Source: an optimization exercise on an open RTL-to-GDS flow (aim: small area). Production flows keep margins and buffers that such runs may drop. Where RTL was checked, it was by simulation tests only, not by an equivalence proof against the original. Some runs may be left out. An edit can pass the tests and still lose a function that they never use. No functional check of the RTL was part of runs 2 and 5. Power is estimated from default activity; no workload was simulated. The clock port is modelled as an ideal driver; clocking choices that lean on that would not hold on a real chip.

### run.sh
#!/bin/bash
# synth_recipe.tcl (not shown) runs the flow's synth.tcl, then flattens the netlist and writes it again
# the make line also repeats each setting of config.mk as NAME=value (left out here)
make -C /OpenROAD-flow-scripts/flow DESIGN_CONFIG=/design/flow/config.mk WORK_HOME=/design/flow/orfs CLKGATE_MAP_FILE= SYNTH_SCRIPT=/design/flow/synth_recipe.tcl finish
### config.mk
export PLATFORM = sky130hd
export DESIGN_NAME = apb_uart
export DESIGN_NICKNAME = apb_uart
export VERILOG_FILES = /design/flow/design.v
export SDC_FILE = /design/flow/constraint.sdc
export NUM_CORES = 4
export LEC_CHECK = 0
export CAP_MARGIN = 20
export CORE_MARGIN = 2
export CORE_UTILIZATION = 40
export SLEW_MARGIN = 20
### constraint.sdc
create_clock -name core_clock -period 20.0 [get_ports {pclk}]
set_input_delay 4.0000 -clock core_clock [delete_from_list [all_inputs] [get_ports {pclk}]]
set_output_delay 4.0000 -clock core_clock [all_outputs]
set_load 0.01 [all_outputs]
### design.v
module synchronizer(
	input clk,
	input reset_n,
	input async,
	output logic sync
);
	logic d1;
	always_ff @(posedge clk) begin 
		if(~reset_n) begin
			 d1 <= 0;
			 sync <= 0;
		end else begin
			 d1 <= async;
			 sync <= d1;
		end
	end
endmodule
module ff #(parameter BIT_RESET = 1) (
	input clk,     
	input reset_n,   
	input D,
	input en_i,
	output logic Q
);
	always_ff @(posedge clk) begin : proc_
		if(~reset_n) begin
			Q <= BIT_RESET;
		end else if(en_i) begin
			Q <= D;
		end else Q <= Q;
	end
endmodule : ff
module parity (
    input  logic        parity_type_i,      
    input  logic [7:0]  data_i,
    input  logic [1:0]  data_bit_num_i,     
    output logic        parity_bit_o
);
    logic parity_calculated;
    always_comb begin
        case (data_bit_num_i)
            2'b00: parity_calculated = ^data_i[4:0];    
            2'b01: parity_calculated = ^data_i[5:0];    
            2'b10: parity_calculated = ^data_i[6:0];    
            2'b11: parity_calculated = ^data_i[7:0];    
            default: parity_calculated = ^data_i;       
        endcase
        parity_bit_o = (parity_type_i) ? parity_calculated : ~parity_calculated;
    end
endmodule : parity
module piso (
	input clk,     
	input reset_n,   
	input shift_en_i,
	input load_en_i,
	input load_d0_i,
	input [7:0] data_i,
	output logic tx_o
);	
	logic [7:0] data;
	wire  f1, f2, f3, f4, f5, f6, f7;
	assign data[7] = load_en_i ? data_i[7] : 1;
	assign data[6] = load_en_i ? data_i[6] : f7;
	assign data[5] = load_en_i ? data_i[5] : f6;
	assign data[4] = load_en_i ? data_i[4] : f5;
	assign data[3] = load_en_i ? data_i[3] : f4;
	assign data[2] = load_en_i ? data_i[2] : f3;
	assign data[1] = load_en_i ? data_i[1] : f2;
	assign data[0] = (load_d0_i) ? 0 : (load_en_i ? data_i[0] : f1);
	ff ff_1_inst (.clk(clk), .reset_n(reset_n), .en_i(shift_en_i), .D(data[0]), .Q(tx_o));
	ff ff_2_inst (.clk(clk), .reset_n(reset_n), .en_i(shift_en_i), .D(data[1]), .Q(f1));
	ff ff_3_inst (.clk(clk), .reset_n(reset_n), .en_i(shift_en_i), .D(data[2]), .Q(f2));
	ff ff_4_inst (.clk(clk), .reset_n(reset_n), .en_i(shift_en_i), .D(data[3]), .Q(f3));
	ff ff_5_inst (.clk(clk), .reset_n(reset_n), .en_i(shift_en_i), .D(data[4]), .Q(f4));
	ff ff_6_inst (.clk(clk), .reset_n(reset_n), .en_i(shift_en_i), .D(data[5]), .Q(f5));
	ff ff_7_inst (.clk(clk), .reset_n(reset_n), .en_i(shift_en_i), .D(data[6]), .Q(f6));
	ff ff_8_inst (.clk(clk), .reset_n(reset_n), .en_i(shift_en_i), .D(data[7]), .Q(f7));
endmodule 
module transmitter_controller (
	input clk,     
	input reset_n,   
	input tx_en_i,
	input start_tx_i,
	input trans_data_fi_i,
	input trans_stop_fi_i,
	input tick_d_i,
	input parity_en_i,
	input cts_ni,
	output logic trans_en_o,
	output logic tx_finish_o
);
	typedef enum logic [2:0] {
        IDLE,  
        CTS, 
        WAIT, 
        TRANS_START,  
        TRANS_DATA, 
        TRANS_PARITY,  
        TRANS_STOP, 
        FINISH 
    } state_t; 
	state_t current_state, next_state;
	always_ff @(posedge clk) begin 
		if(~reset_n) begin
				current_state <= IDLE;
		end else begin
				 current_state<= next_state;
			end
		end
	logic start_tx_d;
	always_ff @(posedge clk) begin 
		if(~reset_n) begin
			 start_tx_d<= 0;
		end else begin
			start_tx_d<= start_tx_i;
		end
	end
	assign negedge_start = start_tx_d & ~start_tx_i; 
	logic start_en_d, start_en_d1;
	always_ff @(posedge clk) begin : proc_
		if(~reset_n) begin
			start_en_d <= 0;
			start_en_d1 <= 0;
		end else begin
			start_en_d <= negedge_start;
			start_en_d1 <= start_en_d;
		end
	end
	always_comb begin
		case (current_state)
			IDLE:  next_state = (tx_en_i) ? CTS: IDLE;
			CTS: next_state = (~cts_ni) ? WAIT : (~tx_en_i) ? IDLE: CTS;
			WAIT: next_state = (cts_ni) ? CTS :  (~tx_en_i)? IDLE : (start_en_d1) ? TRANS_START : WAIT;
			TRANS_START: next_state =  (tick_d_i) ? TRANS_DATA: TRANS_START;
			TRANS_DATA: next_state = (trans_data_fi_i & parity_en_i) ? TRANS_PARITY : (trans_data_fi_i & ~parity_en_i) ? TRANS_STOP : TRANS_DATA;
			TRANS_PARITY: next_state = (tick_d_i) ? TRANS_STOP : TRANS_PARITY;
			TRANS_STOP: next_state = (trans_stop_fi_i) ? FINISH : TRANS_STOP;
			FINISH:	next_state = (tx_en_i & ~cts_ni & start_en_d1) ? TRANS_START : (tx_en_i & ~cts_ni) ? WAIT : (tx_en_i) ? CTS :  IDLE;
			default: next_state = IDLE; 
		endcase
	end
	always_comb begin
		trans_en_o = 1'b0;
		tx_finish_o = 1'b0;
		case (current_state)
			TRANS_START: begin
				trans_en_o = 1'b1;
			end
			TRANS_DATA: begin
				trans_en_o = 1'b1;
			end
			TRANS_PARITY: begin
				trans_en_o = 1'b1;
			end
			TRANS_STOP: begin
				trans_en_o = 1'b1;
			end
			FINISH:	tx_finish_o = 1'b1;
			default: begin
					trans_en_o = 1'b0;
		            tx_finish_o = 1'b0;
		    end
		endcase
	end
endmodule 	
module uart_transmitter(
    input clk,
    input reset_n,
    input start_tx_i,
    input tx_en_i,
    input parity_type_i,
    input parity_en_i,
    input [7:0] data_i,
    input tick_i,
    input stop_bit_num_i,
    input cts_ni,
    input [1:0] data_bit_num_i,
    output logic tx_o,
    output logic trans_fi_o
);
    logic [3:0] data_size;
    logic [3:0] cnt_data_trans;
    logic [1:0] stop_bit_size;
    logic [3:0] total_data;
    logic [7:0] data;
    wire trans_en;
    wire shift_en; 
    assign shift_en = trans_en ? tick_i : 1'b0;
    assign stop_bit_size = (stop_bit_num_i) ? 2: 1;
      always_comb begin
        case (data_bit_num_i)
            2'b00: begin
                data_size = 4'd5;
                data = {3'b111, data_i[4:0]};
            end
            2'b01: begin
                data_size = 4'd6;
                data = {2'b11, data_i[5:0]};
            end
            2'b10: begin
                data_size = 4'd7;
                data = {1'b1, data_i[6:0]};
            end
            2'b11: begin
                data_size = 4'd8;
                data = data_i;
            end
        endcase
        total_data = data_size + parity_en_i + stop_bit_size + 1;
    end
    logic [7:0] sampled_data;
    logic [3:0] total_data_sampled;
    logic [3:0] data_size_sampled;
    always_ff @(posedge clk) begin
        if(~reset_n) begin
            sampled_data <= 0;
            total_data_sampled <= 0;
            data_size_sampled <= 0;
        end else begin
            sampled_data <= data;
            total_data_sampled <= total_data;
            data_size_sampled <=  data_size;
        end
    end
    logic tick_d;
    always_ff @(posedge clk) begin
        if(~reset_n) begin
            tick_d <= 0;
        end else begin
            tick_d <= tick_i;
        end
    end
    always_ff @(posedge clk) begin 
            if(~reset_n) begin
                 cnt_data_trans <= 0;
            end else if(shift_en) begin
                 cnt_data_trans <=  cnt_data_trans + 1;
            end else if(~trans_en)  begin
                cnt_data_trans <= 0;
            end
        end 
    wire parity_bit_o;
    parity parity_inst
        (
            .parity_type_i (parity_type_i),
            .data_i        (sampled_data),
            .data_bit_num_i(data_bit_num_i),
            .parity_bit_o  (parity_bit_o)
        );
    wire trans_data_fi, trans_stop_fi;
    assign trans_data_fi = (cnt_data_trans == (1+ data_size_sampled));
    assign trans_stop_fi = (cnt_data_trans == total_data_sampled);
    wire load_d0;
    assign load_d0 = (~|cnt_data_trans) | (parity_en_i & ~parity_bit_o & trans_data_fi);
    wire load_en;
    assign load_en = cnt_data_trans == 1;
    logic load_d0_sampled;
    logic load_en_sampled;
    logic trans_data_fi_sampled;
    logic trans_stop_fi_sampled;
    always_ff @(posedge clk) begin
           if(~reset_n) begin
            load_d0_sampled <= 0;
            load_en_sampled <= 0;
            trans_data_fi_sampled <= 0;
            trans_stop_fi_sampled <= 0;
        end else begin
            load_d0_sampled <= load_d0;
            load_en_sampled <= load_en;
            trans_data_fi_sampled <=  trans_data_fi;
            trans_stop_fi_sampled <=  trans_stop_fi;
        end
    end
    transmitter_controller transmitter_controller_inst
        (
            .clk             (clk),
            .reset_n         (reset_n),
            .tx_en_i         (tx_en_i),
            .start_tx_i      (start_tx_i),
            .trans_data_fi_i (trans_data_fi_sampled),
            .trans_stop_fi_i (trans_stop_fi_sampled),
            .tick_d_i        (tick_d),
            .cts_ni         (cts_ni),
            .parity_en_i     (parity_en_i),
            .trans_en_o      (trans_en),
            .tx_finish_o     (trans_fi_o)
        );
    piso piso_inst
        (
            .clk        (clk),
            .reset_n    (reset_n),
            .shift_en_i (shift_en),
            .load_en_i  (load_en_sampled),
            .load_d0_i (load_d0_sampled),
            .data_i     (sampled_data),
            .tx_o       (tx_o)
        );
endmodule 
module transmitter_fifo #(parameter DEPTH = 16)(
	input clk,
	input reset_n,
	input [7:0] fifo_tx_i,
	input fifo_tx_push_i,
	input fifo_tx_pop_i,
	input fifo_tx_reset_i,
	output logic  [7:0] fifo_tx_o,
	output  fifo_tx_empty_o,
	output  fifo_tx_full_o
	);
   localparam PTR_WIDTH = $clog2(DEPTH);
   logic [7:0] mem [0:DEPTH-1];
   logic [PTR_WIDTH-1:0] rd_ptr, wr_ptr;
   logic [PTR_WIDTH:0]   count;
    assign  fifo_tx_empty_o = (count == 0);
    assign fifo_tx_full_o  = (count == DEPTH);
    assign fifo_tx_o = mem[rd_ptr];
     always_ff @(posedge clk) begin
        if (~reset_n ) begin
            rd_ptr <= 0;
            wr_ptr <= 0;
            count  <= 0;
        end else if(fifo_tx_reset_i)  begin 
             rd_ptr <= 0;
            wr_ptr <= 0;
            count  <= 0;
        end else begin
            if (fifo_tx_push_i & !fifo_tx_full_o) begin
                mem[wr_ptr] <= fifo_tx_i;
                wr_ptr <= wr_ptr + 1;
                count <= count + 1;
            end
            if (fifo_tx_pop_i & !fifo_tx_empty_o) begin
                rd_ptr <= rd_ptr + 1;
                count <= count - 1;
            end
        end
    end
endmodule
module uart_tx_top (
    input        clk,
    input        reset_n,
    input        fifo_en_i,              
    input        tx_en_i,
    input        parity_type_i,
    input        parity_en_i,
    input        tick_i,
    input fifo_tx_reset_i,
    input        stop_bit_num_i,
    input [1:0]  data_bit_num_i,
    input [7:0]  data_i,  
    input hf_en_i,
    input cts_ni,              
    input        write_data_i,  
    input start_tx_i,        
    output         tx_o,
    output         fifo_tx_empty_o,
    output         fifo_tx_full_o,
    output         trans_fi_o
);
    logic tx_busy;
    assign fifo_tx_pop = fifo_en_i & trans_fi_o & ~fifo_tx_empty_o;
    logic [7:0] fifo_data_out;
    logic       fifo_push;
    logic write_data_d1, write_data_d2;
    always_ff @(posedge clk) begin 
        if (~reset_n) begin
            write_data_d1 <= 0;
            write_data_d2 <= 0;
        end else begin
            write_data_d1 <= write_data_i;
            write_data_d2 <= write_data_d1;
        end
    end
    synchronizer inst_synchronizer (.clk(clk), .reset_n(reset_n), .async(cts_ni), .sync(cts_sync));
    logic tx_busy_pulse;
    assign negedge_write_data_en = ~write_data_d1 & write_data_d2;
    assign fifo_push = fifo_en_i & negedge_write_data_en;
    assign cts_n = hf_en_i ? cts_sync : 0;
    transmitter_fifo fifo_tx_inst (
        .clk(clk),
        .reset_n(reset_n),
        .fifo_tx_i(data_i),
        .fifo_tx_push_i(fifo_push),
        .fifo_tx_pop_i(fifo_tx_pop),
        .fifo_tx_reset_i(fifo_tx_reset_i), 
        .fifo_tx_o(fifo_data_out),
        .fifo_tx_empty_o(fifo_tx_empty_o),
        .fifo_tx_full_o(fifo_tx_full_o)
    );
    logic [7:0] tx_data_mux;
    logic       start_tx;
    always_comb begin
        if (fifo_en_i) begin
            tx_data_mux = fifo_data_out;
            start_tx = start_tx_i |  (~fifo_tx_empty_o & tx_busy_pulse);
        end else begin
            tx_data_mux = data_i;
            start_tx    = start_tx_i; 
        end
    end
    logic tx_busy_d;
    always_ff @(posedge clk) begin 
        if(~reset_n) begin
            tx_busy_d <= 0;
        end else begin
            tx_busy_d <= tx_busy;
        end
    end
    assign negedge_tx_busy = ~tx_busy & tx_busy_d;
        always_ff @(posedge clk) begin 
        if(~reset_n) begin
            tx_busy_pulse <= 0;
        end else if (negedge_tx_busy) begin
            tx_busy_pulse <= 1;
        end else begin
            tx_busy_pulse <= 0;
        end
    end
     always_ff @(posedge clk) begin
        if (~reset_n) begin
            tx_busy <= 1'b0;
        end else if (trans_fi_o) begin
            tx_busy <= 1'b0;
        end else if (start_tx & tx_en_i) begin
            tx_busy <= 1'b1;  
        end
    end
    uart_transmitter uart_tx_inst (
        .clk(clk),
        .reset_n(reset_n),
        .cts_ni(cts_n),
        .start_tx_i(start_tx),
        .tx_en_i(tx_en_i),
        .parity_type_i(parity_type_i),
        .parity_en_i(parity_en_i),
        .data_i(tx_data_mux),
        .tick_i(tick_i),
        .stop_bit_num_i(stop_bit_num_i),
        .data_bit_num_i(data_bit_num_i),
        .tx_o(tx_o),
        .trans_fi_o(trans_fi_o)
    );
endmodule
module shift_register(
		input clk,
		input reset_n,
		input shift_en_i,
		input data_i,
		output [7:0] data_o
	);
	logic [7:0] shift_regs;
	always_ff @(posedge clk) begin
		if(~reset_n) begin
			shift_regs <= 0;
		end else if(shift_en_i) begin
			 shift_regs <= {data_i, shift_regs[7:1]} ;
		end
	end
	assign data_o = shift_regs;
endmodule
module receiver_controller(
		input clk,
		input reset_n,
		input rx_en_i,
		input start_bit_detected_i,
		input clk_1x_i,
		input clk_2x_i,
		input receive_data_fi_i,
		input receive_total_fi_i,
		input parity_en_i,
		input rts_ni,
		output logic receive_en,
		output logic data_o_valid,
		output logic receive_data_en
	);
	typedef enum logic [2:0] {
        IDLE,  
        RTS, 
        SCAN,  
        WAIT_START,  
        RECEIVE_DATA, 
        RECEIVE_PARITY, 
        RECEIVE_STOP, 
        FINISH 
    } state_t; 
	state_t current_state, next_state;
	always_ff @(posedge clk) begin 
		if(~reset_n) begin
				current_state <= IDLE;
		end else begin
				 current_state<= next_state;
			end
		end
	always_comb begin
		case (current_state)
			IDLE:  next_state = (rx_en_i) ? RTS: IDLE;
			RTS: next_state = (~rts_ni) ? SCAN : (~rx_en_i) ? IDLE: RTS; 
			SCAN: next_state = (rts_ni) ? RTS : (~rx_en_i)? IDLE : (start_bit_detected_i) ? WAIT_START : SCAN;
			WAIT_START: next_state = (clk_1x_i) ? RECEIVE_DATA: WAIT_START;
			RECEIVE_DATA: next_state = (receive_data_fi_i & parity_en_i) ? RECEIVE_PARITY : (receive_data_fi_i & ~ parity_en_i) ? RECEIVE_STOP : RECEIVE_DATA;  
			RECEIVE_PARITY : next_state = (clk_2x_i) ? RECEIVE_STOP : RECEIVE_PARITY;
			RECEIVE_STOP: next_state = (receive_total_fi_i) ? FINISH: RECEIVE_STOP;
			FINISH: next_state =  (rx_en_i & ~rts_ni & start_bit_detected_i) ? WAIT_START : (rx_en_i & ~rts_ni) ? SCAN : (rx_en_i) ? RTS : IDLE;
		endcase
	end
	always_comb begin
		receive_data_en = 1'b0;
		receive_en = 1'b0;
		data_o_valid = 1'b0;
		case (current_state)
			RECEIVE_DATA: begin
				receive_data_en = 1'b1;
				receive_en = 1'b1;
			end
			RECEIVE_PARITY: begin
				receive_en = 1'b1;
			end
			RECEIVE_STOP: begin
				receive_en = 1'b1;
			end
			FINISH:	data_o_valid = 1'b1;
			default: begin
					receive_data_en = 1'b0;
                    receive_en = 1'b0;
                    data_o_valid = 1'b0;
			end
		endcase
	end
endmodule
module uart_receiver(
		input clk,
		input reset_n,
		input rx_en_i,
		input tick_i,
	    input parity_type_i,
	    input parity_en_i,
    	input tx_i,
   		input stop_bit_num_i,
    	input [1:0] data_bit_num_i,
    	output logic [7:0] data_o,
    	input rts_ni,
    	output logic data_o_valid,
    	output logic parity_err_o,
    	output logic stop_bit_err_o
    	);
		logic [3:0] clk_div;
	wire tx_sync;
	synchronizer sync(
		.clk(clk),
		.reset_n(reset_n),
		.async(tx_i),
		.sync(tx_sync)
		);
	logic d1;
	always_ff @(posedge clk) begin 
		if(~reset_n) begin
			d1 <= 0;
		end else begin
			d1 <= tx_sync;
		end
	end
  	logic [3:0] data_size;
    logic [1:0] stop_bit_size;
    logic [3:0] total_data_size;
	logic [3:0] data_size_sampled;
	logic [3:0] total_data_size_sampled;
    logic [7:0] data;
    wire [7:0] data_receive;
    wire receive_en;
    	wire receive_data_en;
	assign clk_1x = clk_div == 4'b1111 & tick_i;
	assign clk_2x = clk_div == 4'b1110 & tick_i;
	assign data_receive_en = clk_1x  & receive_en;
	assign shift_receive_en = clk_1x & receive_data_en;
	logic [3:0] count_data;
	assign receive_data_fi = count_data == data_size_sampled;
    assign receive_total_fi_i = count_data == total_data_size_sampled;
	assign start_bit_detected = (d1 & ~tx_sync);
	assign stop_bit_size = (stop_bit_num_i) ? 2 : 1;
	assign parity_check = count_data == data_size_sampled & data_receive_en;
	logic parity_check_sampled;
	logic parity_bit_sampled;
	assign parity_bit = (parity_check_sampled) ? tx_sync : 0; 
	wire expected_parity_bit = (^data) ^ parity_type_i;
	assign parity_err = (parity_en_i && parity_check_sampled) ?
						(parity_bit_sampled != expected_parity_bit) : 1'b0;
  	assign stop_bit_1_check = (count_data == data_size_sampled + parity_en_i) && data_receive_en; 
  	assign stop_bit_2_check = (count_data == data_size_sampled + parity_en_i + 1) && data_receive_en;
	logic stop_bit_1_check_sampled;
	logic stop_bit_2_check_sampled;
  	assign stop_bit_err = (stop_bit_1_check_sampled & (tx_sync != 1'b1)) |
                      (stop_bit_num_i & stop_bit_2_check_sampled & (tx_sync != 1'b1));
always_ff @(posedge clk) begin
		if(~reset_n) begin
			data_o <= 0;
		end else if(receive_total_fi_i) begin
				data_o <= data;
			end
		end
      always_comb begin
        case (data_bit_num_i)
            2'b00: begin
                data_size = 4'd5;
                data = {3'b000, data_receive[7:3]};
            end
            2'b01: begin
                data_size = 4'd6;
                data = {2'b00, data_receive[7:2]};
            end
            2'b10: begin
                data_size = 4'd7;
                data = {1'b0, data_receive[7:1]};
            end
            2'b11: begin
                data_size = 4'd8;
                data = data_receive;
            end
        endcase
        total_data_size = data_size + parity_en_i + stop_bit_size;
    end
	always_ff @(posedge clk) begin
		if(~reset_n) begin
			 parity_err_o <= 0;
			 data_size_sampled <= 0;
			 total_data_size_sampled <= 0;
			 parity_check_sampled <= 0;
			 parity_bit_sampled <= 0;
			 stop_bit_1_check_sampled <= 0;
			 stop_bit_2_check_sampled <= 0;
			 stop_bit_err_o <= 0;
		end else begin
			 parity_err_o <= parity_err;
			 data_size_sampled <= data_size;
			 total_data_size_sampled <= total_data_size;
			 parity_check_sampled <= parity_check;
			 parity_bit_sampled <= parity_bit;
			 stop_bit_1_check_sampled <= stop_bit_1_check;
			 stop_bit_2_check_sampled <= stop_bit_2_check;
			 stop_bit_err_o <= stop_bit_err;
		end
	end
	always_ff @(posedge clk) begin
		if(~reset_n) begin
			 count_data <= 0;
		end else if(data_receive_en) begin
			 count_data <= count_data + 1;
		end else if(receive_total_fi_i) begin
				count_data <= 0;
			end
	end
	always_ff @(posedge clk) begin 
		if(~reset_n) begin
			clk_div <= 0;
		end else if(tick_i) begin
			clk_div <= clk_div + 1;
		end
	end
		shift_register shift_register_inst
		(
			.clk        (clk),
			.reset_n    (reset_n),
			.shift_en_i (shift_receive_en),
			.data_i     (tx_sync),
			.data_o     (data_receive)
		);
	receiver_controller receiver_controller_inst
		(
			.clk                  (clk),
			.reset_n              (reset_n),
			.rx_en_i              (rx_en_i),
			.rts_ni              (rts_ni),
			.start_bit_detected_i (start_bit_detected),
			.clk_1x_i             (clk_1x),
			.clk_2x_i             (clk_2x),
			.receive_data_fi_i    (receive_data_fi),
			.receive_total_fi_i   (receive_total_fi_i),
			.parity_en_i          (parity_en_i),
			.receive_data_en      (receive_data_en),
			.data_o_valid         (data_o_valid),
			.receive_en (receive_en)
		);
endmodule
module receiver_fifo #(
    parameter DEPTH = 16
)(
    input            clk,
    input             reset_n,
    input   [7:0] fifo_rx_i,
    input               fifo_rx_push_i,
    input               fifo_rx_pop_i,
    input               fifo_rx_reset_i,
    input   [1:0]       fifo_rx_trig_level_i,
    output logic [7:0] fifo_rx_o,
    output              fifo_rx_empty_o,
    output              fifo_rx_full_o,
    output fifo_rx_triggered_o
    );
    localparam PTR_WIDTH = $clog2(DEPTH);
    logic [7:0] mem [0:DEPTH-1];
    logic [PTR_WIDTH-1:0] rd_ptr, wr_ptr;
    logic [PTR_WIDTH:0]   count;
    logic [PTR_WIDTH:0] trig_level;
    always_comb begin
        case (fifo_rx_trig_level_i)
            2'd0: trig_level = 1;
            2'd1: trig_level = 4;
            2'd2: trig_level = 8;
            default: trig_level = 14;
        endcase
    end
    assign fifo_rx_triggered_o = (count >= trig_level);
    assign fifo_rx_empty_o = (count == 0);
    assign fifo_rx_full_o  = (count == DEPTH);
    assign fifo_rx_o = mem[rd_ptr];
    always_ff @(posedge clk) begin
        if (~reset_n) begin
            rd_ptr <= 0;
            wr_ptr <= 0;
            count  <= 0;
        end else if(fifo_rx_reset_i) begin
            rd_ptr <= 0;
            wr_ptr <= 0;
            count  <= 0;
        end else begin
            if (fifo_rx_push_i & !fifo_rx_full_o) begin
                mem[wr_ptr] <= fifo_rx_i;
                wr_ptr <= wr_ptr + 1;
                count <= count + 1;
            end
            if (fifo_rx_pop_i & !fifo_rx_empty_o) begin
                rd_ptr <= rd_ptr + 1;
                count <= count - 1;
            end
        end
    end
endmodule
module uart_rx_top (
    input        clk,
    input        reset_n,
    input        rx_en_i,
    input        tick_i,
    input        parity_type_i,
    input        parity_en_i,
    input        tx_i,
    input fifo_rx_reset_i,
    input        stop_bit_num_i,
    input [1:0]  data_bit_num_i,
    input        fifo_en_i,    
    input  force_rts_i,                
    input        fifo_rx_pop_i,
    input [1:0]  fifo_rx_trig_level_i,
    input        hf_en_i,
    input rdr_empty_i,
    output logic [7:0]  data_o,
    output logic        data_o_valid,
    output logic        parity_err_o,
    output logic        stop_bit_err_o,
    output logic        fifo_rx_empty_o,
    output fifo_rx_overrun,
    output logic rts_no
);
    logic [7:0] receiver_data;
    logic       receiver_data_valid;
    wire fifo_rx_full_o;
    wire trigger_fifo_lt_14;
    assign trigger_fifo_lt_14 = ~(fifo_rx_trig_level_i[0] & fifo_rx_trig_level_i[1]);
    uart_receiver uart_rx_inst (
        .clk(clk),
        .reset_n(reset_n),
        .rx_en_i(rx_en_i),
        .tick_i(tick_i),
        .parity_type_i(parity_type_i),
        .parity_en_i(parity_en_i),
        .tx_i(tx_i),
        .rts_ni        (rts_no),
        .stop_bit_num_i(stop_bit_num_i),
        .data_bit_num_i(data_bit_num_i),
        .data_o(receiver_data),
        .data_o_valid(receiver_data_valid),
        .parity_err_o(parity_err_o),
        .stop_bit_err_o(stop_bit_err_o)
    );
    wire fifo_rx_triggered;
    logic [7:0] fifo_out;
    logic       fifo_push;
    always_ff @(posedge clk) begin
        if(~reset_n) begin
            rts_no <= 0;
        end else if(hf_en_i) begin
           if(force_rts_i) begin
            rts_no <= 0;
            end else if( (~fifo_en_i & ~rdr_empty_i) | (fifo_en_i &(trigger_fifo_lt_14 & fifo_rx_triggered) | (~trigger_fifo_lt_14 & fifo_rx_triggered))) begin 
                rts_no <= 1;
            end else if(  (~fifo_en_i & rdr_empty_i) | (fifo_en_i & (trigger_fifo_lt_14 & rts_no & fifo_rx_empty_o) | (~trigger_fifo_lt_14 & ~fifo_rx_triggered))) begin
                rts_no <= 0;
            end
         end
    end
    assign fifo_push = fifo_en_i && receiver_data_valid;
    receiver_fifo fifo_rx_inst (
        .clk(clk),
        .reset_n(reset_n),
        .fifo_rx_i(receiver_data),
        .fifo_rx_push_i(fifo_push),
        .fifo_rx_pop_i(fifo_rx_pop_i),
        .fifo_rx_reset_i(fifo_rx_reset_i),  
        .fifo_rx_o(fifo_out),
        .fifo_rx_empty_o(fifo_rx_empty_o),
        .fifo_rx_trig_level_i(fifo_rx_trig_level_i),
        .fifo_rx_full_o(fifo_rx_full_o),
        .fifo_rx_triggered_o (fifo_rx_triggered)
           );
    logic fifo_rx_pop_d;
    always_ff @(posedge clk) begin 
        if(~reset_n) begin
            fifo_rx_pop_d <= 0;
        end else begin
            fifo_rx_pop_d <= fifo_rx_pop_i;
        end
    end
    wire negedge_rx_pop= ~fifo_rx_pop_i & fifo_rx_pop_d;
    assign fifo_rx_overrun = fifo_en_i & fifo_rx_full_o & receiver_data_valid;
    logic [7:0] msg;
    logic data_valid;
    always_comb begin
        if (fifo_en_i) begin
            msg       = fifo_out;
            data_valid = (fifo_rx_empty_o & receiver_data_valid) | (~fifo_rx_empty_o & negedge_rx_pop );
        end else begin
            msg       = receiver_data;
            data_valid = receiver_data_valid;
        end
    end
    logic data_valid_d;
    always_ff @(posedge clk) begin : proc_
        if(~reset_n) begin
            data_o_valid <= 0;
            data_valid_d <= 0;      
        end else  begin
            data_valid_d <= data_valid;
             data_o_valid <= data_valid_d;
        end
    end
    always_ff @(posedge clk) begin
        if(~reset_n) begin
            data_o <= 0;
        end else if(data_valid_d) begin
            data_o <= msg;
        end
    end
endmodule
module baud_generator #(
    parameter SYSTEM_FREQUENCY = 50_000_000,
    parameter SAMPLING_RATE = 16
) (
    input clk,
    input reset_n,
    input [2:0] baud_sl_i,
    output logic tick_tx,
    output logic tick_rx
);
    logic [31:0] BIT_PERIOD_TX, BIT_PERIOD_RX;
    logic [31:0] counter_tx, counter_rx;
    logic [2:0] baud_sl_prev;
    logic baud_changed;
    logic [31:0] BIT_PERIOD_TX_SEL, BIT_PERIOD_RX_SEL;
    always_comb begin
        case (baud_sl_i)
            3'd0: begin BIT_PERIOD_TX_SEL = SYSTEM_FREQUENCY / 4800;   BIT_PERIOD_RX_SEL = SYSTEM_FREQUENCY / (16 *4800);   end
            3'd1: begin BIT_PERIOD_TX_SEL = SYSTEM_FREQUENCY / 9600;   BIT_PERIOD_RX_SEL = SYSTEM_FREQUENCY / (16 *9600);   end
            3'd2: begin BIT_PERIOD_TX_SEL = SYSTEM_FREQUENCY / 14400;  BIT_PERIOD_RX_SEL = SYSTEM_FREQUENCY / (16 *14400);  end
            3'd3: begin BIT_PERIOD_TX_SEL = SYSTEM_FREQUENCY / 19200;  BIT_PERIOD_RX_SEL = SYSTEM_FREQUENCY / (16 *19200);  end
            3'd4: begin BIT_PERIOD_TX_SEL = SYSTEM_FREQUENCY / 38400;  BIT_PERIOD_RX_SEL = SYSTEM_FREQUENCY / (16 *38400);  end
            3'd5: begin BIT_PERIOD_TX_SEL = SYSTEM_FREQUENCY / 57600;  BIT_PERIOD_RX_SEL = SYSTEM_FREQUENCY / (16 *57600);  end
            3'd6: begin BIT_PERIOD_TX_SEL = SYSTEM_FREQUENCY / 115200; BIT_PERIOD_RX_SEL = SYSTEM_FREQUENCY / (16 *115200); end
            default: begin BIT_PERIOD_TX_SEL = SYSTEM_FREQUENCY / 230400; BIT_PERIOD_RX_SEL = SYSTEM_FREQUENCY / (16 *230400); end
        endcase
    end
    always_ff @(posedge clk) begin
        if (!reset_n) begin
            baud_sl_prev <= 0;
            baud_changed <= 0;
        end else begin
            baud_changed <= (baud_sl_i != baud_sl_prev);
            baud_sl_prev <= baud_sl_i;
        end
    end
    always_ff @(posedge clk) begin : proc_
        if(~reset_n) begin
            BIT_PERIOD_TX <= SYSTEM_FREQUENCY / 115200;
            BIT_PERIOD_RX <= SYSTEM_FREQUENCY / (16 *115200);
        end else if(baud_changed) begin
            BIT_PERIOD_TX <= BIT_PERIOD_TX_SEL;
            BIT_PERIOD_RX <= BIT_PERIOD_RX_SEL;
        end
    end
    always_ff @(posedge clk) begin
        if (~reset_n ) begin
            counter_tx <= 0;
            tick_tx <= 0;
        end else if(baud_changed) begin
         counter_tx <= 0;
            tick_tx <= 0;
        end else begin
            if (counter_tx == BIT_PERIOD_TX - 1) begin
                counter_tx <= 0;
                tick_tx <= 1;
            end else begin
                counter_tx <= counter_tx + 1;
                tick_tx <= 0;
            end
        end
    end
    always_ff @(posedge clk) begin
        if (!reset_n || baud_changed) begin
            counter_rx <= 0;
            tick_rx <= 0;
        end else begin
            if (counter_rx == BIT_PERIOD_RX - 1) begin
                counter_rx <= 0;
                tick_rx <= 1;
            end else begin
                counter_rx <= counter_rx + 1;
                tick_rx <= 0;
            end
        end
    end
endmodule
module apb_controller(
	input clk,
	input reset_n,
	input psel_i,
	input penable_i,
	input addr_err_i,
	output logic pready_o,
	output logic act_en_o,
	output logic pslverr_o
);
assign pslverr_o = addr_err_i & pready_o;
	typedef enum logic [1:0] {
    IDLE   = 2'b00,
    SETUP  = 2'b01,
    WAIT_ = 2'b10,
    ACCESS = 2'b11
  } state_e;
  state_e current_state, next_state;
  always_ff @(posedge clk) begin
    if (~reset_n) begin
      current_state <= IDLE;
    end else begin
      current_state <= next_state;
    end
  end
   always_comb begin
    next_state = IDLE;
    case (current_state)
      IDLE: begin
        if (psel_i & !penable_i) begin
          next_state = SETUP;
        end
      end
      SETUP: begin
      	if(~psel_i) next_state = IDLE;
      	else if(penable_i) next_state = WAIT_;
      	else next_state = SETUP;
      end
      WAIT_: begin
      	next_state = ACCESS;
      end
      ACCESS: begin
      	next_state = IDLE;
      end
      default: next_state = IDLE;
    endcase
  end
 always_comb begin
 	pready_o = 1'b0;
 	act_en_o = 1'b0;
    case (current_state)
      IDLE: begin
      end
      SETUP: begin
      end
      WAIT_: begin
      	act_en_o = 1'b1;
      end
      ACCESS: begin
      	pready_o = 1'b1;
      end
    endcase
  end
endmodule 
module register_file (
	input        clk,            
	input        reset_n,
	input [11:0] addr_i,
	input        wr_rd_i,
	input        en_i,
	input [31:0] pwdata_i,
	input [3:0]  byte_strobe_i,
	output logic [31:0] prdata_o,
	output logic [31:0] tdr_o,
	input [31:0] rdr_i,
	output logic [31:0] lcr_o,
	output logic [31:0] ocr_o,
	input [31:0] lsr_i,
	output logic [31:0] fcr_o,
	output logic [31:0] ier_o,
	input [31:0] iir_i,
  output logic [31:0] hcr_o,
	output logic        addr_err_o
);
    localparam logic [11:0] ADDR_TDR = 12'h000;
    localparam logic [11:0] ADDR_RDR = 12'h004;
    localparam logic [11:0] ADDR_LCR = 12'h008;
    localparam logic [11:0] ADDR_OCR = 12'h00C;
    localparam logic [11:0] ADDR_LSR = 12'h010;
    localparam logic [11:0] ADDR_FCR = 12'h014;
    localparam logic [11:0] ADDR_IER = 12'h018;
    localparam logic [11:0] ADDR_IIR = 12'h01C;
    localparam logic [11:0] ADDR_HCR = 12'h020;
  wire start_tx_pulse;
  assign start_tx_pulse = ocr_o[1];
  always_ff @(posedge clk) begin
    if (~reset_n) begin
      tdr_o       <= 32'b0;
      lcr_o       <= 32'b0;
      ocr_o       <= 32'b0;
      fcr_o       <= 32'b0;
      ier_o       <= 32'b0;
      hcr_o <=    32'b0;
      prdata_o    <= 32'b0;
      addr_err_o  <= 1'b0;
    end else begin
      addr_err_o <= 1'b0;
      if (start_tx_pulse) begin
        ocr_o[1] <= 1'b0; 
      end
      if (en_i & wr_rd_i) begin   
        unique case (addr_i)
          ADDR_TDR: begin
            if (byte_strobe_i[0]) tdr_o[7:0]    <= pwdata_i[7:0];
            if (byte_strobe_i[1]) tdr_o[15:8]   <= pwdata_i[15:8];
            if (byte_strobe_i[2]) tdr_o[23:16]  <= pwdata_i[23:16];
            if (byte_strobe_i[3]) tdr_o[31:24]  <= pwdata_i[31:24];
          end
        ADDR_LCR: begin
          if (byte_strobe_i[0]) lcr_o[7:0]    <= pwdata_i[7:0];
          if (byte_strobe_i[1]) lcr_o[15:8]   <= pwdata_i[15:8];
          if (byte_strobe_i[2]) lcr_o[23:16]  <= pwdata_i[23:16];
          if (byte_strobe_i[3]) lcr_o[31:24]  <= pwdata_i[31:24];
        end
        ADDR_OCR: begin
          if (byte_strobe_i[0]) ocr_o[7:0]    <= pwdata_i[7:0];
          if (byte_strobe_i[1]) ocr_o[15:8]   <= pwdata_i[15:8];
          if (byte_strobe_i[2]) ocr_o[23:16]  <= pwdata_i[23:16];
          if (byte_strobe_i[3]) ocr_o[31:24]  <= pwdata_i[31:24];
        end
        ADDR_FCR: begin
          if (byte_strobe_i[0]) fcr_o[7:0]    <= pwdata_i[7:0];
          if (byte_strobe_i[1]) fcr_o[15:8]   <= pwdata_i[15:8];
          if (byte_strobe_i[2]) fcr_o[23:16]  <= pwdata_i[23:16];
          if (byte_strobe_i[3]) fcr_o[31:24]  <= pwdata_i[31:24];
        end
        ADDR_IER: begin
          if (byte_strobe_i[0]) ier_o[7:0]    <= pwdata_i[7:0];
          if (byte_strobe_i[1]) ier_o[15:8]   <= pwdata_i[15:8];
          if (byte_strobe_i[2]) ier_o[23:16]  <= pwdata_i[23:16];
          if (byte_strobe_i[3]) ier_o[31:24]  <= pwdata_i[31:24];
        end
      ADDR_HCR: begin
        if (byte_strobe_i[0]) hcr_o[7:0]    <= pwdata_i[7:0];
        if (byte_strobe_i[1]) hcr_o[15:8]   <= pwdata_i[15:8];
        if (byte_strobe_i[2]) hcr_o[23:16]  <= pwdata_i[23:16];
        if (byte_strobe_i[3]) hcr_o[31:24]  <= pwdata_i[31:24];
      end
      default: addr_err_o <= 1'b1;
    endcase
    end else if (en_i & !wr_rd_i) begin   
        unique case (addr_i)
          ADDR_TDR: prdata_o <= tdr_o;
          ADDR_RDR: prdata_o <= rdr_i;
          ADDR_LCR: prdata_o <= lcr_o;
          ADDR_OCR: prdata_o <= ocr_o;
          ADDR_LSR: prdata_o <= lsr_i;
          ADDR_FCR: prdata_o <= fcr_o;
          ADDR_IER: prdata_o <= ier_o;
          ADDR_IIR: prdata_o <= iir_i;
          ADDR_HCR: prdata_o <= hcr_o;
          default: begin
            prdata_o   <= 32'b0;
            addr_err_o <= 1'b1;
          end
        endcase
      end
    end
  end
endmodule
module apb_slave (
	input clk,    
	input preset_n,  
	input psel,
	input penable,
	input pwrite,
	input[11:0] paddr,
	input[3:0] pstrb,
	input[31:0] pwdata,
	output pready,
	output pslverr,
	output[31:0] prdata,
	output [31:0] tdr,
	input  [31:0] rdr,
	output logic [31:0] lcr,
	output logic [31:0] ocr,
	input [31:0] lsr,
	output logic [31:0] fcr,
	output logic [31:0] ier,
	input [31:0] iir,
	output logic [31:0] hcr
);
	logic addr_err;
	logic register_access_en;
	apb_controller apb_controller_inst
		(
			.clk        (clk),
			.reset_n    (preset_n),
			.psel_i     (psel),
			.penable_i  (penable),
			.addr_err_i (addr_err),
			.pready_o   (pready),
			.act_en_o   (register_access_en),
			.pslverr_o  (pslverr)
		);
	register_file register_file_inst
		(
			.clk           (clk),
			.reset_n       (preset_n),
			.addr_i        (paddr),
			.wr_rd_i       (pwrite),
			.en_i          (register_access_en),
			.pwdata_i      (pwdata),
			.byte_strobe_i (pstrb),
			.prdata_o      (prdata),
			.tdr_o         (tdr),
			.rdr_i         (rdr),
			.lcr_o         (lcr),
			.ocr_o         (ocr),
			.lsr_i         (lsr),
			.fcr_o         (fcr),
			.ier_o         (ier),
			.iir_i         (iir),
	.hcr_o        (hcr),
			.addr_err_o    (addr_err)
		);
endmodule 
module apb_uart #(
    parameter SYSTEM_FREQUENCY = 50_000_000,
    parameter SAMPLING_RATE = 16
)(
    input pclk,  
    input preset_n,  
    input psel,
    input penable,
    input pwrite,
    input[11:0] paddr,
    input[3:0] pstrb,
    input[31:0] pwdata,
    output pready,
    output pslverr,
    output[31:0] prdata,
    output irq,
    output logic baud_o,
    output logic tick_rx, 
    input cts_n,
    input rx,
    output tx,
    output rts_n
);
    localparam logic [11:0] ADDR_TDR = 12'h000;
    localparam logic [11:0] ADDR_RDR = 12'h004;
    localparam logic [11:0] ADDR_LCR = 12'h008;
    localparam logic [11:0] ADDR_OCR = 12'h00C;
    localparam logic [11:0] ADDR_LSR = 12'h010;
    localparam logic [11:0] ADDR_FCR = 12'h014;
    localparam logic [11:0] ADDR_IER = 12'h018;
    localparam logic [11:0] ADDR_IIR = 12'h01C;
    localparam logic [11:0] ADDR_HCR = 12'h020;
    logic [31:0] tdr;
    logic [31:0] rdr;
    logic [31:0] lcr;
    logic [31:0] ocr;
    logic [31:0] lsr;
    logic [31:0] fcr;
    logic [31:0] ier;
    logic [31:0] iir;
    logic [31:0] hcr;
    logic [31:0] pwdata_d;
    logic psel_d;
    logic penable_d;
    logic pwrite_d;
    logic [11:0] paddr_d;
    logic [3:0] pstrb_d;
    always_ff @(posedge pclk or negedge preset_n) begin
        if(~preset_n) begin
             pwdata_d<= 0;
             psel_d <= 0;
             penable_d <= 0;
             pwrite_d <= 0;
             paddr_d <= 0;
             pstrb_d <= 0;
        end else begin
            pwdata_d <= pwdata;
            psel_d <= psel;
            penable_d <= penable;
            pwrite_d <= pwrite;
            paddr_d <= paddr;
            pstrb_d <= pstrb;
        end
    end
    apb_slave apb_slave_inst
        (
            .clk      (pclk),
            .preset_n (preset_n),
            .psel     (psel_d),
            .penable  (penable_d),
            .pwrite   (pwrite_d),
            .paddr    (paddr_d),
            .pstrb    (pstrb_d),
            .pwdata   (pwdata_d),
            .pready   (pready),
            .pslverr  (pslverr),
            .prdata   (prdata),
            .tdr      (tdr),
            .rdr      (rdr),
            .lcr      (lcr),
            .ocr      (ocr),
            .lsr      (lsr),
            .fcr      (fcr),
            .ier      (ier),
            .iir      (iir),
            .hcr     (hcr)
        );
    assign cpu_read_rdr = pready & !pwrite & paddr == ADDR_RDR;
    assign cpu_write_tdr = pready & pwrite & paddr == ADDR_TDR;
    assign cpu_read_lsr = pready & !pwrite & paddr == ADDR_LSR;
    assign cpu_read_iir = pready & !pwrite & paddr == ADDR_IIR;
    logic tdr_empty;
    wire data_o_valid;
    wire fifo_rx_empty;
    wire fifo_rx_overrun;
    wire parity_err;
    wire stop_bit_err;
    logic rdr_empty;
    wire [7:0] data_received;
    wire fifo_tx_empty;
    wire fifo_tx_full;
    wire lsr0_set;
    assign lsr1_set = (~fcr[0] & ~rdr_empty) | (fcr[0] & ~fifo_rx_empty);
    assign lsr2_set = parity_err;
    assign lsr3_set = stop_bit_err;
    assign lsr4_set = (~fcr[0] & tdr_empty) | (fcr[0] & fifo_tx_empty);
    assign lsr5_set = (fcr[0] & parity_err & stop_bit_err);
    assign lsr6_set = (~fcr[0] & ~rdr_empty & data_o_valid) | fifo_rx_overrun;
    logic [31:0] prdata_prev;
    always_ff @(posedge pclk or negedge preset_n) begin 
        if(~preset_n) begin
            prdata_prev <= 0;
        end else begin
            prdata_prev <= prdata;
        end
    end
    assign lsr0_reset = cpu_read_lsr & ~prdata_prev[0] & prdata[0];
    assign lsr1_reset = (~fcr[0] & rdr_empty) | (fcr[0] & fifo_rx_empty);
    assign lsr2_reset = cpu_read_lsr & ~prdata_prev[2] & prdata[2];
    assign lsr3_reset = cpu_read_lsr & ~prdata_prev[3] & prdata[3];
    assign lsr4_reset = (~fcr[0] & ~tdr_empty) | (fcr[0] & ~fifo_tx_empty);
    assign lsr5_reset = cpu_read_lsr & ~prdata_prev[5] & prdata[5];
    assign lsr6_reset = cpu_read_lsr & ~prdata_prev[6] & prdata[6];
    logic cpu_write_tdr_d;
    always_ff @(posedge pclk or negedge preset_n) begin
        if (~preset_n) cpu_write_tdr_d <= 0;
        else cpu_write_tdr_d <= cpu_write_tdr;
    end  
    always_ff @(posedge pclk or negedge preset_n) begin 
        if(~preset_n) begin
             tdr_empty<= 1;
        end else if(cpu_write_tdr_d) begin
             tdr_empty <= 0;
        end else if((~fcr[0] &~tdr_empty & ocr[1] ) | (fcr[0] & ocr[1] & fifo_tx_empty)) begin
            tdr_empty <= 1;
        end
    end
    assign fifo_rx_pop_ready = cpu_read_rdr & ~fifo_rx_empty;
    logic fifo_rx_pop;
    always_ff @(posedge pclk or negedge preset_n) begin
        if(~preset_n) begin
            fifo_rx_pop <= 0;
        end else begin
            fifo_rx_pop <= fifo_rx_pop_ready;
        end
    end
    assign tick_tx = baud_o;
    baud_generator #(
        .SYSTEM_FREQUENCY(SYSTEM_FREQUENCY),
        .SAMPLING_RATE(SAMPLING_RATE)
    ) baud_gen_inst (
        .clk(pclk),
        .reset_n(preset_n),
        .baud_sl_i(lcr[7:5]),
        .tick_tx(baud_o),
        .tick_rx(tick_rx)
    );
    uart_tx_top uart_tx_top_inst
        (
            .clk             (pclk),
            .reset_n         (preset_n),
            .fifo_en_i       (fcr[0]),
            .tx_en_i         (ocr[0]),
            .parity_type_i   (lcr[4]),
            .parity_en_i     (lcr[3]),
            .tick_i          (tick_tx),
            .stop_bit_num_i  (lcr[2]),
            .cts_ni           (cts_n),
            .hf_en_i         (hcr[0]),
            .data_bit_num_i  (lcr[1:0]),
            .fifo_tx_reset_i(fcr[2]),
            .data_i          (tdr[7:0]),
            .write_data_i    (cpu_write_tdr_d), 
            .start_tx_i  (ocr[1]), 
            .tx_o            (tx),
            .fifo_tx_empty_o (fifo_tx_empty),
            .fifo_tx_full_o  (fifo_tx_full),
            .trans_fi_o       (lsr0_set)
        );
    uart_rx_top uart_rx_top_inst
        (
            .clk                  (pclk),
            .reset_n              (preset_n),
            .rx_en_i              (ocr[2]),
            .tick_i               (tick_rx),
            .parity_type_i        (lcr[4]),
            .parity_en_i          (lcr[3]),
            .tx_i                 (rx),
            .stop_bit_num_i       (lcr[2]),
            .data_bit_num_i       (lcr[1:0]),
            .fifo_en_i              (fcr[0]),
            .fifo_rx_reset_i     (fcr[1]),
            .fifo_rx_trig_level_i(fcr[4:3]),
            .hf_en_i             (hcr[0]),
            .force_rts_i          (hcr[1]),
            .fifo_rx_pop_i        (fifo_rx_pop),
            .data_o               (data_received),
            .data_o_valid         (data_o_valid),
            .parity_err_o         (parity_err),
            .stop_bit_err_o       (stop_bit_err),
            .fifo_rx_empty_o      (fifo_rx_empty),
            .fifo_rx_overrun     (fifo_rx_overrun),
            .rts_no              (rts_n),
            .rdr_empty_i      (rdr_empty)
        );
    always_ff @(posedge pclk or negedge preset_n) begin 
        if(~preset_n) begin
            lsr[31:0] <= 0;
        end else begin
            if(lsr0_set) begin
                lsr[0] <= 1;
            end 
            if(lsr0_reset) begin
                lsr[0] <= 0;
            end
            if(lsr1_set) begin
                lsr[1] <= 1;
            end 
            if(lsr1_reset) begin
                lsr[1] <= 0;
            end
            if(lsr2_set) begin
                lsr[2] <= 1;
            end 
            if(lsr2_reset) begin
                lsr[2] <= 0;
            end
            if(lsr3_set) begin
                lsr[3] <= 1;
            end 
            if(lsr3_reset) begin
                lsr[3] <= 0;
            end
            if(lsr4_set) begin
                lsr[4] <= 1;
            end 
            if(lsr4_reset) begin
                lsr[4] <= 0;
            end
            if(lsr5_set) begin
                lsr[5] <= 1;
            end 
            if(lsr5_reset) begin
                lsr[5] <= 0;
            end
            if(lsr6_set) begin
                lsr[6] <= 1;
            end 
            if(lsr6_reset) begin
                lsr[6] <= 0;
            end
        end
    end
    always_ff @(posedge pclk or negedge preset_n) begin 
        if(~preset_n) begin
            rdr <= 0;
            rdr_empty <= 1;
        end else if(data_o_valid) begin
            rdr <= {24'b0, data_received};
            rdr_empty <= 1'b0;
        end else if(cpu_read_rdr) begin
            rdr_empty <= 1'b1;
        end
    end
    wire lsr_stt = (lsr[2] | lsr[3]  | lsr[5] | lsr[6]);
       always_ff @(posedge pclk or negedge preset_n) begin 
        if(~preset_n) begin
            iir <= 32'h00000001; 
        end else begin
            if(cpu_read_iir) begin
                iir[2:0] <=  3'b001; 
            end else begin
                if(ier[2] & lsr_stt) begin
                    iir[2:0] <=  3'b110; 
                end else if(ier[0] & ~rdr_empty) begin
                    iir[2:0] <=  3'b100; 
                end else if(ier[1] & tdr_empty & ocr[1]) begin
                    iir[2:0] <=  3'b010; 
                end 
            end
        end
    end
    assign irq = ~iir[0];
endmodule
**Run 1: wire density map**

The die is cut into 29 by 29 equal tiles; dark blue is low, red is high, scaled to the fullest tile. Values are wire area over tile area, all layers added.
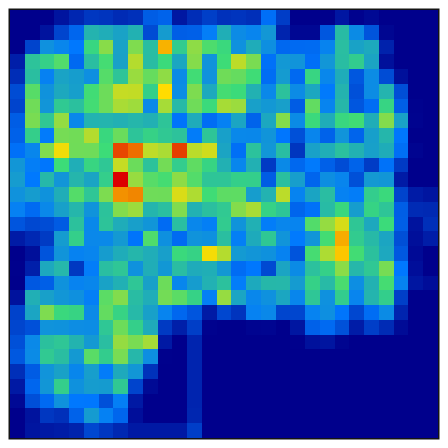
nearly empty tiles: 22%
emptiest ninth of the die: south-east
densest ninth of the die: centre
mean over tiles: 0.16
tiles over half the peak: 14%

**Run 1: signal wires by layer**

Two of the layers only.
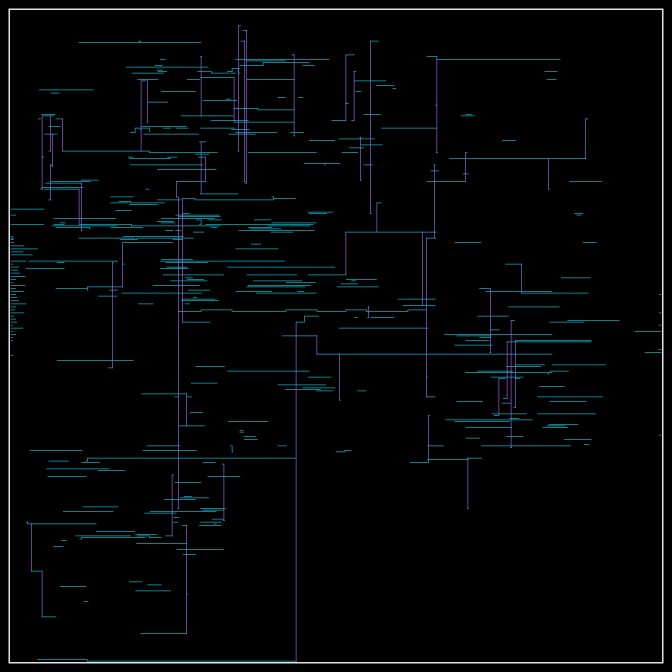
| layer | colour | wire length |
|---|---|---|
| met4 | purple | 1700 µm |
| met3 | cyan | 5030 µm |
Via Count: 22530
DRT Wirelength: 83.27 mm
routed len/inst: 20.53 µm
GRT Total Usage: 19.39%

==> impl_metrics.env, run 1 <==
export IMPL_status="timing/DRC/antenna clean"
export IMPL_viasPerCell=5.553
export IMPL_seqPwrFrac_pct=50.4
export IMPL_p_per_area_nw_per_um2=87.23
export IMPL_place_hpwl_mm=54.30
export IMPL_timing_final_crit_share_pct=30.36
export IMPL_ant_nets=0
export IMPL_clock_latency_ns=0.63
export IMPL_cts_resized=0
export IMPL_grt_pass1_wl_mm=130.3
export IMPL_synthCells=2893
export IMPL_tightest_slew_ns=1.136
export IMPL_syn_to_final_growth_pct=14.13
export IMPL_cts_tree="built"
export IMPL_start_util_pct=40.56
export IMPL_worstPathArrival_ns=6.29
export IMPL_postCtsSetupRepairBufs=0
export IMPL_place_congestion=0.8544
export IMPL_crit_type="in -> reg"
export IMPL_netlist_area_um2=32780
export IMPL_die_x_um=290.3
export IMPL_port_buffers=93
export IMPL_grt_max_degree=87
export IMPL_critPathCaptureType="register"
export IMPL_drv_slew=0
export IMPL_htree_num_levels=3
export IMPL_fin_skew_ns=0.03885
export IMPL_yosysUniqueCellTypes=75
export IMPL_clk_pin_slew_ns=0.06
export IMPL_ys_flop_type="dfxtp_1"
export IMPL_worstHoldPathType="reg -> reg"
export IMPL_syn_mean_instance_area_um2=11.33
export IMPL_synth_area_top_cells="dfxtp_1 27%, edfxtp_1 23%, dfrtp_1 5.7%"
export IMPL_rsz0062_at_grt="no"
export IMPL_row_count=104
export IMPL_internal_power_mw=2.569
export IMPL_diodes=0
export IMPL_synth_edf_count=256
export IMPL_coreArea_um2=80810
export IMPL_synth_top_area_share_pct=27.06
export IMPL_overflow=0
export IMPL_cap_violations=0
export IMPL_first_iter_violations=2098
export IMPL_finalSetupViolCount=0
export IMPL_cts_hold_buf=0
export IMPL_synth_seq_area_share_pct=56.48
export IMPL_grt_antenna_before_repair=1
export IMPL_crit_fanout=70
export IMPL_finalCriticalPeriod_ns=6.072
export IMPL_cts_buffers=84
export IMPL_io_pins=94
export IMPL_first_pass_iters=6
export IMPL_stdcell_area_um2=37410
**Run 1: cell placement**

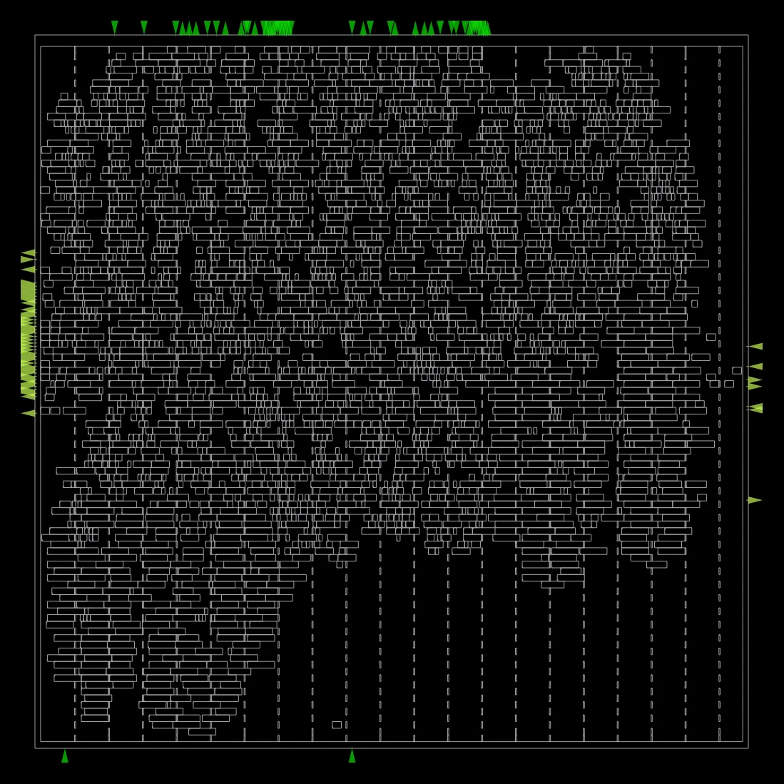
Final Util: 46.29%
fraction of area in registers: 49.50%

-- run 1: through the flow --
| step | instances | util [%] |
|---|---|---|
| 6_report | 4057 | 46.29 |
| 5_1_grt | 4057 | 46.29 |
| 4_1_cts | 4057 | 46.28 |
| 3_5_place_dp | 3901 | 42.80 |
| 3_3_place_gp | 3900 | 42.78 |
| 2_1_floorplan | 2893 | - |
-- run 1: path summary, 6_finish.rpt --
path	startpoint	to	slack, ns	cells past startpoint
min in group asynchronous	preset_n	pwdata_d[23]	3.26	1
worst max register to register	baud_gen_inst.BIT_PERIOD_TX[6]	baud_gen_inst.tick_rx	16.18	11
max in group asynchronous	preset_n	pwrite_d	14.65	3
worst min-delay path	register	register	0.42	1
worst min register to register	register	register	0.42	1
worst max-delay path	preset_n	uart_tx_top_inst.fifo_tx_inst.mem[0][6]	13.93	5
-- run 1: cell type report --
class	instances	area (µm²)
Fill cell	7212	43400
Multi-Input combinational cell	1889	13420
Clock buffer	118	2330
Sequential cell	777	18520
Timing Repair Buffer	114	1097
Tap cell	1060	1326
Inverter	61	231.5
Clock inverter	38	486.7
-- run 1: registers in the layout, indices dropped and copies added (netlist names), 7 cells and up, named ones only --
name / cells
uart_rx_top_inst.fifo_rx_inst.mem: 128
apb_slave_inst.register_file_inst.prdata_o: 32
apb_slave_inst.register_file_inst.ier_o: 32
apb_slave_inst.lsr: 7
pwdata_d: 32
apb_slave_inst.register_file_inst.ocr_o: 32
uart_tx_top_inst.fifo_tx_inst.mem: 128
uart_rx_top_inst.data_o: 8
uart_rx_top_inst.uart_rx_inst.shift_register_inst.shift_regs: 8
apb_slave_inst.register_file_inst.hcr_o: 32
apb_slave_inst.register_file_inst.tdr_o: 32
apb_slave_inst.register_file_inst.lcr_o: 32
baud_gen_inst.counter_tx: 32
rdr: 8
baud_gen_inst.counter_rx: 32
baud_gen_inst.BIT_PERIOD_TX: 14
uart_tx_top_inst.uart_tx_inst.sampled_data: 8
apb_slave_inst.register_file_inst.fcr_o: 32
uart_rx_top_inst.uart_rx_inst.data_o: 8
paddr_d: 12
-- run 1: cells in the mapped netlist (29+ instances only) --
cell and n:
mux2i_1 154, nand4_1 29, nand2_1 259, edfxtp_1 256, xor2_1 74, nor2_1 269, nor3_1 32, inv_1 59
a31oi_1 44, nor3_2 30, o21ai_0 147, mux4_2 78, dfrtp_1 75, a21boi_0 49, xnor2_1 92, nor2b_1 68
a222oi_1 29, nand3_1 51, and2_1 39, dfxtp_1 443, a21oi_1 134, a22oi_1 35, ha_1 46, clkbuf_1 139
-- run 1: worst max-delay path, stage by stage --
cell and delay (ns):
buf_8 0.34, nand2b_1 0.45, nor2_1 0.37, nand2_1 0.24, nor3_1 0.80
-- run 1: power by group through the flow --
stage / Combinational [mW] / Sequential (mW) / Clock [mW]
floorplan: 0.0309 / 1.67 / 0
global placement: 0.0544 / 1.68 / 0
detailed placement: 0.0555 / 1.68 / 0
CTS: 0.0559 / 1.65 / 1.59
global route: 0.0603 / 1.65 / 1.66
finish: 0.0553 / 1.65 / 1.56
-- run 1: cell families (layout without fill, tap and decap cells) --
family                     count (synthesis)  in the layout  synth area share [%]
buffers and inverters                    227            331                 2.733
and+or+nand+nor                          900            900                 13.58
DFF                                      777            777                 56.48
muxes                                    247            247                 10.58
AOI/OAI and AO/OA                        523            523                 10.00
xor gates and xnor gates                 167            167                 4.508
adders and majority gates                 52             52                 2.123
-- run 1: routing by layer --
layer  vias up  wire [µm]  part of all wire, %  global-route usage, %
met5         -          0                    0                      0
met3       122       5029                  6.0                  2.807
met1     11180      37800                   45                  27.11
met2       734      38740                   47                  31.42
li1      10490          -                    -                      -
met4         0       1702                  2.0                  5.462
**Run 1: logic cells by family**

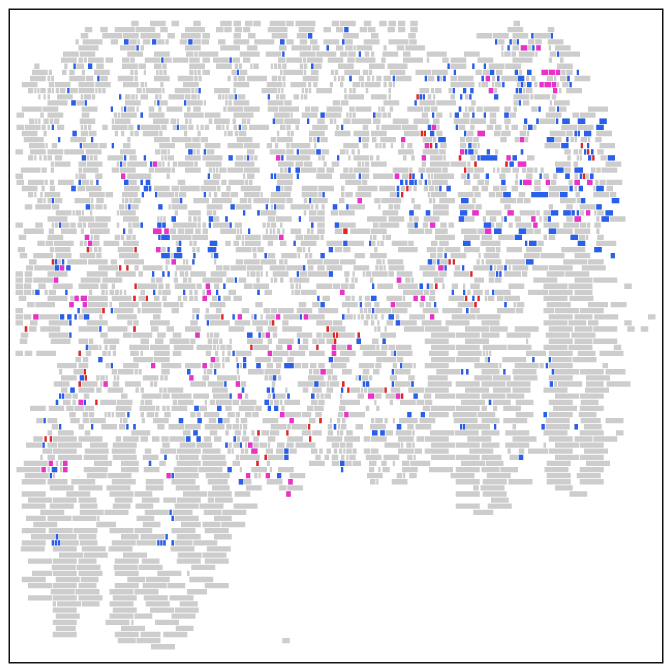

==> run 2: a larger rewrite; changed files in full <==
==> design.v <==
module apb_uart #(
    parameter SYSTEM_FREQUENCY = 50_000_000,
    parameter SAMPLING_RATE = 16
)(
    input pclk,
    input preset_n,
    input psel,
    input penable,
    input pwrite,
    input[11:0] paddr,
    input[3:0] pstrb,
    input[31:0] pwdata,
    output pready,
    output pslverr,
    output[31:0] prdata,
    output irq,
    output logic baud_o,
    output logic tick_rx,
    input cts_n,
    input rx,
    output tx,
    output rts_n
);
    localparam logic [11:0] ADDR_TDR = 12'h000;
    localparam logic [11:0] ADDR_RDR = 12'h004;
    localparam logic [11:0] ADDR_LCR = 12'h008;
    localparam logic [11:0] ADDR_OCR = 12'h00C;
    localparam logic [11:0] ADDR_LSR = 12'h010;
    localparam logic [11:0] ADDR_FCR = 12'h014;
    localparam logic [11:0] ADDR_IER = 12'h018;
    localparam logic [11:0] ADDR_IIR = 12'h01C;
    localparam logic [11:0] ADDR_HCR = 12'h020;
    logic psel_d, penable_d;
    always_ff @(posedge pclk or negedge preset_n) begin
        if (~preset_n) begin
            psel_d <= 0;
            penable_d <= 0;
        end else begin
            psel_d <= psel;
            penable_d <= penable;
        end
    end
    logic [1:0] apb_st;
    always_ff @(posedge pclk) begin
        if (~preset_n) apb_st <= 2'd0;
        else begin
            case (apb_st)
                2'd0: apb_st <= (psel_d & ~penable_d) ? 2'd1 : 2'd0;
                2'd1: apb_st <= ~psel_d ? 2'd0 : (penable_d ? 2'd2 : 2'd1);
                2'd2: apb_st <= 2'd3;
                default: apb_st <= 2'd0;
            endcase
        end
    end
    wire act = (apb_st == 2'd2);
    assign pready = (apb_st == 2'd3);
    wire a_tdr = paddr == ADDR_TDR;
    wire a_rdr = paddr == ADDR_RDR;
    wire a_lcr = paddr == ADDR_LCR;
    wire a_ocr = paddr == ADDR_OCR;
    wire a_lsr = paddr == ADDR_LSR;
    wire a_fcr = paddr == ADDR_FCR;
    wire a_ier = paddr == ADDR_IER;
    wire a_iir = paddr == ADDR_IIR;
    wire a_hcr = paddr == ADDR_HCR;
    wire a_wok = a_tdr | a_lcr | a_ocr | a_fcr | a_ier | a_hcr;
    wire a_rok = a_wok | a_rdr | a_lsr | a_iir;
    assign pslverr = pready & (pwrite ? ~a_wok : ~a_rok);
    logic [31:0] tdr, lcr, ocr, fcr, ier, hcr;
    logic [31:0] prdata_r;
    logic [7:0]  rdr;
    logic [6:0]  lsr;
    logic [2:0]  iir;
    assign prdata = prdata_r;
    wire wr = act & pwrite;
    wire rd = act & ~pwrite;
    always_ff @(posedge pclk) begin
        if (~preset_n) begin
            tdr <= 32'b0;
            lcr <= 32'b0;
            ocr <= 32'b0;
            fcr <= 32'b0;
            ier <= 32'b0;
            hcr <= 32'b0;
        end else begin
            if (ocr[1]) ocr[1] <= 1'b0;
            for (int i = 0; i < 4; i++) begin
                if (wr & pstrb[i]) begin
                    if (a_tdr) tdr[8*i +: 8] <= pwdata[8*i +: 8];
                    if (a_lcr) lcr[8*i +: 8] <= pwdata[8*i +: 8];
                    if (a_ocr) ocr[8*i +: 8] <= pwdata[8*i +: 8];
                    if (a_fcr) fcr[8*i +: 8] <= pwdata[8*i +: 8];
                    if (a_ier) ier[8*i +: 8] <= pwdata[8*i +: 8];
                    if (a_hcr) hcr[8*i +: 8] <= pwdata[8*i +: 8];
                end
            end
        end
    end
    always_ff @(posedge pclk) begin
        if (~preset_n) prdata_r <= 32'b0;
        else if (rd) begin
            prdata_r <= ({32{a_tdr}} & tdr)
                      | ({32{a_rdr}} & {24'b0, rdr})
                      | ({32{a_lcr}} & lcr)
                      | ({32{a_ocr}} & ocr)
                      | ({32{a_lsr}} & {25'b0, lsr})
                      | ({32{a_fcr}} & fcr)
                      | ({32{a_ier}} & ier)
                      | ({32{a_iir}} & {29'b0, iir})
                      | ({32{a_hcr}} & hcr);
        end
    end
    wire cpu_read_rdr  = pready & ~pwrite & a_rdr;
    wire cpu_write_tdr = pready & pwrite & a_tdr;
    wire cpu_read_lsr  = pready & ~pwrite & a_lsr;
    wire cpu_read_iir  = pready & ~pwrite & a_iir;
    logic [6:0] prdata_prev;
    always_ff @(posedge pclk) begin
        prdata_prev[0] <= prdata_r[0];
        prdata_prev[2] <= prdata_r[2];
        prdata_prev[3] <= prdata_r[3];
        prdata_prev[5] <= prdata_r[5];
        prdata_prev[6] <= prdata_r[6];
    end
    assign prdata_prev[1] = 1'b0;
    assign prdata_prev[4] = 1'b0;
    logic [2:0] baud_prev;
    logic baud_changed, baud_dflt;
    always_ff @(posedge pclk) begin
        if (~preset_n) begin
            baud_prev <= 3'd0;
            baud_changed <= 1'b0;
            baud_dflt <= 1'b1;
        end else begin
            baud_changed <= (lcr[7:5] != baud_prev);
            baud_prev <= lcr[7:5];
            if (baud_changed) baud_dflt <= 1'b0;
        end
    end
    wire [2:0] bsel = baud_dflt ? 3'd6 : baud_prev;
    logic [13:0] ptx_m1;
    logic [9:0]  prx_m1;
    always_comb begin
        case (bsel)
            3'd0: begin ptx_m1 = 14'(SYSTEM_FREQUENCY / 4800 - 1);   prx_m1 = 10'(SYSTEM_FREQUENCY / (16 * 4800) - 1);   end
            3'd1: begin ptx_m1 = 14'(SYSTEM_FREQUENCY / 9600 - 1);   prx_m1 = 10'(SYSTEM_FREQUENCY / (16 * 9600) - 1);   end
            3'd2: begin ptx_m1 = 14'(SYSTEM_FREQUENCY / 14400 - 1);  prx_m1 = 10'(SYSTEM_FREQUENCY / (16 * 14400) - 1);  end
            3'd3: begin ptx_m1 = 14'(SYSTEM_FREQUENCY / 19200 - 1);  prx_m1 = 10'(SYSTEM_FREQUENCY / (16 * 19200) - 1);  end
            3'd4: begin ptx_m1 = 14'(SYSTEM_FREQUENCY / 38400 - 1);  prx_m1 = 10'(SYSTEM_FREQUENCY / (16 * 38400) - 1);  end
            3'd5: begin ptx_m1 = 14'(SYSTEM_FREQUENCY / 57600 - 1);  prx_m1 = 10'(SYSTEM_FREQUENCY / (16 * 57600) - 1);  end
            3'd6: begin ptx_m1 = 14'(SYSTEM_FREQUENCY / 115200 - 1); prx_m1 = 10'(SYSTEM_FREQUENCY / (16 * 115200) - 1); end
            default: begin ptx_m1 = 14'(SYSTEM_FREQUENCY / 230400 - 1); prx_m1 = 10'(SYSTEM_FREQUENCY / (16 * 230400) - 1); end
        endcase
    end
    logic [13:0] counter_tx;
    logic [9:0]  counter_rx;
    always_ff @(posedge pclk) begin
        if (~preset_n | baud_changed) begin
            counter_tx <= 14'd0;
            baud_o <= 1'b0;
        end else if (counter_tx == ptx_m1) begin
            counter_tx <= 14'd0;
            baud_o <= 1'b1;
        end else begin
            counter_tx <= counter_tx + 14'd1;
            baud_o <= 1'b0;
        end
    end
    always_ff @(posedge pclk) begin
        if (~preset_n | baud_changed) begin
            counter_rx <= 10'd0;
            tick_rx <= 1'b0;
        end else if (counter_rx == prx_m1) begin
            counter_rx <= 10'd0;
            tick_rx <= 1'b1;
        end else begin
            counter_rx <= counter_rx + 10'd1;
            tick_rx <= 1'b0;
        end
    end
    logic [3:0] lcr_d;
    always_ff @(posedge pclk) lcr_d <= lcr[3:0];
    logic [3:0] ds_d;      
    always_comb begin
        case (lcr_d[1:0])
            2'b00: ds_d = 4'd5;
            2'b01: ds_d = 4'd6;
            2'b10: ds_d = 4'd7;
            default: ds_d = 4'd8;
        endcase
    end
    wire [3:0] rx_total_d = ds_d + {3'b0, lcr_d[3]} + (lcr_d[2] ? 4'd2 : 4'd1);
    wire [3:0] tx_total_d = rx_total_d + 4'd1;
    logic cpu_write_tdr_d;
    logic tdr_empty;
    logic fifo_rx_pop;
    logic write_data_d1, write_data_d2;
    logic cts_s1, cts_sync;
    always_ff @(posedge pclk or negedge preset_n) begin
        if (~preset_n) cpu_write_tdr_d <= 1'b0;
        else cpu_write_tdr_d <= cpu_write_tdr;
    end
    always_ff @(posedge pclk) begin
        if (~preset_n) begin
            write_data_d1 <= 1'b0;
            write_data_d2 <= 1'b0;
            cts_s1 <= 1'b0;
            cts_sync <= 1'b0;
        end else begin
            write_data_d1 <= cpu_write_tdr_d;
            write_data_d2 <= write_data_d1;
            cts_s1 <= cts_n;
            cts_sync <= cts_s1;
        end
    end
    wire cts_eff = hcr[0] ? cts_sync : 1'b0;
    logic [7:0] txf_mem [0:15];
    logic [3:0] txf_rd, txf_wr;
    logic [4:0] txf_cnt;
    wire fifo_tx_empty = (txf_cnt == 5'd0);
    wire fifo_tx_full  = (txf_cnt == 5'd16);
    wire tx_finish;
    wire txf_push = fcr[0] & ~write_data_d1 & write_data_d2;
    wire txf_pop  = fcr[0] & tx_finish & ~fifo_tx_empty;
    always_ff @(posedge pclk) begin
        if (~preset_n | fcr[2]) begin
            txf_rd <= 4'd0;
            txf_wr <= 4'd0;
            txf_cnt <= 5'd0;
        end else begin
            if (txf_push & ~fifo_tx_full) begin
                txf_wr <= txf_wr + 4'd1;
                txf_cnt <= txf_cnt + 5'd1;
            end
            if (txf_pop & ~fifo_tx_empty) begin
                txf_rd <= txf_rd + 4'd1;
                txf_cnt <= txf_cnt - 5'd1;
            end
        end
    end
    always_ff @(posedge pclk) begin
        if (preset_n & ~fcr[2] & txf_push & ~fifo_tx_full)
            txf_mem[txf_wr] <= tdr[7:0];
    end
    logic tx_busy, tx_busy_d, tx_busy_pulse;
    wire [7:0] tx_data_mux = fcr[0] ? txf_mem[txf_rd] : tdr[7:0];
    wire start_tx = fcr[0] ? (ocr[1] | (~fifo_tx_empty & tx_busy_pulse)) : ocr[1];
    always_ff @(posedge pclk) begin
        if (~preset_n) begin
            tx_busy_d <= 1'b0;
            tx_busy_pulse <= 1'b0;
            tx_busy <= 1'b0;
        end else begin
            tx_busy_d <= tx_busy;
            tx_busy_pulse <= ~tx_busy & tx_busy_d;
            if (tx_finish) tx_busy <= 1'b0;
            else if (start_tx & ocr[0]) tx_busy <= 1'b1;
        end
    end
    logic [7:0] tx_data;
    always_comb begin
        case (lcr[1:0])
            2'b00: tx_data = {3'b111, tx_data_mux[4:0]};
            2'b01: tx_data = {2'b11, tx_data_mux[5:0]};
            2'b10: tx_data = {1'b1, tx_data_mux[6:0]};
            default: tx_data = tx_data_mux;
        endcase
    end
    logic [7:0] sampled_data;
    logic tick_d;
    always_ff @(posedge pclk) begin
        if (~preset_n) begin
            sampled_data <= 8'd0;
            tick_d <= 1'b0;
        end else begin
            sampled_data <= tx_data;
            tick_d <= baud_o;
        end
    end
    logic [2:0] tx_st;
    localparam logic [2:0] T_IDLE = 3'd0, T_CTS = 3'd1, T_WAIT = 3'd2, T_START = 3'd3,
                           T_DATA = 3'd4, T_PARITY = 3'd5, T_STOP = 3'd6, T_FINISH = 3'd7;
    wire trans_en = (tx_st == T_START) | (tx_st == T_DATA) | (tx_st == T_PARITY) | (tx_st == T_STOP);
    assign tx_finish = (tx_st == T_FINISH);
    wire shift_en = trans_en & baud_o;
    logic [3:0] cnt_tx;
    always_ff @(posedge pclk) begin
        if (~preset_n) cnt_tx <= 4'd0;
        else if (shift_en) cnt_tx <= cnt_tx + 4'd1;
        else if (~trans_en) cnt_tx <= 4'd0;
    end
    logic par_calc;
    always_comb begin
        case (lcr[1:0])
            2'b00: par_calc = ^sampled_data[4:0];
            2'b01: par_calc = ^sampled_data[5:0];
            2'b10: par_calc = ^sampled_data[6:0];
            default: par_calc = ^sampled_data[7:0];
        endcase
    end
    wire parity_bit = lcr[4] ? par_calc : ~par_calc;
    wire trans_data_fi = (cnt_tx == ds_d + 4'd1);
    wire trans_stop_fi = (cnt_tx == tx_total_d);
    wire load_d0 = (cnt_tx == 4'd0) | (lcr[3] & ~parity_bit & trans_data_fi);
    wire load_en = (cnt_tx == 4'd1);
    logic load_d0_s, load_en_s, trans_data_fi_s, trans_stop_fi_s;
    logic start_tx_d, start_en_d, start_en_d1;
    always_ff @(posedge pclk) begin
        if (~preset_n) begin
            load_d0_s <= 1'b0;
            load_en_s <= 1'b0;
            trans_data_fi_s <= 1'b0;
            trans_stop_fi_s <= 1'b0;
            start_tx_d <= 1'b0;
            start_en_d <= 1'b0;
            start_en_d1 <= 1'b0;
        end else begin
            load_d0_s <= load_d0;
            load_en_s <= load_en;
            trans_data_fi_s <= trans_data_fi;
            trans_stop_fi_s <= trans_stop_fi;
            start_tx_d <= start_tx;
            start_en_d <= start_tx_d & ~start_tx;
            start_en_d1 <= start_en_d;
        end
    end
    always_ff @(posedge pclk) begin
        if (~preset_n) tx_st <= T_IDLE;
        else begin
            case (tx_st)
                T_IDLE:   tx_st <= ocr[0] ? T_CTS : T_IDLE;
                T_CTS:    tx_st <= ~cts_eff ? T_WAIT : (~ocr[0] ? T_IDLE : T_CTS);
                T_WAIT:   tx_st <= cts_eff ? T_CTS : (~ocr[0] ? T_IDLE : (start_en_d1 ? T_START : T_WAIT));
                T_START:  tx_st <= tick_d ? T_DATA : T_START;
                T_DATA:   tx_st <= (trans_data_fi_s & lcr[3]) ? T_PARITY :
                                   (trans_data_fi_s & ~lcr[3]) ? T_STOP : T_DATA;
                T_PARITY: tx_st <= tick_d ? T_STOP : T_PARITY;
                T_STOP:   tx_st <= trans_stop_fi_s ? T_FINISH : T_STOP;
                default:  tx_st <= (ocr[0] & ~cts_eff & start_en_d1) ? T_START :
                                   (ocr[0] & ~cts_eff) ? T_WAIT : (ocr[0] ? T_CTS : T_IDLE);
            endcase
        end
    end
    logic [7:0] piso;
    always_ff @(posedge pclk) begin
        if (~preset_n) piso <= 8'hFF;
        else if (shift_en) begin
            piso[7:1] <= load_en_s ? sampled_data[7:1] : {1'b1, piso[7:2]};
            piso[0] <= load_d0_s ? 1'b0 : (load_en_s ? sampled_data[0] : piso[1]);
        end
    end
    assign tx = piso[0];
    logic rx_s1, rx_sync, rx_d1;
    always_ff @(posedge pclk) begin
        if (~preset_n) begin
            rx_s1 <= 1'b0;
            rx_sync <= 1'b0;
            rx_d1 <= 1'b0;
        end else begin
            rx_s1 <= rx;
            rx_sync <= rx_s1;
            rx_d1 <= rx_sync;
        end
    end
    wire start_bit_detected = rx_d1 & ~rx_sync;
    logic [3:0] clk_div;
    always_ff @(posedge pclk) begin
        if (~preset_n) clk_div <= 4'd0;
        else if (tick_rx) clk_div <= clk_div + 4'd1;
    end
    wire clk_1x = (clk_div == 4'b1111) & tick_rx;
    wire clk_2x = (clk_div == 4'b1110) & tick_rx;
    logic [2:0] rx_st;
    localparam logic [2:0] R_IDLE = 3'd0, R_RTS = 3'd1, R_SCAN = 3'd2, R_WAIT_START = 3'd3,
                           R_DATA = 3'd4, R_PARITY = 3'd5, R_STOP = 3'd6, R_FINISH = 3'd7;
    wire receive_en = (rx_st == R_DATA) | (rx_st == R_PARITY) | (rx_st == R_STOP);
    wire receive_data_en = (rx_st == R_DATA);
    wire rx_valid = (rx_st == R_FINISH);
    wire data_receive_en = clk_1x & receive_en;
    wire shift_receive_en = clk_1x & receive_data_en;
    logic [3:0] count_data;
    wire receive_data_fi = (count_data == ds_d);
    wire receive_total_fi = (count_data == rx_total_d);
    always_ff @(posedge pclk) begin
        if (~preset_n) count_data <= 4'd0;
        else if (data_receive_en) count_data <= count_data + 4'd1;
        else if (receive_total_fi) count_data <= 4'd0;
    end
    logic [7:0] rx_shift;
    always_ff @(posedge pclk) begin
        if (~preset_n) rx_shift <= 8'd0;
        else if (shift_receive_en) rx_shift <= {rx_sync, rx_shift[7:1]};
    end
    logic [7:0] rx_data;
    always_comb begin
        case (lcr[1:0])
            2'b00: rx_data = {3'b000, rx_shift[7:3]};
            2'b01: rx_data = {2'b00, rx_shift[7:2]};
            2'b10: rx_data = {1'b0, rx_shift[7:1]};
            default: rx_data = rx_shift;
        endcase
    end
    logic parity_check_s, stop1_s, stop2_s;
    logic parity_err, stop_bit_err;
    logic [7:0] receiver_data;
    wire parity_check = receive_data_fi & data_receive_en;
    wire stop1_check = (count_data == ds_d + {3'b0, lcr[3]}) & data_receive_en;
    wire stop2_check = (count_data == ds_d + {3'b0, lcr[3]} + 4'd1) & data_receive_en;
    wire expected_parity = (^rx_data) ^ lcr[4];
    always_ff @(posedge pclk) begin
        if (~preset_n) begin
            parity_check_s <= 1'b0;
            stop1_s <= 1'b0;
            stop2_s <= 1'b0;
            parity_err <= 1'b0;
            stop_bit_err <= 1'b0;
        end else begin
            parity_check_s <= parity_check;
            stop1_s <= stop1_check;
            stop2_s <= stop2_check;
            parity_err <= lcr[3] & parity_check_s & expected_parity;
            stop_bit_err <= (stop1_s & ~rx_sync) | (lcr[2] & stop2_s & ~rx_sync);
        end
    end
    always_ff @(posedge pclk) begin
        if (~preset_n) receiver_data <= 8'd0;
        else if (receive_total_fi) receiver_data <= rx_data;
    end
    always_ff @(posedge pclk) begin
        if (~preset_n) rx_st <= R_IDLE;
        else begin
            case (rx_st)
                R_IDLE:       rx_st <= ocr[2] ? R_RTS : R_IDLE;
                R_RTS:        rx_st <= ~rts_n ? R_SCAN : (~ocr[2] ? R_IDLE : R_RTS);
                R_SCAN:       rx_st <= rts_n ? R_RTS : (~ocr[2] ? R_IDLE : (start_bit_detected ? R_WAIT_START : R_SCAN));
                R_WAIT_START: rx_st <= clk_1x ? R_DATA : R_WAIT_START;
                R_DATA:       rx_st <= (receive_data_fi & lcr[3]) ? R_PARITY :
                                       (receive_data_fi & ~lcr[3]) ? R_STOP : R_DATA;
                R_PARITY:     rx_st <= clk_2x ? R_STOP : R_PARITY;
                R_STOP:       rx_st <= receive_total_fi ? R_FINISH : R_STOP;
                default:      rx_st <= (ocr[2] & ~rts_n & start_bit_detected) ? R_WAIT_START :
                                       (ocr[2] & ~rts_n) ? R_SCAN : (ocr[2] ? R_RTS : R_IDLE);
            endcase
        end
    end
    logic [7:0] rxf_mem [0:15];
    logic [3:0] rxf_rd, rxf_wr;
    logic [4:0] rxf_cnt;
    wire fifo_rx_empty = (rxf_cnt == 5'd0);
    wire fifo_rx_full  = (rxf_cnt == 5'd16);
    logic [4:0] trig_level;
    always_comb begin
        case (fcr[4:3])
            2'd0: trig_level = 5'd1;
            2'd1: trig_level = 5'd4;
            2'd2: trig_level = 5'd8;
            default: trig_level = 5'd14;
        endcase
    end
    wire fifo_rx_triggered = (rxf_cnt >= trig_level);
    wire rxf_push = fcr[0] & rx_valid;
    always_ff @(posedge pclk) begin
        if (~preset_n | fcr[1]) begin
            rxf_rd <= 4'd0;
            rxf_wr <= 4'd0;
            rxf_cnt <= 5'd0;
        end else begin
            if (rxf_push & ~fifo_rx_full) begin
                rxf_wr <= rxf_wr + 4'd1;
                rxf_cnt <= rxf_cnt + 5'd1;
            end
            if (fifo_rx_pop & ~fifo_rx_empty) begin
                rxf_rd <= rxf_rd + 4'd1;
                rxf_cnt <= rxf_cnt - 5'd1;
            end
        end
    end
    always_ff @(posedge pclk) begin
        if (preset_n & ~fcr[1] & rxf_push & ~fifo_rx_full)
            rxf_mem[rxf_wr] <= receiver_data;
    end
    wire [7:0] rxf_out = rxf_mem[rxf_rd];
    wire trigger_lt_14 = ~(fcr[3] & fcr[4]);
    logic rdr_empty;
    logic rts_r;
    assign rts_n = rts_r;
    always_ff @(posedge pclk) begin
        if (~preset_n) rts_r <= 1'b0;
        else if (hcr[0]) begin
            if (hcr[1]) rts_r <= 1'b0;
            else if ((~fcr[0] & ~rdr_empty) | (fcr[0] & (trigger_lt_14 & fifo_rx_triggered) | (~trigger_lt_14 & fifo_rx_triggered)))
                rts_r <= 1'b1;
            else if ((~fcr[0] & rdr_empty) | (fcr[0] & (trigger_lt_14 & rts_r & fifo_rx_empty) | (~trigger_lt_14 & ~fifo_rx_triggered)))
                rts_r <= 1'b0;
        end
    end
    logic fifo_rx_pop_d;
    logic data_valid_d, data_o_valid;
    logic [7:0] data_received;
    wire negedge_rx_pop = ~fifo_rx_pop & fifo_rx_pop_d;
    wire fifo_rx_overrun = fcr[0] & fifo_rx_full & rx_valid;
    wire [7:0] msg = fcr[0] ? rxf_out : receiver_data;
    wire data_valid = fcr[0] ? ((fifo_rx_empty & rx_valid) | (~fifo_rx_empty & negedge_rx_pop)) : rx_valid;
    always_ff @(posedge pclk) begin
        if (~preset_n) begin
            fifo_rx_pop_d <= 1'b0;
            data_valid_d <= 1'b0;
            data_o_valid <= 1'b0;
            data_received <= 8'd0;
        end else begin
            fifo_rx_pop_d <= fifo_rx_pop;
            data_valid_d <= data_valid;
            data_o_valid <= data_valid_d;
            if (data_valid_d) data_received <= msg;
        end
    end
    wire lsr1_set = (~fcr[0] & ~rdr_empty) | (fcr[0] & ~fifo_rx_empty);
    wire lsr4_set = (~fcr[0] & tdr_empty) | (fcr[0] & fifo_tx_empty);
    wire lsr5_set = fcr[0] & parity_err & stop_bit_err;
    wire lsr6_set = (~fcr[0] & ~rdr_empty & data_o_valid) | fifo_rx_overrun;
    wire lsr0_reset = cpu_read_lsr & ~prdata_prev[0] & prdata_r[0];
    wire lsr1_reset = (~fcr[0] & rdr_empty) | (fcr[0] & fifo_rx_empty);
    wire lsr2_reset = cpu_read_lsr & ~prdata_prev[2] & prdata_r[2];
    wire lsr3_reset = cpu_read_lsr & ~prdata_prev[3] & prdata_r[3];
    wire lsr4_reset = (~fcr[0] & ~tdr_empty) | (fcr[0] & ~fifo_tx_empty);
    wire lsr5_reset = cpu_read_lsr & ~prdata_prev[5] & prdata_r[5];
    wire lsr6_reset = cpu_read_lsr & ~prdata_prev[6] & prdata_r[6];
    always_ff @(posedge pclk or negedge preset_n) begin
        if (~preset_n) begin
            tdr_empty <= 1'b1;
            fifo_rx_pop <= 1'b0;
            lsr <= 7'd0;
            rdr <= 8'd0;
            rdr_empty <= 1'b1;
            iir <= 3'b001;
        end else begin
            if (cpu_write_tdr_d) tdr_empty <= 1'b0;
            else if ((~fcr[0] & ~tdr_empty & ocr[1]) | (fcr[0] & ocr[1] & fifo_tx_empty)) tdr_empty <= 1'b1;
            fifo_rx_pop <= cpu_read_rdr & ~fifo_rx_empty;
            if (tx_finish) lsr[0] <= 1'b1;
            if (lsr0_reset) lsr[0] <= 1'b0;
            if (lsr1_set) lsr[1] <= 1'b1;
            if (lsr1_reset) lsr[1] <= 1'b0;
            if (parity_err) lsr[2] <= 1'b1;
            if (lsr2_reset) lsr[2] <= 1'b0;
            if (stop_bit_err) lsr[3] <= 1'b1;
            if (lsr3_reset) lsr[3] <= 1'b0;
            if (lsr4_set) lsr[4] <= 1'b1;
            if (lsr4_reset) lsr[4] <= 1'b0;
            if (lsr5_set) lsr[5] <= 1'b1;
            if (lsr5_reset) lsr[5] <= 1'b0;
            if (lsr6_set) lsr[6] <= 1'b1;
            if (lsr6_reset) lsr[6] <= 1'b0;
            if (data_o_valid) begin
                rdr <= data_received;
                rdr_empty <= 1'b0;
            end else if (cpu_read_rdr) begin
                rdr_empty <= 1'b1;
            end
            if (cpu_read_iir) iir <= 3'b001;
            else if (ier[2] & (lsr[2] | lsr[3] | lsr[5] | lsr[6])) iir <= 3'b110;
            else if (ier[0] & ~rdr_empty) iir <= 3'b100;
            else if (ier[1] & tdr_empty & ocr[1]) iir <= 3'b010;
        end
    end
    assign irq = ~iir[0];
endmodule
==> config.mk <==
export PLATFORM = sky130hd
export DESIGN_NAME = apb_uart
export DESIGN_NICKNAME = apb_uart
export VERILOG_FILES = /design/flow/design.v
export SDC_FILE = /design/flow/constraint.sdc
export NUM_CORES = 4
export LEC_CHECK = 0
export CAP_MARGIN = 20
export CORE_MARGIN = 2
export CORE_UTILIZATION = 70
export CTS_BUF_LIST = sky130_fd_sc_hd__clkbuf_4
export SLEW_MARGIN = 20
**Run 2: logic cells by family**

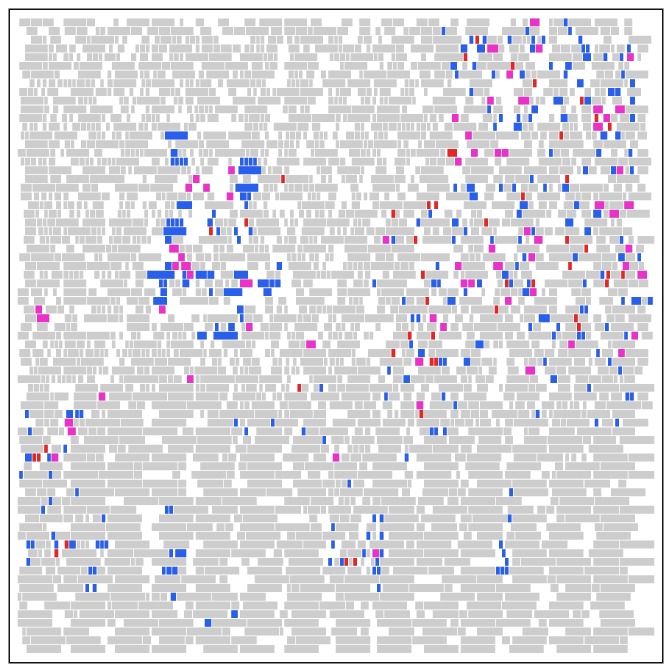
| family | colour | cells | most used |
|---|---|---|---|
| inverters | red | 46 | inv_1 |
| AND and OR gates | magenta | 66 | and2_1 |
| NOR gates | blue | 255 | nor2_1 |

**Run 2: sizing map**

Scale bar: 50 µm.
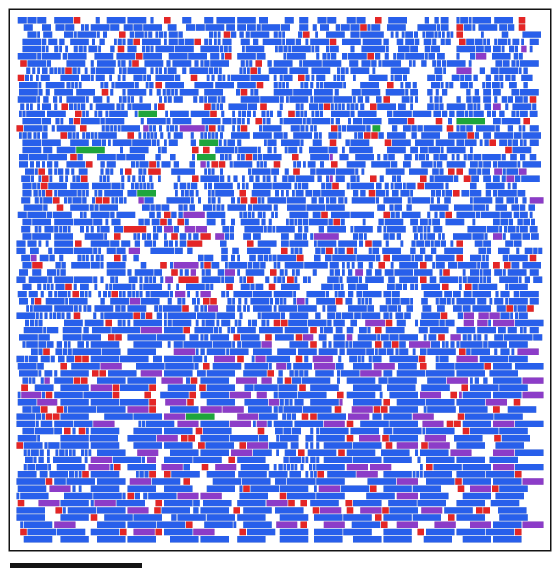
| size | colour | cells | share |
|---|---|---|---|
| drive 3 to 4 | red | 280 | 10% |
| drive 2 | purple | 135 | 4.8% |
| drive 1 or less | blue | 2383 | 85% |
| drive 6 and up | green | 8 | 0.29% |
bufs w/o clock: 115
post-route setup slack: 9.080 ns
area grow syn2layout: 11.94%

==> impl_metrics.env, run 2 <==
export IMPL_status="timing/DRC/antenna clean"
export IMPL_synthCells=2540
export IMPL_synth_top_area_share_pct=27.59
export IMPL_netlist_area_um2=27940
export IMPL_synth_most_common_cell="nand2_1"
export IMPL_finalCriticalPeriod_ns=10.92
export IMPL_crit_path_top_delay_cell="or2_0"
export IMPL_largestRegisters="rxf_mem x128, txf_mem x128"
export IMPL_place_hpwl_mm=46.01
export IMPL_place_congestion=0.9260
export IMPL_grt_usage_pct=34.14
export IMPL_rsz0062_at_grt="no"
export IMPL_cap_violations=0
export IMPL_drv_slew=0
export IMPL_synth_seq_area_share_pct=57.27
export IMPL_hold_viol_final=0
export IMPL_port_buffers=93
export IMPL_endpoint="pslverr"
export IMPL_max_stage_delay_ns=0.82
export IMPL_crit_fanout=14
export IMPL_finish_utilization_pct=79.07
export IMPL_timing_rr_start="lcr_d[0]"
export IMPL_cp_common_cell="clkdlybuf4s50_1"
export IMPL_overflow=0
export IMPL_p_per_area_nw_per_um2=82.80
export IMPL_finalSetupViolCount=0
export IMPL_hp_start="prdata_r[6]"
export IMPL_worstPathArrival_ns=6.92
export IMPL_fillers=2501
export IMPL_viasPerCell=6.277
export IMPL_clock_latency_ns=0.88
export IMPL_grt_max_degree=132
export IMPL_cts_resized=0
export IMPL_num_vias=20920
export IMPL_synth_edf_count=256
export IMPL_synth_area_top_cells="dfxtp_1 28%, edfxtp_1 28%, nand2_1 6.6%"
export IMPL_timing_rr_end="receiver_data[1]"
export IMPL_crit_type="in -> out"
export IMPL_grt_use_met2_pct=52.77
export IMPL_ant_nets=0
export IMPL_timing_final_crit_share_pct=54.60
export IMPL_first_pass_iters=9
export IMPL_tightest_slew_ns=1.049
export IMPL_postCtsSetupRepairBufs=0
export IMPL_dieArea_um2=41520
export IMPL_cts_tree="built"
export IMPL_reg2reg_slack_ns=15.82
export IMPL_start_util_pct=70.64
export IMPL_wl_mm=70.59
export IMPL_syn_mean_instance_area_um2=11.00
export IMPL_clk_pin_slew_ns=0.07
export IMPL_use_met3_pct=8.597
export IMPL_grt_pass1_wl_mm=109.5
export IMPL_path_cells="clkdlybuf4s50_1 > or2_2 > or2_0 > nor2_1 > nand4b_1 > nand3_1 > nor4_1 > clkdlybuf4s50_1"
export IMPL_crit_start="paddr[6]"
export IMPL_critPathCaptureType="output pin"
export IMPL_relSlewSlack_pct=29.44
export IMPL_fin_skew_ns=0.03953
export IMPL_io_pins=94
export IMPL_coreArea_um2=39550
export IMPL_grt_antenna_before_repair=4
export IMPL_top_usage_layer="met2"
export IMPL_cts_hold_buf=0
export IMPL_ys_flop_type="dfxtp_1"
export IMPL_wl_per_cell_um=21.18
export IMPL_yosysUniqueCellTypes=86
export IMPL_die_x_um=203.8
export IMPL_yosysWarnings=3
export IMPL_first_iter_violations=2276
export IMPL_worst_r2r_path_depth=14
export IMPL_worstHoldPathType="reg -> reg"
export IMPL_ys_top_cells_by_count="491 x nand2_1, 385 x dfxtp_1, 256 x edfxtp_1"
**Run 2: cell placement**

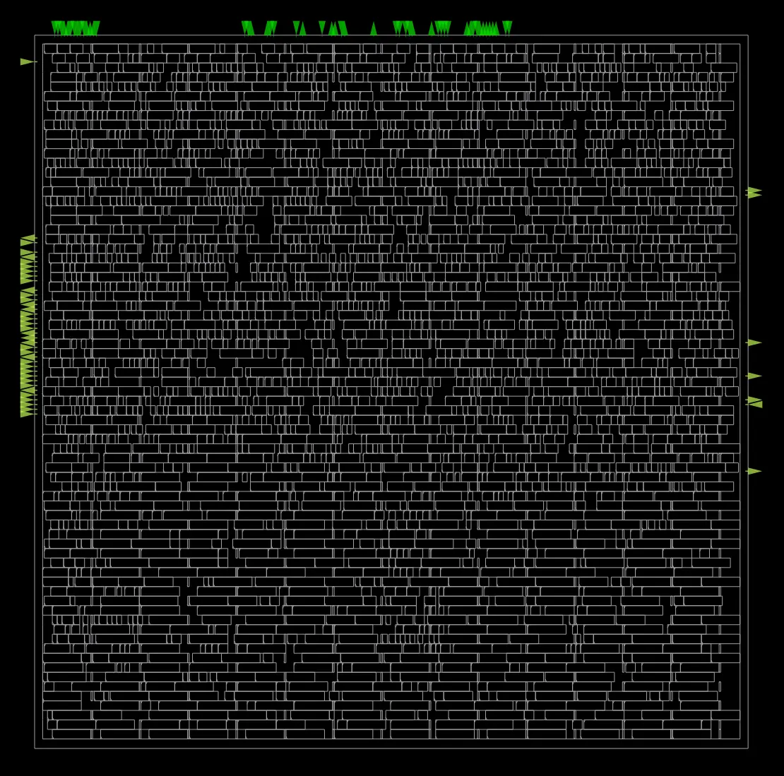
row cnt: 73
final cell count without fillers: 3332

**Run 2: CTS result over the die**

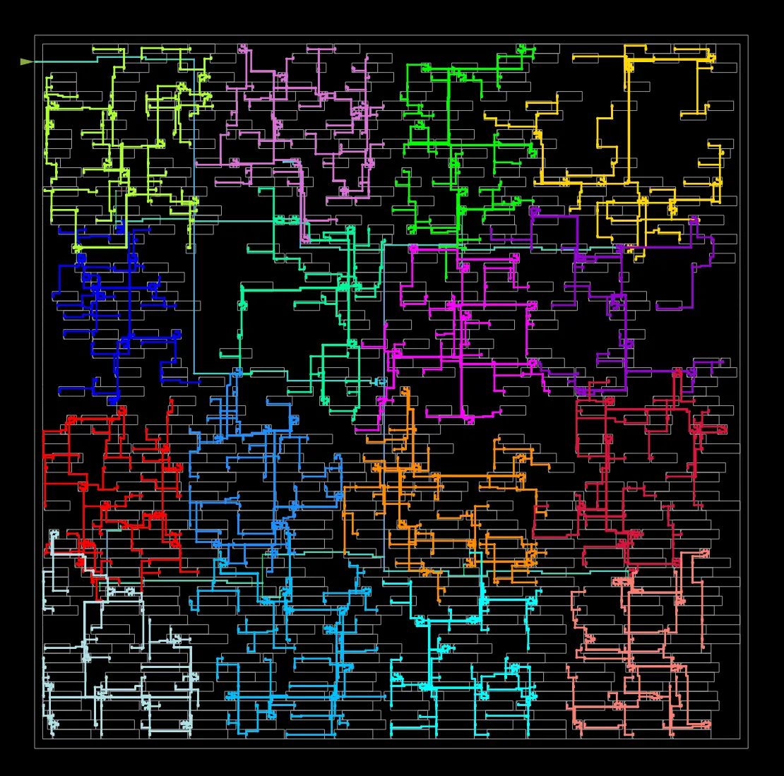
FF+latch count: 665
total CTS buffers: 163
# H-tree levels: 4
CTS root buf: clkbuf_4

-- run 2: cell types whose count changed after synthesis, moves of 25 or more --
cell | previous run | this run
clkbuf_1 | 139 | 107
dfxtp_1 | 443 | 385
a22oi_1 | 35 | 10
nand2_1 | 259 | 491
xnor2_1 | 92 | 49
dfrtp_1 | 75 | 21
nor2_1 | 269 | 171
nor3_2 | 30 | 2
a21boi_0 | 49 | 3
nor2b_1 | 68 | 24
a21oi_1 | 134 | 247
o21ai_0 | 147 | 71
xor2_1 | 74 | 40
mux2i_1 | 154 | 53
-- run 2: worst min-delay path by stage --
stage	end	slack (ns)	cells after the start
final	prdata_prev[6]	0.38	0
after global routing	prdata_prev[0]	0.39	0
after CTS	prdata_prev[3]	0.38	0
after detailed placement	prdata_prev[6]	0.38	0
after global placement	prdata_prev[0]	0.38	0
after floorplan	lcr_d[0]	0.33	0
-- run 2: power breakdown --
part / internal [mW] / total (mW) / switching, mW
Clock: 0.605 / 1.14 / 0.532
Combinational: 0.0179 / 0.0492 / 0.0313
Sequential: 1.40 / 1.40 / 0.00391
Total: 2.02 / 2.59 / 0.568
-- run 2: metrics by stage --
stage,cells,hold slack [ns],cell area [µm²]
2_1_floorplan,2540,0.3290,27940
3_3_place_gp,3039,0.3767,29150
3_5_place_dp,3039,0.3787,29150
4_1_cts,3331,0.3819,31270
5_1_grt,3332,0.3861,31270
6_report,3332,0.3813,31270
-- run 2: cell type report --
type | count | area [µm²] | area share, %
Clock buffer | 249 | 1869 | 5.977
Tap cell | 525 | 656.9 | 2.101
Antenna cell | 1 | 2.502 | 0.008002
Timing Repair Buffer | 115 | 1094 | 3.497
Sequential cell | 665 | 16000 | 51.18
Multi-Input combinational cell | 1688 | 11220 | 35.88
Clock inverter | 43 | 247.7 | 0.7922
Inverter | 46 | 177.7 | 0.5681
-- run 2: worst max-delay path: cells and delay by family --
family	cells	cell delay [ns]
buffers and inverters	2	1.15
and+or+nand+nor	6	1.76
-- run 2: routing by layer --
metal | vias up | part of all wire (%)
met5 | - | 0.040
met3 | 192 | 9.5
met2 | 1030 | 47
li1 | 9566 | -
met1 | 10120 | 41
met4 | 4 | 3.1
-- run 2: kinds of logic after synthesis --
family | count (synthesis) | synth area share, %
simple gates | 890 | 14.51
compound gates | 511 | 11.38
mux | 154 | 9.195
fa+ha+maj | 43 | 2.114
xor+xnor | 90 | 2.875
flops | 665 | 57.27
buf+inv | 187 | 2.660
**Run 2: sequential cells coloured by netlist name**

Scale bar: 50 µm. Other sequential cells in the stronger grey, the rest of the logic in the fainter grey.
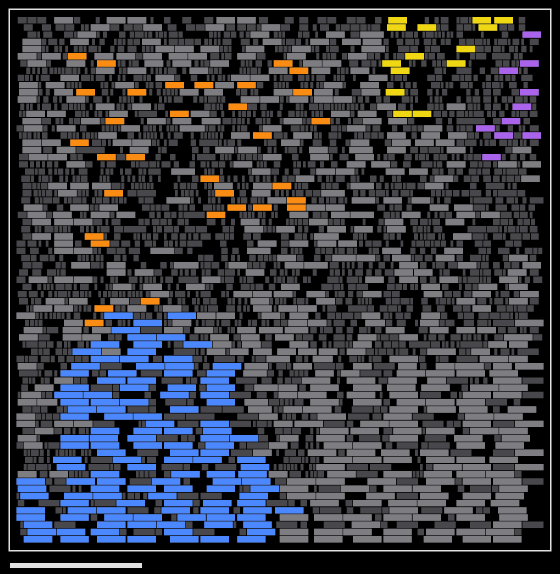

==> run 2 -> run 3 <==
--- a/design.v
+++ b/design.v
@@ -76,37 +76,33 @@
     wire rd = act & ~pwrite;
+    wire [31:0] wdata = pwdata & {32{preset_n}};
+    wire [3:0] bwe = {4{wr}} & pstrb;
     always_ff @(posedge pclk) begin
-        if (~preset_n) begin
-            tdr <= 32'b0;
-            lcr <= 32'b0;
-            ocr <= 32'b0;
-            fcr <= 32'b0;
-            ier <= 32'b0;
-            hcr <= 32'b0;
-        end else begin
-            if (ocr[1]) ocr[1] <= 1'b0;
-            for (int i = 0; i < 4; i++) begin
-                if (wr & pstrb[i]) begin
-                    if (a_tdr) tdr[8*i +: 8] <= pwdata[8*i +: 8];
-                    if (a_lcr) lcr[8*i +: 8] <= pwdata[8*i +: 8];
-                    if (a_ocr) ocr[8*i +: 8] <= pwdata[8*i +: 8];
-                    if (a_fcr) fcr[8*i +: 8] <= pwdata[8*i +: 8];
-                    if (a_ier) ier[8*i +: 8] <= pwdata[8*i +: 8];
-                    if (a_hcr) hcr[8*i +: 8] <= pwdata[8*i +: 8];
-                end
-            end
+        for (int i = 0; i < 4; i++) begin
+            if (~preset_n | (bwe[i] & a_tdr)) tdr[8*i +: 8] <= wdata[8*i +: 8];
+            if (~preset_n | (bwe[i] & a_lcr)) lcr[8*i +: 8] <= wdata[8*i +: 8];
+            if (~preset_n | (bwe[i] & a_fcr)) fcr[8*i +: 8] <= wdata[8*i +: 8];
+            if (~preset_n | (bwe[i] & a_ier)) ier[8*i +: 8] <= wdata[8*i +: 8];
+            if (~preset_n | (bwe[i] & a_hcr)) hcr[8*i +: 8] <= wdata[8*i +: 8];
         end
-    end
-    always_ff @(posedge pclk) begin
-        if (~preset_n) prdata_r <= 32'b0;
-        else if (rd) begin
-            prdata_r <= ({32{a_tdr}} & tdr)
-                      | ({32{a_rdr}} & {24'b0, rdr})
-                      | ({32{a_lcr}} & lcr)
-                      | ({32{a_ocr}} & ocr)
-                      | ({32{a_lsr}} & {25'b0, lsr})
-                      | ({32{a_fcr}} & fcr)
-                      | ({32{a_ier}} & ier)
-                      | ({32{a_iir}} & {29'b0, iir})
-                      | ({32{a_hcr}} & hcr);
+        if (~preset_n | (bwe[0] & a_ocr)) begin
+            ocr[7:2] <= wdata[7:2];
+            ocr[0] <= wdata[0];
         end
+        for (int i = 1; i < 4; i++)
+            if (~preset_n | (bwe[i] & a_ocr)) ocr[8*i +: 8] <= wdata[8*i +: 8];
+        if (~preset_n) ocr[1] <= 1'b0;
+        else if (bwe[0] & a_ocr) ocr[1] <= pwdata[1];
+        else if (ocr[1]) ocr[1] <= 1'b0;
+    end
+    wire [31:0] rd_mux = ({32{a_tdr}} & tdr)
+                       | ({32{a_rdr}} & {24'b0, rdr})
+                       | ({32{a_lcr}} & lcr)
+                       | ({32{a_ocr}} & ocr)
+                       | ({32{a_lsr}} & {25'b0, lsr})
+                       | ({32{a_fcr}} & fcr)
+                       | ({32{a_ier}} & ier)
+                       | ({32{a_iir}} & {29'b0, iir})
+                       | ({32{a_hcr}} & hcr);
+    always_ff @(posedge pclk) begin
+        if (~preset_n | rd) prdata_r <= rd_mux & {32{preset_n}};
     end
@@ -140,14 +136,50 @@
     wire [2:0] bsel = baud_dflt ? 3'd6 : baud_prev;
-    logic [13:0] ptx_m1;
-    logic [9:0]  prx_m1;
+    function automatic [13:0] tx_next(input [13:0] s);
+        tx_next = {s[12:0], ~(s[13] ^ s[12] ^ s[11] ^ s[1])};
+    endfunction
+    function automatic [9:0] rx_next(input [9:0] s);
+        rx_next = {s[8:0], ~(s[9] ^ s[6])};
+    endfunction
+    function automatic [13:0] tx_state(input integer n);
+        integer i;
+        begin
+            tx_state = 14'd0;
+            for (i = 0; i < n; i = i + 1) tx_state = tx_next(tx_state);
+        end
+    endfunction
+    function automatic [9:0] rx_state(input integer n);
+        integer i;
+        begin
+            rx_state = 10'd0;
+            for (i = 0; i < n; i = i + 1) rx_state = rx_next(rx_state);
+        end
+    endfunction
+    localparam logic [13:0] TX_END0 = tx_state(SYSTEM_FREQUENCY / 4800 - 1);
+    localparam logic [13:0] TX_END1 = tx_state(SYSTEM_FREQUENCY / 9600 - 1);
+    localparam logic [13:0] TX_END2 = tx_state(SYSTEM_FREQUENCY / 14400 - 1);
+    localparam logic [13:0] TX_END3 = tx_state(SYSTEM_FREQUENCY / 19200 - 1);
+    localparam logic [13:0] TX_END4 = tx_state(SYSTEM_FREQUENCY / 38400 - 1);
+    localparam logic [13:0] TX_END5 = tx_state(SYSTEM_FREQUENCY / 57600 - 1);
+    localparam logic [13:0] TX_END6 = tx_state(SYSTEM_FREQUENCY / 115200 - 1);
+    localparam logic [13:0] TX_END7 = tx_state(SYSTEM_FREQUENCY / 230400 - 1);
+    localparam logic [9:0] RX_END0 = rx_state(SYSTEM_FREQUENCY / (16 * 4800) - 1);
+    localparam logic [9:0] RX_END1 = rx_state(SYSTEM_FREQUENCY / (16 * 9600) - 1);
+    localparam logic [9:0] RX_END2 = rx_state(SYSTEM_FREQUENCY / (16 * 14400) - 1);
+    localparam logic [9:0] RX_END3 = rx_state(SYSTEM_FREQUENCY / (16 * 19200) - 1);
+    localparam logic [9:0] RX_END4 = rx_state(SYSTEM_FREQUENCY / (16 * 38400) - 1);
+    localparam logic [9:0] RX_END5 = rx_state(SYSTEM_FREQUENCY / (16 * 57600) - 1);
+    localparam logic [9:0] RX_END6 = rx_state(SYSTEM_FREQUENCY / (16 * 115200) - 1);
+    localparam logic [9:0] RX_END7 = rx_state(SYSTEM_FREQUENCY / (16 * 230400) - 1);
+    logic [13:0] tx_end;
+    logic [9:0]  rx_end;
     always_comb begin
         case (bsel)
-            3'd0: begin ptx_m1 = 14'(SYSTEM_FREQUENCY / 4800 - 1);   prx_m1 = 10'(SYSTEM_FREQUENCY / (16 * 4800) - 1);   end
-            3'd1: begin ptx_m1 = 14'(SYSTEM_FREQUENCY / 9600 - 1);   prx_m1 = 10'(SYSTEM_FREQUENCY / (16 * 9600) - 1);   end
-            3'd2: begin ptx_m1 = 14'(SYSTEM_FREQUENCY / 14400 - 1);  prx_m1 = 10'(SYSTEM_FREQUENCY / (16 * 14400) - 1);  end
-            3'd3: begin ptx_m1 = 14'(SYSTEM_FREQUENCY / 19200 - 1);  prx_m1 = 10'(SYSTEM_FREQUENCY / (16 * 19200) - 1);  end
-            3'd4: begin ptx_m1 = 14'(SYSTEM_FREQUENCY / 38400 - 1);  prx_m1 = 10'(SYSTEM_FREQUENCY / (16 * 38400) - 1);  end
-            3'd5: begin ptx_m1 = 14'(SYSTEM_FREQUENCY / 57600 - 1);  prx_m1 = 10'(SYSTEM_FREQUENCY / (16 * 57600) - 1);  end
-            3'd6: begin ptx_m1 = 14'(SYSTEM_FREQUENCY / 115200 - 1); prx_m1 = 10'(SYSTEM_FREQUENCY / (16 * 115200) - 1); end
-            default: begin ptx_m1 = 14'(SYSTEM_FREQUENCY / 230400 - 1); prx_m1 = 10'(SYSTEM_FREQUENCY / (16 * 230400) - 1); end
+            3'd0: begin tx_end = TX_END0; rx_end = RX_END0; end
+            3'd1: begin tx_end = TX_END1; rx_end = RX_END1; end
+            3'd2: begin tx_end = TX_END2; rx_end = RX_END2; end
+            3'd3: begin tx_end = TX_END3; rx_end = RX_END3; end
+            3'd4: begin tx_end = TX_END4; rx_end = RX_END4; end
+            3'd5: begin tx_end = TX_END5; rx_end = RX_END5; end
+            3'd6: begin tx_end = TX_END6; rx_end = RX_END6; end
+            default: begin tx_end = TX_END7; rx_end = RX_END7; end
         endcase
@@ -156,25 +188,13 @@
     logic [9:0]  counter_rx;
+    wire tx_wrap = (counter_tx == tx_end);
+    wire rx_wrap = (counter_rx == rx_end);
     always_ff @(posedge pclk) begin
-        if (~preset_n | baud_changed) begin
-            counter_tx <= 14'd0;
-            baud_o <= 1'b0;
-        end else if (counter_tx == ptx_m1) begin
-            counter_tx <= 14'd0;
-            baud_o <= 1'b1;
-        end else begin
-            counter_tx <= counter_tx + 14'd1;
-            baud_o <= 1'b0;
-        end
+        if (~preset_n | baud_changed | tx_wrap) counter_tx <= 14'd0;
+        else counter_tx <= tx_next(counter_tx);
+        baud_o <= preset_n & ~baud_changed & tx_wrap;
     end
     always_ff @(posedge pclk) begin
-        if (~preset_n | baud_changed) begin
-            counter_rx <= 10'd0;
-            tick_rx <= 1'b0;
-        end else if (counter_rx == prx_m1) begin
-            counter_rx <= 10'd0;
-            tick_rx <= 1'b1;
-        end else begin
-            counter_rx <= counter_rx + 10'd1;
-            tick_rx <= 1'b0;
-        end
+        if (~preset_n | baud_changed | rx_wrap) counter_rx <= 10'd0;
+        else counter_rx <= rx_next(counter_rx);
+        tick_rx <= preset_n & ~baud_changed & rx_wrap;
     end
--- a/config.mk
+++ b/config.mk
@@ -10,3 +10,5 @@
 export CORE_UTILIZATION = 70
-export CTS_BUF_LIST = sky130_fd_sc_hd__clkbuf_4
+export CTS_BUF_LIST = sky130_fd_sc_hd__clkbuf_16
+export CTS_CLUSTER_DIAMETER = 100
+export CTS_CLUSTER_SIZE = 30
 export SLEW_MARGIN = 20
**Run 3: sequential cells coloured by netlist name**

Scale bar: 50 µm. Other sequential cells in the stronger grey, the rest of the logic in the fainter grey.
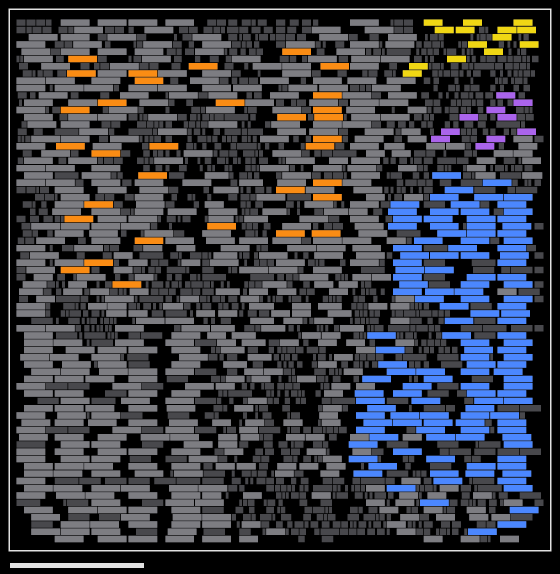
| name in the netlist | colour | sequential cells |
|---|---|---|
| counter_tx | yellow | 14 |
| ier | orange | 32 |
| txf_mem | blue | 128 |
| counter_rx | purple | 10 |
not coloured: 481
Sequential Area: 18240 µm²
fraction of area in registers: 61.59%
Final Util: 76.63%
sequential logic power: 1.55 mW

**Run 3: sizing map**

Scale bar: 50 µm.
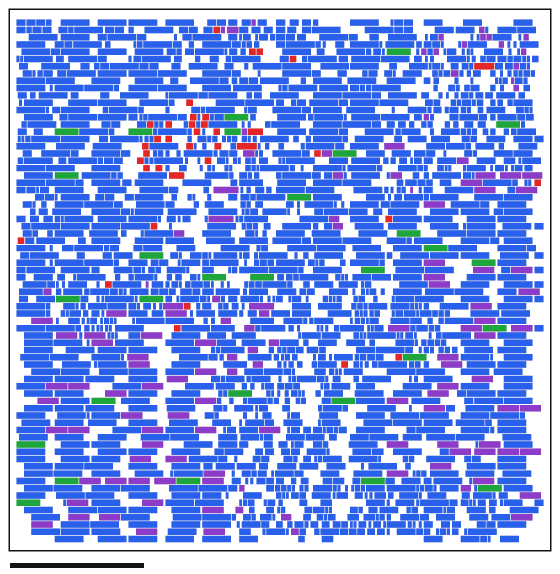
post-route setup slack: 9.082 ns
fin area: 29610 µm²
area grow syn2layout: 7.989%

**Run 3: logic cells by family**

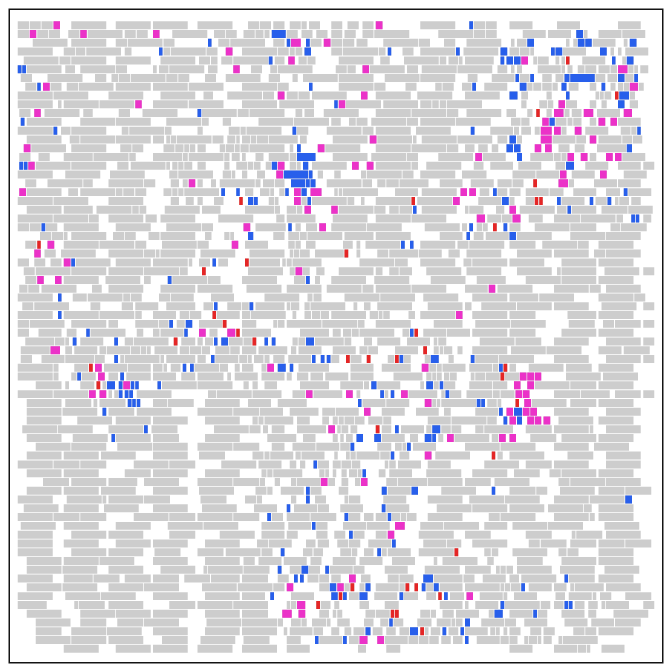
| family | colour | cells | most used |
|---|---|---|---|
| AND and OR gates | magenta | 122 | and2_1 |
| NOR gates | blue | 214 | nor2_1 |
| inverters | red | 40 | inv_1 |

**Run 3: cell placement**

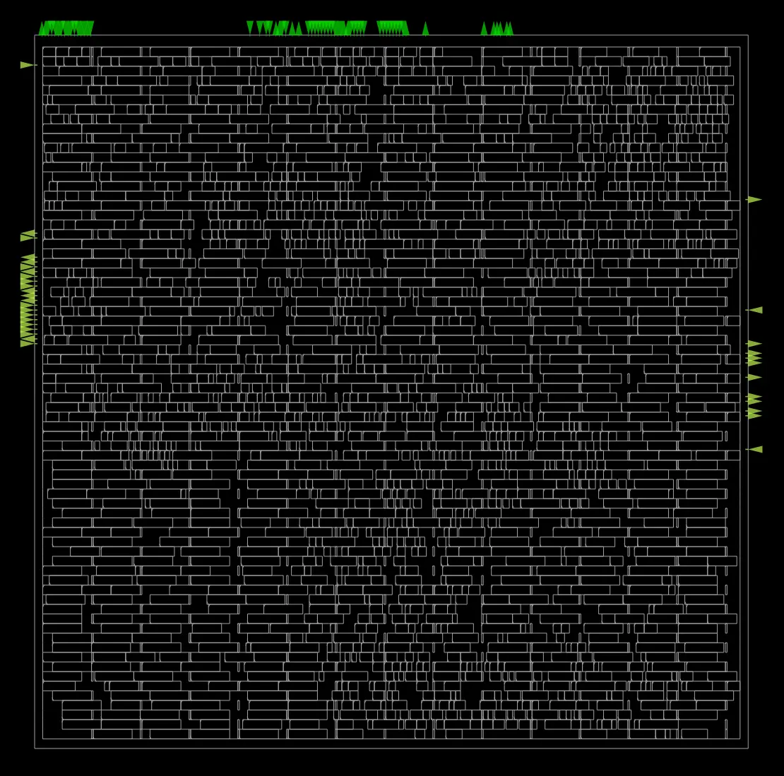
TAP cells: 518
Core Region: 38650 µm²
fillcell total: 2268

==> impl_metrics.env, run 3 <==
export IMPL_fin_skew_ns=0.03535
export IMPL_postCtsSetupRepairBufs=0
export IMPL_timing_final_crit_share_pct=54.59
export IMPL_die_x_um=201.9
export IMPL_start_util_pct=70.96
export IMPL_cts_resized=0
export IMPL_final_cells=2481
export IMPL_yosysWarnings=3
export IMPL_hold_viol_final=0
export IMPL_cts_root_buf="clkbuf_16"
export IMPL_relSlewSlack_pct=26.56
export IMPL_row_count=72
export IMPL_cap_violations=0
export IMPL_crit_fanout=8
export IMPL_dieArea_um2=40770
export IMPL_switching_power_uw=502.9
export IMPL_synth_edf_count=479
export IMPL_p_per_area_nw_per_um2=78.88
export IMPL_internal_power_mw=1.833
export IMPL_p_comb_share_pct=5.8
export IMPL_finalSetupViolCount=0
export IMPL_place_congestion=0.8592
export IMPL_grt_max_degree=78
export IMPL_syn_mean_instance_area_um2=14.46
export IMPL_clk_pin_slew_ns=0.12
export IMPL_grt_pass1_wl_mm=91.56
export IMPL_tightest_slew_ns=1.090
export IMPL_cts_buffers=26
export IMPL_port_buffers=93
export IMPL_place_hpwl_mm=39.70
export IMPL_viasPerCell=6.463
export IMPL_numPlacedInstances=2433
export IMPL_clock_latency_ns=0.60
export IMPL_first_iter_violations=1572
export IMPL_rsz0062_at_grt="no"
export IMPL_swShare_pct=21.53
export IMPL_synth_top_area_share_pct=52.45
export IMPL_p_clk_share_pct=27.8
export IMPL_ant_nets=0
export IMPL_synth_seq_area_share_pct=66.48
export IMPL_ys_top_cells_by_count="479 x edfxtp_1, 162 x dfxtp_1, 148 x nor2_1"
export IMPL_synthCells=1896
export IMPL_status="timing/DRC/antenna clean"
export IMPL_yosysUniqueCellTypes=84
export IMPL_htree_num_levels=1
export IMPL_netlist_area_um2=27420
export IMPL_largestRegisters="rxf_mem x128, txf_mem x128"
export IMPL_grt_antenna_before_repair=0
export IMPL_first_pass_iters=5
export IMPL_timing_hold_ws_ns=0.4215
export IMPL_grt_usage_pct=29.40
## run 3: changes by cell type in the layout (fill, tap and decap cells not counted), sizes merged, moves of 33 or more
cell and delta:
nand2 -402, dfxtp -223, edfxtp +223, clkbuf -222
a21oi -185, mux2i +64, a222oi -45, and2 +43
clkinv -33
## run 3: power groups by stage
| stage | clock [mW] | sequential, mW | combinational, mW |
|---|---|---|---|
| final | 0.650 | 1.55 | 0.136 |
| after global routing | 0.701 | 1.55 | 0.148 |
| after CTS | 0.659 | 1.55 | 0.135 |
| after detailed placement | 0 | 1.58 | 0.134 |
| after global placement | 0 | 1.58 | 0.130 |
| after floorplan | 0 | 1.56 | 0.0934 |
## run 3: cells by family after synthesis
logic type | count (synthesis) | share of synthesized area (%)
flip-flops | 665 | 66.48
AND/OR/NAND/NOR | 478 | 9.020
AO/OA/AOI/OAI | 285 | 6.780
multiplexers | 211 | 11.37
buffers and inverters | 146 | 2.181
XOR/XNOR | 74 | 2.363
adder cells (fa/ha/maj) | 37 | 1.798
## run 3: worst max-delay path, cell delays in order
cell	delay, ns
clkdlybuf4s50_1	0.43
nor4_2	0.42
nand3_1	0.41
nor4_2	0.80
or3_1	0.23
a221oi_1	0.07
clkdlybuf4s50_1	0.54
## run 3: area by class of cell
cell class	instances	area share, %
multi-input cells	1085	29.12
clock buffers	27	2.282
inverters	40	0.5070
repair buffers	125	3.912
flip-flops and latches	665	61.59
clock inverters	21	0.4014
well taps	518	2.189
## run 3: final timing paths
check,from,endpoint,slack (ns),cells after the start
worst max-delay path,paddr[6],pslverr,9.08,7
worst min-delay path,cpu_write_tdr_d,tdr_empty,0.42,1
worst max register to register,lcr_d[1],rx_st[0],16.12,13
worst min register to register,cpu_write_tdr_d,tdr_empty,0.42,1
max in group asynchronous,preset_n,rdr[5],15.46,2
min in group asynchronous,preset_n,penable_d,3.46,1
## run 3: metrics by stage
stage	utilization (%)	setup slack (ns)	power [mW]
floorplan	-	10.56	1.656
global placement	74.55	9.240	1.707
detailed placement	74.56	9.122	1.715
CTS	76.62	9.125	2.343
global route	76.63	8.895	2.403
finish	76.63	9.082	2.336
## run 3: routing by layer
| metal | GRT usage (%) | wire, µm | vias to the layer above |
|---|---|---|---|
| li1 | - | - | 7234 |
| met5 | 0 | 0 | - |
| met4 | 7.826 | 1589 | 0 |
| met3 | 3.322 | 3865 | 85 |
| met1 | 40.96 | 23800 | 8061 |
| met2 | 50.15 | 29920 | 654 |
**Run 3: CTS result over the die**

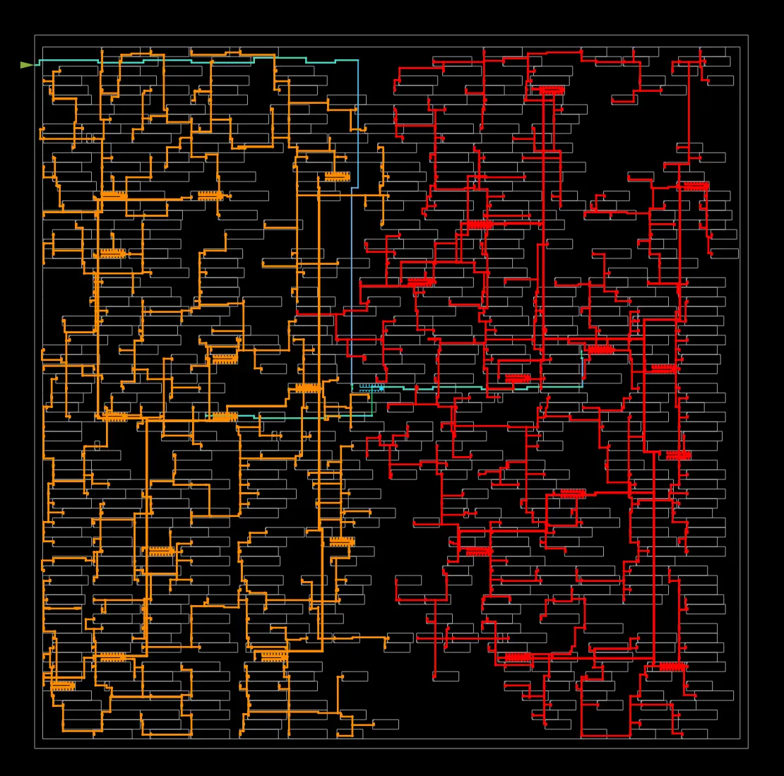

==> run 3 -> run 4 <==
--- a/config.mk
+++ b/config.mk
@@ -10,5 +10,5 @@
 export CORE_UTILIZATION = 70
-export CTS_BUF_LIST = sky130_fd_sc_hd__clkbuf_16
+export CTS_BUF_LIST = sky130_fd_sc_hd__clkbuf_8
 export CTS_CLUSTER_DIAMETER = 100
-export CTS_CLUSTER_SIZE = 30
+export CTS_CLUSTER_SIZE = 18
 export SLEW_MARGIN = 20
**Run 4: CTS result over the die**

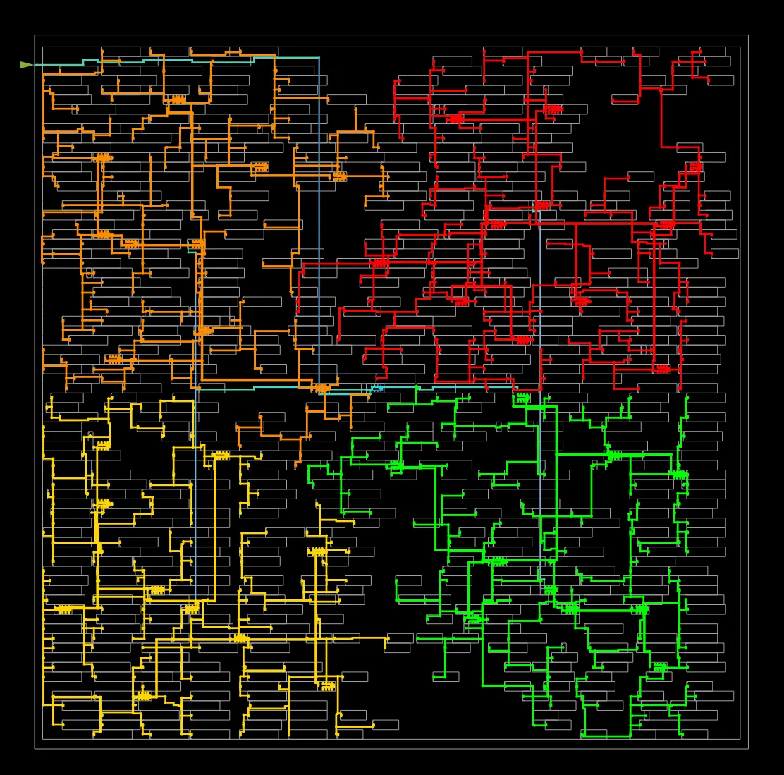
CTS root buf: clkbuf_8
total CTS buffers: 42

**Run 4: cell placement**

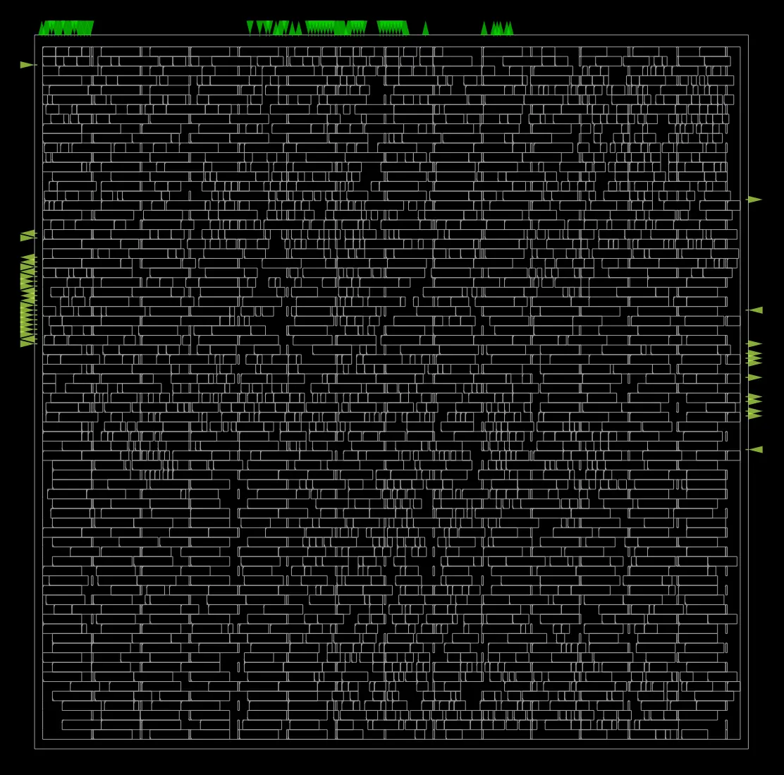
fraction of area in registers: 61.69%
Final Util: 76.49%
fillcell total: 2292

==> impl_metrics.env, run 4 <==
export IMPL_synth_top_area_share_pct=52.45
export IMPL_fin_skew_ns=0.02687
export IMPL_die_x_um=201.9
export IMPL_timing_rr_end="rx_st[0]"
export IMPL_fin_ws_ns=9.046
export IMPL_overflow=0
export IMPL_postCtsSetupRepairBufs=0
export IMPL_hp_start="prdata_r[0]"
export IMPL_yosysWarnings=3
export IMPL_row_count=72
export IMPL_grt_antenna_before_repair=0
export IMPL_syn_to_final_growth_pct=7.802
export IMPL_synth_edf_count=479
export IMPL_first_iter_violations=1546
export IMPL_htree_num_levels=2
export IMPL_max_clock_freq_mhz=91.29
export IMPL_timing_rr_start="lcr_d[1]"
export IMPL_finalSetupViolCount=0
export IMPL_cts_resized=0
export IMPL_synth_seq_cells=665
export IMPL_synth_seq_area_share_pct=66.48
export IMPL_cts_tree="built"
export IMPL_drv_slew=0
export IMPL_post_place_ws_ns=9.122
export IMPL_synthCells=1896
export IMPL_num_vias=16080
export IMPL_post_dp_cell_area_um2=28820
export IMPL_rsz0062_at_grt="no"
export IMPL_hold_viol_final=0
export IMPL_io_pins=94
export IMPL_finalCriticalPeriod_ns=10.95
export IMPL_coreArea_um2=38650
export IMPL_p_per_area_nw_per_um2=77.66
export IMPL_ys_flop_type="edfxtp_1"
export IMPL_worstHoldPathType="reg -> reg"
export IMPL_synth_area_top_cells="edfxtp_1 52%, dfxtp_1 12%, mux4_2 6.5%"
export IMPL_timing_final_crit_share_pct=54.77
export IMPL_critPathCaptureType="output pin"
export IMPL_startpoint_type="input port"
export IMPL_dieArea_um2=40770
export IMPL_syn_mean_instance_area_um2=14.46
export IMPL_viasPerCell=6.405
export IMPL_fin_total_pwr_mw=2.296
export IMPL_grt_usage_pct=29.53
export IMPL_largestRegisters="rxf_mem x128, txf_mem x128"
export IMPL_place_hpwl_mm=39.70
export IMPL_crit_start="paddr[6]"
export IMPL_relSlewSlack_pct=27.84
export IMPL_crit_type="in -> out"
export IMPL_cts_hold_buf=0
export IMPL_hold_path_depth=0
export IMPL_ys_top_cells_by_count="479 x edfxtp_1, 162 x dfxtp_1, 148 x nor2_1"
export IMPL_min_to="prdata_prev[0]"
export IMPL_tightest_slew_ns=1.071
export IMPL_status="timing/DRC/antenna clean"
export IMPL_clock_latency_ns=0.66
export IMPL_stdcell_area_um2=29560
export IMPL_yosysUniqueCellTypes=84
export IMPL_wl_per_cell_um=23.55
export IMPL_clk_pin_slew_ns=0.11
export IMPL_cap_violations=0
export IMPL_start_util_pct=70.96
export IMPL_grt_pass1_wl_mm=91.58
export IMPL_port_buffers=93
export IMPL_synth_most_common_cell="edfxtp_1"
export IMPL_first_pass_iters=8
export IMPL_netlist_area_um2=27420
export IMPL_crit_fanout=8
export IMPL_grt_max_degree=78
export IMPL_diodes=0
export IMPL_reg2reg_slack_ns=16.12
export IMPL_fin_setup_tns_ns=0
export IMPL_worst_r2r_path_depth=13
export IMPL_worstPathArrival_ns=6.95
export IMPL_wl_mm=59.13
export IMPL_ant_nets=0
export IMPL_place_congestion=0.8592
**Run 4: sequential cells coloured by netlist name**

Scale bar: 50 µm. Other sequential cells in the stronger grey, the rest of the logic in the fainter grey.
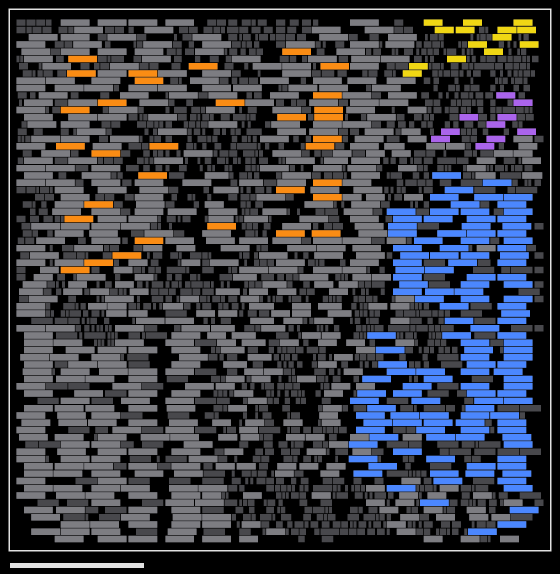

**Run 4: logic cells by family**

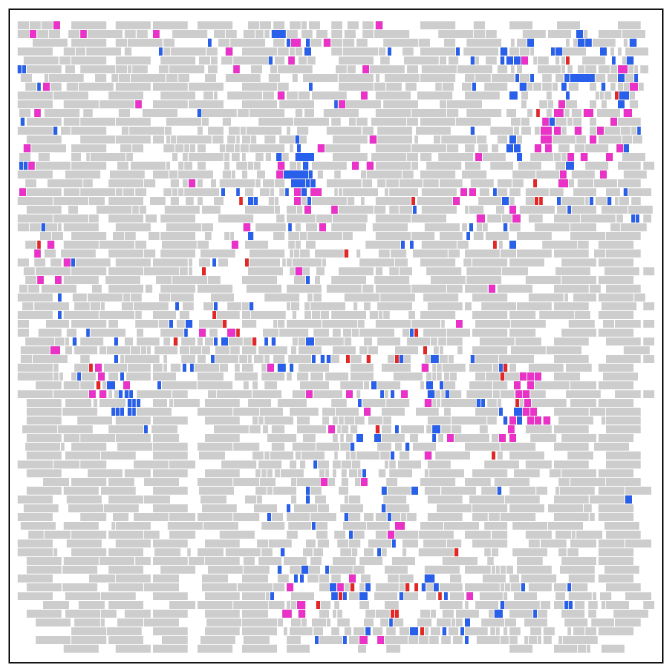
final cell count without fillers: 2511
fraction of area in multi-input gates: 29.17%
most common cell after layout, fill and taps aside: edfxtp_1

run 4: critical path, cell delays in order:
cell and delay [ns]:
clkdlybuf4s50_1 0.43, nor4_2 0.42, nand3_1 0.42, nor4_2 0.83, or3_1 0.24, a221oi_1 0.07, clkdlybuf4s50_1 0.55
run 4: power breakdown:
part	internal (mW)	switching [mW]	total [mW]	leakage, nW
logic	0.0593	0.0760	0.135	3.58
clock network	0.211	0.400	0.611	0.499
registers	1.52	0.0333	1.55	6.10
total	1.79	0.509	2.30	10.2
run 4: worst max path at each step:
stage | depth (start not counted) | endpoint | slack (ns)
final | 7 | pslverr | 9.05
after CTS | 7 | pslverr | 9.12
after global placement | 7 | pslverr | 9.24
after floorplan | 5 | pslverr | 10.56
after global routing | 7 | pslverr | 8.88
after detailed placement | 7 | pslverr | 9.12
run 4: cell families (layout without fill, tap and decap cells):
kind of cell,after synthesis,count (layout),synth area share [%]
muxes,211,211,11.37
and+or+nand+nor,478,478,9.020
xor gates and xnor gates,74,74,2.363
AOI/OAI and AO/OA,285,285,6.780
buffers and inverters,146,243,2.181
DFF,665,665,66.48
adders and majority gates,37,37,1.798
run 4: final cells by class:
type	count	area, µm²
Sequential cell	665	18240
Clock inverter	33	123.9
Clock buffer	45	619.3
Timing Repair Buffer	125	1159
Multi-Input combinational cell	1085	8625
Tap cell	518	648.1
Fill cell	2292	9085
Inverter	40	150.1
run 4: through the flow:
stage	instances	hold slack (ns)	utilization (%)
final	2511	0.4138	76.49
after global routing	2511	0.4236	76.49
after CTS	2511	0.4063	76.48
after detailed placement	2433	0.3980	74.56
after global placement	2433	0.3918	74.55
after floorplan	1896	0.3427	-
run 4: routing by layer:
metal	track usage, %	wire, µm	vias to the layer above
met5	0	0	-
li1	-	-	7279
met4	9.743	1630	0
met1	40.95	24040	8072
met3	3.789	3880	102
met2	49.36	29580	631
**Run 4: wire density map**

The die is cut into 20 by 20 equal tiles; dark blue is low, red is high, scaled to the fullest tile. Values are wire area over tile area, all layers added.
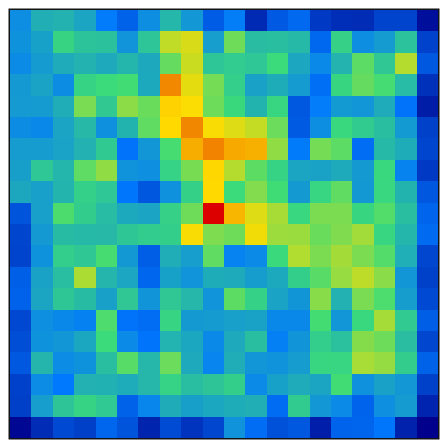

==> run 4 -> run 5 <==
--- a/design.v
+++ b/design.v
@@ -96,13 +96,14 @@
     end
-    wire [31:0] rd_mux = ({32{a_tdr}} & tdr)
-                       | ({32{a_rdr}} & {24'b0, rdr})
-                       | ({32{a_lcr}} & lcr)
-                       | ({32{a_ocr}} & ocr)
-                       | ({32{a_lsr}} & {25'b0, lsr})
-                       | ({32{a_fcr}} & fcr)
-                       | ({32{a_ier}} & ier)
-                       | ({32{a_iir}} & {29'b0, iir})
-                       | ({32{a_hcr}} & hcr);
+    wire [8:0] rsel = {a_hcr, a_iir, a_ier, a_fcr, a_lsr, a_ocr, a_lcr, a_rdr, a_tdr} & {9{preset_n}};
+    wire [31:0] rd_mux = ({32{rsel[0]}} & tdr)
+                       | ({32{rsel[1]}} & {24'b0, rdr})
+                       | ({32{rsel[2]}} & lcr)
+                       | ({32{rsel[3]}} & ocr)
+                       | ({32{rsel[4]}} & {25'b0, lsr})
+                       | ({32{rsel[5]}} & fcr)
+                       | ({32{rsel[6]}} & ier)
+                       | ({32{rsel[7]}} & {29'b0, iir})
+                       | ({32{rsel[8]}} & hcr);
     always_ff @(posedge pclk) begin
-        if (~preset_n | rd) prdata_r <= rd_mux & {32{preset_n}};
+        if (~preset_n | rd) prdata_r <= rd_mux;
     end
@@ -136,4 +137,7 @@
     wire [2:0] bsel = baud_dflt ? 3'd6 : baud_prev;
-    function automatic [13:0] tx_next(input [13:0] s);
-        tx_next = {s[12:0], ~(s[13] ^ s[12] ^ s[11] ^ s[1])};
+    function automatic [7:0] lo_next(input [7:0] s);
+        lo_next = {s[6:0], ~(s[7] ^ s[5] ^ s[4] ^ s[3])};
+    endfunction
+    function automatic [5:0] hi_next(input [5:0] s);
+        hi_next = {s[4:0], ~(s[5] ^ s[4])};
     endfunction
@@ -142,7 +146,14 @@
     endfunction
-    function automatic [13:0] tx_state(input integer n);
+    function automatic [7:0] lo_state(input integer n);
+        integer i;
+        begin
+            lo_state = 8'd0;
+            for (i = 0; i < n; i = i + 1) lo_state = lo_next(lo_state);
+        end
+    endfunction
+    function automatic [5:0] hi_state(input integer n);
         integer i;
         begin
-            tx_state = 14'd0;
-            for (i = 0; i < n; i = i + 1) tx_state = tx_next(tx_state);
+            hi_state = 6'd0;
+            for (i = 0; i < n; i = i + 1) hi_state = hi_next(hi_state);
         end
@@ -156,10 +167,12 @@
     endfunction
-    localparam logic [13:0] TX_END0 = tx_state(SYSTEM_FREQUENCY / 4800 - 1);
-    localparam logic [13:0] TX_END1 = tx_state(SYSTEM_FREQUENCY / 9600 - 1);
-    localparam logic [13:0] TX_END2 = tx_state(SYSTEM_FREQUENCY / 14400 - 1);
-    localparam logic [13:0] TX_END3 = tx_state(SYSTEM_FREQUENCY / 19200 - 1);
-    localparam logic [13:0] TX_END4 = tx_state(SYSTEM_FREQUENCY / 38400 - 1);
-    localparam logic [13:0] TX_END5 = tx_state(SYSTEM_FREQUENCY / 57600 - 1);
-    localparam logic [13:0] TX_END6 = tx_state(SYSTEM_FREQUENCY / 115200 - 1);
-    localparam logic [13:0] TX_END7 = tx_state(SYSTEM_FREQUENCY / 230400 - 1);
+    localparam integer TX_BASE = SYSTEM_FREQUENCY / 230400;
+    localparam logic [7:0] LO_END = lo_state(TX_BASE - 1);
+    localparam logic [5:0] HI_END0 = hi_state((SYSTEM_FREQUENCY / 4800) / TX_BASE - 1);
+    localparam logic [5:0] HI_END1 = hi_state((SYSTEM_FREQUENCY / 9600) / TX_BASE - 1);
+    localparam logic [5:0] HI_END2 = hi_state((SYSTEM_FREQUENCY / 14400) / TX_BASE - 1);
+    localparam logic [5:0] HI_END3 = hi_state((SYSTEM_FREQUENCY / 19200) / TX_BASE - 1);
+    localparam logic [5:0] HI_END4 = hi_state((SYSTEM_FREQUENCY / 38400) / TX_BASE - 1);
+    localparam logic [5:0] HI_END5 = hi_state((SYSTEM_FREQUENCY / 57600) / TX_BASE - 1);
+    localparam logic [5:0] HI_END6 = hi_state((SYSTEM_FREQUENCY / 115200) / TX_BASE - 1);
+    localparam logic [5:0] HI_END7 = hi_state((SYSTEM_FREQUENCY / 230400) / TX_BASE - 1);
     localparam logic [9:0] RX_END0 = rx_state(SYSTEM_FREQUENCY / (16 * 4800) - 1);
@@ -172,23 +185,27 @@
     localparam logic [9:0] RX_END7 = rx_state(SYSTEM_FREQUENCY / (16 * 230400) - 1);
-    logic [13:0] tx_end;
-    logic [9:0]  rx_end;
+    logic [5:0] hi_end;
+    logic [9:0] rx_end;
     always_comb begin
         case (bsel)
-            3'd0: begin tx_end = TX_END0; rx_end = RX_END0; end
-            3'd1: begin tx_end = TX_END1; rx_end = RX_END1; end
-            3'd2: begin tx_end = TX_END2; rx_end = RX_END2; end
-            3'd3: begin tx_end = TX_END3; rx_end = RX_END3; end
-            3'd4: begin tx_end = TX_END4; rx_end = RX_END4; end
-            3'd5: begin tx_end = TX_END5; rx_end = RX_END5; end
-            3'd6: begin tx_end = TX_END6; rx_end = RX_END6; end
-            default: begin tx_end = TX_END7; rx_end = RX_END7; end
+            3'd0: begin hi_end = HI_END0; rx_end = RX_END0; end
+            3'd1: begin hi_end = HI_END1; rx_end = RX_END1; end
+            3'd2: begin hi_end = HI_END2; rx_end = RX_END2; end
+            3'd3: begin hi_end = HI_END3; rx_end = RX_END3; end
+            3'd4: begin hi_end = HI_END4; rx_end = RX_END4; end
+            3'd5: begin hi_end = HI_END5; rx_end = RX_END5; end
+            3'd6: begin hi_end = HI_END6; rx_end = RX_END6; end
+            default: begin hi_end = HI_END7; rx_end = RX_END7; end
         endcase
     end
-    logic [13:0] counter_tx;
-    logic [9:0]  counter_rx;
-    wire tx_wrap = (counter_tx == tx_end);
+    logic [7:0] counter_lo;
+    logic [5:0] counter_hi;
+    logic [9:0] counter_rx;
+    wire lo_wrap = (counter_lo == LO_END);
+    wire tx_wrap = lo_wrap & (counter_hi == hi_end);
     wire rx_wrap = (counter_rx == rx_end);
     always_ff @(posedge pclk) begin
-        if (~preset_n | baud_changed | tx_wrap) counter_tx <= 14'd0;
-        else counter_tx <= tx_next(counter_tx);
+        if (~preset_n | baud_changed | lo_wrap) counter_lo <= 8'd0;
+        else counter_lo <= lo_next(counter_lo);
+        if (~preset_n | baud_changed | tx_wrap) counter_hi <= 6'd0;
+        else if (lo_wrap) counter_hi <= hi_next(counter_hi);
         baud_o <= preset_n & ~baud_changed & tx_wrap;
==> flow/run.sh (new file) <==
#!/bin/bash
# Standard ORFS layout (standard.sh) with two changes:
#  - ports are buffered with the smallest buffer instead of clkdlybuf4s50_1;
#  - clock tree: clkbuf_16 leaf clusters and no dummy loads.
# Every tool's output is written to a log file in this folder.
set -euo pipefail
export BUFFER_PORTS_ARGS="-buffer_cell sky130_fd_sc_hd__buf_1"
export CTS_ARGS="-sink_clustering_enable -repair_clock_nets -buf_list sky130_fd_sc_hd__clkbuf_16 -sink_clustering_size 30 -sink_clustering_max_diameter 100 -dont_use_dummy_load"
bash standard.sh > flow_make.log 2>&1
==> standard.sh (new file) <==
#!/bin/bash
# synth_recipe.tcl (not shown) runs the flow's synth.tcl, then flattens the netlist and writes it again
# the make line also repeats each setting of config.mk as NAME=value (left out here)
make -C /OpenROAD-flow-scripts/flow DESIGN_CONFIG=/design/flow/config.mk WORK_HOME=/design/flow/orfs CLKGATE_MAP_FILE= SYNTH_SCRIPT=/design/flow/synth_recipe.tcl "${@:-finish}"
--- a/config.mk
+++ b/config.mk
@@ -10,5 +10,3 @@
 export CORE_UTILIZATION = 70
-export CTS_BUF_LIST = sky130_fd_sc_hd__clkbuf_8
-export CTS_CLUSTER_DIAMETER = 100
-export CTS_CLUSTER_SIZE = 18
 export SLEW_MARGIN = 20
+export SYNTH_HIERARCHICAL = 1
removed: run.sh
**Run 5: wire density map**

The die is cut into 20 by 20 equal tiles; dark blue is low, red is high, scaled to the fullest tile. Values are wire area over tile area, all layers added.
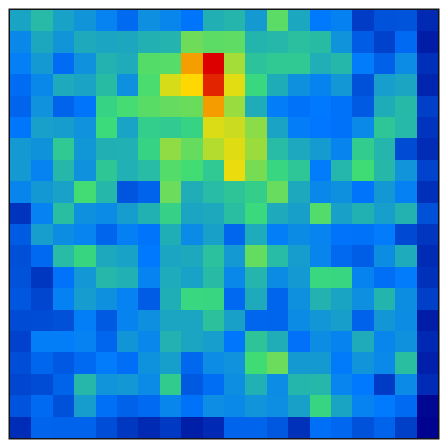
Via Count: 15300
GRT Total Usage: 28.03%
routed len/inst: 23.38 µm

**Run 5: cell placement**

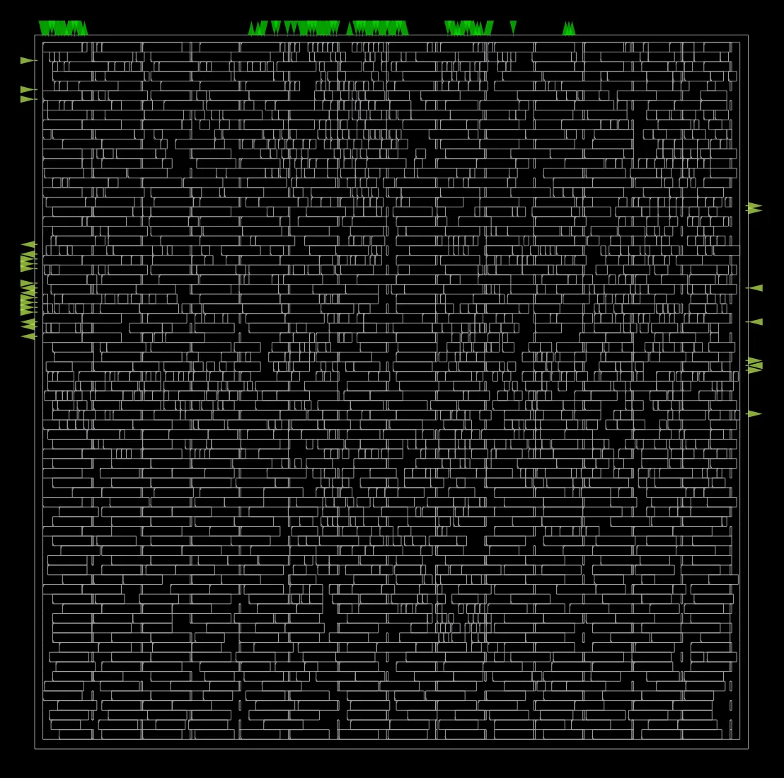
fraction of area in registers: 63.88%
Final Util: 74.38%
fillcell total: 2428
Core Region: 38380 µm²

==> impl_metrics.env, run 5 <==
export IMPL_status="timing/DRC/antenna clean"
export IMPL_synth_seq_area_share_pct=67.36
export IMPL_dieArea_um2=40250
export IMPL_crit_start="paddr[4]"
export IMPL_cts_resized=0
export IMPL_overflow=0
export IMPL_syn_mean_instance_area_um2=14.81
export IMPL_wl_mm=56.02
export IMPL_timing_final_crit_share_pct=49.55
export IMPL_synthAdderAreaFrac_pct=1.969
export IMPL_crit_type="in -> out"
export IMPL_place_congestion=0.9506
export IMPL_hp_start="prdata_r[5]"
export IMPL_fin_ws_ns=10.09
export IMPL_relSlewSlack_pct=15.38
export IMPL_drv_slew=0
export IMPL_synth_xor_area_share_pct=2.510
export IMPL_grt_antenna_before_repair=0
export IMPL_diodes=0
export IMPL_first_iter_violations=1421
export IMPL_post_place_ws_ns=10.21
export IMPL_finalSetupViolCount=0
export IMPL_crit_fanout=11
export IMPL_netlist_area_um2=27070
export IMPL_grt_pass1_wl_mm=87.02
export IMPL_first_pass_iters=7
export IMPL_startpoint_type="input port"
export IMPL_p_clk_share_pct=27.0
export IMPL_ys_flop_type="edfxtp_1"
export IMPL_path_cells="buf_1 > nor2b_1 > and3_1 > nand2_1 > nand4_1 > a2111oi_0 > buf_1"
export IMPL_synth_area_top_cells="edfxtp_1 53%, dfxtp_1 12%, mux4_2 6.6%"
export IMPL_switching_power_uw=478.8
export IMPL_cp_common_cell="buf_1"
export IMPL_max_stage_delay_ns=0.60
export IMPL_max_clock_freq_mhz=100.9
export IMPL_critPathCaptureType="output pin"
export IMPL_timing_hold_ws_ns=0.4160
export IMPL_synthMuxAreaShare_pct=9.537
export IMPL_grt_use_met2_pct=45.81
export IMPL_place_hpwl_mm=37.71
**Run 5: CTS result over the die**

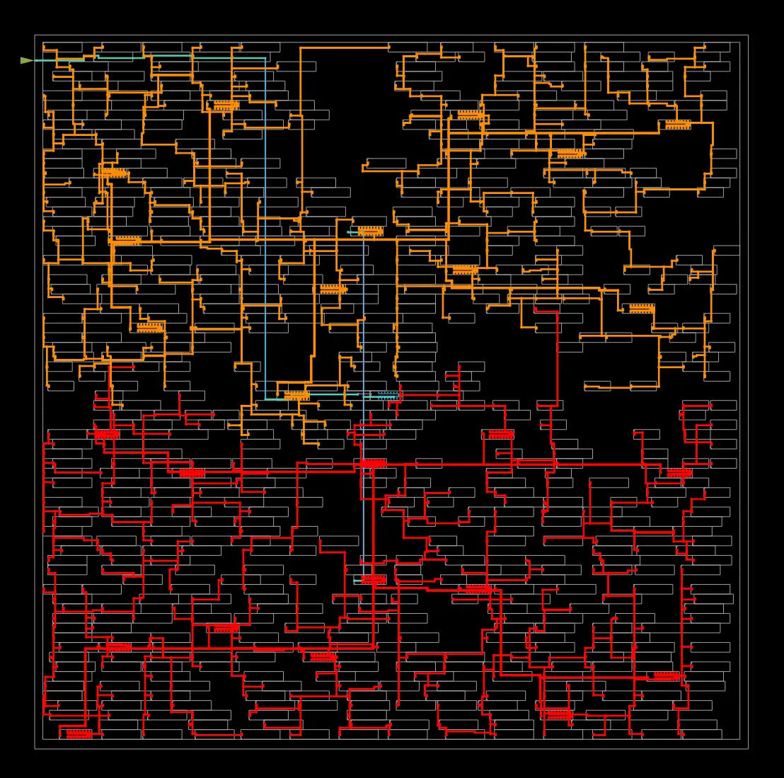
clock tree sinks: 665
total CTS buffers: 26
CTS root buf: clkbuf_16
# H-tree levels: 1

**Run 5: logic cells by family**

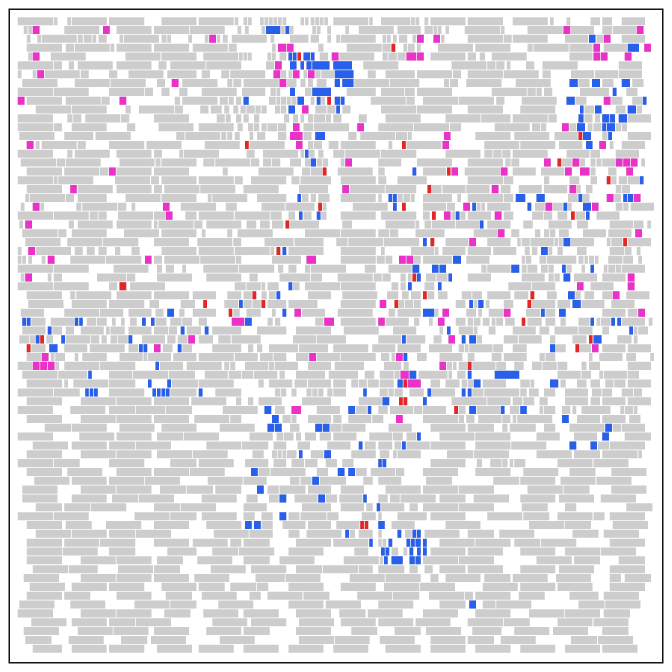
final cell count without fillers: 2396
fraction of area in multi-input gates: 28.97%

-- run 5: cell count changes after synthesis, moves of 15 or more --
cell / delta
a221oi_1: -31
nor2b_1: +31
mux2i_1: -56
nand3_1: +34
nor2_1: -38
a22oi_1: +64
a21oi_1: -22
a31oi_1: -15
o22ai_1: -22
-- run 5: power by group through the flow --
stage	Combinational (mW)	Sequential, mW	Clock [mW]
6_report	0.107	1.55	0.614
5_1_grt	0.117	1.55	0.668
4_1_cts	0.107	1.55	0.626
3_5_place_dp	0.106	1.58	0
3_3_place_gp	0.103	1.58	0
2_1_floorplan	0.0776	1.56	0
-- run 5: logic make-up after synthesis --
logic type / count (synthesis)
compound gates: 278
mux: 157
simple gates: 472
flops: 665
xor+xnor: 76
buf+inv: 140
fa+ha+maj: 39
-- run 5: worst paths after layout --
path,slack [ns],depth (start not counted),endpoint
max,10.09,7,pslverr
min,0.42,0,prdata_prev[5]
max reg2reg,16.43,9,rx_st[0]
min reg2reg,0.42,0,prdata_prev[5]
max in group asynchronous,15.58,2,tdr_empty
min in group asynchronous,3.48,1,psel_d
-- run 5: worst max-delay path, delay by kind of cell --
kind / cells / cell delay (ns)
and+or+nand+nor: 4 / 0.81
buffers and inverters: 2 / 0.49
AOI/OAI and AO/OA: 1 / 0.60
-- run 5: final cells by class --
class                           count  area (µm²)  share of cell area (%)
Clock buffer                       26       650.6                   2.279
Inverter                           41       156.4                  0.5479
Multi-Input combinational cell   1022        8269                   28.97
Sequential cell                   665       18240                   63.88
Tap cell                          518       648.1                   2.270
Timing Repair Buffer              124       585.6                   2.051
-- run 5: per-layer routing --
layer / vias to the layer above / part of all wire (%)
li1: 6989 / -
met1: 7742 / 43
met2: 488 / 49
met3: 78 / 5.8
met4: 0 / 2.5
met5: - / 0
-- run 5: metrics by stage --
stage                     cell area [µm²]  cells
after global routing                28550   2396
after CTS                           28540   2396
after floorplan                     27070   1827
final                               28550   2396
after detailed placement            27890   2370
after global placement              27890   2370
**Run 5: sequential cells coloured by netlist name**

Scale bar: 50 µm. Other sequential cells in the stronger grey, the rest of the logic in the fainter grey.
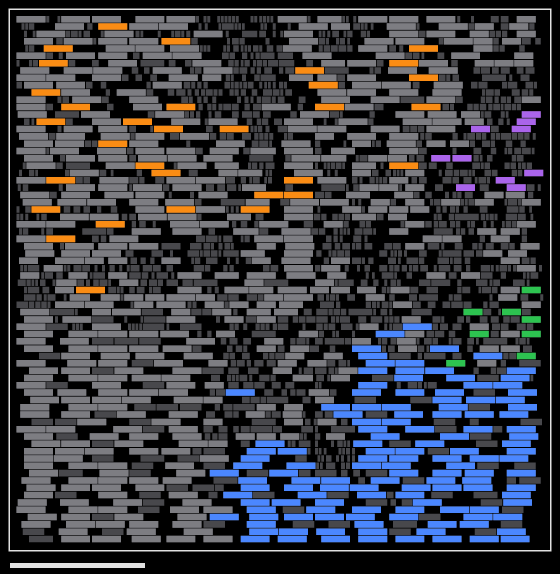

==> run 5 -> run 6 <==
--- a/design.v
+++ b/design.v
@@ -243,4 +243,2 @@
             write_data_d2 <= 1'b0;
-            cts_s1 <= 1'b0;
-            cts_sync <= 1'b0;
         end else begin
@@ -248,6 +246,8 @@
             write_data_d2 <= write_data_d1;
-            cts_s1 <= cts_n;
-            cts_sync <= cts_s1;
         end
     end
+    always_ff @(posedge pclk) begin
+        cts_s1 <= cts_n;
+        cts_sync <= cts_s1;
+    end
     wire cts_eff = hcr[0] ? cts_sync : 1'b0;
@@ -285,12 +285,7 @@
     always_ff @(posedge pclk) begin
-        if (~preset_n) begin
-            tx_busy_d <= 1'b0;
-            tx_busy_pulse <= 1'b0;
-            tx_busy <= 1'b0;
-        end else begin
-            tx_busy_d <= tx_busy;
-            tx_busy_pulse <= ~tx_busy & tx_busy_d;
-            if (tx_finish) tx_busy <= 1'b0;
-            else if (start_tx & ocr[0]) tx_busy <= 1'b1;
-        end
+        if (~preset_n) tx_busy <= 1'b0;
+        else if (tx_finish) tx_busy <= 1'b0;
+        else if (start_tx & ocr[0]) tx_busy <= 1'b1;
+        tx_busy_d <= tx_busy;
+        tx_busy_pulse <= ~tx_busy & tx_busy_d;
     end
@@ -308,9 +303,4 @@
     always_ff @(posedge pclk) begin
-        if (~preset_n) begin
-            sampled_data <= 8'd0;
-            tick_d <= 1'b0;
-        end else begin
-            sampled_data <= tx_data;
-            tick_d <= baud_o;
-        end
+        sampled_data <= tx_data;
+        tick_d <= baud_o;
     end
@@ -345,11 +335,3 @@
     always_ff @(posedge pclk) begin
-        if (~preset_n) begin
-            load_d0_s <= 1'b0;
-            load_en_s <= 1'b0;
-            trans_data_fi_s <= 1'b0;
-            trans_stop_fi_s <= 1'b0;
-            start_tx_d <= 1'b0;
-            start_en_d <= 1'b0;
-            start_en_d1 <= 1'b0;
-        end else begin
+        begin
             load_d0_s <= load_d0;
@@ -391,7 +373,3 @@
     always_ff @(posedge pclk) begin
-        if (~preset_n) begin
-            rx_s1 <= 1'b0;
-            rx_sync <= 1'b0;
-            rx_d1 <= 1'b0;
-        end else begin
+        begin
             rx_s1 <= rx;
@@ -545,3 +523,2 @@
             data_o_valid <= 1'b0;
-            data_received <= 8'd0;
         end else begin
@@ -550,5 +527,5 @@
             data_o_valid <= data_valid_d;
-            if (data_valid_d) data_received <= msg;
         end
     end
+    always_ff @(posedge pclk) if (data_valid_d) data_received <= msg;
     wire lsr1_set = (~fcr[0] & ~rdr_empty) | (fcr[0] & ~fifo_rx_empty);
**Run 6: sequential cells coloured by netlist name**

Scale bar: 50 µm. Other sequential cells in the stronger grey, the rest of the logic in the fainter grey.
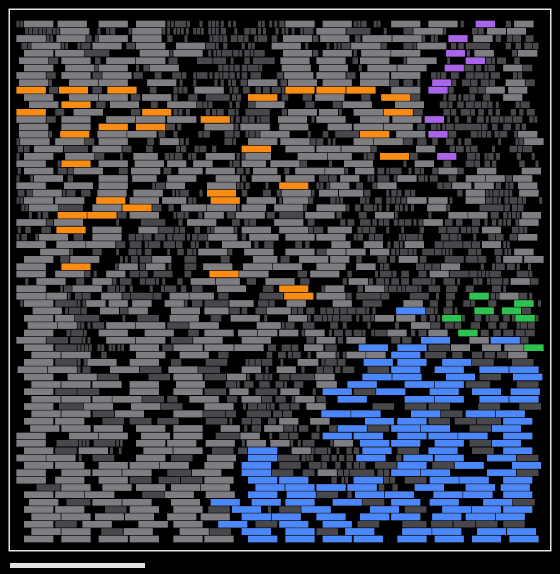
| name in the netlist | colour | sequential cells |
|---|---|---|
| counter_rx | purple | 10 |
| piso | green | 8 |
| txf_mem | blue | 128 |
| ier | orange | 32 |

**Run 6: logic cells by family**

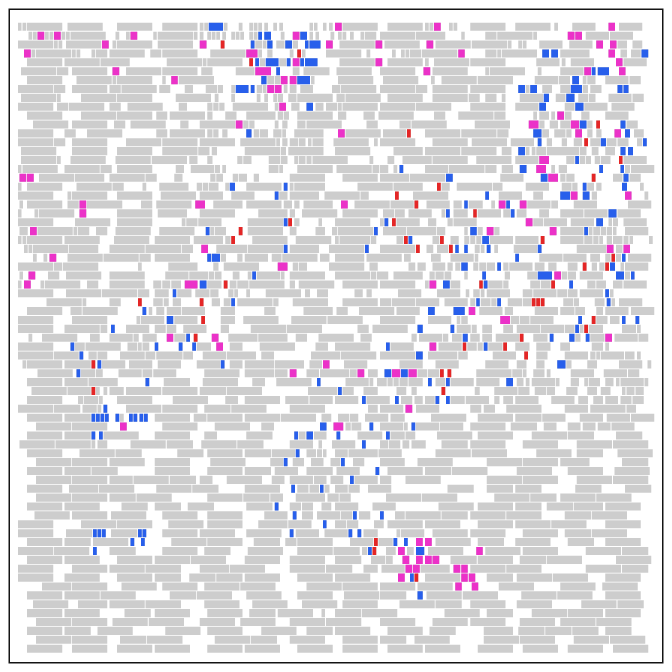
| family | colour | cells | most used |
|---|---|---|---|
| NOR gates | blue | 193 | nor2_1 |
| inverters | red | 48 | inv_1 |
| AND and OR gates | magenta | 100 | and2_1 |

**Run 6: wire density map**

The die is cut into 40 by 40 equal tiles; dark blue is low, red is high, scaled to the fullest tile. Values are wire area over tile area, all layers added.
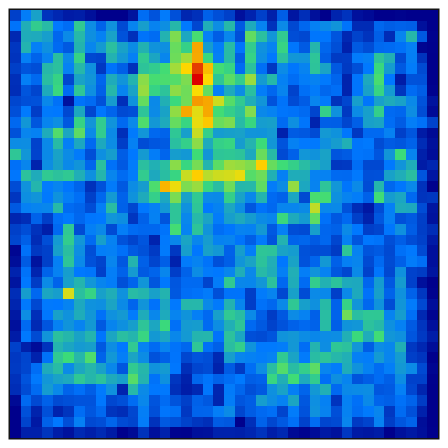
tiles over half the peak: 5.8%
fullest tile: 0.82
mean over tiles: 0.22
nearly empty tiles: 2.6%
emptiest ninth of the die: north-east
GRT Total Usage: 28.55%
routed len/inst: 23.71 µm

**Run 6: CTS result over the die**

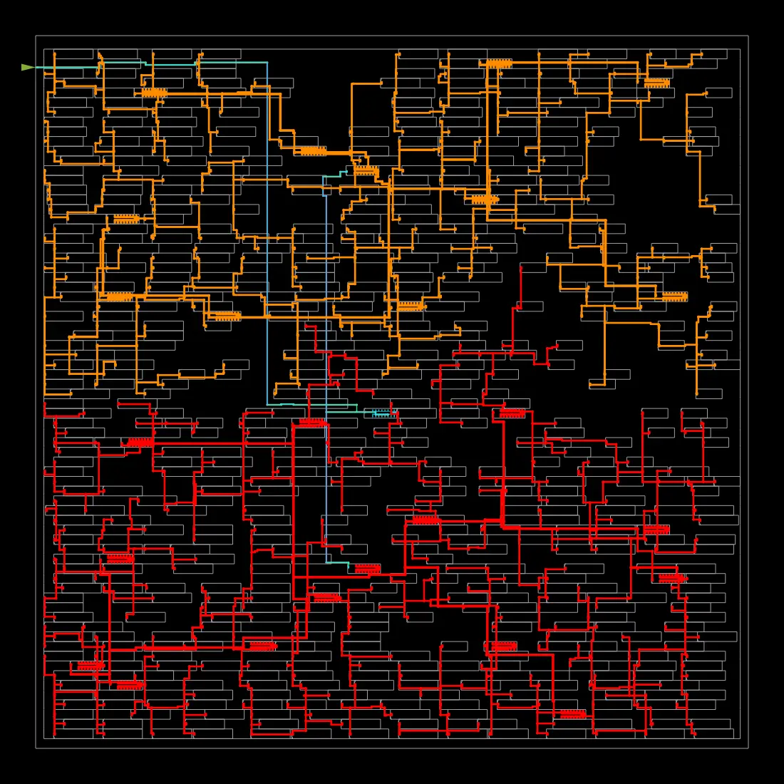

==> impl_metrics.env, run 6 <==
export IMPL_status="timing/DRC/antenna clean"
export IMPL_clk_pin_slew_ns=0.11
export IMPL_fin_setup_tns_ns=0
export IMPL_htree_num_levels=1
export IMPL_first_iter_violations=1488
export IMPL_dieArea_um2=39850
export IMPL_stdcell_area_um2=28230
export IMPL_clock_latency_ns=0.61
export IMPL_grt_antenna_before_repair=0
export IMPL_path_buf_inv=2
export IMPL_syn_nets=1855
export IMPL_worstHoldPathType="reg -> reg"
export IMPL_yosysUniqueCellTypes=85
export IMPL_start_util_pct=71.12
export IMPL_port_buffers=93
export IMPL_synthCells=1760
export IMPL_synth_top_area_share_pct=54.59
export IMPL_numPlacedInstances=2298
export IMPL_ys_top_cells_by_count="487 x edfxtp_1, 154 x dfxtp_1, 130 x nor2_1"
export IMPL_drc=0
export IMPL_synth_area_top_cells="edfxtp_1 55%, dfxtp_1 12%, mux4_2 6.9%"
export IMPL_die_x_um=199.6
export IMPL_post_dp_cell_area_um2=27580
export IMPL_row_count=71
export IMPL_final_common_cell="edfxtp_1"
export IMPL_drive_above_1_share_pct=11.42
export IMPL_max_stage_delay_ns=0.65
export IMPL_first_pass_iters=9
export IMPL_final_cell_mix="487 x edfxtp_1, 150 x dfxtp_1, 124 x nor2_1"
export IMPL_crit_type="in -> out"
export IMPL_fin_skew_ns=0.06076
export IMPL_cts_resized=0
export IMPL_crit_path_top_delay_cell="nor3_1"
export IMPL_ant_nets=0
export IMPL_relSlewSlack_pct=30.84
export IMPL_num_vias=14940
export IMPL_cts_buffers=26
export IMPL_grt_max_degree=67
export IMPL_rsz0062_at_grt="no"
export IMPL_overflow=0
export IMPL_crit_fanout=8
export IMPL_cp_required_ns=16.00
export IMPL_critPathCaptureType="output pin"
export IMPL_synth_most_common_cell="edfxtp_1"
export IMPL_timing_final_crit_share_pct=48.95
export IMPL_ir_drop_uv=66.59
export IMPL_cts_root_buf="clkbuf_16"
export IMPL_cts_tree="built"
export IMPL_max_clock_freq_mhz=102.1
export IMPL_syn_to_final_growth_pct=5.390
export IMPL_synth_seq_cells=665
export IMPL_startpoint_type="input port"
export IMPL_viasPerCell=6.429
export IMPL_yosysWarnings=9
export IMPL_largestRegisters="rxf_mem x128, txf_mem x128"
export IMPL_cap_violations=0
export IMPL_postCtsSetupRepairBufs=0
export IMPL_io_pins=94
export IMPL_wl_mm=55.11
export IMPL_place_congestion=0.9088
export IMPL_drv_slew=0
export IMPL_finalCriticalPeriod_ns=9.790
export IMPL_cts_hold_buf=0
export IMPL_final_cells=2324
export IMPL_diodes=0
export IMPL_timing_hold_ws_ns=0.3372
export IMPL_path_cells="buf_1 > nor4_2 > nand2_1 > nor3_1 > o21ai_0 > nand4_1 > nor3_1 > buf_1"
export IMPL_coreArea_um2=37670
export IMPL_netlist_area_um2=26790
export IMPL_syn_mean_instance_area_um2=15.22
export IMPL_place_hpwl_mm=36.41
export IMPL_grt_pass1_wl_mm=85.08
export IMPL_finalSetupViolCount=0
export IMPL_worstPathArrival_ns=5.79
export IMPL_synth_seq_area_share_pct=68.36
export IMPL_hold_viol_final=0
export IMPL_finish_utilization_pct=74.95
export IMPL_crit_family="simple AND/OR/NAND/NOR gates"
export IMPL_ys_flop_type="edfxtp_1"
export IMPL_clock_sinks=665
export IMPL_p_per_area_nw_per_um2=80.36
export IMPL_synth_edf_count=487
export IMPL_tightest_slew_ns=1.035
export IMPL_power_leakage_nw=9.540
export IMPL_dieHeight_um=199.6
export IMPL_grt_pass1_vias=14820
==> run 6: changes by cell type after synthesis, moves of 9 or more <==
cell | before | now
o21ai_0 | 63 | 52
nor2b_1 | 42 | 13
nand3_1 | 45 | 21
mux2i_1 | 61 | 40
mux2_2 | 17 | 29
buf_2 | 23 | 13
nand2_1 | 82 | 100
a222oi_1 | 14 | 59
nor3b_1 | 17 | 8
a21boi_0 | 10 | 1
nor2_1 | 110 | 130
a22oi_1 | 73 | 8
==> run 6: worst register-to-register path: cells and delay by family (launching register included) <==
family	cells	cell delay [ns]
simple gates	3	1.29
flops	1	0.56
compound gates	1	0.75
==> run 6: area by class of cell <==
cell class,count,area (µm²)
flip-flops and latches,665,18320
fillers,2388,9435
multi-input cells,957,7911
clock buffers,26,650.6
well taps,511,639.4
repair buffers,117,533.0
inverters,48,180.2
==> run 6: worst paths after layout <==
kind | from | to | slack [ns] | depth (start not counted)
max | paddr[7] | pslverr | 10.21 | 8
min | rx_s1 | rx_sync | 0.34 | 0
max reg2reg | rx_st[1] | rxf_mem[13][1] | 16.96 | 4
min reg2reg | rx_s1 | rx_sync | 0.34 | 0
max in group asynchronous | preset_n | rdr_empty | 15.36 | 3
min in group asynchronous | preset_n | rdr[4] | 3.65 | 2
==> run 6: report_power, final <==
group	switching (mW)	internal (mW)	total (mW)
sequential	0.0352	1.52	1.56
clock	0.378	0.234	0.612
combinational	0.0614	0.0394	0.101
==> run 6: through the flow <==
stage                     worst slack (ns)  power, mW
final                                10.21      2.269
after global routing                 10.01      2.338
after CTS                            10.25      2.278
after detailed placement             10.26      1.686
after global placement               10.31      1.682
after floorplan                      10.77      1.643
==> run 6: cell families (layout without fill, tap and decap cells) <==
group | after synthesis | count (layout) | share of synthesized area, %
buffers and inverters | 138 | 191 | 2.261
DFF | 665 | 665 | 68.36
AOI/OAI and AO/OA | 239 | 239 | 6.610
muxes | 151 | 151 | 9.608
adders and majority gates | 40 | 40 | 2.065
xor gates and xnor gates | 75 | 75 | 2.504
and+or+nand+nor | 452 | 452 | 8.595
==> run 6: routing by layer <==
layer | share of wire, % | vias up | track usage [%]
met5 | 0 | - | 0
met4 | 2.3 | 0 | 7.380
met3 | 5.6 | 91 | 3.241
met2 | 50 | 481 | 48.53
met1 | 42 | 7567 | 40.04
li1 | - | 6803 | -
**Run 6: cell placement**

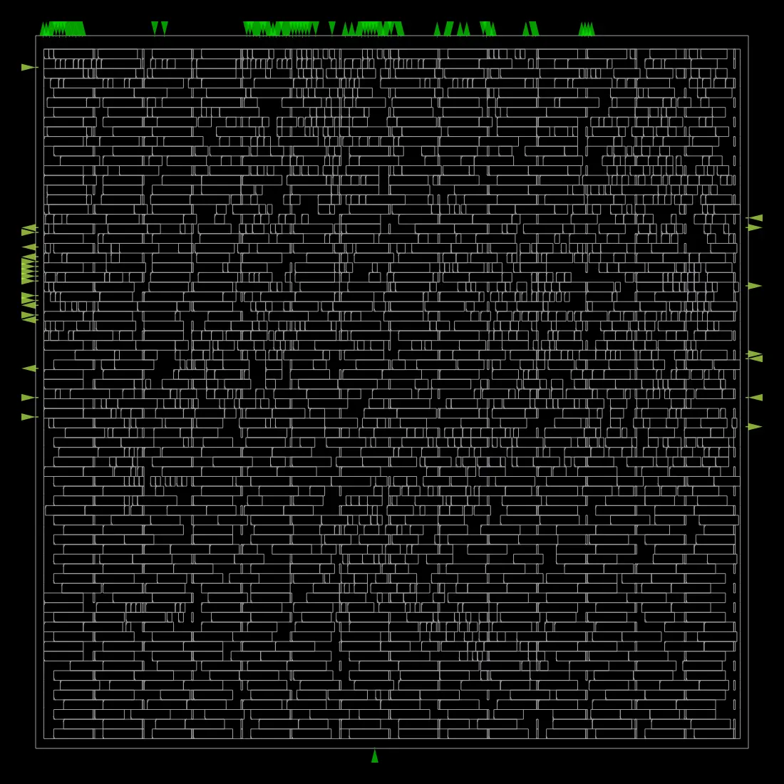

==> run 6 -> run 7 <==
==> flow/run.sh (replaced) <==
#!/bin/bash
# The standard ORFS layout (standard.sh) with three changes:
#  - synthesis maps the logic with an area-oriented ABC script (flow/area.abc)
#    instead of ORFS's speed script; everything else in synthesis, including
#    the flip-flop mapping and register names, is ORFS's own synth.tcl;
#  - ports are buffered with the smallest buffer instead of clkdlybuf4s50_1;
#  - clock tree: clkbuf_16 leaf clusters and no dummy loads.
# Each tool's output goes to a log file in this folder (and ORFS's own logs).
set -euo pipefail
here=$(pwd)
# ORFS synth.tcl, with the logic-mapping ABC call pointed at our script
sed 's|^\(\s*\)log_cmd abc {\*}\$abc_args|\1lset abc_args 1 '"$here"'/flow/area.abc\n\1log_cmd abc {*}$abc_args|' \
  "$FLOW_HOME/scripts/synth.tcl" > "$here/synth_area.tcl"
grep -q "flow/area.abc" "$here/synth_area.tcl"
sed 's|source \$::env(SCRIPTS_DIR)/synth.tcl|source '"$here"'/synth_area.tcl|' synth_recipe.tcl > "$here/synth_recipe_area.tcl"
grep -q "synth_area.tcl" "$here/synth_recipe_area.tcl"
sed 's|SYNTH_SCRIPT=[^ ]*|SYNTH_SCRIPT='"$here"'/synth_recipe_area.tcl|' standard.sh > "$here/standard_area.sh"
grep -q "synth_recipe_area.tcl" "$here/standard_area.sh"
export BUFFER_PORTS_ARGS="-buffer_cell sky130_fd_sc_hd__buf_1"
export CTS_ARGS="-sink_clustering_enable -repair_clock_nets -buf_list sky130_fd_sc_hd__clkbuf_16 -sink_clustering_size 30 -sink_clustering_max_diameter 100 -dont_use_dummy_load"
bash "$here/standard_area.sh" > flow_make.log 2>&1
==> flow/area.abc (new file) <==
&get -n
&st
&dch -f
&nf -R 1000
&put
**Run 7: cell placement**

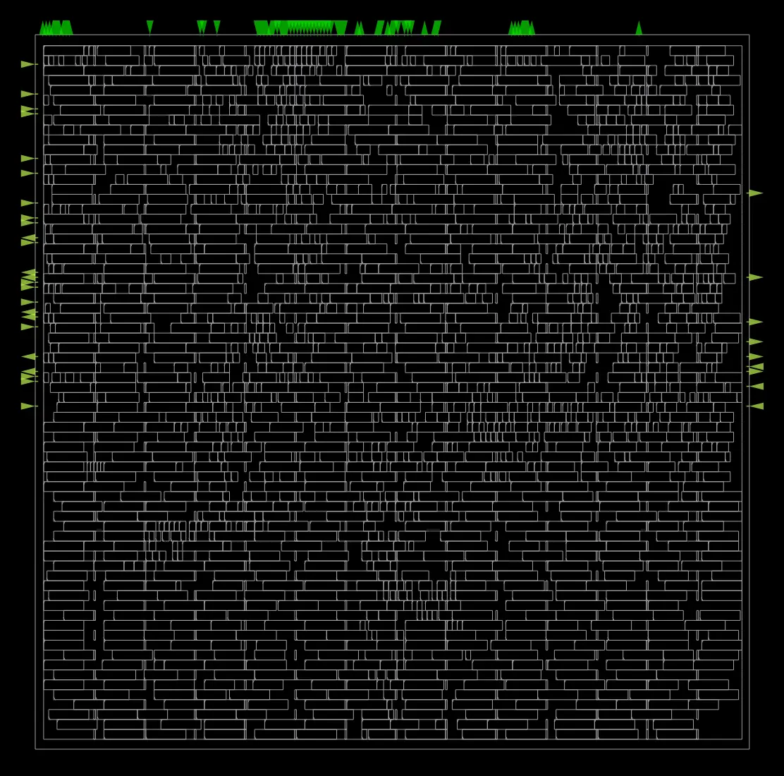
final cell count without fillers: 2266
Final Util: 76.02%
fraction of area in registers: 65.97%
row cnt: 70

**Run 7: wire density map**

The die is cut into 39 by 39 equal tiles; dark blue is low, red is high, scaled to the fullest tile. Values are wire area over tile area, all layers added.
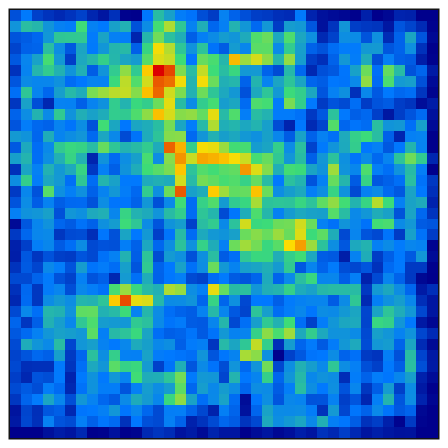
Via Count: 15020
GRT Total Usage: 28.66%
routed len/inst: 24.15 µm

==> impl_metrics.env, run 7 <==
export IMPL_p_comb_share_pct=4.6
export IMPL_cap_violations=0
export IMPL_die_x_um=196.1
export IMPL_fillers=2171
export IMPL_clock_latency_ns=0.59
export IMPL_reg2reg_slack_ns=16.73
export IMPL_port_buffers=93
export IMPL_clock_sinks=665
export IMPL_place_hpwl_mm=36.00
export IMPL_status="complete, but fails checks"
export IMPL_worstHoldPathType="reg -> reg"
export IMPL_postCtsSetupRepairBufs=0
export IMPL_clk_pin_slew_ns=0.10
export IMPL_ir_drop_uv=65.60
export IMPL_synth_edf_count=487
export IMPL_netlist_area_um2=25840
export IMPL_start_util_pct=70.76
export IMPL_startpoint_type="input port"
export IMPL_grt_pass1_wl_mm=83.55
export IMPL_finalSetupViolCount=0
export IMPL_largestRegisters="rxf_mem x128, txf_mem x128"
export IMPL_fin_skew_ns=0.06433
export IMPL_drive_above_1_share_pct=8.924
export IMPL_worstPathArrival_ns=5.93
export IMPL_tightest_slew_ns=1.094
export IMPL_p_clk_share_pct=26.7
export IMPL_relSlewSlack_pct=26.82
export IMPL_dieArea_um2=38470
export IMPL_dieHeight_um=196.1
export IMPL_first_pass_iters=8
export IMPL_yosysWarnings=9
export IMPL_cts_resized=0
export IMPL_grt_antenna_before_repair=0
export IMPL_yosysUniqueCellTypes=55
export IMPL_fin_total_pwr_mw=2.272
export IMPL_grt_max_degree=64
export IMPL_swShare_pct=20.83
export IMPL_coreArea_um2=36520
export IMPL_worst_r2r_path_depth=9
export IMPL_cts_tree="built"
export IMPL_synth_top_area_share_pct=56.59
export IMPL_syn_mean_instance_area_um2=15.75
export IMPL_drv_slew=0
export IMPL_max_clock_freq_mhz=100.7
export IMPL_final_common_cell="edfxtp_1"
export IMPL_syn_to_final_growth_pct=7.442
export IMPL_timing_rr_end="txf_cnt[4]"
export IMPL_syn_nets=1736
export IMPL_cp_required_ns=16.00
export IMPL_synth_area_top_cells="edfxtp_1 57%, dfxtp_1 12%, mux4_2 7.0%"
export IMPL_internal_power_mw=1.799
export IMPL_place_congestion=0.8608
export IMPL_ant_nets=1
export IMPL_fin_setup_tns_ns=0
export IMPL_first_iter_violations=1553
export IMPL_critPathCaptureType="output pin"
export IMPL_overflow=0
export IMPL_viasPerCell=6.628
export IMPL_hp_start="cts_s1"
export IMPL_so_faults="antenna rules"
export IMPL_seqPwrFrac_pct=68.7
**Run 7: logic cells by family**

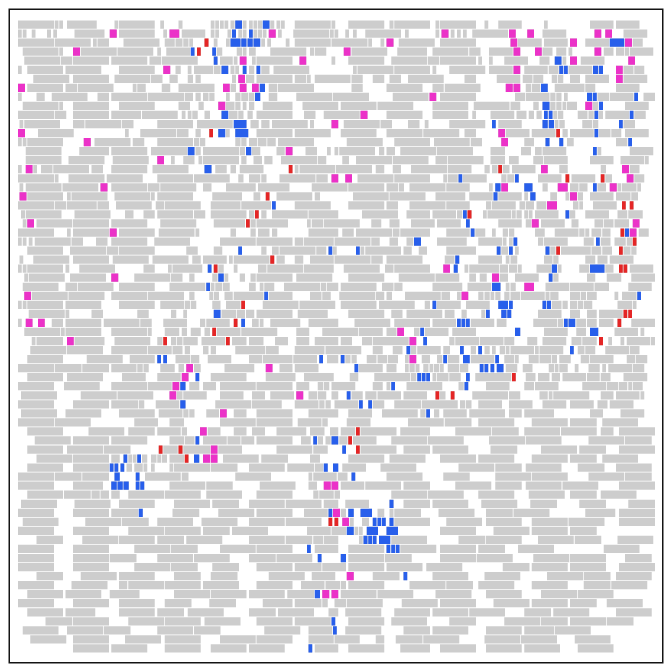
| family | colour | cells | most used |
|---|---|---|---|
| NOR gates | blue | 176 | nor2_1 |
| inverters | red | 42 | clkinv_1 |
| AND and OR gates | magenta | 91 | and2_0 |

**Run 7: CTS result over the die**

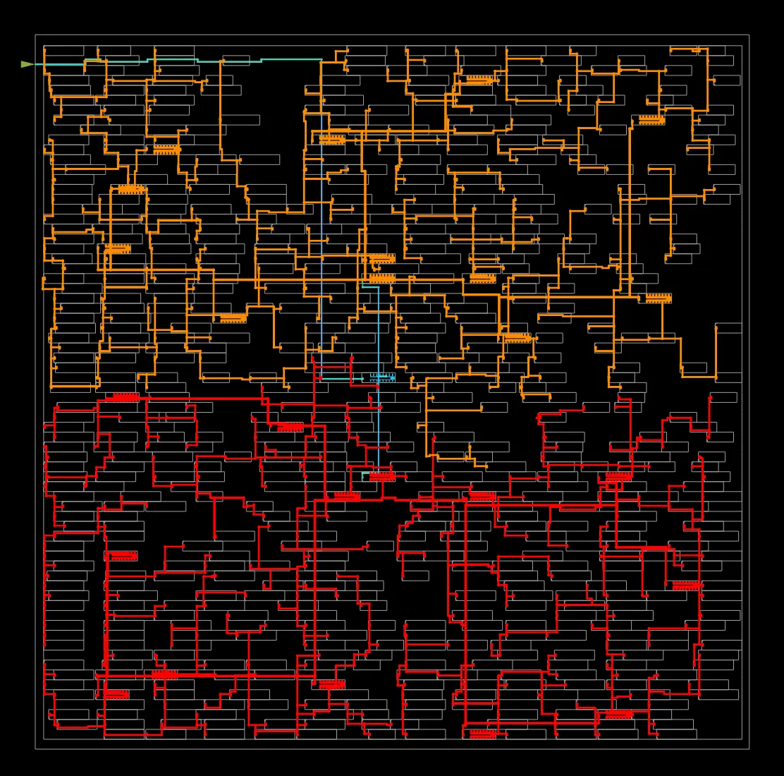

-- run 7: cell count changes after synthesis, sizes merged, moves of 11 or more --
cell / delta
clkbuf: -53
inv: -47
clkinv: +41
buf: -37
a21oi: +24
mux2i: -20
nor2: -16
and3: +15
o21ai: +15
a22oi: +12
and2: -11
-- run 7: stage by stage --
stage                     cells  util, %  cell area, µm²  worst slack, ns
after floorplan            1641        -           25840            10.72
after global placement     2235    74.21           27100            10.31
after detailed placement   2235    74.21           27100            10.15
after CTS                  2261    75.99           27750            10.14
after global routing       2261    75.99           27750            9.984
final                      2266    76.02           27770            10.07
-- run 7: worst min-delay path by stage --
stage                  end  cells after the start  slack, ns
4_1_cts           cts_sync                      0       0.34
2_1_floorplan     cts_sync                      0       0.31
6_report          cts_sync                      0       0.34
5_1_grt        start_en_d1                      0       0.35
3_5_place_dp      cts_sync                      0       0.32
3_3_place_gp   start_en_d1                      0       0.31
-- run 7: final cells by class --
| class | count | area [µm²] | area share (%) |
|---|---|---|---|
| Antenna cell | 5 | 12.51 | 0.04506 |
| Clock buffer | 26 | 650.6 | 2.343 |
| Inverter | 42 | 157.7 | 0.5678 |
| Multi-Input combinational cell | 934 | 7442 | 26.80 |
| Sequential cell | 665 | 18320 | 65.97 |
| Tap cell | 468 | 585.6 | 2.109 |
| Timing Repair Buffer | 126 | 600.6 | 2.163 |
-- run 7: cells by family after synthesis --
| logic type | share of synthesized area [%] |
|---|---|
| compound gates | 7.306 |
| xor+xnor | 2.339 |
| fa+ha+maj | 2.140 |
| buf+inv | 0.6100 |
| flops | 70.86 |
| mux | 8.662 |
| simple gates | 8.086 |
-- run 7: layer usage --
layer / global-route usage, % / routed length [µm] / vias up
li1: - / - / 6740
met1: 41.80 / 22870 / 7615
met2: 47.66 / 27030 / 585
met3: 3.077 / 3592 / 79
met4: 6.987 / 1241 / 0
met5: 0 / 0 / -
-- run 7: worst max-delay path, stage by stage --
cell	delay, ns
buf_1	0.10
nor4b_1	0.72
nand2_1	0.22
or2_0	0.42
nor2b_1	0.21
nand4_1	0.08
a21oi_1	0.06
buf_1	0.12
-- run 7: power by group through the flow --
| stage | Combinational [mW] | Clock, mW | Sequential, mW |
|---|---|---|---|
| final | 0.105 | 0.607 | 1.56 |
| after global placement | 0.102 | 0 | 1.59 |
| after global routing | 0.116 | 0.658 | 1.56 |
| after detailed placement | 0.104 | 0 | 1.59 |
| after CTS | 0.105 | 0.615 | 1.56 |
| after floorplan | 0.0664 | 0 | 1.58 |
**Run 7: sequential cells coloured by netlist name**

Scale bar: 50 µm. Other sequential cells in the stronger grey, the rest of the logic in the fainter grey.
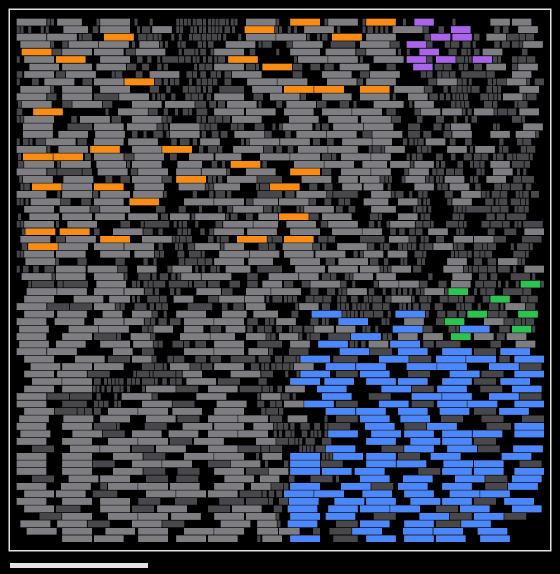

==> run 7 -> run 8 <==
--- a/design.v
+++ b/design.v
@@ -282,3 +282,8 @@
     logic tx_busy, tx_busy_d, tx_busy_pulse;
-    wire [7:0] tx_data_mux = fcr[0] ? txf_mem[txf_rd] : tdr[7:0];
+    logic [7:0] txf_out;
+    always_comb begin
+        txf_out = 8'd0;
+        for (int i = 0; i < 16; i++) txf_out = txf_out | (txf_mem[i] & {8{txf_rd == 4'(i)}});
+    end
+    wire [7:0] tx_data_mux = fcr[0] ? txf_out : tdr[7:0];
     wire start_tx = fcr[0] ? (ocr[1] | (~fifo_tx_empty & tx_busy_pulse)) : ocr[1];
@@ -496,3 +501,7 @@
     end
-    wire [7:0] rxf_out = rxf_mem[rxf_rd];
+    logic [7:0] rxf_out;
+    always_comb begin
+        rxf_out = 8'd0;
+        for (int i = 0; i < 16; i++) rxf_out = rxf_out | (rxf_mem[i] & {8{rxf_rd == 4'(i)}});
+    end
     wire trigger_lt_14 = ~(fcr[3] & fcr[4]);
==> flow/area.abc (replaced) <==
&get -n
&st
&dc2
&dch -f
&nf -R 1000
&put
**Run 8: sequential cells coloured by netlist name**

Scale bar: 50 µm. Other sequential cells in the stronger grey, the rest of the logic in the fainter grey.
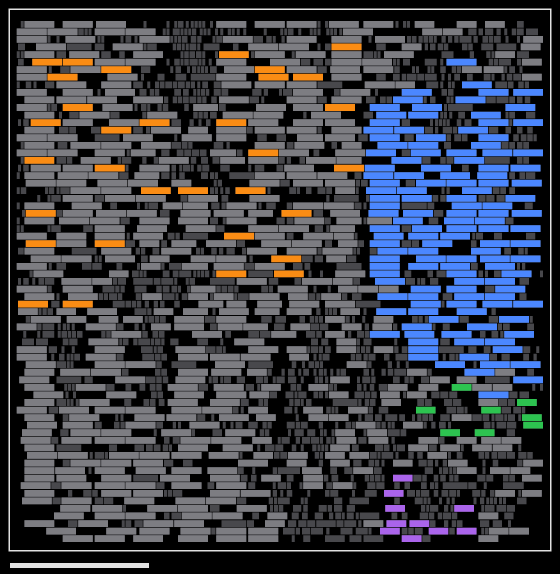
| name in the netlist | colour | sequential cells |
|---|---|---|
| piso | green | 8 |
| counter_rx | purple | 10 |
| ier | orange | 32 |
| txf_mem | blue | 128 |
not coloured: 479

**Run 8: sizing map**

Scale bar: 50 µm.
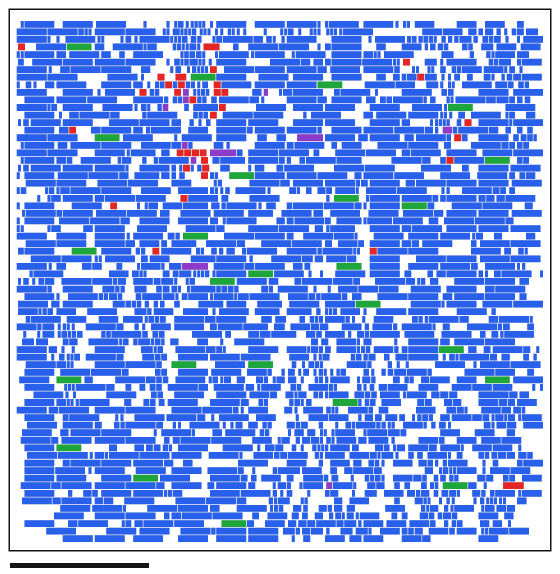
post-route setup slack: 10.42 ns
fin area: 27160 µm²

==> impl_metrics.env, run 8 <==
export IMPL_synthCells=1772
export IMPL_grt_pass1_vias=15540
export IMPL_synth_seq_cells=657
export IMPL_clk_pin_slew_ns=0.11
export IMPL_start_util_pct=71.18
export IMPL_largestRegisters="rxf_mem x128, txf_mem x128"
export IMPL_hold_viol_final=0
export IMPL_die_x_um=194.2
export IMPL_place_congestion=0.9028
export IMPL_postCtsSetupRepairBufs=0
export IMPL_startpoint_type="input port"
export IMPL_syn_mean_instance_area_um2=14.29
export IMPL_path_cells="buf_1 > or4_1 > nor2_1 > and3_1 > o31a_1 > nor4_1 > buf_1"
export IMPL_coreArea_um2=35570
export IMPL_fin_setup_tns_ns=0
export IMPL_ir_drop_uv=86.24
export IMPL_netlist_area_um2=25320
export IMPL_tightest_slew_ns=1.103
export IMPL_dieArea_um2=37710
export IMPL_row_count=69
export IMPL_status="timing/DRC/antenna clean"
export IMPL_fin_skew_ns=0.04985
export IMPL_port_buffers=93
export IMPL_num_vias=16100
export IMPL_p_per_area_nw_per_um2=83.10
export IMPL_grt_usage_pct=31.13
export IMPL_drive_above_1_share_pct=3.644
export IMPL_worstPathArrival_ns=5.58
export IMPL_cts_hold_buf=0
export IMPL_synth_seq_area_share_pct=71.69
export IMPL_finalCriticalPeriod_ns=9.585
export IMPL_synth_most_common_cell="edfxtp_1"
export IMPL_power_leakage_nw=9.154
export IMPL_max_stage_delay_ns=0.57
export IMPL_cp_common_cell="buf_1"
export IMPL_ant_nets=0
export IMPL_grt_antenna_before_repair=1
export IMPL_cap_violations=0
export IMPL_max_clock_freq_mhz=104.3
export IMPL_synth_top_area_share_pct=57.76
export IMPL_htree_num_levels=1
export IMPL_yosysUniqueCellTypes=56
export IMPL_syn_nets=1873
export IMPL_final_cell_mix="487 x edfxtp_1, 146 x dfxtp_1, 139 x nand2_1"
export IMPL_worstHoldPathType="reg -> reg"
export IMPL_yosysWarnings=9
export IMPL_synth_area_top_cells="edfxtp_1 58%, dfxtp_1 12%, a222oi_1 3.6%"
export IMPL_cp_required_ns=16.00
export IMPL_finalSetupViolCount=0
export IMPL_place_hpwl_mm=39.60
export IMPL_io_pins=94
export IMPL_syn_to_final_growth_pct=7.275
export IMPL_crit_fanout=5
export IMPL_rsz0062_at_grt="no"
export IMPL_viasPerCell=6.757
export IMPL_wl_mm=59.08
export IMPL_relSlewSlack_pct=26.23
export IMPL_post_place_ws_ns=10.41
**Run 8: cell placement**

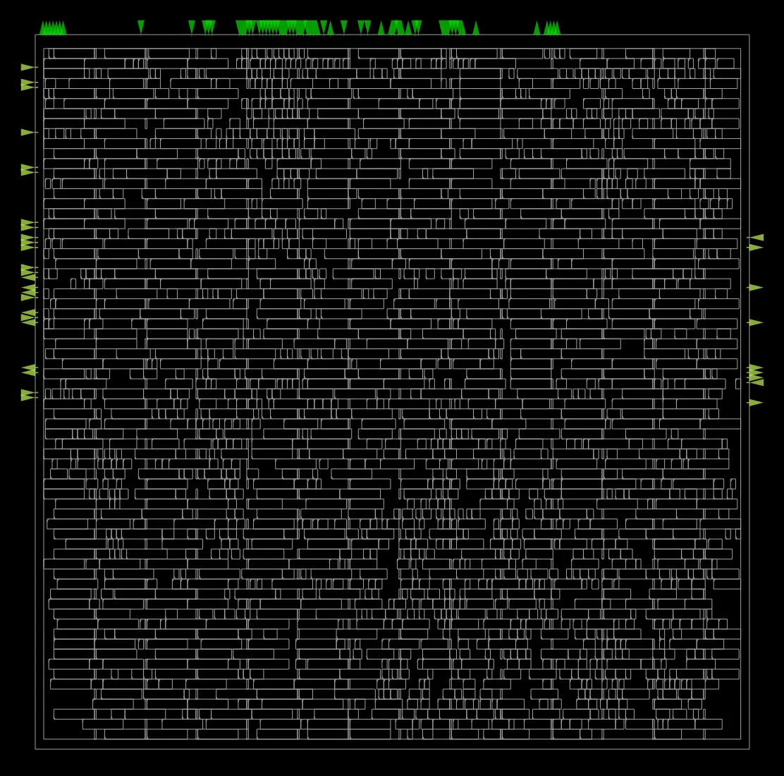
Final Util: 76.36%
final cell count without fillers: 2383
FF+latch count: 657

**Run 8: CTS result over the die**

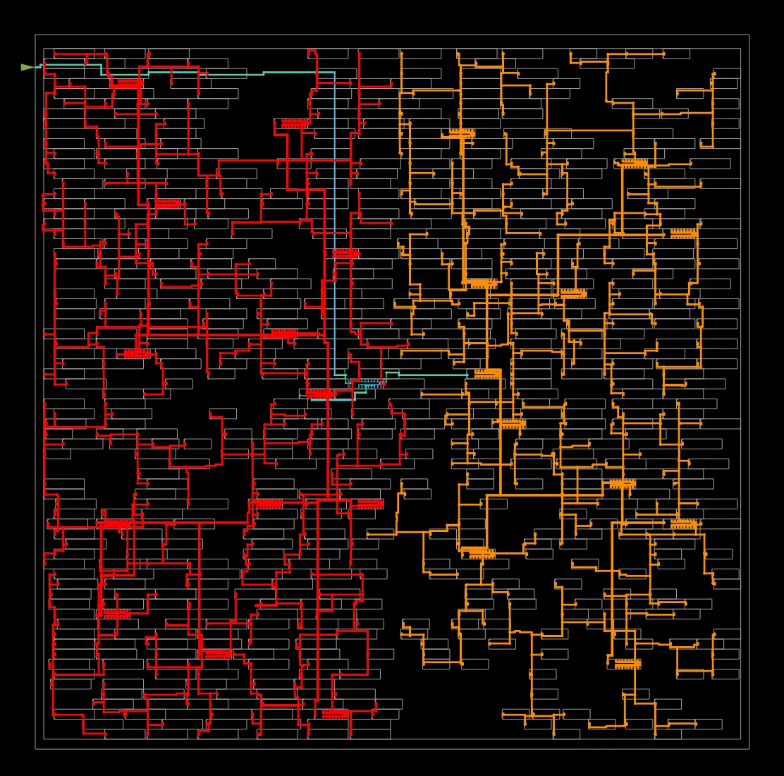
clock tree sinks: 657
total CTS buffers: 25

run 8: critical path: cells and delay by family:
| kind | cells | cell delay (ns) |
|---|---|---|
| compound gates | 1 | 0.18 |
| buf+inv | 2 | 0.20 |
| simple gates | 4 | 1.20 |
run 8: area by class of cell:
cell class	count	area, µm²	area share (%)
clock buffers	25	625.6	2.303
repair buffers	124	583.1	2.147
multi-input cells	1068	7044	25.94
inverters	47	176.4	0.6496
flip-flops and latches	657	18150	66.83
diodes	1	2.502	0.009214
well taps	461	576.8	2.124
run 8: kinds of logic after synthesis:
| family | share of synthesized area (%) |
|---|---|
| xor gates and xnor gates | 2.130 |
| adders and majority gates | 2.481 |
| DFF | 71.69 |
| buffers and inverters | 0.6968 |
| and+or+nand+nor | 10.61 |
| muxes | 0.9093 |
| AOI/OAI and AO/OA | 11.48 |
run 8: per-stage QoR:
step / utilization (%) / instance area (µm²) / hold WS, ns / total power [mW] / cells
2_1_floorplan: - / 25320 / 0.3096 / 1.637 / 1772
3_3_place_gp: 74.55 / 26520 / 0.3138 / 1.685 / 2356
3_5_place_dp: 74.56 / 26520 / 0.3121 / 1.693 / 2357
4_1_cts: 76.32 / 27150 / 0.3483 / 2.262 / 2382
5_1_grt: 76.36 / 27160 / 0.3512 / 2.325 / 2383
6_report: 76.36 / 27160 / 0.3485 / 2.257 / 2383
run 8: where the power goes:
group	leakage [nW]	switching, mW	total (mW)	internal, mW
Combinational	2.83	0.0683	0.108	0.0394
Sequential	6.01	0.0408	1.56	1.51
Clock	0.308	0.368	0.594	0.226
run 8: path summary, 6_finish.rpt:
check	start	to	slack, ns	depth (start not counted)
setup / recovery	paddr[9]	pslverr	10.42	7
min in group asynchronous	preset_n	psel_d	3.57	2
max in group asynchronous	preset_n	lsr[3]	15.25	3
setup reg to reg	fcr[0]	rxf_mem[3][3]	16.33	5
hold reg to reg	cts_s1	cts_sync	0.35	0
hold / removal	cts_s1	cts_sync	0.35	0
run 8: metal layers:
metal  vias up  global-route usage [%]  share of wire (%)
met5         -                       0                  0
met4         0                   11.08                3.7
met3       132                   3.966                8.7
met2       822                   52.30                 50
met1      7914                   42.53                 38
li1       7233                       -                  -
**Run 8: wire density map**

The die is cut into 39 by 39 equal tiles; dark blue is low, red is high, scaled to the fullest tile. Values are wire area over tile area, all layers added.
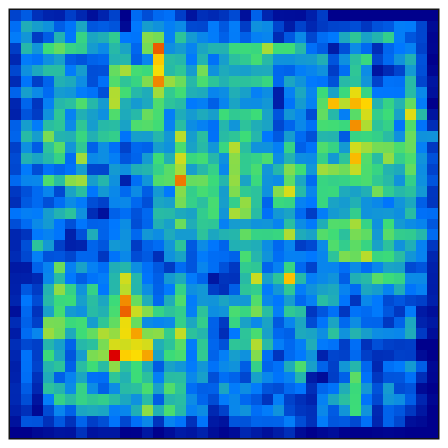

==> run 8 -> run 9 <==
--- a/flow/run.sh
+++ b/flow/run.sh
@@ -1,3 +1,3 @@
 #!/bin/bash
-# The standard ORFS layout (standard.sh) with three changes:
+# The standard ORFS layout (standard.sh) with these changes:
 #  - synthesis maps the logic with an area-oriented ABC script (flow/area.abc)
@@ -6,3 +6,6 @@
 #  - ports are buffered with the smallest buffer instead of clkdlybuf4s50_1;
-#  - clock tree: clkbuf_16 leaf clusters and no dummy loads.
+#  - clock tree: clkbuf_16 leaf clusters and no dummy loads;
+#  - if the routed layout still has an antenna violation, routing is redone
+#    with more antenna repair iterations, and if that does not clear it,
+#    placement onwards is redone at a slightly lower utilisation.
 # Each tool's output goes to a log file in this folder (and ORFS's own logs).
@@ -20,2 +23,25 @@
 export CTS_ARGS="-sink_clustering_enable -repair_clock_nets -buf_list sky130_fd_sc_hd__clkbuf_16 -sink_clustering_size 30 -sink_clustering_max_diameter 100 -dont_use_dummy_load"
+
+results=$(sed -n 's|^if \[\[ -f \(.*\)/6_final.odb \]\]; then$|\1|p' standard.sh)
+
+antennas() { # number of antenna violations in the final layout ($1: log name)
+  printf 'read_db %s\nputs "ANTENNA_VIOLATIONS [check_antennas]"\n' "$results/6_final.odb" > "$here/antennas.tcl"
+  openroad -no_init -exit "$here/antennas.tcl" > "$here/antennas_$1.log" 2>&1 || true
+  sed -n 's/^ANTENNA_VIOLATIONS \([0-9]*\)$/\1/p' "$here/antennas_$1.log" | tail -1
+}
+
 bash "$here/standard_area.sh" > flow_make.log 2>&1
+n=$(antennas 1)
+if [[ "$n" != "0" ]]; then
+  bash "$here/standard_area.sh" clean_route clean_finish > flow_make_clean2.log 2>&1
+  bash "$here/standard_area.sh" MAX_REPAIR_ANTENNAS_ITER_GRT=10 MAX_REPAIR_ANTENNAS_ITER_DRT=15 finish \
+    > flow_make_2.log 2>&1
+  n=$(antennas 2)
+fi
+if [[ "$n" != "0" ]]; then
+  bash "$here/standard_area.sh" clean_floorplan clean_place clean_cts clean_route clean_finish \
+    > flow_make_clean3.log 2>&1
+  bash "$here/standard_area.sh" CORE_UTILIZATION=65 MAX_REPAIR_ANTENNAS_ITER_GRT=10 \
+    MAX_REPAIR_ANTENNAS_ITER_DRT=15 finish > flow_make_3.log 2>&1
+  antennas 3 > /dev/null
+fi
--- a/config.mk
+++ b/config.mk
@@ -10,2 +10,3 @@
 export CORE_UTILIZATION = 70
+export GPL_TIMING_DRIVEN = 0
 export SLEW_MARGIN = 20
**Run 9: wire density map**

The die is cut into 39 by 39 equal tiles; dark blue is low, red is high, scaled to the fullest tile. Values are wire area over tile area, all layers added.
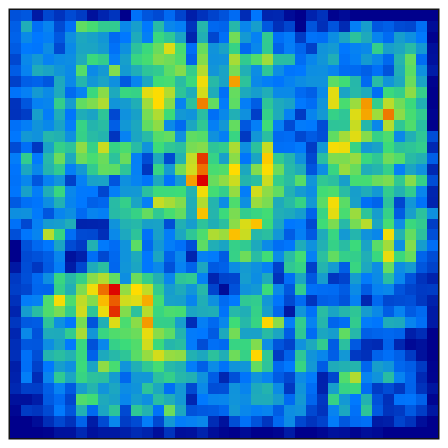
densest ninth of the die: centre
mean over tiles: 0.26
nearly empty tiles: 3.2%
emptiest ninth of the die: south-east
tiles over half the peak: 16%

**Run 9: logic cells by family**

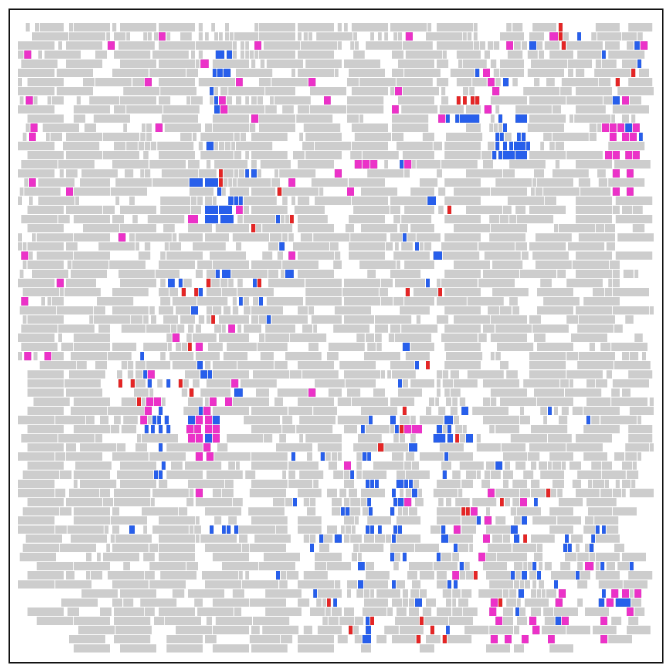
| family | colour | cells | most used |
|---|---|---|---|
| inverters | red | 47 | clkinv_1 |
| AND and OR gates | magenta | 119 | and2_0 |
| NOR gates | blue | 194 | nor2_1 |

**Run 9: CTS result over the die**

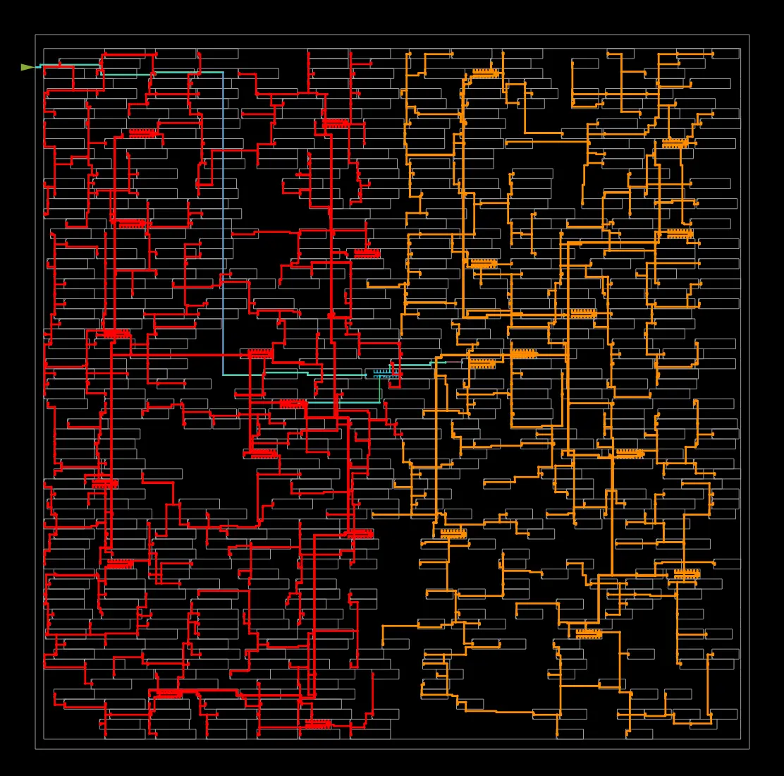

**Run 9: sequential cells coloured by netlist name**

Scale bar: 50 µm. Other sequential cells in the stronger grey, the rest of the logic in the fainter grey.
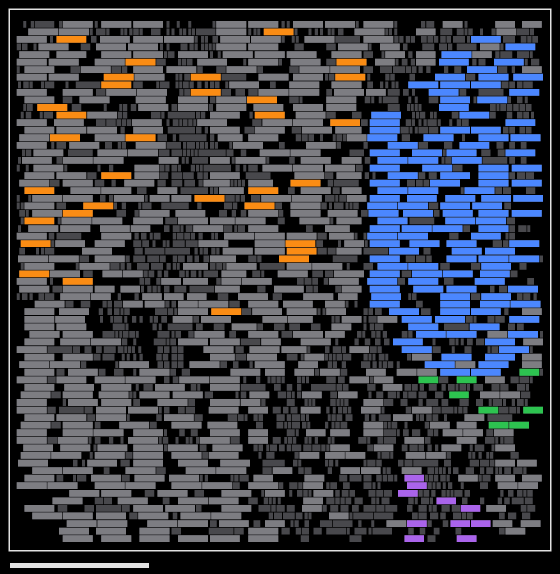
| name in the netlist | colour | sequential cells |
|---|---|---|
| ier | orange | 32 |
| counter_rx | purple | 10 |
| piso | green | 8 |
| txf_mem | blue | 128 |
not coloured: 479

==> impl_metrics.env, run 9 <==
export IMPL_coreArea_um2=35570
export IMPL_switching_power_uw=482.5
export IMPL_relSlewSlack_pct=26.23
export IMPL_synth_area_top_cells="edfxtp_1 58%, dfxtp_1 12%, a222oi_1 3.6%"
export IMPL_drive_above_1_share_pct=3.148
export IMPL_tightest_slew_ns=1.103
export IMPL_ant_nets=0
export IMPL_final_cell_mix="487 x edfxtp_1, 146 x dfxtp_1, 139 x nand2_1"
export IMPL_syn_to_final_growth_pct=7.774
export IMPL_ys_flop_type="edfxtp_1"
export IMPL_row_count=69
export IMPL_synth_xor_area_share_pct=2.130
export IMPL_overflow=0
export IMPL_swShare_pct=21.32
export IMPL_internal_power_mw=1.781
export IMPL_p_per_area_nw_per_um2=82.94
export IMPL_cp_required_ns=16.00
export IMPL_cts_buffers=25
export IMPL_synth_edf_count=487
export IMPL_synthAdderAreaFrac_pct=2.481
export IMPL_ys_top_cells_by_count="487 x edfxtp_1, 146 x dfxtp_1, 139 x nand2_1"
export IMPL_synthCells=1772
export IMPL_seqPwrFrac_pct=68.8
export IMPL_dieHeight_um=194.2
export IMPL_synth_most_common_cell="edfxtp_1"
export IMPL_power_leakage_nw=9.161
export IMPL_yosysWarnings=9
export IMPL_cts_root_buf="clkbuf_16"
export IMPL_status="timing/DRC/antenna clean"
export IMPL_rsz0062_at_grt="no"
export IMPL_wl_per_cell_um=25.12
export IMPL_place_hpwl_mm=40.12
export IMPL_grt_pass1_wl_mm=90.40
export IMPL_grt_antenna_before_repair=1
export IMPL_fin_skew_ns=0.03511
export IMPL_finalSetupViolCount=0
export IMPL_synth_seq_area_share_pct=71.69
export IMPL_first_iter_violations=2022
export IMPL_yosysUniqueCellTypes=56
export IMPL_num_vias=16150
export IMPL_cts_resized=0
export IMPL_timing_rr_start="fcr[0]"
export IMPL_synth_compound_area_share_pct=11.48
export IMPL_timing_final_crit_share_pct=49.06
export IMPL_viasPerCell=6.820
export IMPL_port_buffers=93
export IMPL_p_comb_share_pct=4.8
export IMPL_fin_setup_tns_ns=0
export IMPL_synthMuxAreaShare_pct=0.9093
export IMPL_die_x_um=194.2
export IMPL_cts_tree="built"
export IMPL_grt_pass1_vias=15870
export IMPL_wl_mm=59.47
export IMPL_cap_violations=0
export IMPL_htree_num_levels=1
export IMPL_finish_utilization_pct=76.71
export IMPL_hold_viol_final=0
export IMPL_first_pass_iters=7
export IMPL_drv_slew=0
export IMPL_netlist_area_um2=25320
export IMPL_worstPathArrival_ns=5.81
export IMPL_ir_drop_uv=80.62
export IMPL_synth_top_family_by_area="compound AO/OA/AOI/OAI gates"
export IMPL_finalCriticalPeriod_ns=9.813
export IMPL_clock_latency_ns=0.59
export IMPL_final_common_cell="edfxtp_1"
export IMPL_io_pins=94
export IMPL_place_congestion=0.8543
export IMPL_critPathCaptureType="output pin"
export IMPL_syn_mean_instance_area_um2=14.29
export IMPL_drc=0
export IMPL_grt_usage_pct=31.22
export IMPL_postCtsSetupRepairBufs=0
export IMPL_max_clock_freq_mhz=101.9
export IMPL_synthSimpleGateAreaFrac_pct=10.61
[run 9: cell counts after synthesis]
Identical to the previous run, type by type.
[run 9: stage by stage]
| stage | std cells | hold WS [ns] | worst slack [ns] | cell area (µm²) |
|---|---|---|---|---|
| final | 2368 | 0.3461 | 10.19 | 27290 |
| after floorplan | 1772 | 0.3096 | 10.79 | 25320 |
| after detailed placement | 2342 | 0.3150 | 10.24 | 26650 |
| after global routing | 2368 | 0.3566 | 10.14 | 27290 |
| after CTS | 2367 | 0.3469 | 10.24 | 27270 |
| after global placement | 2326 | 0.3118 | 5.180 | 26240 |
[run 9: critical path: stages]
cell and delay (ns):
buf_1 0.10, nor4_1 0.65, nand4_1 0.59, nand2_1 0.21, nor4_1 0.10, buf_1 0.15
[run 9: logic make-up after synthesis]
family | Yosys count
compound gates | 396
xor+xnor | 60
fa+ha+maj | 46
buf+inv | 47
flops | 657
mux | 22
simple gates | 544
[run 9: path summary, 6_finish.rpt]
check	to	slack, ns	cells after the start
max	pslverr	10.19	6
min	rx_sync	0.35	0
max reg2reg	rxf_mem[15][6]	16.57	5
min reg2reg	rx_sync	0.35	0
max in group asynchronous	tdr_empty	15.96	3
min in group asynchronous	psel_d	3.53	2
[run 9: metal layers]
| layer | GRT usage [%] | part of all wire (%) | routed length (µm) |
|---|---|---|---|
| met3 | 3.740 | 8.0 | 4779 |
| met1 | 41.75 | 38 | 22770 |
| met4 | 12.07 | 4.1 | 2461 |
| met5 | 0 | 0 | 0 |
| met2 | 53.13 | 50 | 29470 |
[run 9: layout make-up]
class | count | area, µm²
timing repair buffer | 109 | 670.6
antenna | 1 | 2.502
sequential | 657 | 18150
tap | 461 | 576.8
inverter | 47 | 177.7
clock buffer | 25 | 625.6
multi-input combinational | 1068 | 7082
fill | 2162 | 8283
[run 9: power by group through the flow]
stage,clock (mW),sequential (mW),combinational (mW)
6_report,0.599,1.56,0.108
5_1_grt,0.642,1.56,0.119
4_1_cts,0.599,1.55,0.107
3_5_place_dp,0,1.59,0.106
3_3_place_gp,0,1.58,0.0975
2_1_floorplan,0,1.57,0.0667
**Run 9: sizing map**

Scale bar: 50 µm.
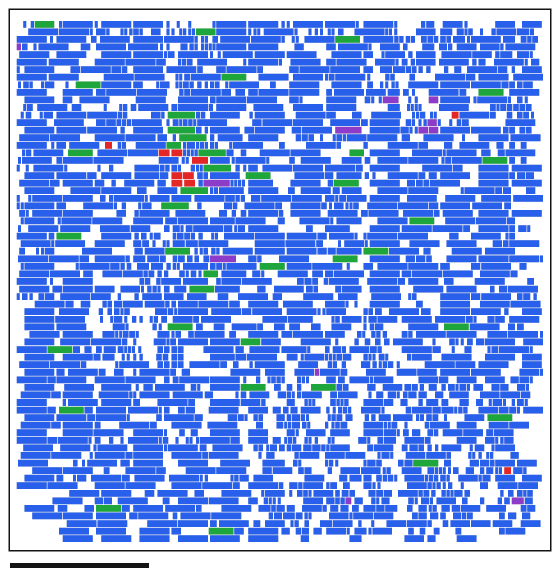

==> run 9 -> run 10 <==
--- a/config.mk
+++ b/config.mk
@@ -7,7 +7,6 @@
 export LEC_CHECK = 0
-export CAP_MARGIN = 20
+export CAP_MARGIN = 5
 export CORE_MARGIN = 2
 export CORE_UTILIZATION = 70
-export GPL_TIMING_DRIVEN = 0
-export SLEW_MARGIN = 20
+export SLEW_MARGIN = 5
 export SYNTH_HIERARCHICAL = 1
**Run 10: sizing map**

Scale bar: 50 µm.
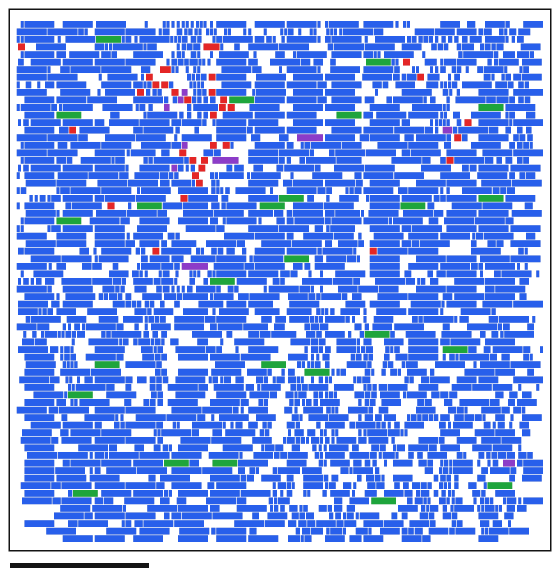
bufs w/o clock: 123
fin area: 27140 µm²

**Run 10: sequential cells coloured by netlist name**

Scale bar: 50 µm. Other sequential cells in the stronger grey, the rest of the logic in the fainter grey.
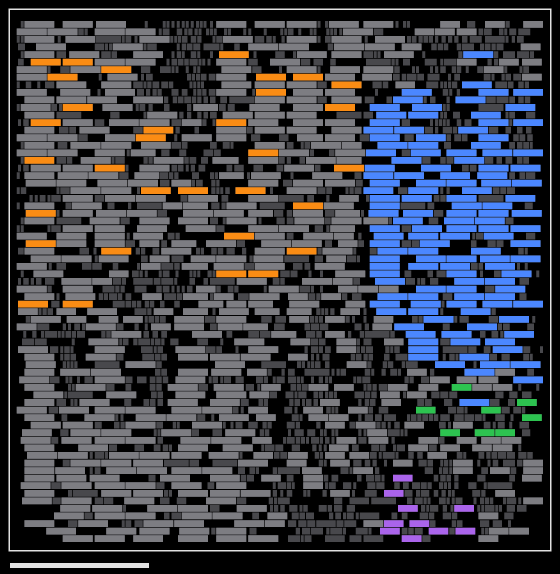
Sequential Area: 18150 µm²
fraction of area in registers: 66.88%
Final Util: 76.31%
sequential logic power: 1.56 mW

==> impl_metrics.env, run 10 <==
export IMPL_status="timing/DRC/antenna clean"
export IMPL_fin_setup_tns_ns=0
export IMPL_grt_pass1_vias=15560
export IMPL_ys_top_cells_by_count="487 x edfxtp_1, 146 x dfxtp_1, 139 x nand2_1"
export IMPL_endpoint="pslverr"
export IMPL_synthMuxAreaShare_pct=0.9093
export IMPL_syn_nets=1873
export IMPL_crit_fanout=5
export IMPL_hold_viol_final=0
export IMPL_tightest_slew_ns=1.148
export IMPL_final_common_cell="edfxtp_1"
export IMPL_synth_seq_cells=657
export IMPL_drc=0
export IMPL_finalCriticalPeriod_ns=9.572
export IMPL_startpoint_type="input port"
export IMPL_ir_drop_uv=87.79
export IMPL_synth_compound_area_share_pct=11.48
export IMPL_synth_xor_area_share_pct=2.130
export IMPL_crit_cells=7
export IMPL_path_cells="buf_1 > or4_1 > nor2_1 > and3_1 > o31a_1 > nor4_1 > buf_1"
export IMPL_place_hpwl_mm=39.56
export IMPL_crit_start="paddr[9]"
export IMPL_io_pins=94
export IMPL_p_per_area_nw_per_um2=83.11
export IMPL_cts_tree="built"
export IMPL_post_dp_cell_area_um2=26520
export IMPL_wl_per_cell_um=24.83
export IMPL_synthCells=1772
export IMPL_port_buffers=93
export IMPL_coreArea_um2=35570
export IMPL_cts_root_buf="clkbuf_16"
export IMPL_swShare_pct=21.08
export IMPL_worstHoldPathType="reg -> reg"
export IMPL_seqPwrFrac_pct=69.0
export IMPL_synth_area_top_cells="edfxtp_1 58%, dfxtp_1 12%, a222oi_1 3.6%"
export IMPL_viasPerCell=6.766
export IMPL_syn_to_final_growth_pct=7.200
export IMPL_finalSetupViolCount=0
export IMPL_final_cell_mix="487 x edfxtp_1, 146 x dfxtp_1, 139 x nand2_1"
export IMPL_clock_latency_ns=0.57
export IMPL_clk_pin_slew_ns=0.11
export IMPL_grt_pass1_wl_mm=90.21
export IMPL_timing_final_crit_share_pct=47.86
export IMPL_max_clock_freq_mhz=104.5
export IMPL_synth_top_area_share_pct=57.76
export IMPL_start_util_pct=71.18
export IMPL_drv_slew=0
export IMPL_max_stage_delay_ns=0.56
export IMPL_die_x_um=194.2
export IMPL_cp_common_cell="buf_1"
export IMPL_worst_r2r_path_depth=5
export IMPL_row_count=69
export IMPL_ys_flop_type="edfxtp_1"
export IMPL_internal_power_mw=1.780
export IMPL_p_clk_share_pct=26.2
export IMPL_htree_num_levels=1
export IMPL_cap_violations=0
export IMPL_grt_max_degree=82
export IMPL_critPathCaptureType="output pin"
export IMPL_rsz0062_at_grt="no"
export IMPL_timing_rr_end="rxf_mem[3][0]"
export IMPL_cts_resized=0
export IMPL_crit_family="simple AND/OR/NAND/NOR gates"
export IMPL_largestRegisters="rxf_mem x128, txf_mem x128"
export IMPL_synthAdderAreaFrac_pct=2.481
export IMPL_dieHeight_um=194.2
export IMPL_cp_required_ns=16.00
export IMPL_syn_mean_instance_area_um2=14.29
export IMPL_synth_most_common_cell="edfxtp_1"
export IMPL_synth_seq_area_share_pct=71.69
**Run 10: CTS result over the die**

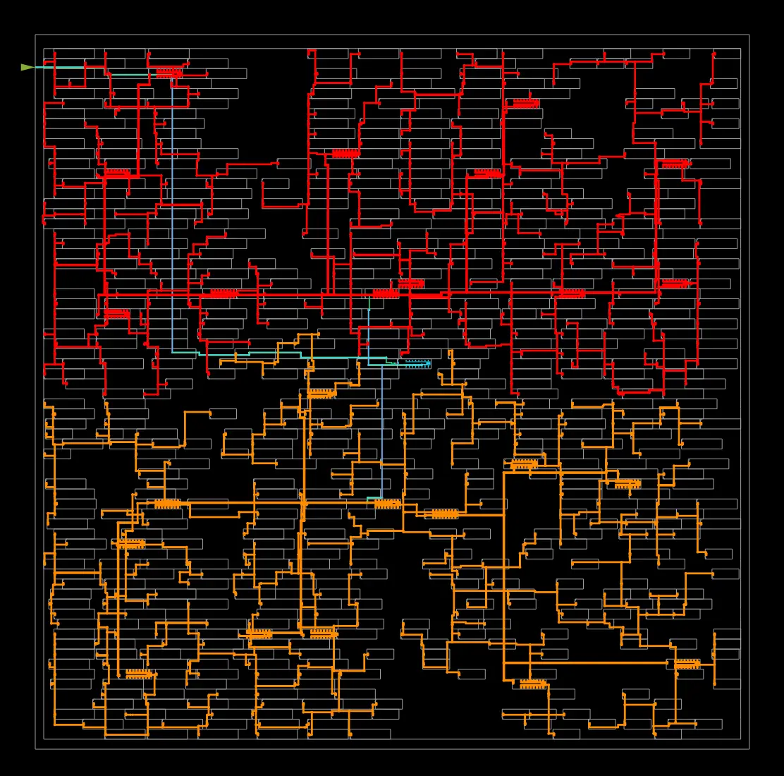

**Run 10: wire density map**

The die is cut into 39 by 39 equal tiles; dark blue is low, red is high, scaled to the fullest tile. Values are wire area over tile area, all layers added.
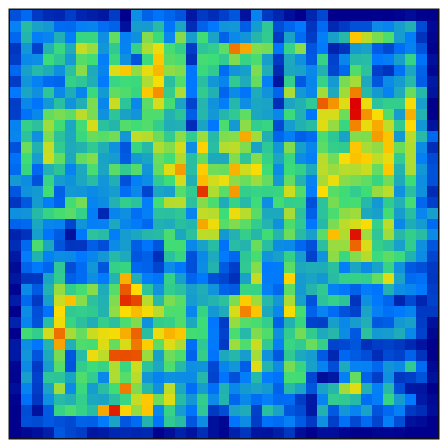
GRT Total Usage: 31.27%
Via Count: 16110
DRT Wirelength: 59.13 mm

[run 10: cell counts after synthesis]
No cell type changed its count.
[run 10: worst register-to-register path, cell delays in order, from the launching register on]
cell      delay [ns]
edfxtp_1        0.70
buf_4           0.52
nand2_1         0.14
a21oi_1         0.81
nand2_1         0.28
nor2_1          0.87
[run 10: final cells by class]
cell class / instances / area, µm²
sequential: 657 / 18150
fill: 2157 / 8428
multi-input combinational: 1068 / 7033
clock buffer: 25 / 625.6
timing repair buffer: 123 / 578.1
tap: 461 / 576.8
inverter: 47 / 176.4
[run 10: metrics by stage]
stage	cells	setup slack, ns	util, %	power (mW)	hold WS, ns
global route	2381	10.31	76.31	2.325	0.3516
detailed placement	2356	10.43	74.55	1.692	0.3121
floorplan	1772	10.79	-	1.637	0.3096
CTS	2381	10.43	76.31	2.260	0.3432
global placement	2356	10.49	74.55	1.685	0.3138
finish	2381	10.43	76.31	2.256	0.3393
[run 10: power groups by stage]
stage | Sequential, mW | Clock (mW) | Combinational, mW
after detailed placement | 1.59 | 0 | 0.107
after CTS | 1.55 | 0.597 | 0.108
after global routing | 1.56 | 0.645 | 0.119
after floorplan | 1.57 | 0 | 0.0667
after global placement | 1.58 | 0 | 0.103
final | 1.56 | 0.592 | 0.108
[run 10: how the worst min path moves through the flow]
stage,start,endpoint,slack (ns),depth (start not counted)
after floorplan,cts_s1,cts_sync,0.31,0
after global placement,start_en_d,start_en_d1,0.31,0
after detailed placement,rx_s1,rx_sync,0.31,0
after CTS,start_en_d,start_en_d1,0.34,0
after global routing,cts_s1,cts_sync,0.35,0
final,start_en_d,start_en_d1,0.34,0
[run 10: cell families after synthesis]
| logic type | after synthesis |
|---|---|
| flops | 657 |
| simple gates | 544 |
| compound gates | 396 |
| xor+xnor | 60 |
| buf+inv | 47 |
| fa+ha+maj | 46 |
| mux | 22 |
[run 10: metal layers]
metal  vias to the layer above  global-route usage, %  part of all wire, %
li1                       7231                      -                    -
met1                      7861                  42.85                   38
met2                       888                  52.01                   49
met3                       129                  4.314                  9.3
met4                         2                  11.48                  3.7
met5                         -                      0                0.022
**Run 10: logic cells by family**

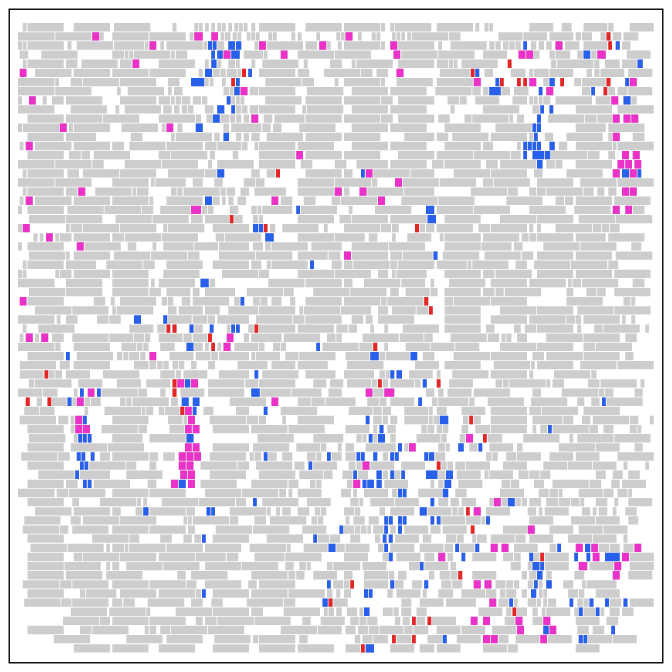

==> run 10 -> run 11 <==
--- a/flow/run.sh
+++ b/flow/run.sh
@@ -22,3 +22,3 @@
 export BUFFER_PORTS_ARGS="-buffer_cell sky130_fd_sc_hd__buf_1"
-export CTS_ARGS="-sink_clustering_enable -repair_clock_nets -buf_list sky130_fd_sc_hd__clkbuf_16 -sink_clustering_size 30 -sink_clustering_max_diameter 100 -dont_use_dummy_load"
+export CTS_ARGS="-sink_clustering_enable -repair_clock_nets -buf_list \"sky130_fd_sc_hd__clkbuf_8 sky130_fd_sc_hd__clkbuf_16\" -sink_clustering_size 30 -sink_clustering_max_diameter 100 -dont_use_dummy_load"
 
--- a/config.mk
+++ b/config.mk
@@ -7,6 +7,6 @@
 export LEC_CHECK = 0
-export CAP_MARGIN = 5
+export CAP_MARGIN = 20
 export CORE_MARGIN = 2
 export CORE_UTILIZATION = 70
-export SLEW_MARGIN = 5
+export SLEW_MARGIN = 20
 export SYNTH_HIERARCHICAL = 1
**Run 11: logic cells by family**

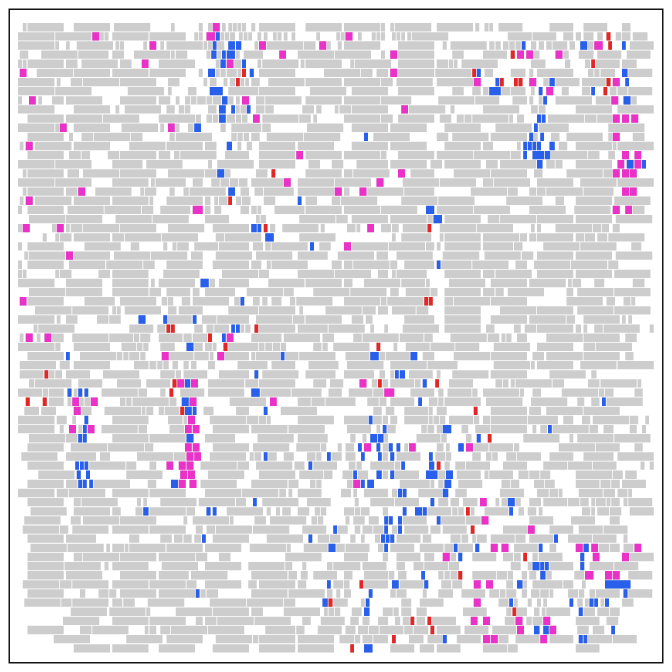
fraction of area in multi-input gates: 25.94%

==> impl_metrics.env, run 11 <==
export IMPL_status="timing/DRC/antenna clean"
export IMPL_p_per_area_nw_per_um2=83.10
export IMPL_synth_seq_cells=657
export IMPL_tightest_slew_ns=1.103
export IMPL_wl_per_cell_um=24.79
export IMPL_start_util_pct=71.18
export IMPL_synth_top_area_share_pct=57.76
export IMPL_clk_pin_slew_ns=0.11
export IMPL_viasPerCell=6.757
export IMPL_grt_antenna_before_repair=1
export IMPL_crit_fanout=5
export IMPL_drc=0
export IMPL_crit_start="paddr[9]"
export IMPL_crit_path_top_delay_cell="or4_1"
export IMPL_timing_rr_start="fcr[0]"
export IMPL_critPathCaptureType="output pin"
export IMPL_first_iter_violations=2175
export IMPL_io_pins=94
export IMPL_rsz0062_at_grt="no"
export IMPL_cts_buffers=25
export IMPL_final_cell_mix="487 x edfxtp_1, 146 x dfxtp_1, 139 x nand2_1"
export IMPL_startpoint_type="input port"
export IMPL_power_leakage_nw=9.154
export IMPL_cp_common_cell="buf_1"
export IMPL_hold_viol_final=0
export IMPL_drive_above_1_share_pct=3.644
export IMPL_coreArea_um2=35570
export IMPL_first_pass_iters=8
export IMPL_cts_resized=0
export IMPL_place_congestion=0.9028
export IMPL_max_stage_delay_ns=0.57
export IMPL_p_clk_share_pct=26.3
export IMPL_fin_total_pwr_mw=2.257
export IMPL_grt_pass1_vias=15540
export IMPL_cap_violations=0
export IMPL_grt_use_met2_pct=52.30
export IMPL_grt_max_degree=82
export IMPL_cts_root_buf="clkbuf_16"
export IMPL_clock_latency_ns=0.59
export IMPL_post_dp_cell_area_um2=26520
export IMPL_max_clock_freq_mhz=104.3
export IMPL_fin_ws_ns=10.42
export IMPL_largestRegisters="rxf_mem x128, txf_mem x128"
export IMPL_dieArea_um2=37710
export IMPL_seqPwrFrac_pct=68.9
export IMPL_synth_seq_area_share_pct=71.69
export IMPL_stdcell_area_um2=27160
export IMPL_use_met3_pct=3.966
export IMPL_drv_slew=0
export IMPL_place_hpwl_mm=39.60
export IMPL_cp_required_ns=16.00
export IMPL_dieHeight_um=194.2
export IMPL_cts_hold_buf=0
export IMPL_syn_mean_instance_area_um2=14.29
export IMPL_clock_sinks=657
export IMPL_fin_skew_ns=0.04985
export IMPL_num_vias=16100
export IMPL_ys_top_cells_by_count="487 x edfxtp_1, 146 x dfxtp_1, 139 x nand2_1"
export IMPL_synth_edf_count=487
export IMPL_overflow=0
export IMPL_die_x_um=194.2
export IMPL_p_comb_share_pct=4.8
export IMPL_row_count=69
export IMPL_cts_tree="built"
export IMPL_grt_usage_pct=31.13
export IMPL_synthCells=1772
export IMPL_finalSetupViolCount=0
export IMPL_use_met1_pct=42.53
export IMPL_finalCriticalPeriod_ns=9.585
export IMPL_worstPathArrival_ns=5.58
export IMPL_timing_final_crit_share_pct=47.92
export IMPL_crit_type="in -> out"
export IMPL_syn_to_final_growth_pct=7.275
export IMPL_htree_num_levels=1
export IMPL_fin_setup_tns_ns=0
export IMPL_hp_start="cts_s1"
export IMPL_grt_pass1_wl_mm=89.81
export IMPL_yosysWarnings=9
export IMPL_synth_area_top_cells="edfxtp_1 58%, dfxtp_1 12%, a222oi_1 3.6%"
export IMPL_swShare_pct=21.13
export IMPL_finish_utilization_pct=76.36
export IMPL_ir_drop_uv=86.24
export IMPL_yosysUniqueCellTypes=56
export IMPL_wl_mm=59.08
export IMPL_ys_flop_type="edfxtp_1"
export IMPL_postCtsSetupRepairBufs=0
export IMPL_synth_most_common_cell="edfxtp_1"
export IMPL_syn_nets=1873
export IMPL_post_place_ws_ns=10.41
export IMPL_final_common_cell="edfxtp_1"
export IMPL_worstHoldPathType="reg -> reg"
export IMPL_internal_power_mw=1.780
==> run 11: cell families after synthesis <==
group / Yosys count / synth area share, %
flip-flops: 657 / 71.69
AND/OR/NAND/NOR: 544 / 10.61
adder cells (fa/ha/maj): 46 / 2.481
multiplexers: 22 / 0.9093
AO/OA/AOI/OAI: 396 / 11.48
buffers and inverters: 47 / 0.6968
XOR/XNOR: 60 / 2.130
==> run 11: metal layers <==
layer | part of all wire, % | wire length (µm) | vias to the layer above
li1 | - | - | 7233
met1 | 38 | 22410 | 7914
met2 | 50 | 29320 | 822
met3 | 8.7 | 5153 | 132
met4 | 3.7 | 2199 | 0
met5 | 0 | 0 | -
==> run 11: worst max-delay path, delay by kind of cell <==
kind | cells | cell delay (ns)
compound gates | 1 | 0.18
buf+inv | 2 | 0.20
simple gates | 4 | 1.20
==> run 11: power by group through the flow <==
stage,registers (mW),clock network (mW),logic [mW]
2_1_floorplan,1.57,0,0.0667
3_5_place_dp,1.59,0,0.107
6_report,1.56,0.594,0.108
5_1_grt,1.56,0.644,0.120
4_1_cts,1.55,0.599,0.108
3_3_place_gp,1.58,0,0.103
==> run 11: final timing paths <==
| path | cells past startpoint | end | slack, ns |
|---|---|---|---|
| worst max register to register | 5 | rxf_mem[3][3] | 16.33 |
| worst min register to register | 0 | cts_sync | 0.35 |
| worst min-delay path | 0 | cts_sync | 0.35 |
| min in group asynchronous | 2 | psel_d | 3.57 |
| max in group asynchronous | 3 | lsr[3] | 15.25 |
| worst max-delay path | 7 | pslverr | 10.42 |
==> run 11: stage by stage <==
stage / instances / hold WS, ns
6_report: 2383 / 0.3485
2_1_floorplan: 1772 / 0.3096
3_3_place_gp: 2356 / 0.3138
4_1_cts: 2382 / 0.3483
3_5_place_dp: 2357 / 0.3121
5_1_grt: 2383 / 0.3512
==> run 11: area by class of cell <==
type                    instances  area (µm²)
well taps                     461       576.8
flip-flops and latches        657       18150
multi-input cells            1068        7044
clock buffers                  25       625.6
inverters                      47       176.4
fillers                      2175        8409
repair buffers                124       583.1
diodes                          1       2.502
==> run 11 -> run 12 <==
--- a/flow/run.sh
+++ b/flow/run.sh
@@ -22,3 +22,3 @@
 export BUFFER_PORTS_ARGS="-buffer_cell sky130_fd_sc_hd__buf_1"
-export CTS_ARGS="-sink_clustering_enable -repair_clock_nets -buf_list \"sky130_fd_sc_hd__clkbuf_8 sky130_fd_sc_hd__clkbuf_16\" -sink_clustering_size 30 -sink_clustering_max_diameter 100 -dont_use_dummy_load"
+export CTS_ARGS="-sink_clustering_enable -repair_clock_nets -buf_list sky130_fd_sc_hd__clkbuf_16 -sink_clustering_size 34 -sink_clustering_max_diameter 100 -dont_use_dummy_load"
 
**Run 12: CTS result over the die**

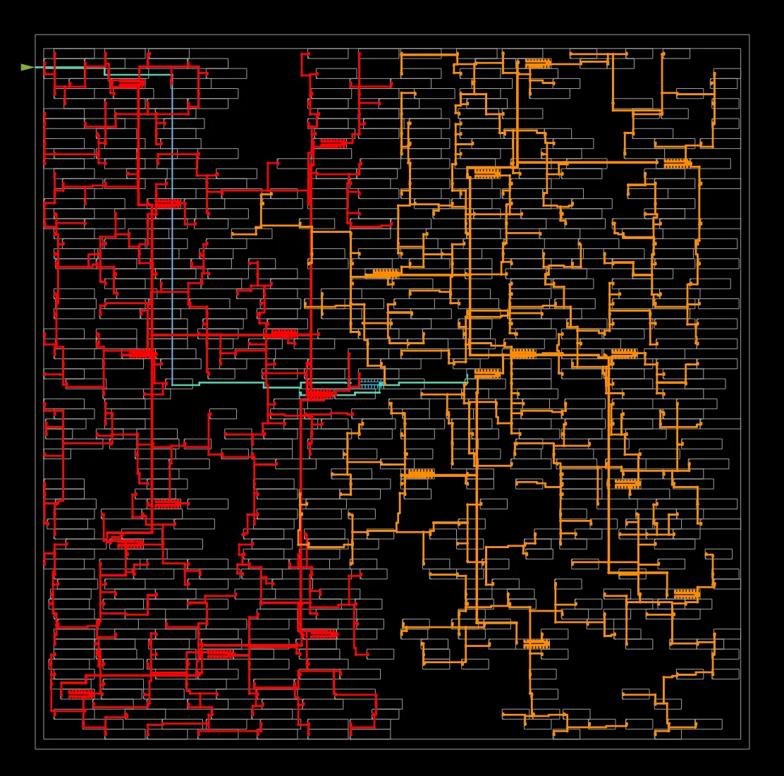
total CTS buffers: 23

**Run 12: logic cells by family**

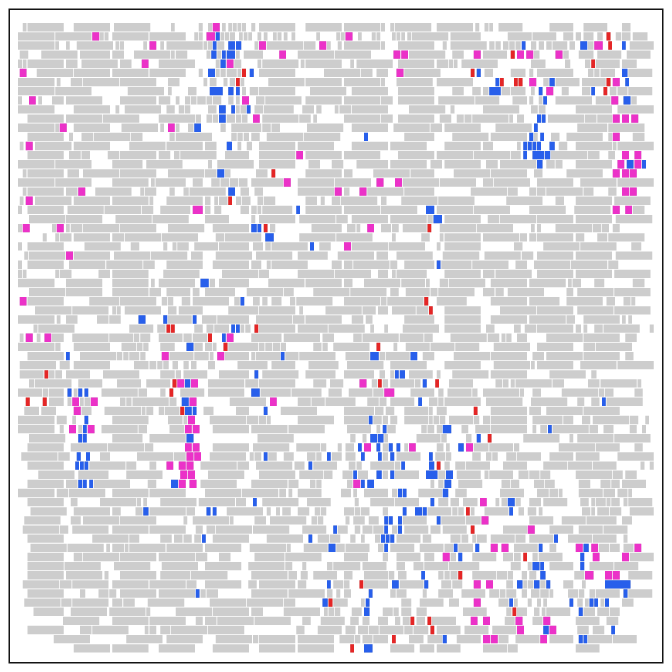
| family | colour | cells | most used |
|---|---|---|---|
| inverters | red | 47 | clkinv_1 |
| NOR gates | blue | 194 | nor2_1 |
| AND and OR gates | magenta | 119 | and2_0 |

==> impl_metrics.env, run 12 <==
export IMPL_synth_seq_cells=657
export IMPL_timing_rr_end="rxf_mem[3][3]"
export IMPL_crit_start="paddr[9]"
export IMPL_crit_family="simple AND/OR/NAND/NOR gates"
export IMPL_place_hpwl_mm=39.60
export IMPL_hold_path_depth=0
export IMPL_wl_per_cell_um=24.77
export IMPL_fin_setup_tns_ns=0
export IMPL_start_util_pct=71.18
export IMPL_cts_resized=0
export IMPL_io_pins=94
export IMPL_cts_hold_buf=0
export IMPL_grt_pass1_wl_mm=89.22
export IMPL_ys_flop_type="edfxtp_1"
export IMPL_num_vias=16010
export IMPL_diodes=0
export IMPL_die_x_um=194.2
export IMPL_synthCells=1772
export IMPL_netlist_area_um2=25320
export IMPL_cts_root_buf="clkbuf_16"
export IMPL_status="timing/DRC/antenna clean"
export IMPL_fin_skew_ns=0.05254
export IMPL_clock_sinks=657
export IMPL_worst_r2r_path_depth=5
export IMPL_max_stage_delay_ns=0.56
export IMPL_worstPathArrival_ns=5.59
export IMPL_endpoint="pslverr"
export IMPL_finalSetupViolCount=0
export IMPL_grt_pass1_vias=15540
export IMPL_cap_violations=0
export IMPL_ant_nets=0
export IMPL_first_iter_violations=2083
export IMPL_place_congestion=0.9028
export IMPL_power_leakage_nw=9.129
export IMPL_final_common_cell="edfxtp_1"
export IMPL_cp_required_ns=16.00
export IMPL_synth_seq_area_share_pct=71.69
export IMPL_yosysUniqueCellTypes=56
export IMPL_max_clock_freq_mhz=104.3
export IMPL_synth_area_top_cells="edfxtp_1 58%, dfxtp_1 12%, a222oi_1 3.6%"
export IMPL_syn_nets=1873
export IMPL_path_cells="buf_1 > or4_1 > nor2_1 > and3_1 > o31a_1 > nor4_1 > buf_1"
export IMPL_finalCriticalPeriod_ns=9.587
export IMPL_critPathCaptureType="output pin"
export IMPL_nets=2022
export IMPL_startpoint_type="input port"
export IMPL_post_dp_cell_area_um2=26520
export IMPL_yosys_area_top_type="edfxtp_1"
export IMPL_clock_latency_ns=0.57
export IMPL_syn_to_final_growth_pct=7.067
export IMPL_worstHoldPathType="reg -> reg"
export IMPL_postCtsSetupRepairBufs=0
export IMPL_cp_common_cell="buf_1"
export IMPL_cts_tree="built"
export IMPL_hold_viol_final=0
export IMPL_stdcell_area_um2=27110
export IMPL_port_buffers=93
export IMPL_crit_path_top_delay_cell="or4_1"
export IMPL_final_cell_mix="487 x edfxtp_1, 146 x dfxtp_1, 139 x nand2_1"
export IMPL_timing_rr_start="fcr[0]"
export IMPL_drc=0
export IMPL_synth_edf_count=487
export IMPL_p_per_area_nw_per_um2=82.66
export IMPL_reg2reg_slack_ns=16.30
export IMPL_grt_usage_pct=30.91
export IMPL_syn_mean_instance_area_um2=14.29
export IMPL_largestRegisters="rxf_mem x128, txf_mem x128"
export IMPL_tightest_slew_ns=1.122
export IMPL_dieHeight_um=194.2
export IMPL_grt_antenna_before_repair=0
export IMPL_timing_final_crit_share_pct=47.93
export IMPL_drv_slew=0
export IMPL_path_buf_inv=2
export IMPL_relSlewSlack_pct=24.69
export IMPL_dieArea_um2=37710
export IMPL_synth_most_common_cell="edfxtp_1"
export IMPL_yosysWarnings=9
export IMPL_viasPerCell=6.726
export IMPL_htree_num_levels=1
export IMPL_drive_above_1_share_pct=3.544
export IMPL_wl_mm=58.96
export IMPL_overflow=0
export IMPL_crit_type="in -> out"
export IMPL_rsz0062_at_grt="no"
export IMPL_crit_cells=7
export IMPL_ir_drop_uv=79.28
export IMPL_ys_top_cells_by_count="487 x edfxtp_1, 146 x dfxtp_1, 139 x nand2_1"
export IMPL_clk_pin_slew_ns=0.12
export IMPL_grt_max_degree=82
export IMPL_crit_fanout=5
export IMPL_first_pass_iters=7
export IMPL_coreArea_um2=35570
export IMPL_synth_top_area_share_pct=57.76
**Run 12: wire density map**

The die is cut into 39 by 39 equal tiles; dark blue is low, red is high, scaled to the fullest tile. Values are wire area over tile area, all layers added.
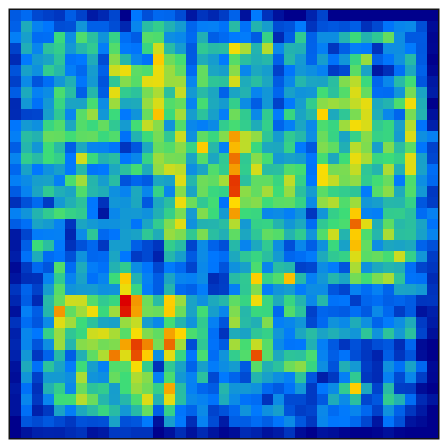
fullest tile: 0.75
nearly empty tiles: 2.5%
emptiest ninth of the die: south-east
tiles over half the peak: 21%
mean over tiles: 0.26

**Run 12: cell placement**

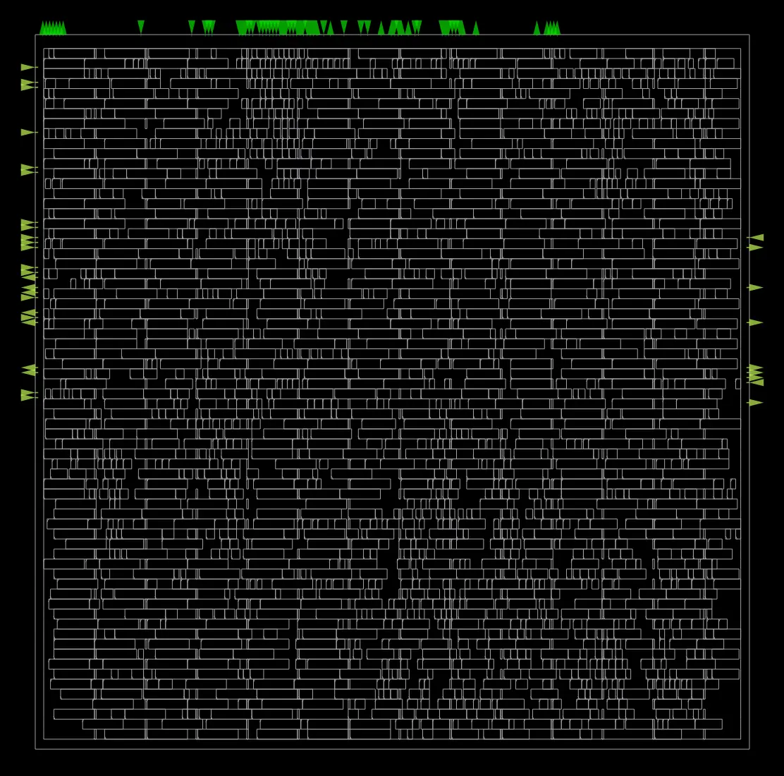
Final Util: 76.21%
row cnt: 69
fillcell total: 2193
TAP cells: 461

==> run 12: cell types whose count changed in the layout (fill, tap and decap cells not counted) <==
cell / change
diode_2: -1
clkbuf_16: -2
==> run 12: how the worst min path moves through the flow <==
| stage | from | end | slack (ns) |
|---|---|---|---|
| finish | cts_s1 | cts_sync | 0.35 |
| global route | start_en_d | start_en_d1 | 0.35 |
| CTS | start_en_d | start_en_d1 | 0.35 |
| detailed placement | rx_s1 | rx_sync | 0.31 |
| global placement | start_en_d | start_en_d1 | 0.31 |
| floorplan | cts_s1 | cts_sync | 0.31 |
==> run 12: routing by layer <==
metal / up-vias / track usage [%] / routed length [µm] / part of all wire, %
met1: 7792 / 41.61 / 21930 / 37
met3: 109 / 4.783 / 5712 / 9.7
li1: 7236 / - / - / -
met4: 0 / 11.08 / 2178 / 3.7
met2: 870 / 51.93 / 29150 / 49
met5: - / 0 / 0 / 0
==> run 12: through the flow <==
stage	hold WS [ns]	utilization (%)	setup slack (ns)	power, mW	instances
after CTS	0.3468	76.18	10.42	2.242	2380
after detailed placement	0.3121	74.56	10.41	1.693	2357
final	0.3501	76.21	10.41	2.241	2380
after global routing	0.3524	76.21	10.28	2.304	2380
after floorplan	0.3096	-	10.79	1.637	1772
after global placement	0.3138	74.55	10.49	1.685	2356
==> run 12: layout make-up <==
type,instances,area (µm²)
sequential,657,18150
fill,2193,8462
tap,461,576.8
inverter,47,176.4
multi-input combinational,1068,7044
timing repair buffer,124,583.1
clock buffer,23,575.6
==> run 12: logic make-up after synthesis <==
| kind of cell | after synthesis | share of synthesized area, % |
|---|---|---|
| muxes | 22 | 0.9093 |
| DFF | 657 | 71.69 |
| buffers and inverters | 47 | 0.6968 |
| adders and majority gates | 46 | 2.481 |
| and+or+nand+nor | 544 | 10.61 |
| xor gates and xnor gates | 60 | 2.130 |
| AOI/OAI and AO/OA | 396 | 11.48 |
==> run 12: report_power, final <==
part | switching [mW] | internal [mW]
Sequential | 0.0404 | 1.52
Combinational | 0.0682 | 0.0394
Clock | 0.369 | 0.209
**Run 12: sequential cells coloured by netlist name**

Scale bar: 50 µm. Other sequential cells in the stronger grey, the rest of the logic in the fainter grey.
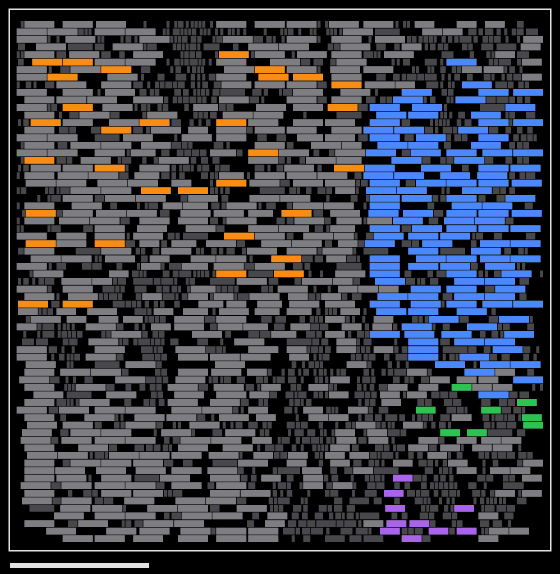

==> run 12 -> run 13 <==
--- a/flow/run.sh
+++ b/flow/run.sh
@@ -3,4 +3,5 @@
 #  - synthesis maps the logic with an area-oriented ABC script (flow/area.abc)
-#    instead of ORFS's speed script; everything else in synthesis, including
-#    the flip-flop mapping and register names, is ORFS's own synth.tcl;
+#    instead of ORFS's speed script, without the weakest (_0) gate variants;
+#    everything else in synthesis, including the flip-flop mapping and
+#    register names, is ORFS's own synth.tcl;
 #  - ports are buffered with the smallest buffer instead of clkdlybuf4s50_1;
@@ -14,3 +15,7 @@
 # ORFS synth.tcl, with the logic-mapping ABC call pointed at our script
-sed 's|^\(\s*\)log_cmd abc {\*}\$abc_args|\1lset abc_args 1 '"$here"'/flow/area.abc\n\1log_cmd abc {*}$abc_args|' \
+# The weakest (_0) variants of a few gates have the same area as the _1
+# variants; mapping to the _1 variants leaves fewer nets for the resizer to
+# buffer.
+weak="sky130_fd_sc_hd__o21ai_0 sky130_fd_sc_hd__a21boi_0 sky130_fd_sc_hd__and2_0 sky130_fd_sc_hd__o311ai_0 sky130_fd_sc_hd__or2_0"
+sed 's|^\(\s*\)log_cmd abc {\*}\$abc_args|\1lset abc_args 1 '"$here"'/flow/area.abc\n\1foreach c {'"$weak"'} { lappend abc_args -dont_use $c }\n\1log_cmd abc {*}$abc_args|' \
   "$FLOW_HOME/scripts/synth.tcl" > "$here/synth_area.tcl"
@@ -22,3 +27,3 @@
 export BUFFER_PORTS_ARGS="-buffer_cell sky130_fd_sc_hd__buf_1"
-export CTS_ARGS="-sink_clustering_enable -repair_clock_nets -buf_list sky130_fd_sc_hd__clkbuf_16 -sink_clustering_size 34 -sink_clustering_max_diameter 100 -dont_use_dummy_load"
+export CTS_ARGS="-sink_clustering_enable -repair_clock_nets -buf_list sky130_fd_sc_hd__clkbuf_16 -sink_clustering_size 30 -sink_clustering_max_diameter 100 -dont_use_dummy_load"
 
--- a/config.mk
+++ b/config.mk
@@ -9,3 +9,3 @@
 export CORE_MARGIN = 2
-export CORE_UTILIZATION = 70
+export CORE_UTILIZATION = 75
 export SLEW_MARGIN = 20
**Run 13: sequential cells coloured by netlist name**

Scale bar: 50 µm. Other sequential cells in the stronger grey, the rest of the logic in the fainter grey.
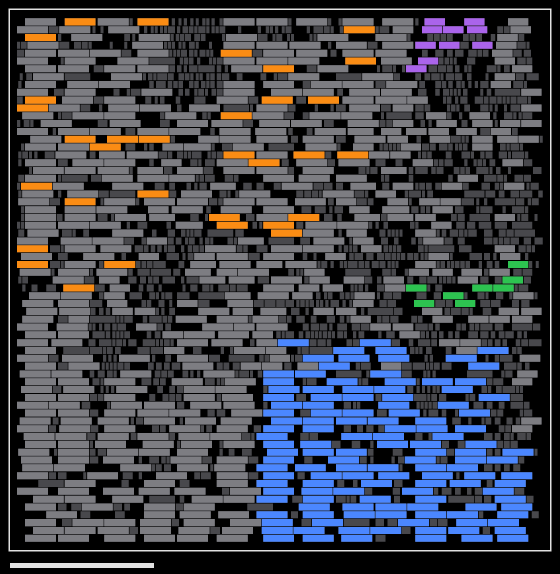
| name in the netlist | colour | sequential cells |
|---|---|---|
| txf_mem | blue | 128 |
| piso | green | 8 |
| ier | orange | 32 |
| counter_rx | purple | 10 |

**Run 13: wire density map**

The die is cut into 38 by 38 equal tiles; dark blue is low, red is high, scaled to the fullest tile. Values are wire area over tile area, all layers added.
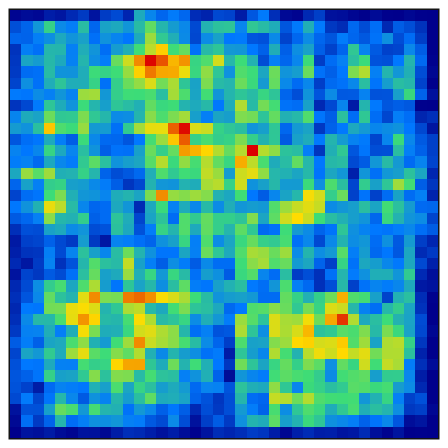
nearly empty tiles: 2.8%
mean over tiles: 0.29
tiles over half the peak: 22%

**Run 13: CTS result over the die**

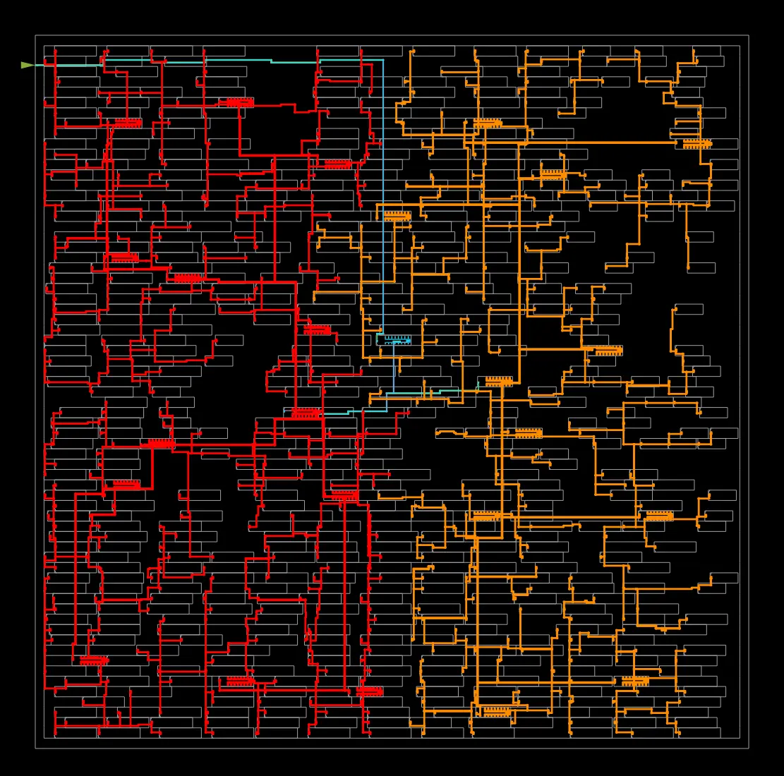
total CTS buffers: 25

**Run 13: cell placement**

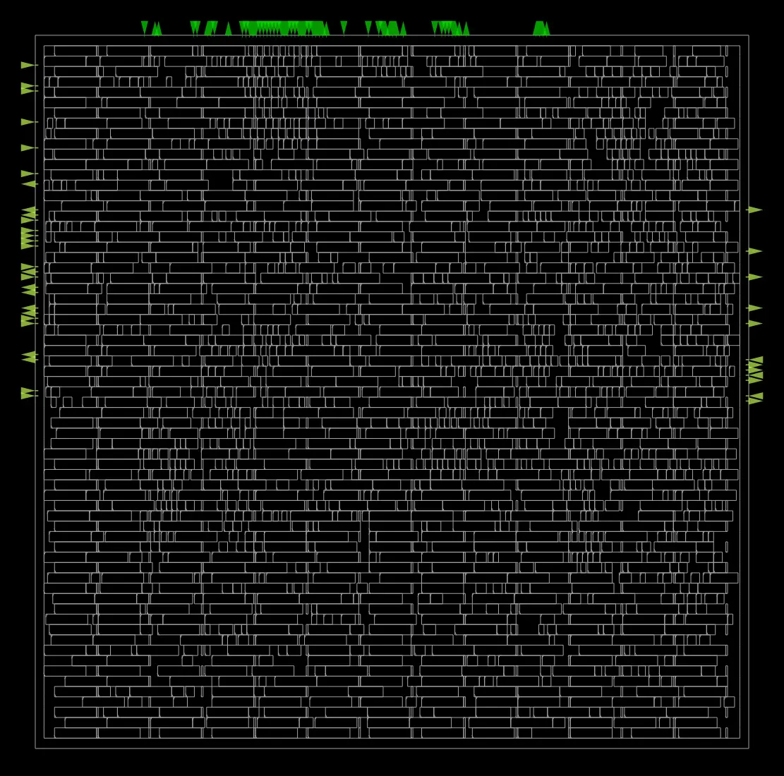
Final Util: 80.99%
final cell count without fillers: 2354
row cnt: 67
TAP cells: 448

==> impl_metrics.env, run 13 <==
export IMPL_yosysWarnings=9
export IMPL_synth_compound_area_share_pct=11.48
export IMPL_grt_pass1_vias=15950
export IMPL_drv_slew=0
export IMPL_clock_sinks=657
export IMPL_timing_rr_end="rxf_mem[15][0]"
export IMPL_synth_top_family_by_area="compound AO/OA/AOI/OAI gates"
export IMPL_tightest_slew_ns=1.087
export IMPL_synth_area_top_cells="edfxtp_1 58%, dfxtp_1 12%, a222oi_1 3.6%"
export IMPL_rsz0062_at_grt="no"
export IMPL_grt_max_degree=67
export IMPL_postCtsSetupRepairBufs=0
export IMPL_hold_viol_final=0
export IMPL_status="timing/DRC/antenna clean"
export IMPL_die_x_um=187.7
export IMPL_max_stage_delay_ns=0.57
export IMPL_dieHeight_um=187.7
export IMPL_synthCells=1772
export IMPL_drive_above_1_share_pct=2.887
export IMPL_io_pins=94
export IMPL_timing_final_crit_share_pct=48.12
export IMPL_fin_ws_ns=10.38
export IMPL_grt_antenna_before_repair=0
export IMPL_place_hpwl_mm=39.46
export IMPL_endpoint="pslverr"
export IMPL_final_common_cell="edfxtp_1"
export IMPL_htree_num_levels=1
export IMPL_crit_fanout=7
export IMPL_num_vias=16530
export IMPL_first_iter_violations=2552
export IMPL_ys_top_cells_by_count="487 x edfxtp_1, 146 x dfxtp_1, 139 x nand2_1"
export IMPL_coreArea_um2=33360
export IMPL_yosys_area_top_type="edfxtp_1"
export IMPL_cts_tree="built"
export IMPL_power_leakage_nw=9.151
export IMPL_viasPerCell=7.021
export IMPL_nets=2008
export IMPL_p_comb_share_pct=4.8
export IMPL_relSlewSlack_pct=27.04
export IMPL_syn_mean_instance_area_um2=14.29
export IMPL_netlist_area_um2=25320
export IMPL_drc=0
export IMPL_grt_pass1_wl_mm=91.21
export IMPL_reg2reg_slack_ns=16.07
export IMPL_synth_most_common_cell="edfxtp_1"
export IMPL_worstPathArrival_ns=5.62
export IMPL_largestRegisters="rxf_mem x128, txf_mem x128"
export IMPL_critPathCaptureType="output pin"
export IMPL_ant_nets=0
export IMPL_start_util_pct=75.88
export IMPL_crit_start="paddr[9]"
export IMPL_timing_rr_start="fcr[0]"
export IMPL_synthSimpleGateAreaFrac_pct=10.61
## run 13: how the worst min path moves through the flow
stage	start	endpoint	slack, ns
2_1_floorplan	cts_s1	cts_sync	0.31
6_report	start_en_d	start_en_d1	0.34
3_3_place_gp	start_en_d	start_en_d1	0.31
5_1_grt	start_en_d	start_en_d1	0.36
4_1_cts	start_en_d	start_en_d1	0.34
3_5_place_dp	start_en_d	start_en_d1	0.32
## run 13: cell type report
cell class | instances | area (µm²)
diodes | 1 | 2.502
clock buffers | 25 | 625.6
fillers | 1932 | 6342
inverters | 47 | 176.4
multi-input cells | 1068 | 7041
flip-flops and latches | 657 | 18150
well taps | 448 | 560.5
repair buffers | 108 | 465.4
## run 13: logic make-up after synthesis
logic type	count (synthesis)
flops	657
simple gates	544
mux	22
xor+xnor	60
buf+inv	47
fa+ha+maj	46
compound gates	396
## run 13: through the flow
step | power, mW | cell area, µm²
final | 2.265 | 27020
after global routing | 2.318 | 27020
after CTS | 2.261 | 27020
after detailed placement | 1.694 | 26390
after global placement | 1.685 | 26380
after floorplan | 1.638 | 25320
## run 13: critical path, delay by kind of cell
kind / cells / cell delay (ns)
simple gates: 6 / 1.41
buf+inv: 2 / 0.22
## run 13: metal layers
| metal | global-route usage [%] | vias to the layer above | part of all wire [%] |
|---|---|---|---|
| li1 | - | 7205 | - |
| met1 | 48.73 | 8040 | 38 |
| met2 | 54.81 | 1116 | 48 |
| met3 | 5.315 | 167 | 11 |
| met4 | 11.18 | 0 | 2.7 |
| met5 | 0 | - | 0 |
## run 13: power groups by stage
stage	Clock [mW]	Combinational [mW]	Sequential, mW
after floorplan	0	0.0684	1.57
after global placement	0	0.101	1.58
after detailed placement	0	0.106	1.59
after CTS	0.597	0.107	1.56
after global routing	0.637	0.118	1.56
final	0.599	0.108	1.56
**Run 13: logic cells by family**

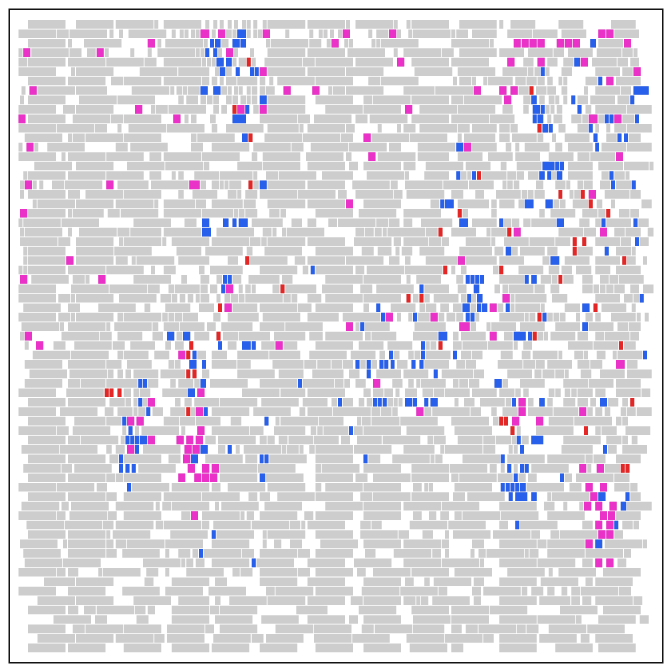

==> run 13 -> run 14 <==
--- a/config.mk
+++ b/config.mk
@@ -9,3 +9,3 @@
 export CORE_MARGIN = 2
-export CORE_UTILIZATION = 75
+export CORE_UTILIZATION = 70
 export SLEW_MARGIN = 20
**Run 14: logic cells by family**

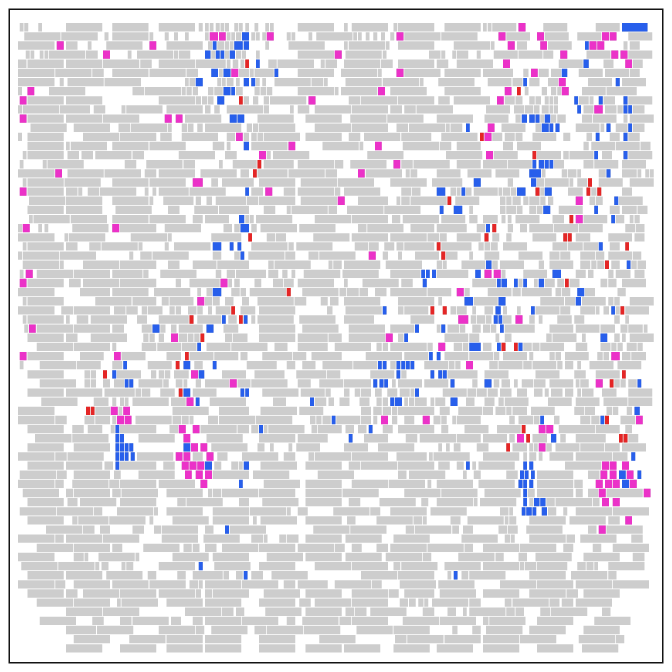
| family | colour | cells | most used |
|---|---|---|---|
| NOR gates | blue | 194 | nor2_1 |
| inverters | red | 47 | clkinv_1 |
| AND and OR gates | magenta | 119 | and2_1 |
fraction of area in multi-input gates: 26.00%
final cell count without fillers: 2369

**Run 14: cell placement**

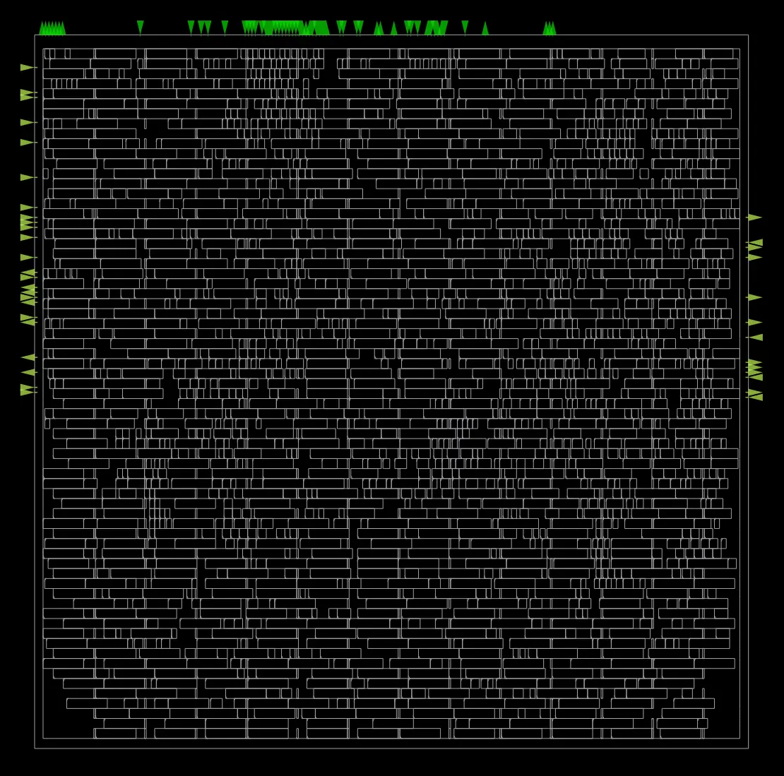
row cnt: 69
Final Util: 76.05%
Core Region: 35570 µm²

==> impl_metrics.env, run 14 <==
export IMPL_timing_rr_start="txf_cnt[0]"
export IMPL_switching_power_uw=481.9
export IMPL_crit_start="paddr[9]"
export IMPL_syn_mean_instance_area_um2=14.29
export IMPL_die_x_um=194.2
export IMPL_yosysUniqueCellTypes=56
export IMPL_p_clk_share_pct=26.4
export IMPL_startpoint_type="input port"
export IMPL_largestRegisters="rxf_mem x128, txf_mem x128"
export IMPL_cts_root_buf="clkbuf_16"
export IMPL_fin_total_pwr_mw=2.261
export IMPL_synth_top_area_share_pct=57.76
export IMPL_max_clock_freq_mhz=104.2
export IMPL_rsz0062_at_grt="no"
export IMPL_yosys_area_top_type="edfxtp_1"
export IMPL_p_per_area_nw_per_um2=83.60
export IMPL_grt_max_degree=75
export IMPL_cts_buffers=25
export IMPL_numPlacedInstances=2344
export IMPL_grt_antenna_before_repair=0
export IMPL_clockBufferDepth=3
export IMPL_critPathCaptureType="output pin"
export IMPL_crit_type="in -> out"
export IMPL_swShare_pct=21.31
export IMPL_grt_pass1_wl_mm=89.06
export IMPL_worstPathArrival_ns=5.60
export IMPL_final_common_cell="edfxtp_1"
export IMPL_ys_top_cells_by_count="487 x edfxtp_1, 146 x dfxtp_1, 139 x nand2_1"
export IMPL_cap_violations=0
export IMPL_first_iter_violations=2238
export IMPL_synth_most_common_cell="edfxtp_1"
export IMPL_internal_power_mw=1.779
export IMPL_wl_mm=58.70
export IMPL_postCtsSetupRepairBufs=0
export IMPL_place_hpwl_mm=38.97
export IMPL_first_pass_iters=8
export IMPL_tightest_slew_ns=1.117
export IMPL_finalCriticalPeriod_ns=9.599
export IMPL_clk_pin_slew_ns=0.11
export IMPL_worstHoldPathType="reg -> reg"
export IMPL_viasPerCell=6.813
export IMPL_crit_fanout=5
export IMPL_synthCells=1772
export IMPL_synth_edf_count=487
export IMPL_nets=2011
export IMPL_ys_flop_type="edfxtp_1"
export IMPL_drc=0
export IMPL_yosysWarnings=9
export IMPL_start_util_pct=71.18
export IMPL_place_congestion=0.9038
export IMPL_fin_setup_tns_ns=0
export IMPL_overflow=0
export IMPL_num_vias=16140
export IMPL_final_cell_mix="487 x edfxtp_1, 146 x dfxtp_1, 139 x nand2_1"
export IMPL_power_leakage_nw=9.158
export IMPL_dieArea_um2=37710
export IMPL_syn_nets=1873
export IMPL_synth_seq_area_share_pct=71.69
export IMPL_hp_start="start_en_d"
export IMPL_drv_slew=0
export IMPL_clock_latency_ns=0.60
export IMPL_wl_per_cell_um=24.78
export IMPL_fillers=2200
export IMPL_clock_sinks=657
export IMPL_htree_num_levels=1
export IMPL_cts_resized=0
export IMPL_hold_viol_final=0
export IMPL_grt_usage_pct=30.72
export IMPL_cts_hold_buf=0
export IMPL_timing_final_crit_share_pct=47.99
export IMPL_finalSetupViolCount=0
export IMPL_port_buffers=93
export IMPL_diodes=0
export IMPL_seqPwrFrac_pct=68.8
export IMPL_p_comb_share_pct=4.7
export IMPL_multi_input_area_um2=7032
export IMPL_cts_tree="built"
export IMPL_syn_to_final_growth_pct=6.840
export IMPL_fin_skew_ns=0.03238
export IMPL_status="timing/DRC/antenna clean"
export IMPL_grt_pass1_vias=15300
export IMPL_regArea_um2=18150
export IMPL_drive_above_1_share_pct=2.883
export IMPL_netlist_area_um2=25320
export IMPL_synth_seq_cells=657
export IMPL_io_pins=94
export IMPL_async_flop_share_pct=3.653
export IMPL_ir_drop_uv=100.3
export IMPL_dieHeight_um=194.2
export IMPL_cp_required_ns=16.00
export IMPL_ant_nets=0
export IMPL_synth_area_top_cells="edfxtp_1 58%, dfxtp_1 12%, a222oi_1 3.6%"
export IMPL_relSlewSlack_pct=25.25
**Run 14: sequential cells coloured by netlist name**

Scale bar: 50 µm. Other sequential cells in the stronger grey, the rest of the logic in the fainter grey.
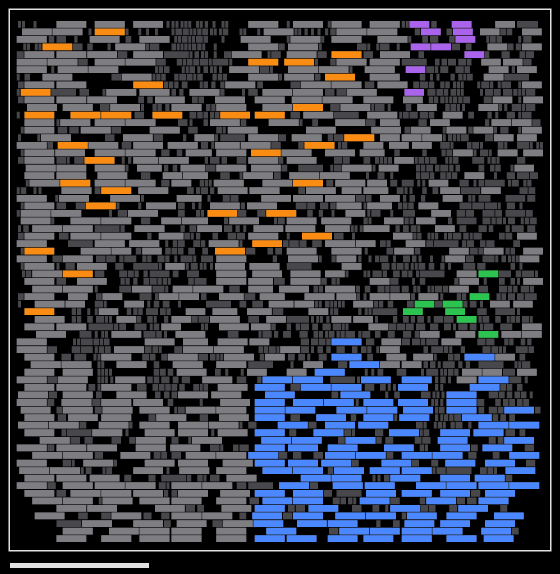
| name in the netlist | colour | sequential cells |
|---|---|---|
| txf_mem | blue | 128 |
| ier | orange | 32 |
| counter_rx | purple | 10 |
| piso | green | 8 |
not coloured: 479

**Run 14: wire density map**

The die is cut into 39 by 39 equal tiles; dark blue is low, red is high, scaled to the fullest tile. Values are wire area over tile area, all layers added.
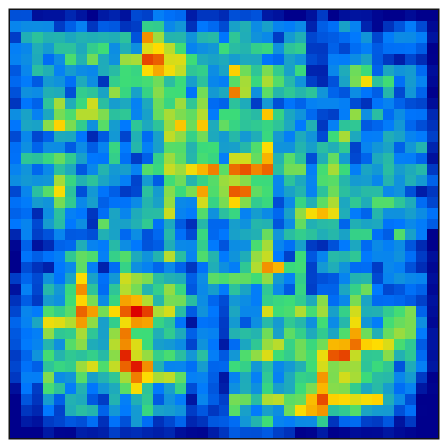
mean over tiles: 0.26
tiles over half the peak: 21%
fullest tile: 0.74
nearly empty tiles: 3.2%
emptiest ninth of the die: north-east

## run 14: cell types whose count changed in the layout (fill, tap and decap cells not counted), sizes merged
cell   delta
buf       +3
diode     -1
## run 14: power groups by stage
stage               logic [mW]  clock network, mW  registers, mW
floorplan               0.0684                  0           1.57
global placement         0.103                  0           1.58
detailed placement       0.106                  0           1.59
CTS                      0.107              0.606           1.56
global route             0.119              0.646           1.56
finish                   0.107              0.597           1.56
## run 14: kinds of logic (layout without fill, tap and decap cells)
group / Yosys count / in the layout / share of synthesized area [%]
flip-flops: 657 / 657 / 71.69
AND/OR/NAND/NOR: 544 / 544 / 10.61
AO/OA/AOI/OAI: 396 / 396 / 11.48
XOR/XNOR: 60 / 60 / 2.130
buffers and inverters: 47 / 183 / 0.6968
adder cells (fa/ha/maj): 46 / 46 / 2.481
multiplexers: 22 / 22 / 0.9093
## run 14: cell type report
class / count / share of cell area [%]
Multi-Input combinational cell: 1068 / 26.00
Sequential cell: 657 / 67.10
Inverter: 47 / 0.6522
Clock buffer: 25 / 2.313
Tap cell: 461 / 2.132
Timing Repair Buffer: 111 / 1.804
## run 14: worst max-delay path, cell delays in order
cell    delay (ns)
buf_1         0.06
or4_1         0.57
nor2_1        0.26
and3_1        0.33
o31a_1        0.17
nor4_1        0.06
buf_1         0.15
## run 14: stage by stage
| step | hold WS (ns) | utilization [%] | cell area, µm² | setup slack, ns |
|---|---|---|---|---|
| finish | 0.3325 | 76.05 | 27050 | 10.40 |
| global route | 0.3335 | 76.05 | 27050 | 10.31 |
| CTS | 0.3374 | 76.02 | 27040 | 10.45 |
| detailed placement | 0.3128 | 74.26 | 26420 | 10.45 |
| global placement | 0.3114 | 74.26 | 26420 | 10.49 |
| floorplan | 0.3096 | - | 25320 | 10.80 |
## run 14: path summary, 6_finish.rpt
kind | to | slack (ns) | depth (start not counted)
max | pslverr | 10.40 | 7
min | start_en_d1 | 0.33 | 0
max reg2reg | txf_cnt[4] | 16.90 | 12
min reg2reg | start_en_d1 | 0.33 | 0
max in group asynchronous | fifo_rx_pop | 15.17 | 3
min in group asynchronous | lsr[5] | 3.72 | 2
## run 14: routing by layer
metal	vias up	global-route usage, %	routed length [µm]
met1	7951	45.51	23720
met3	106	4.957	5888
li1	7211	-	-
met2	871	48.91	27590
met4	0	7.071	1502
met5	-	0	0

==> gallery <==
Sizing map.
(a)
Scale bar: 50 µm.
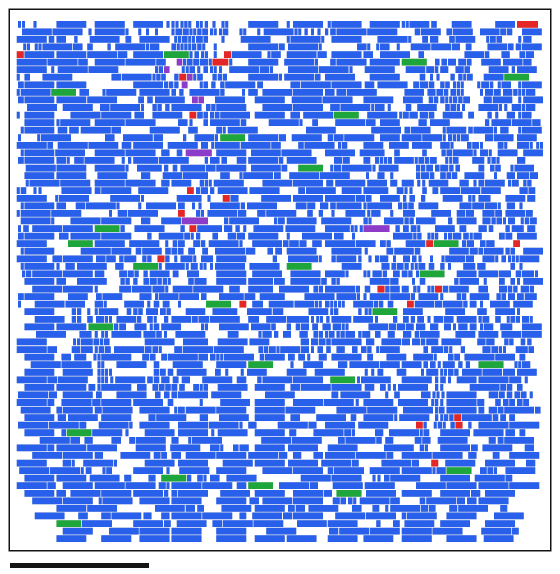
(b)
Scale bar: 100 µm.
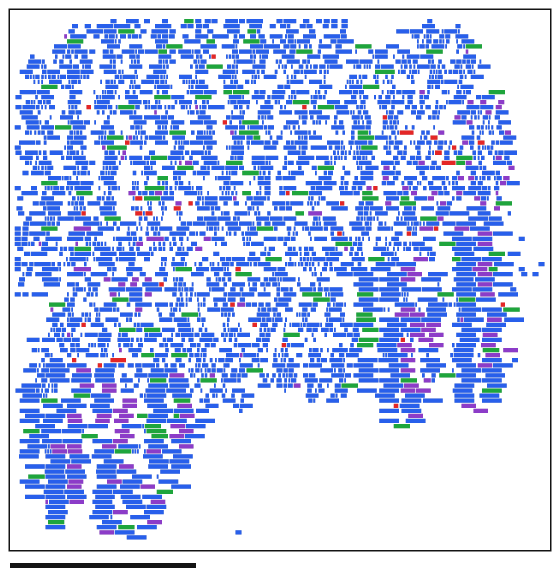
(c)
Scale bar: 50 µm.
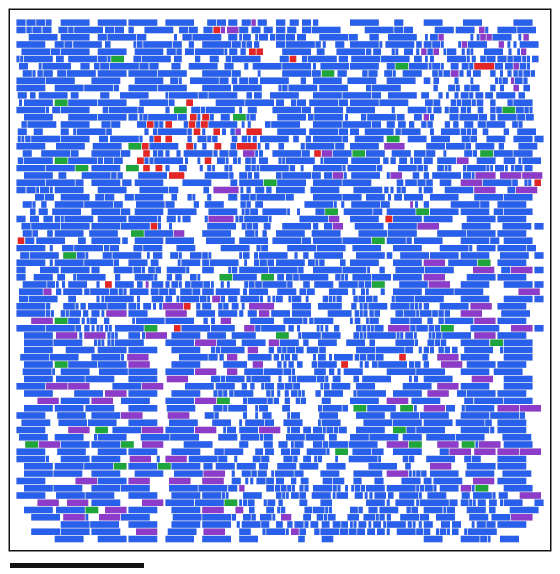
(d)
Scale bar: 50 µm.
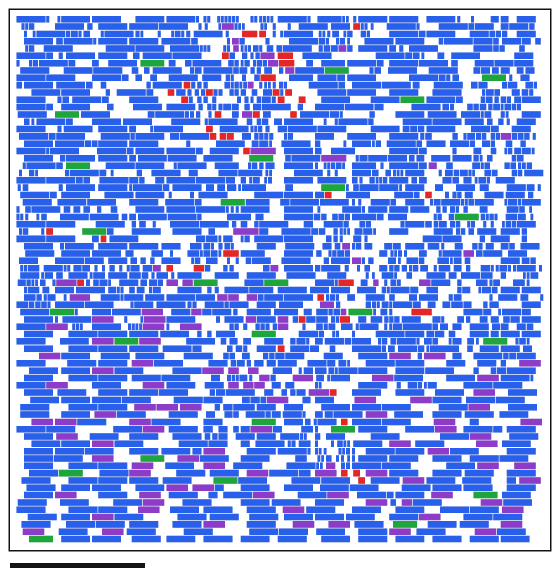
(e)
Scale bar: 50 µm.
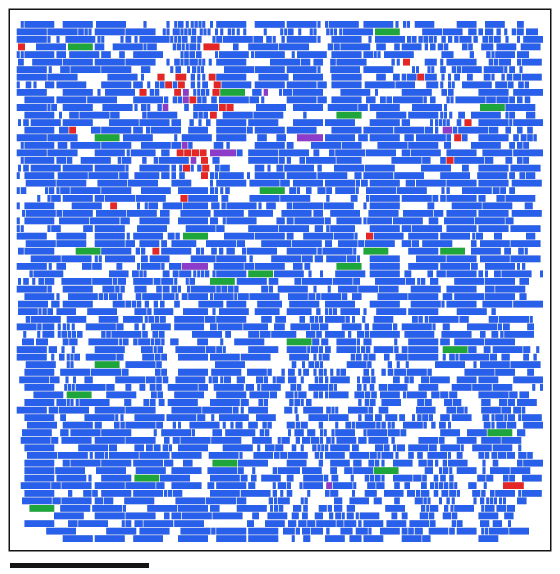
run 4: (c)
run 14: (a)
run 5: (d)
run 1: (b)
run 12: (e)


==> layout pictures side by side <==
Sizing map.
Scale bar: 50 µm.
Plate I
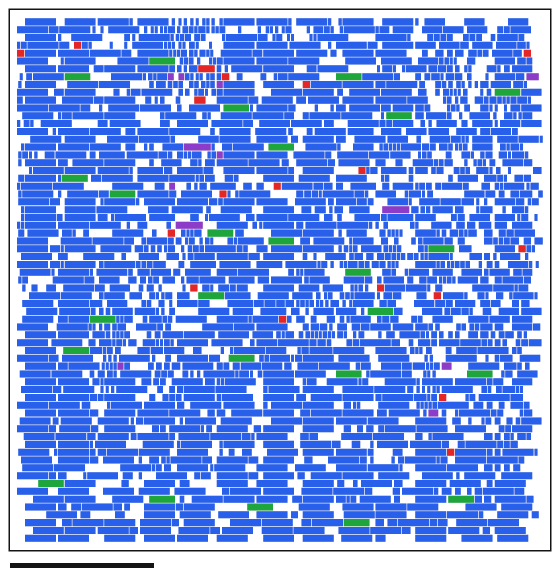
Plate II
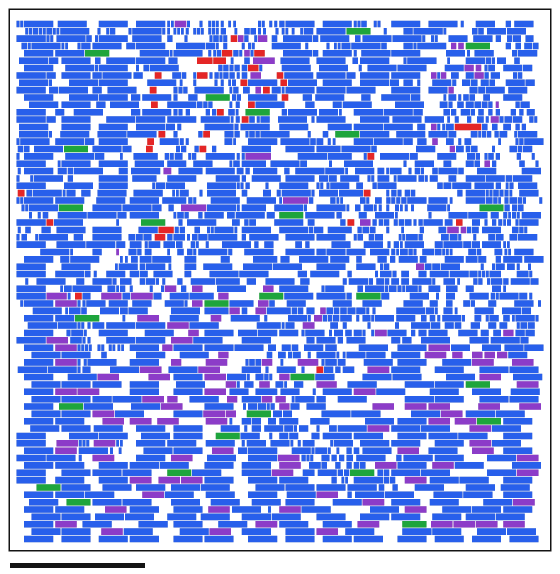
For run 6, see Plate II.
For run 13, see Plate I.

-- what the ideal ports hide --
In the flow no input, the clock included, has a driving cell. The finished layouts below were timed again as built, in two steps.
Step 1: set_driving_cell puts a clkbuf_16 on pclk and a buf_2 on each other input, an assumption about the parent block.
Step 2 times the ports against the registers' clock, not the clock port: input delays grow and output delays shrink by t, the midpoint of the rising clock arrivals with the driver on.
Three values: ideal ports, drivers, drivers and shift; two values: the first two.
run	shift t [ns]	setup slack, ns	worst hold slack (ns)	worst data-port slew with drivers (ns)	cell pins on the clock port's net
run 1	0.680	13.928 / 13.937 / 13.257	0.418 / 0.418 / 0.418	0.06	1
run 2	0.919	9.080 / 9.056 / 9.056	0.381 / 0.381 / 0.381	0.09	1
run 3	0.646	9.082 / 9.048 / 9.048	0.421 / 0.421 / 0.421	0.06	1
run 4	0.700	9.046 / 9.009 / 9.009	0.414 / 0.414 / 0.414	0.06	1
run 5	0.626	10.089 / 10.066 / 10.066	0.416 / 0.416 / 0.416	0.06	1
run 6	0.637	10.210 / 10.188 / 10.188	0.337 / 0.337 / 0.337	0.04	1
run 7	0.612	10.072 / 10.050 / 10.050	0.339 / 0.339 / 0.339	0.06	1
run 8	0.621	10.415 / 10.395 / 10.395	0.348 / 0.348 / 0.348	0.07	1
run 9	0.629	10.187 / 10.157 / 10.157	0.346 / 0.346 / 0.346	0.08	1
run 10	0.619	10.428 / 10.407 / 10.407	0.339 / 0.339 / 0.339	0.07	1
run 11	0.621	10.415 / 10.395 / 10.395	0.348 / 0.348 / 0.348	0.07	1
run 12	0.605	10.413 / 10.393 / 10.393	0.350 / 0.350 / 0.350	0.07	1
run 13	0.631	10.375 / 10.353 / 10.353	0.343 / 0.343 / 0.343	0.11	1
run 14	0.641	10.401 / 10.380 / 10.380	0.332 / 0.332 / 0.332	0.06	1
The setup slack of run 1, which loses most, moves by +0.009 ns with the drivers and by -0.671 ns with both steps.
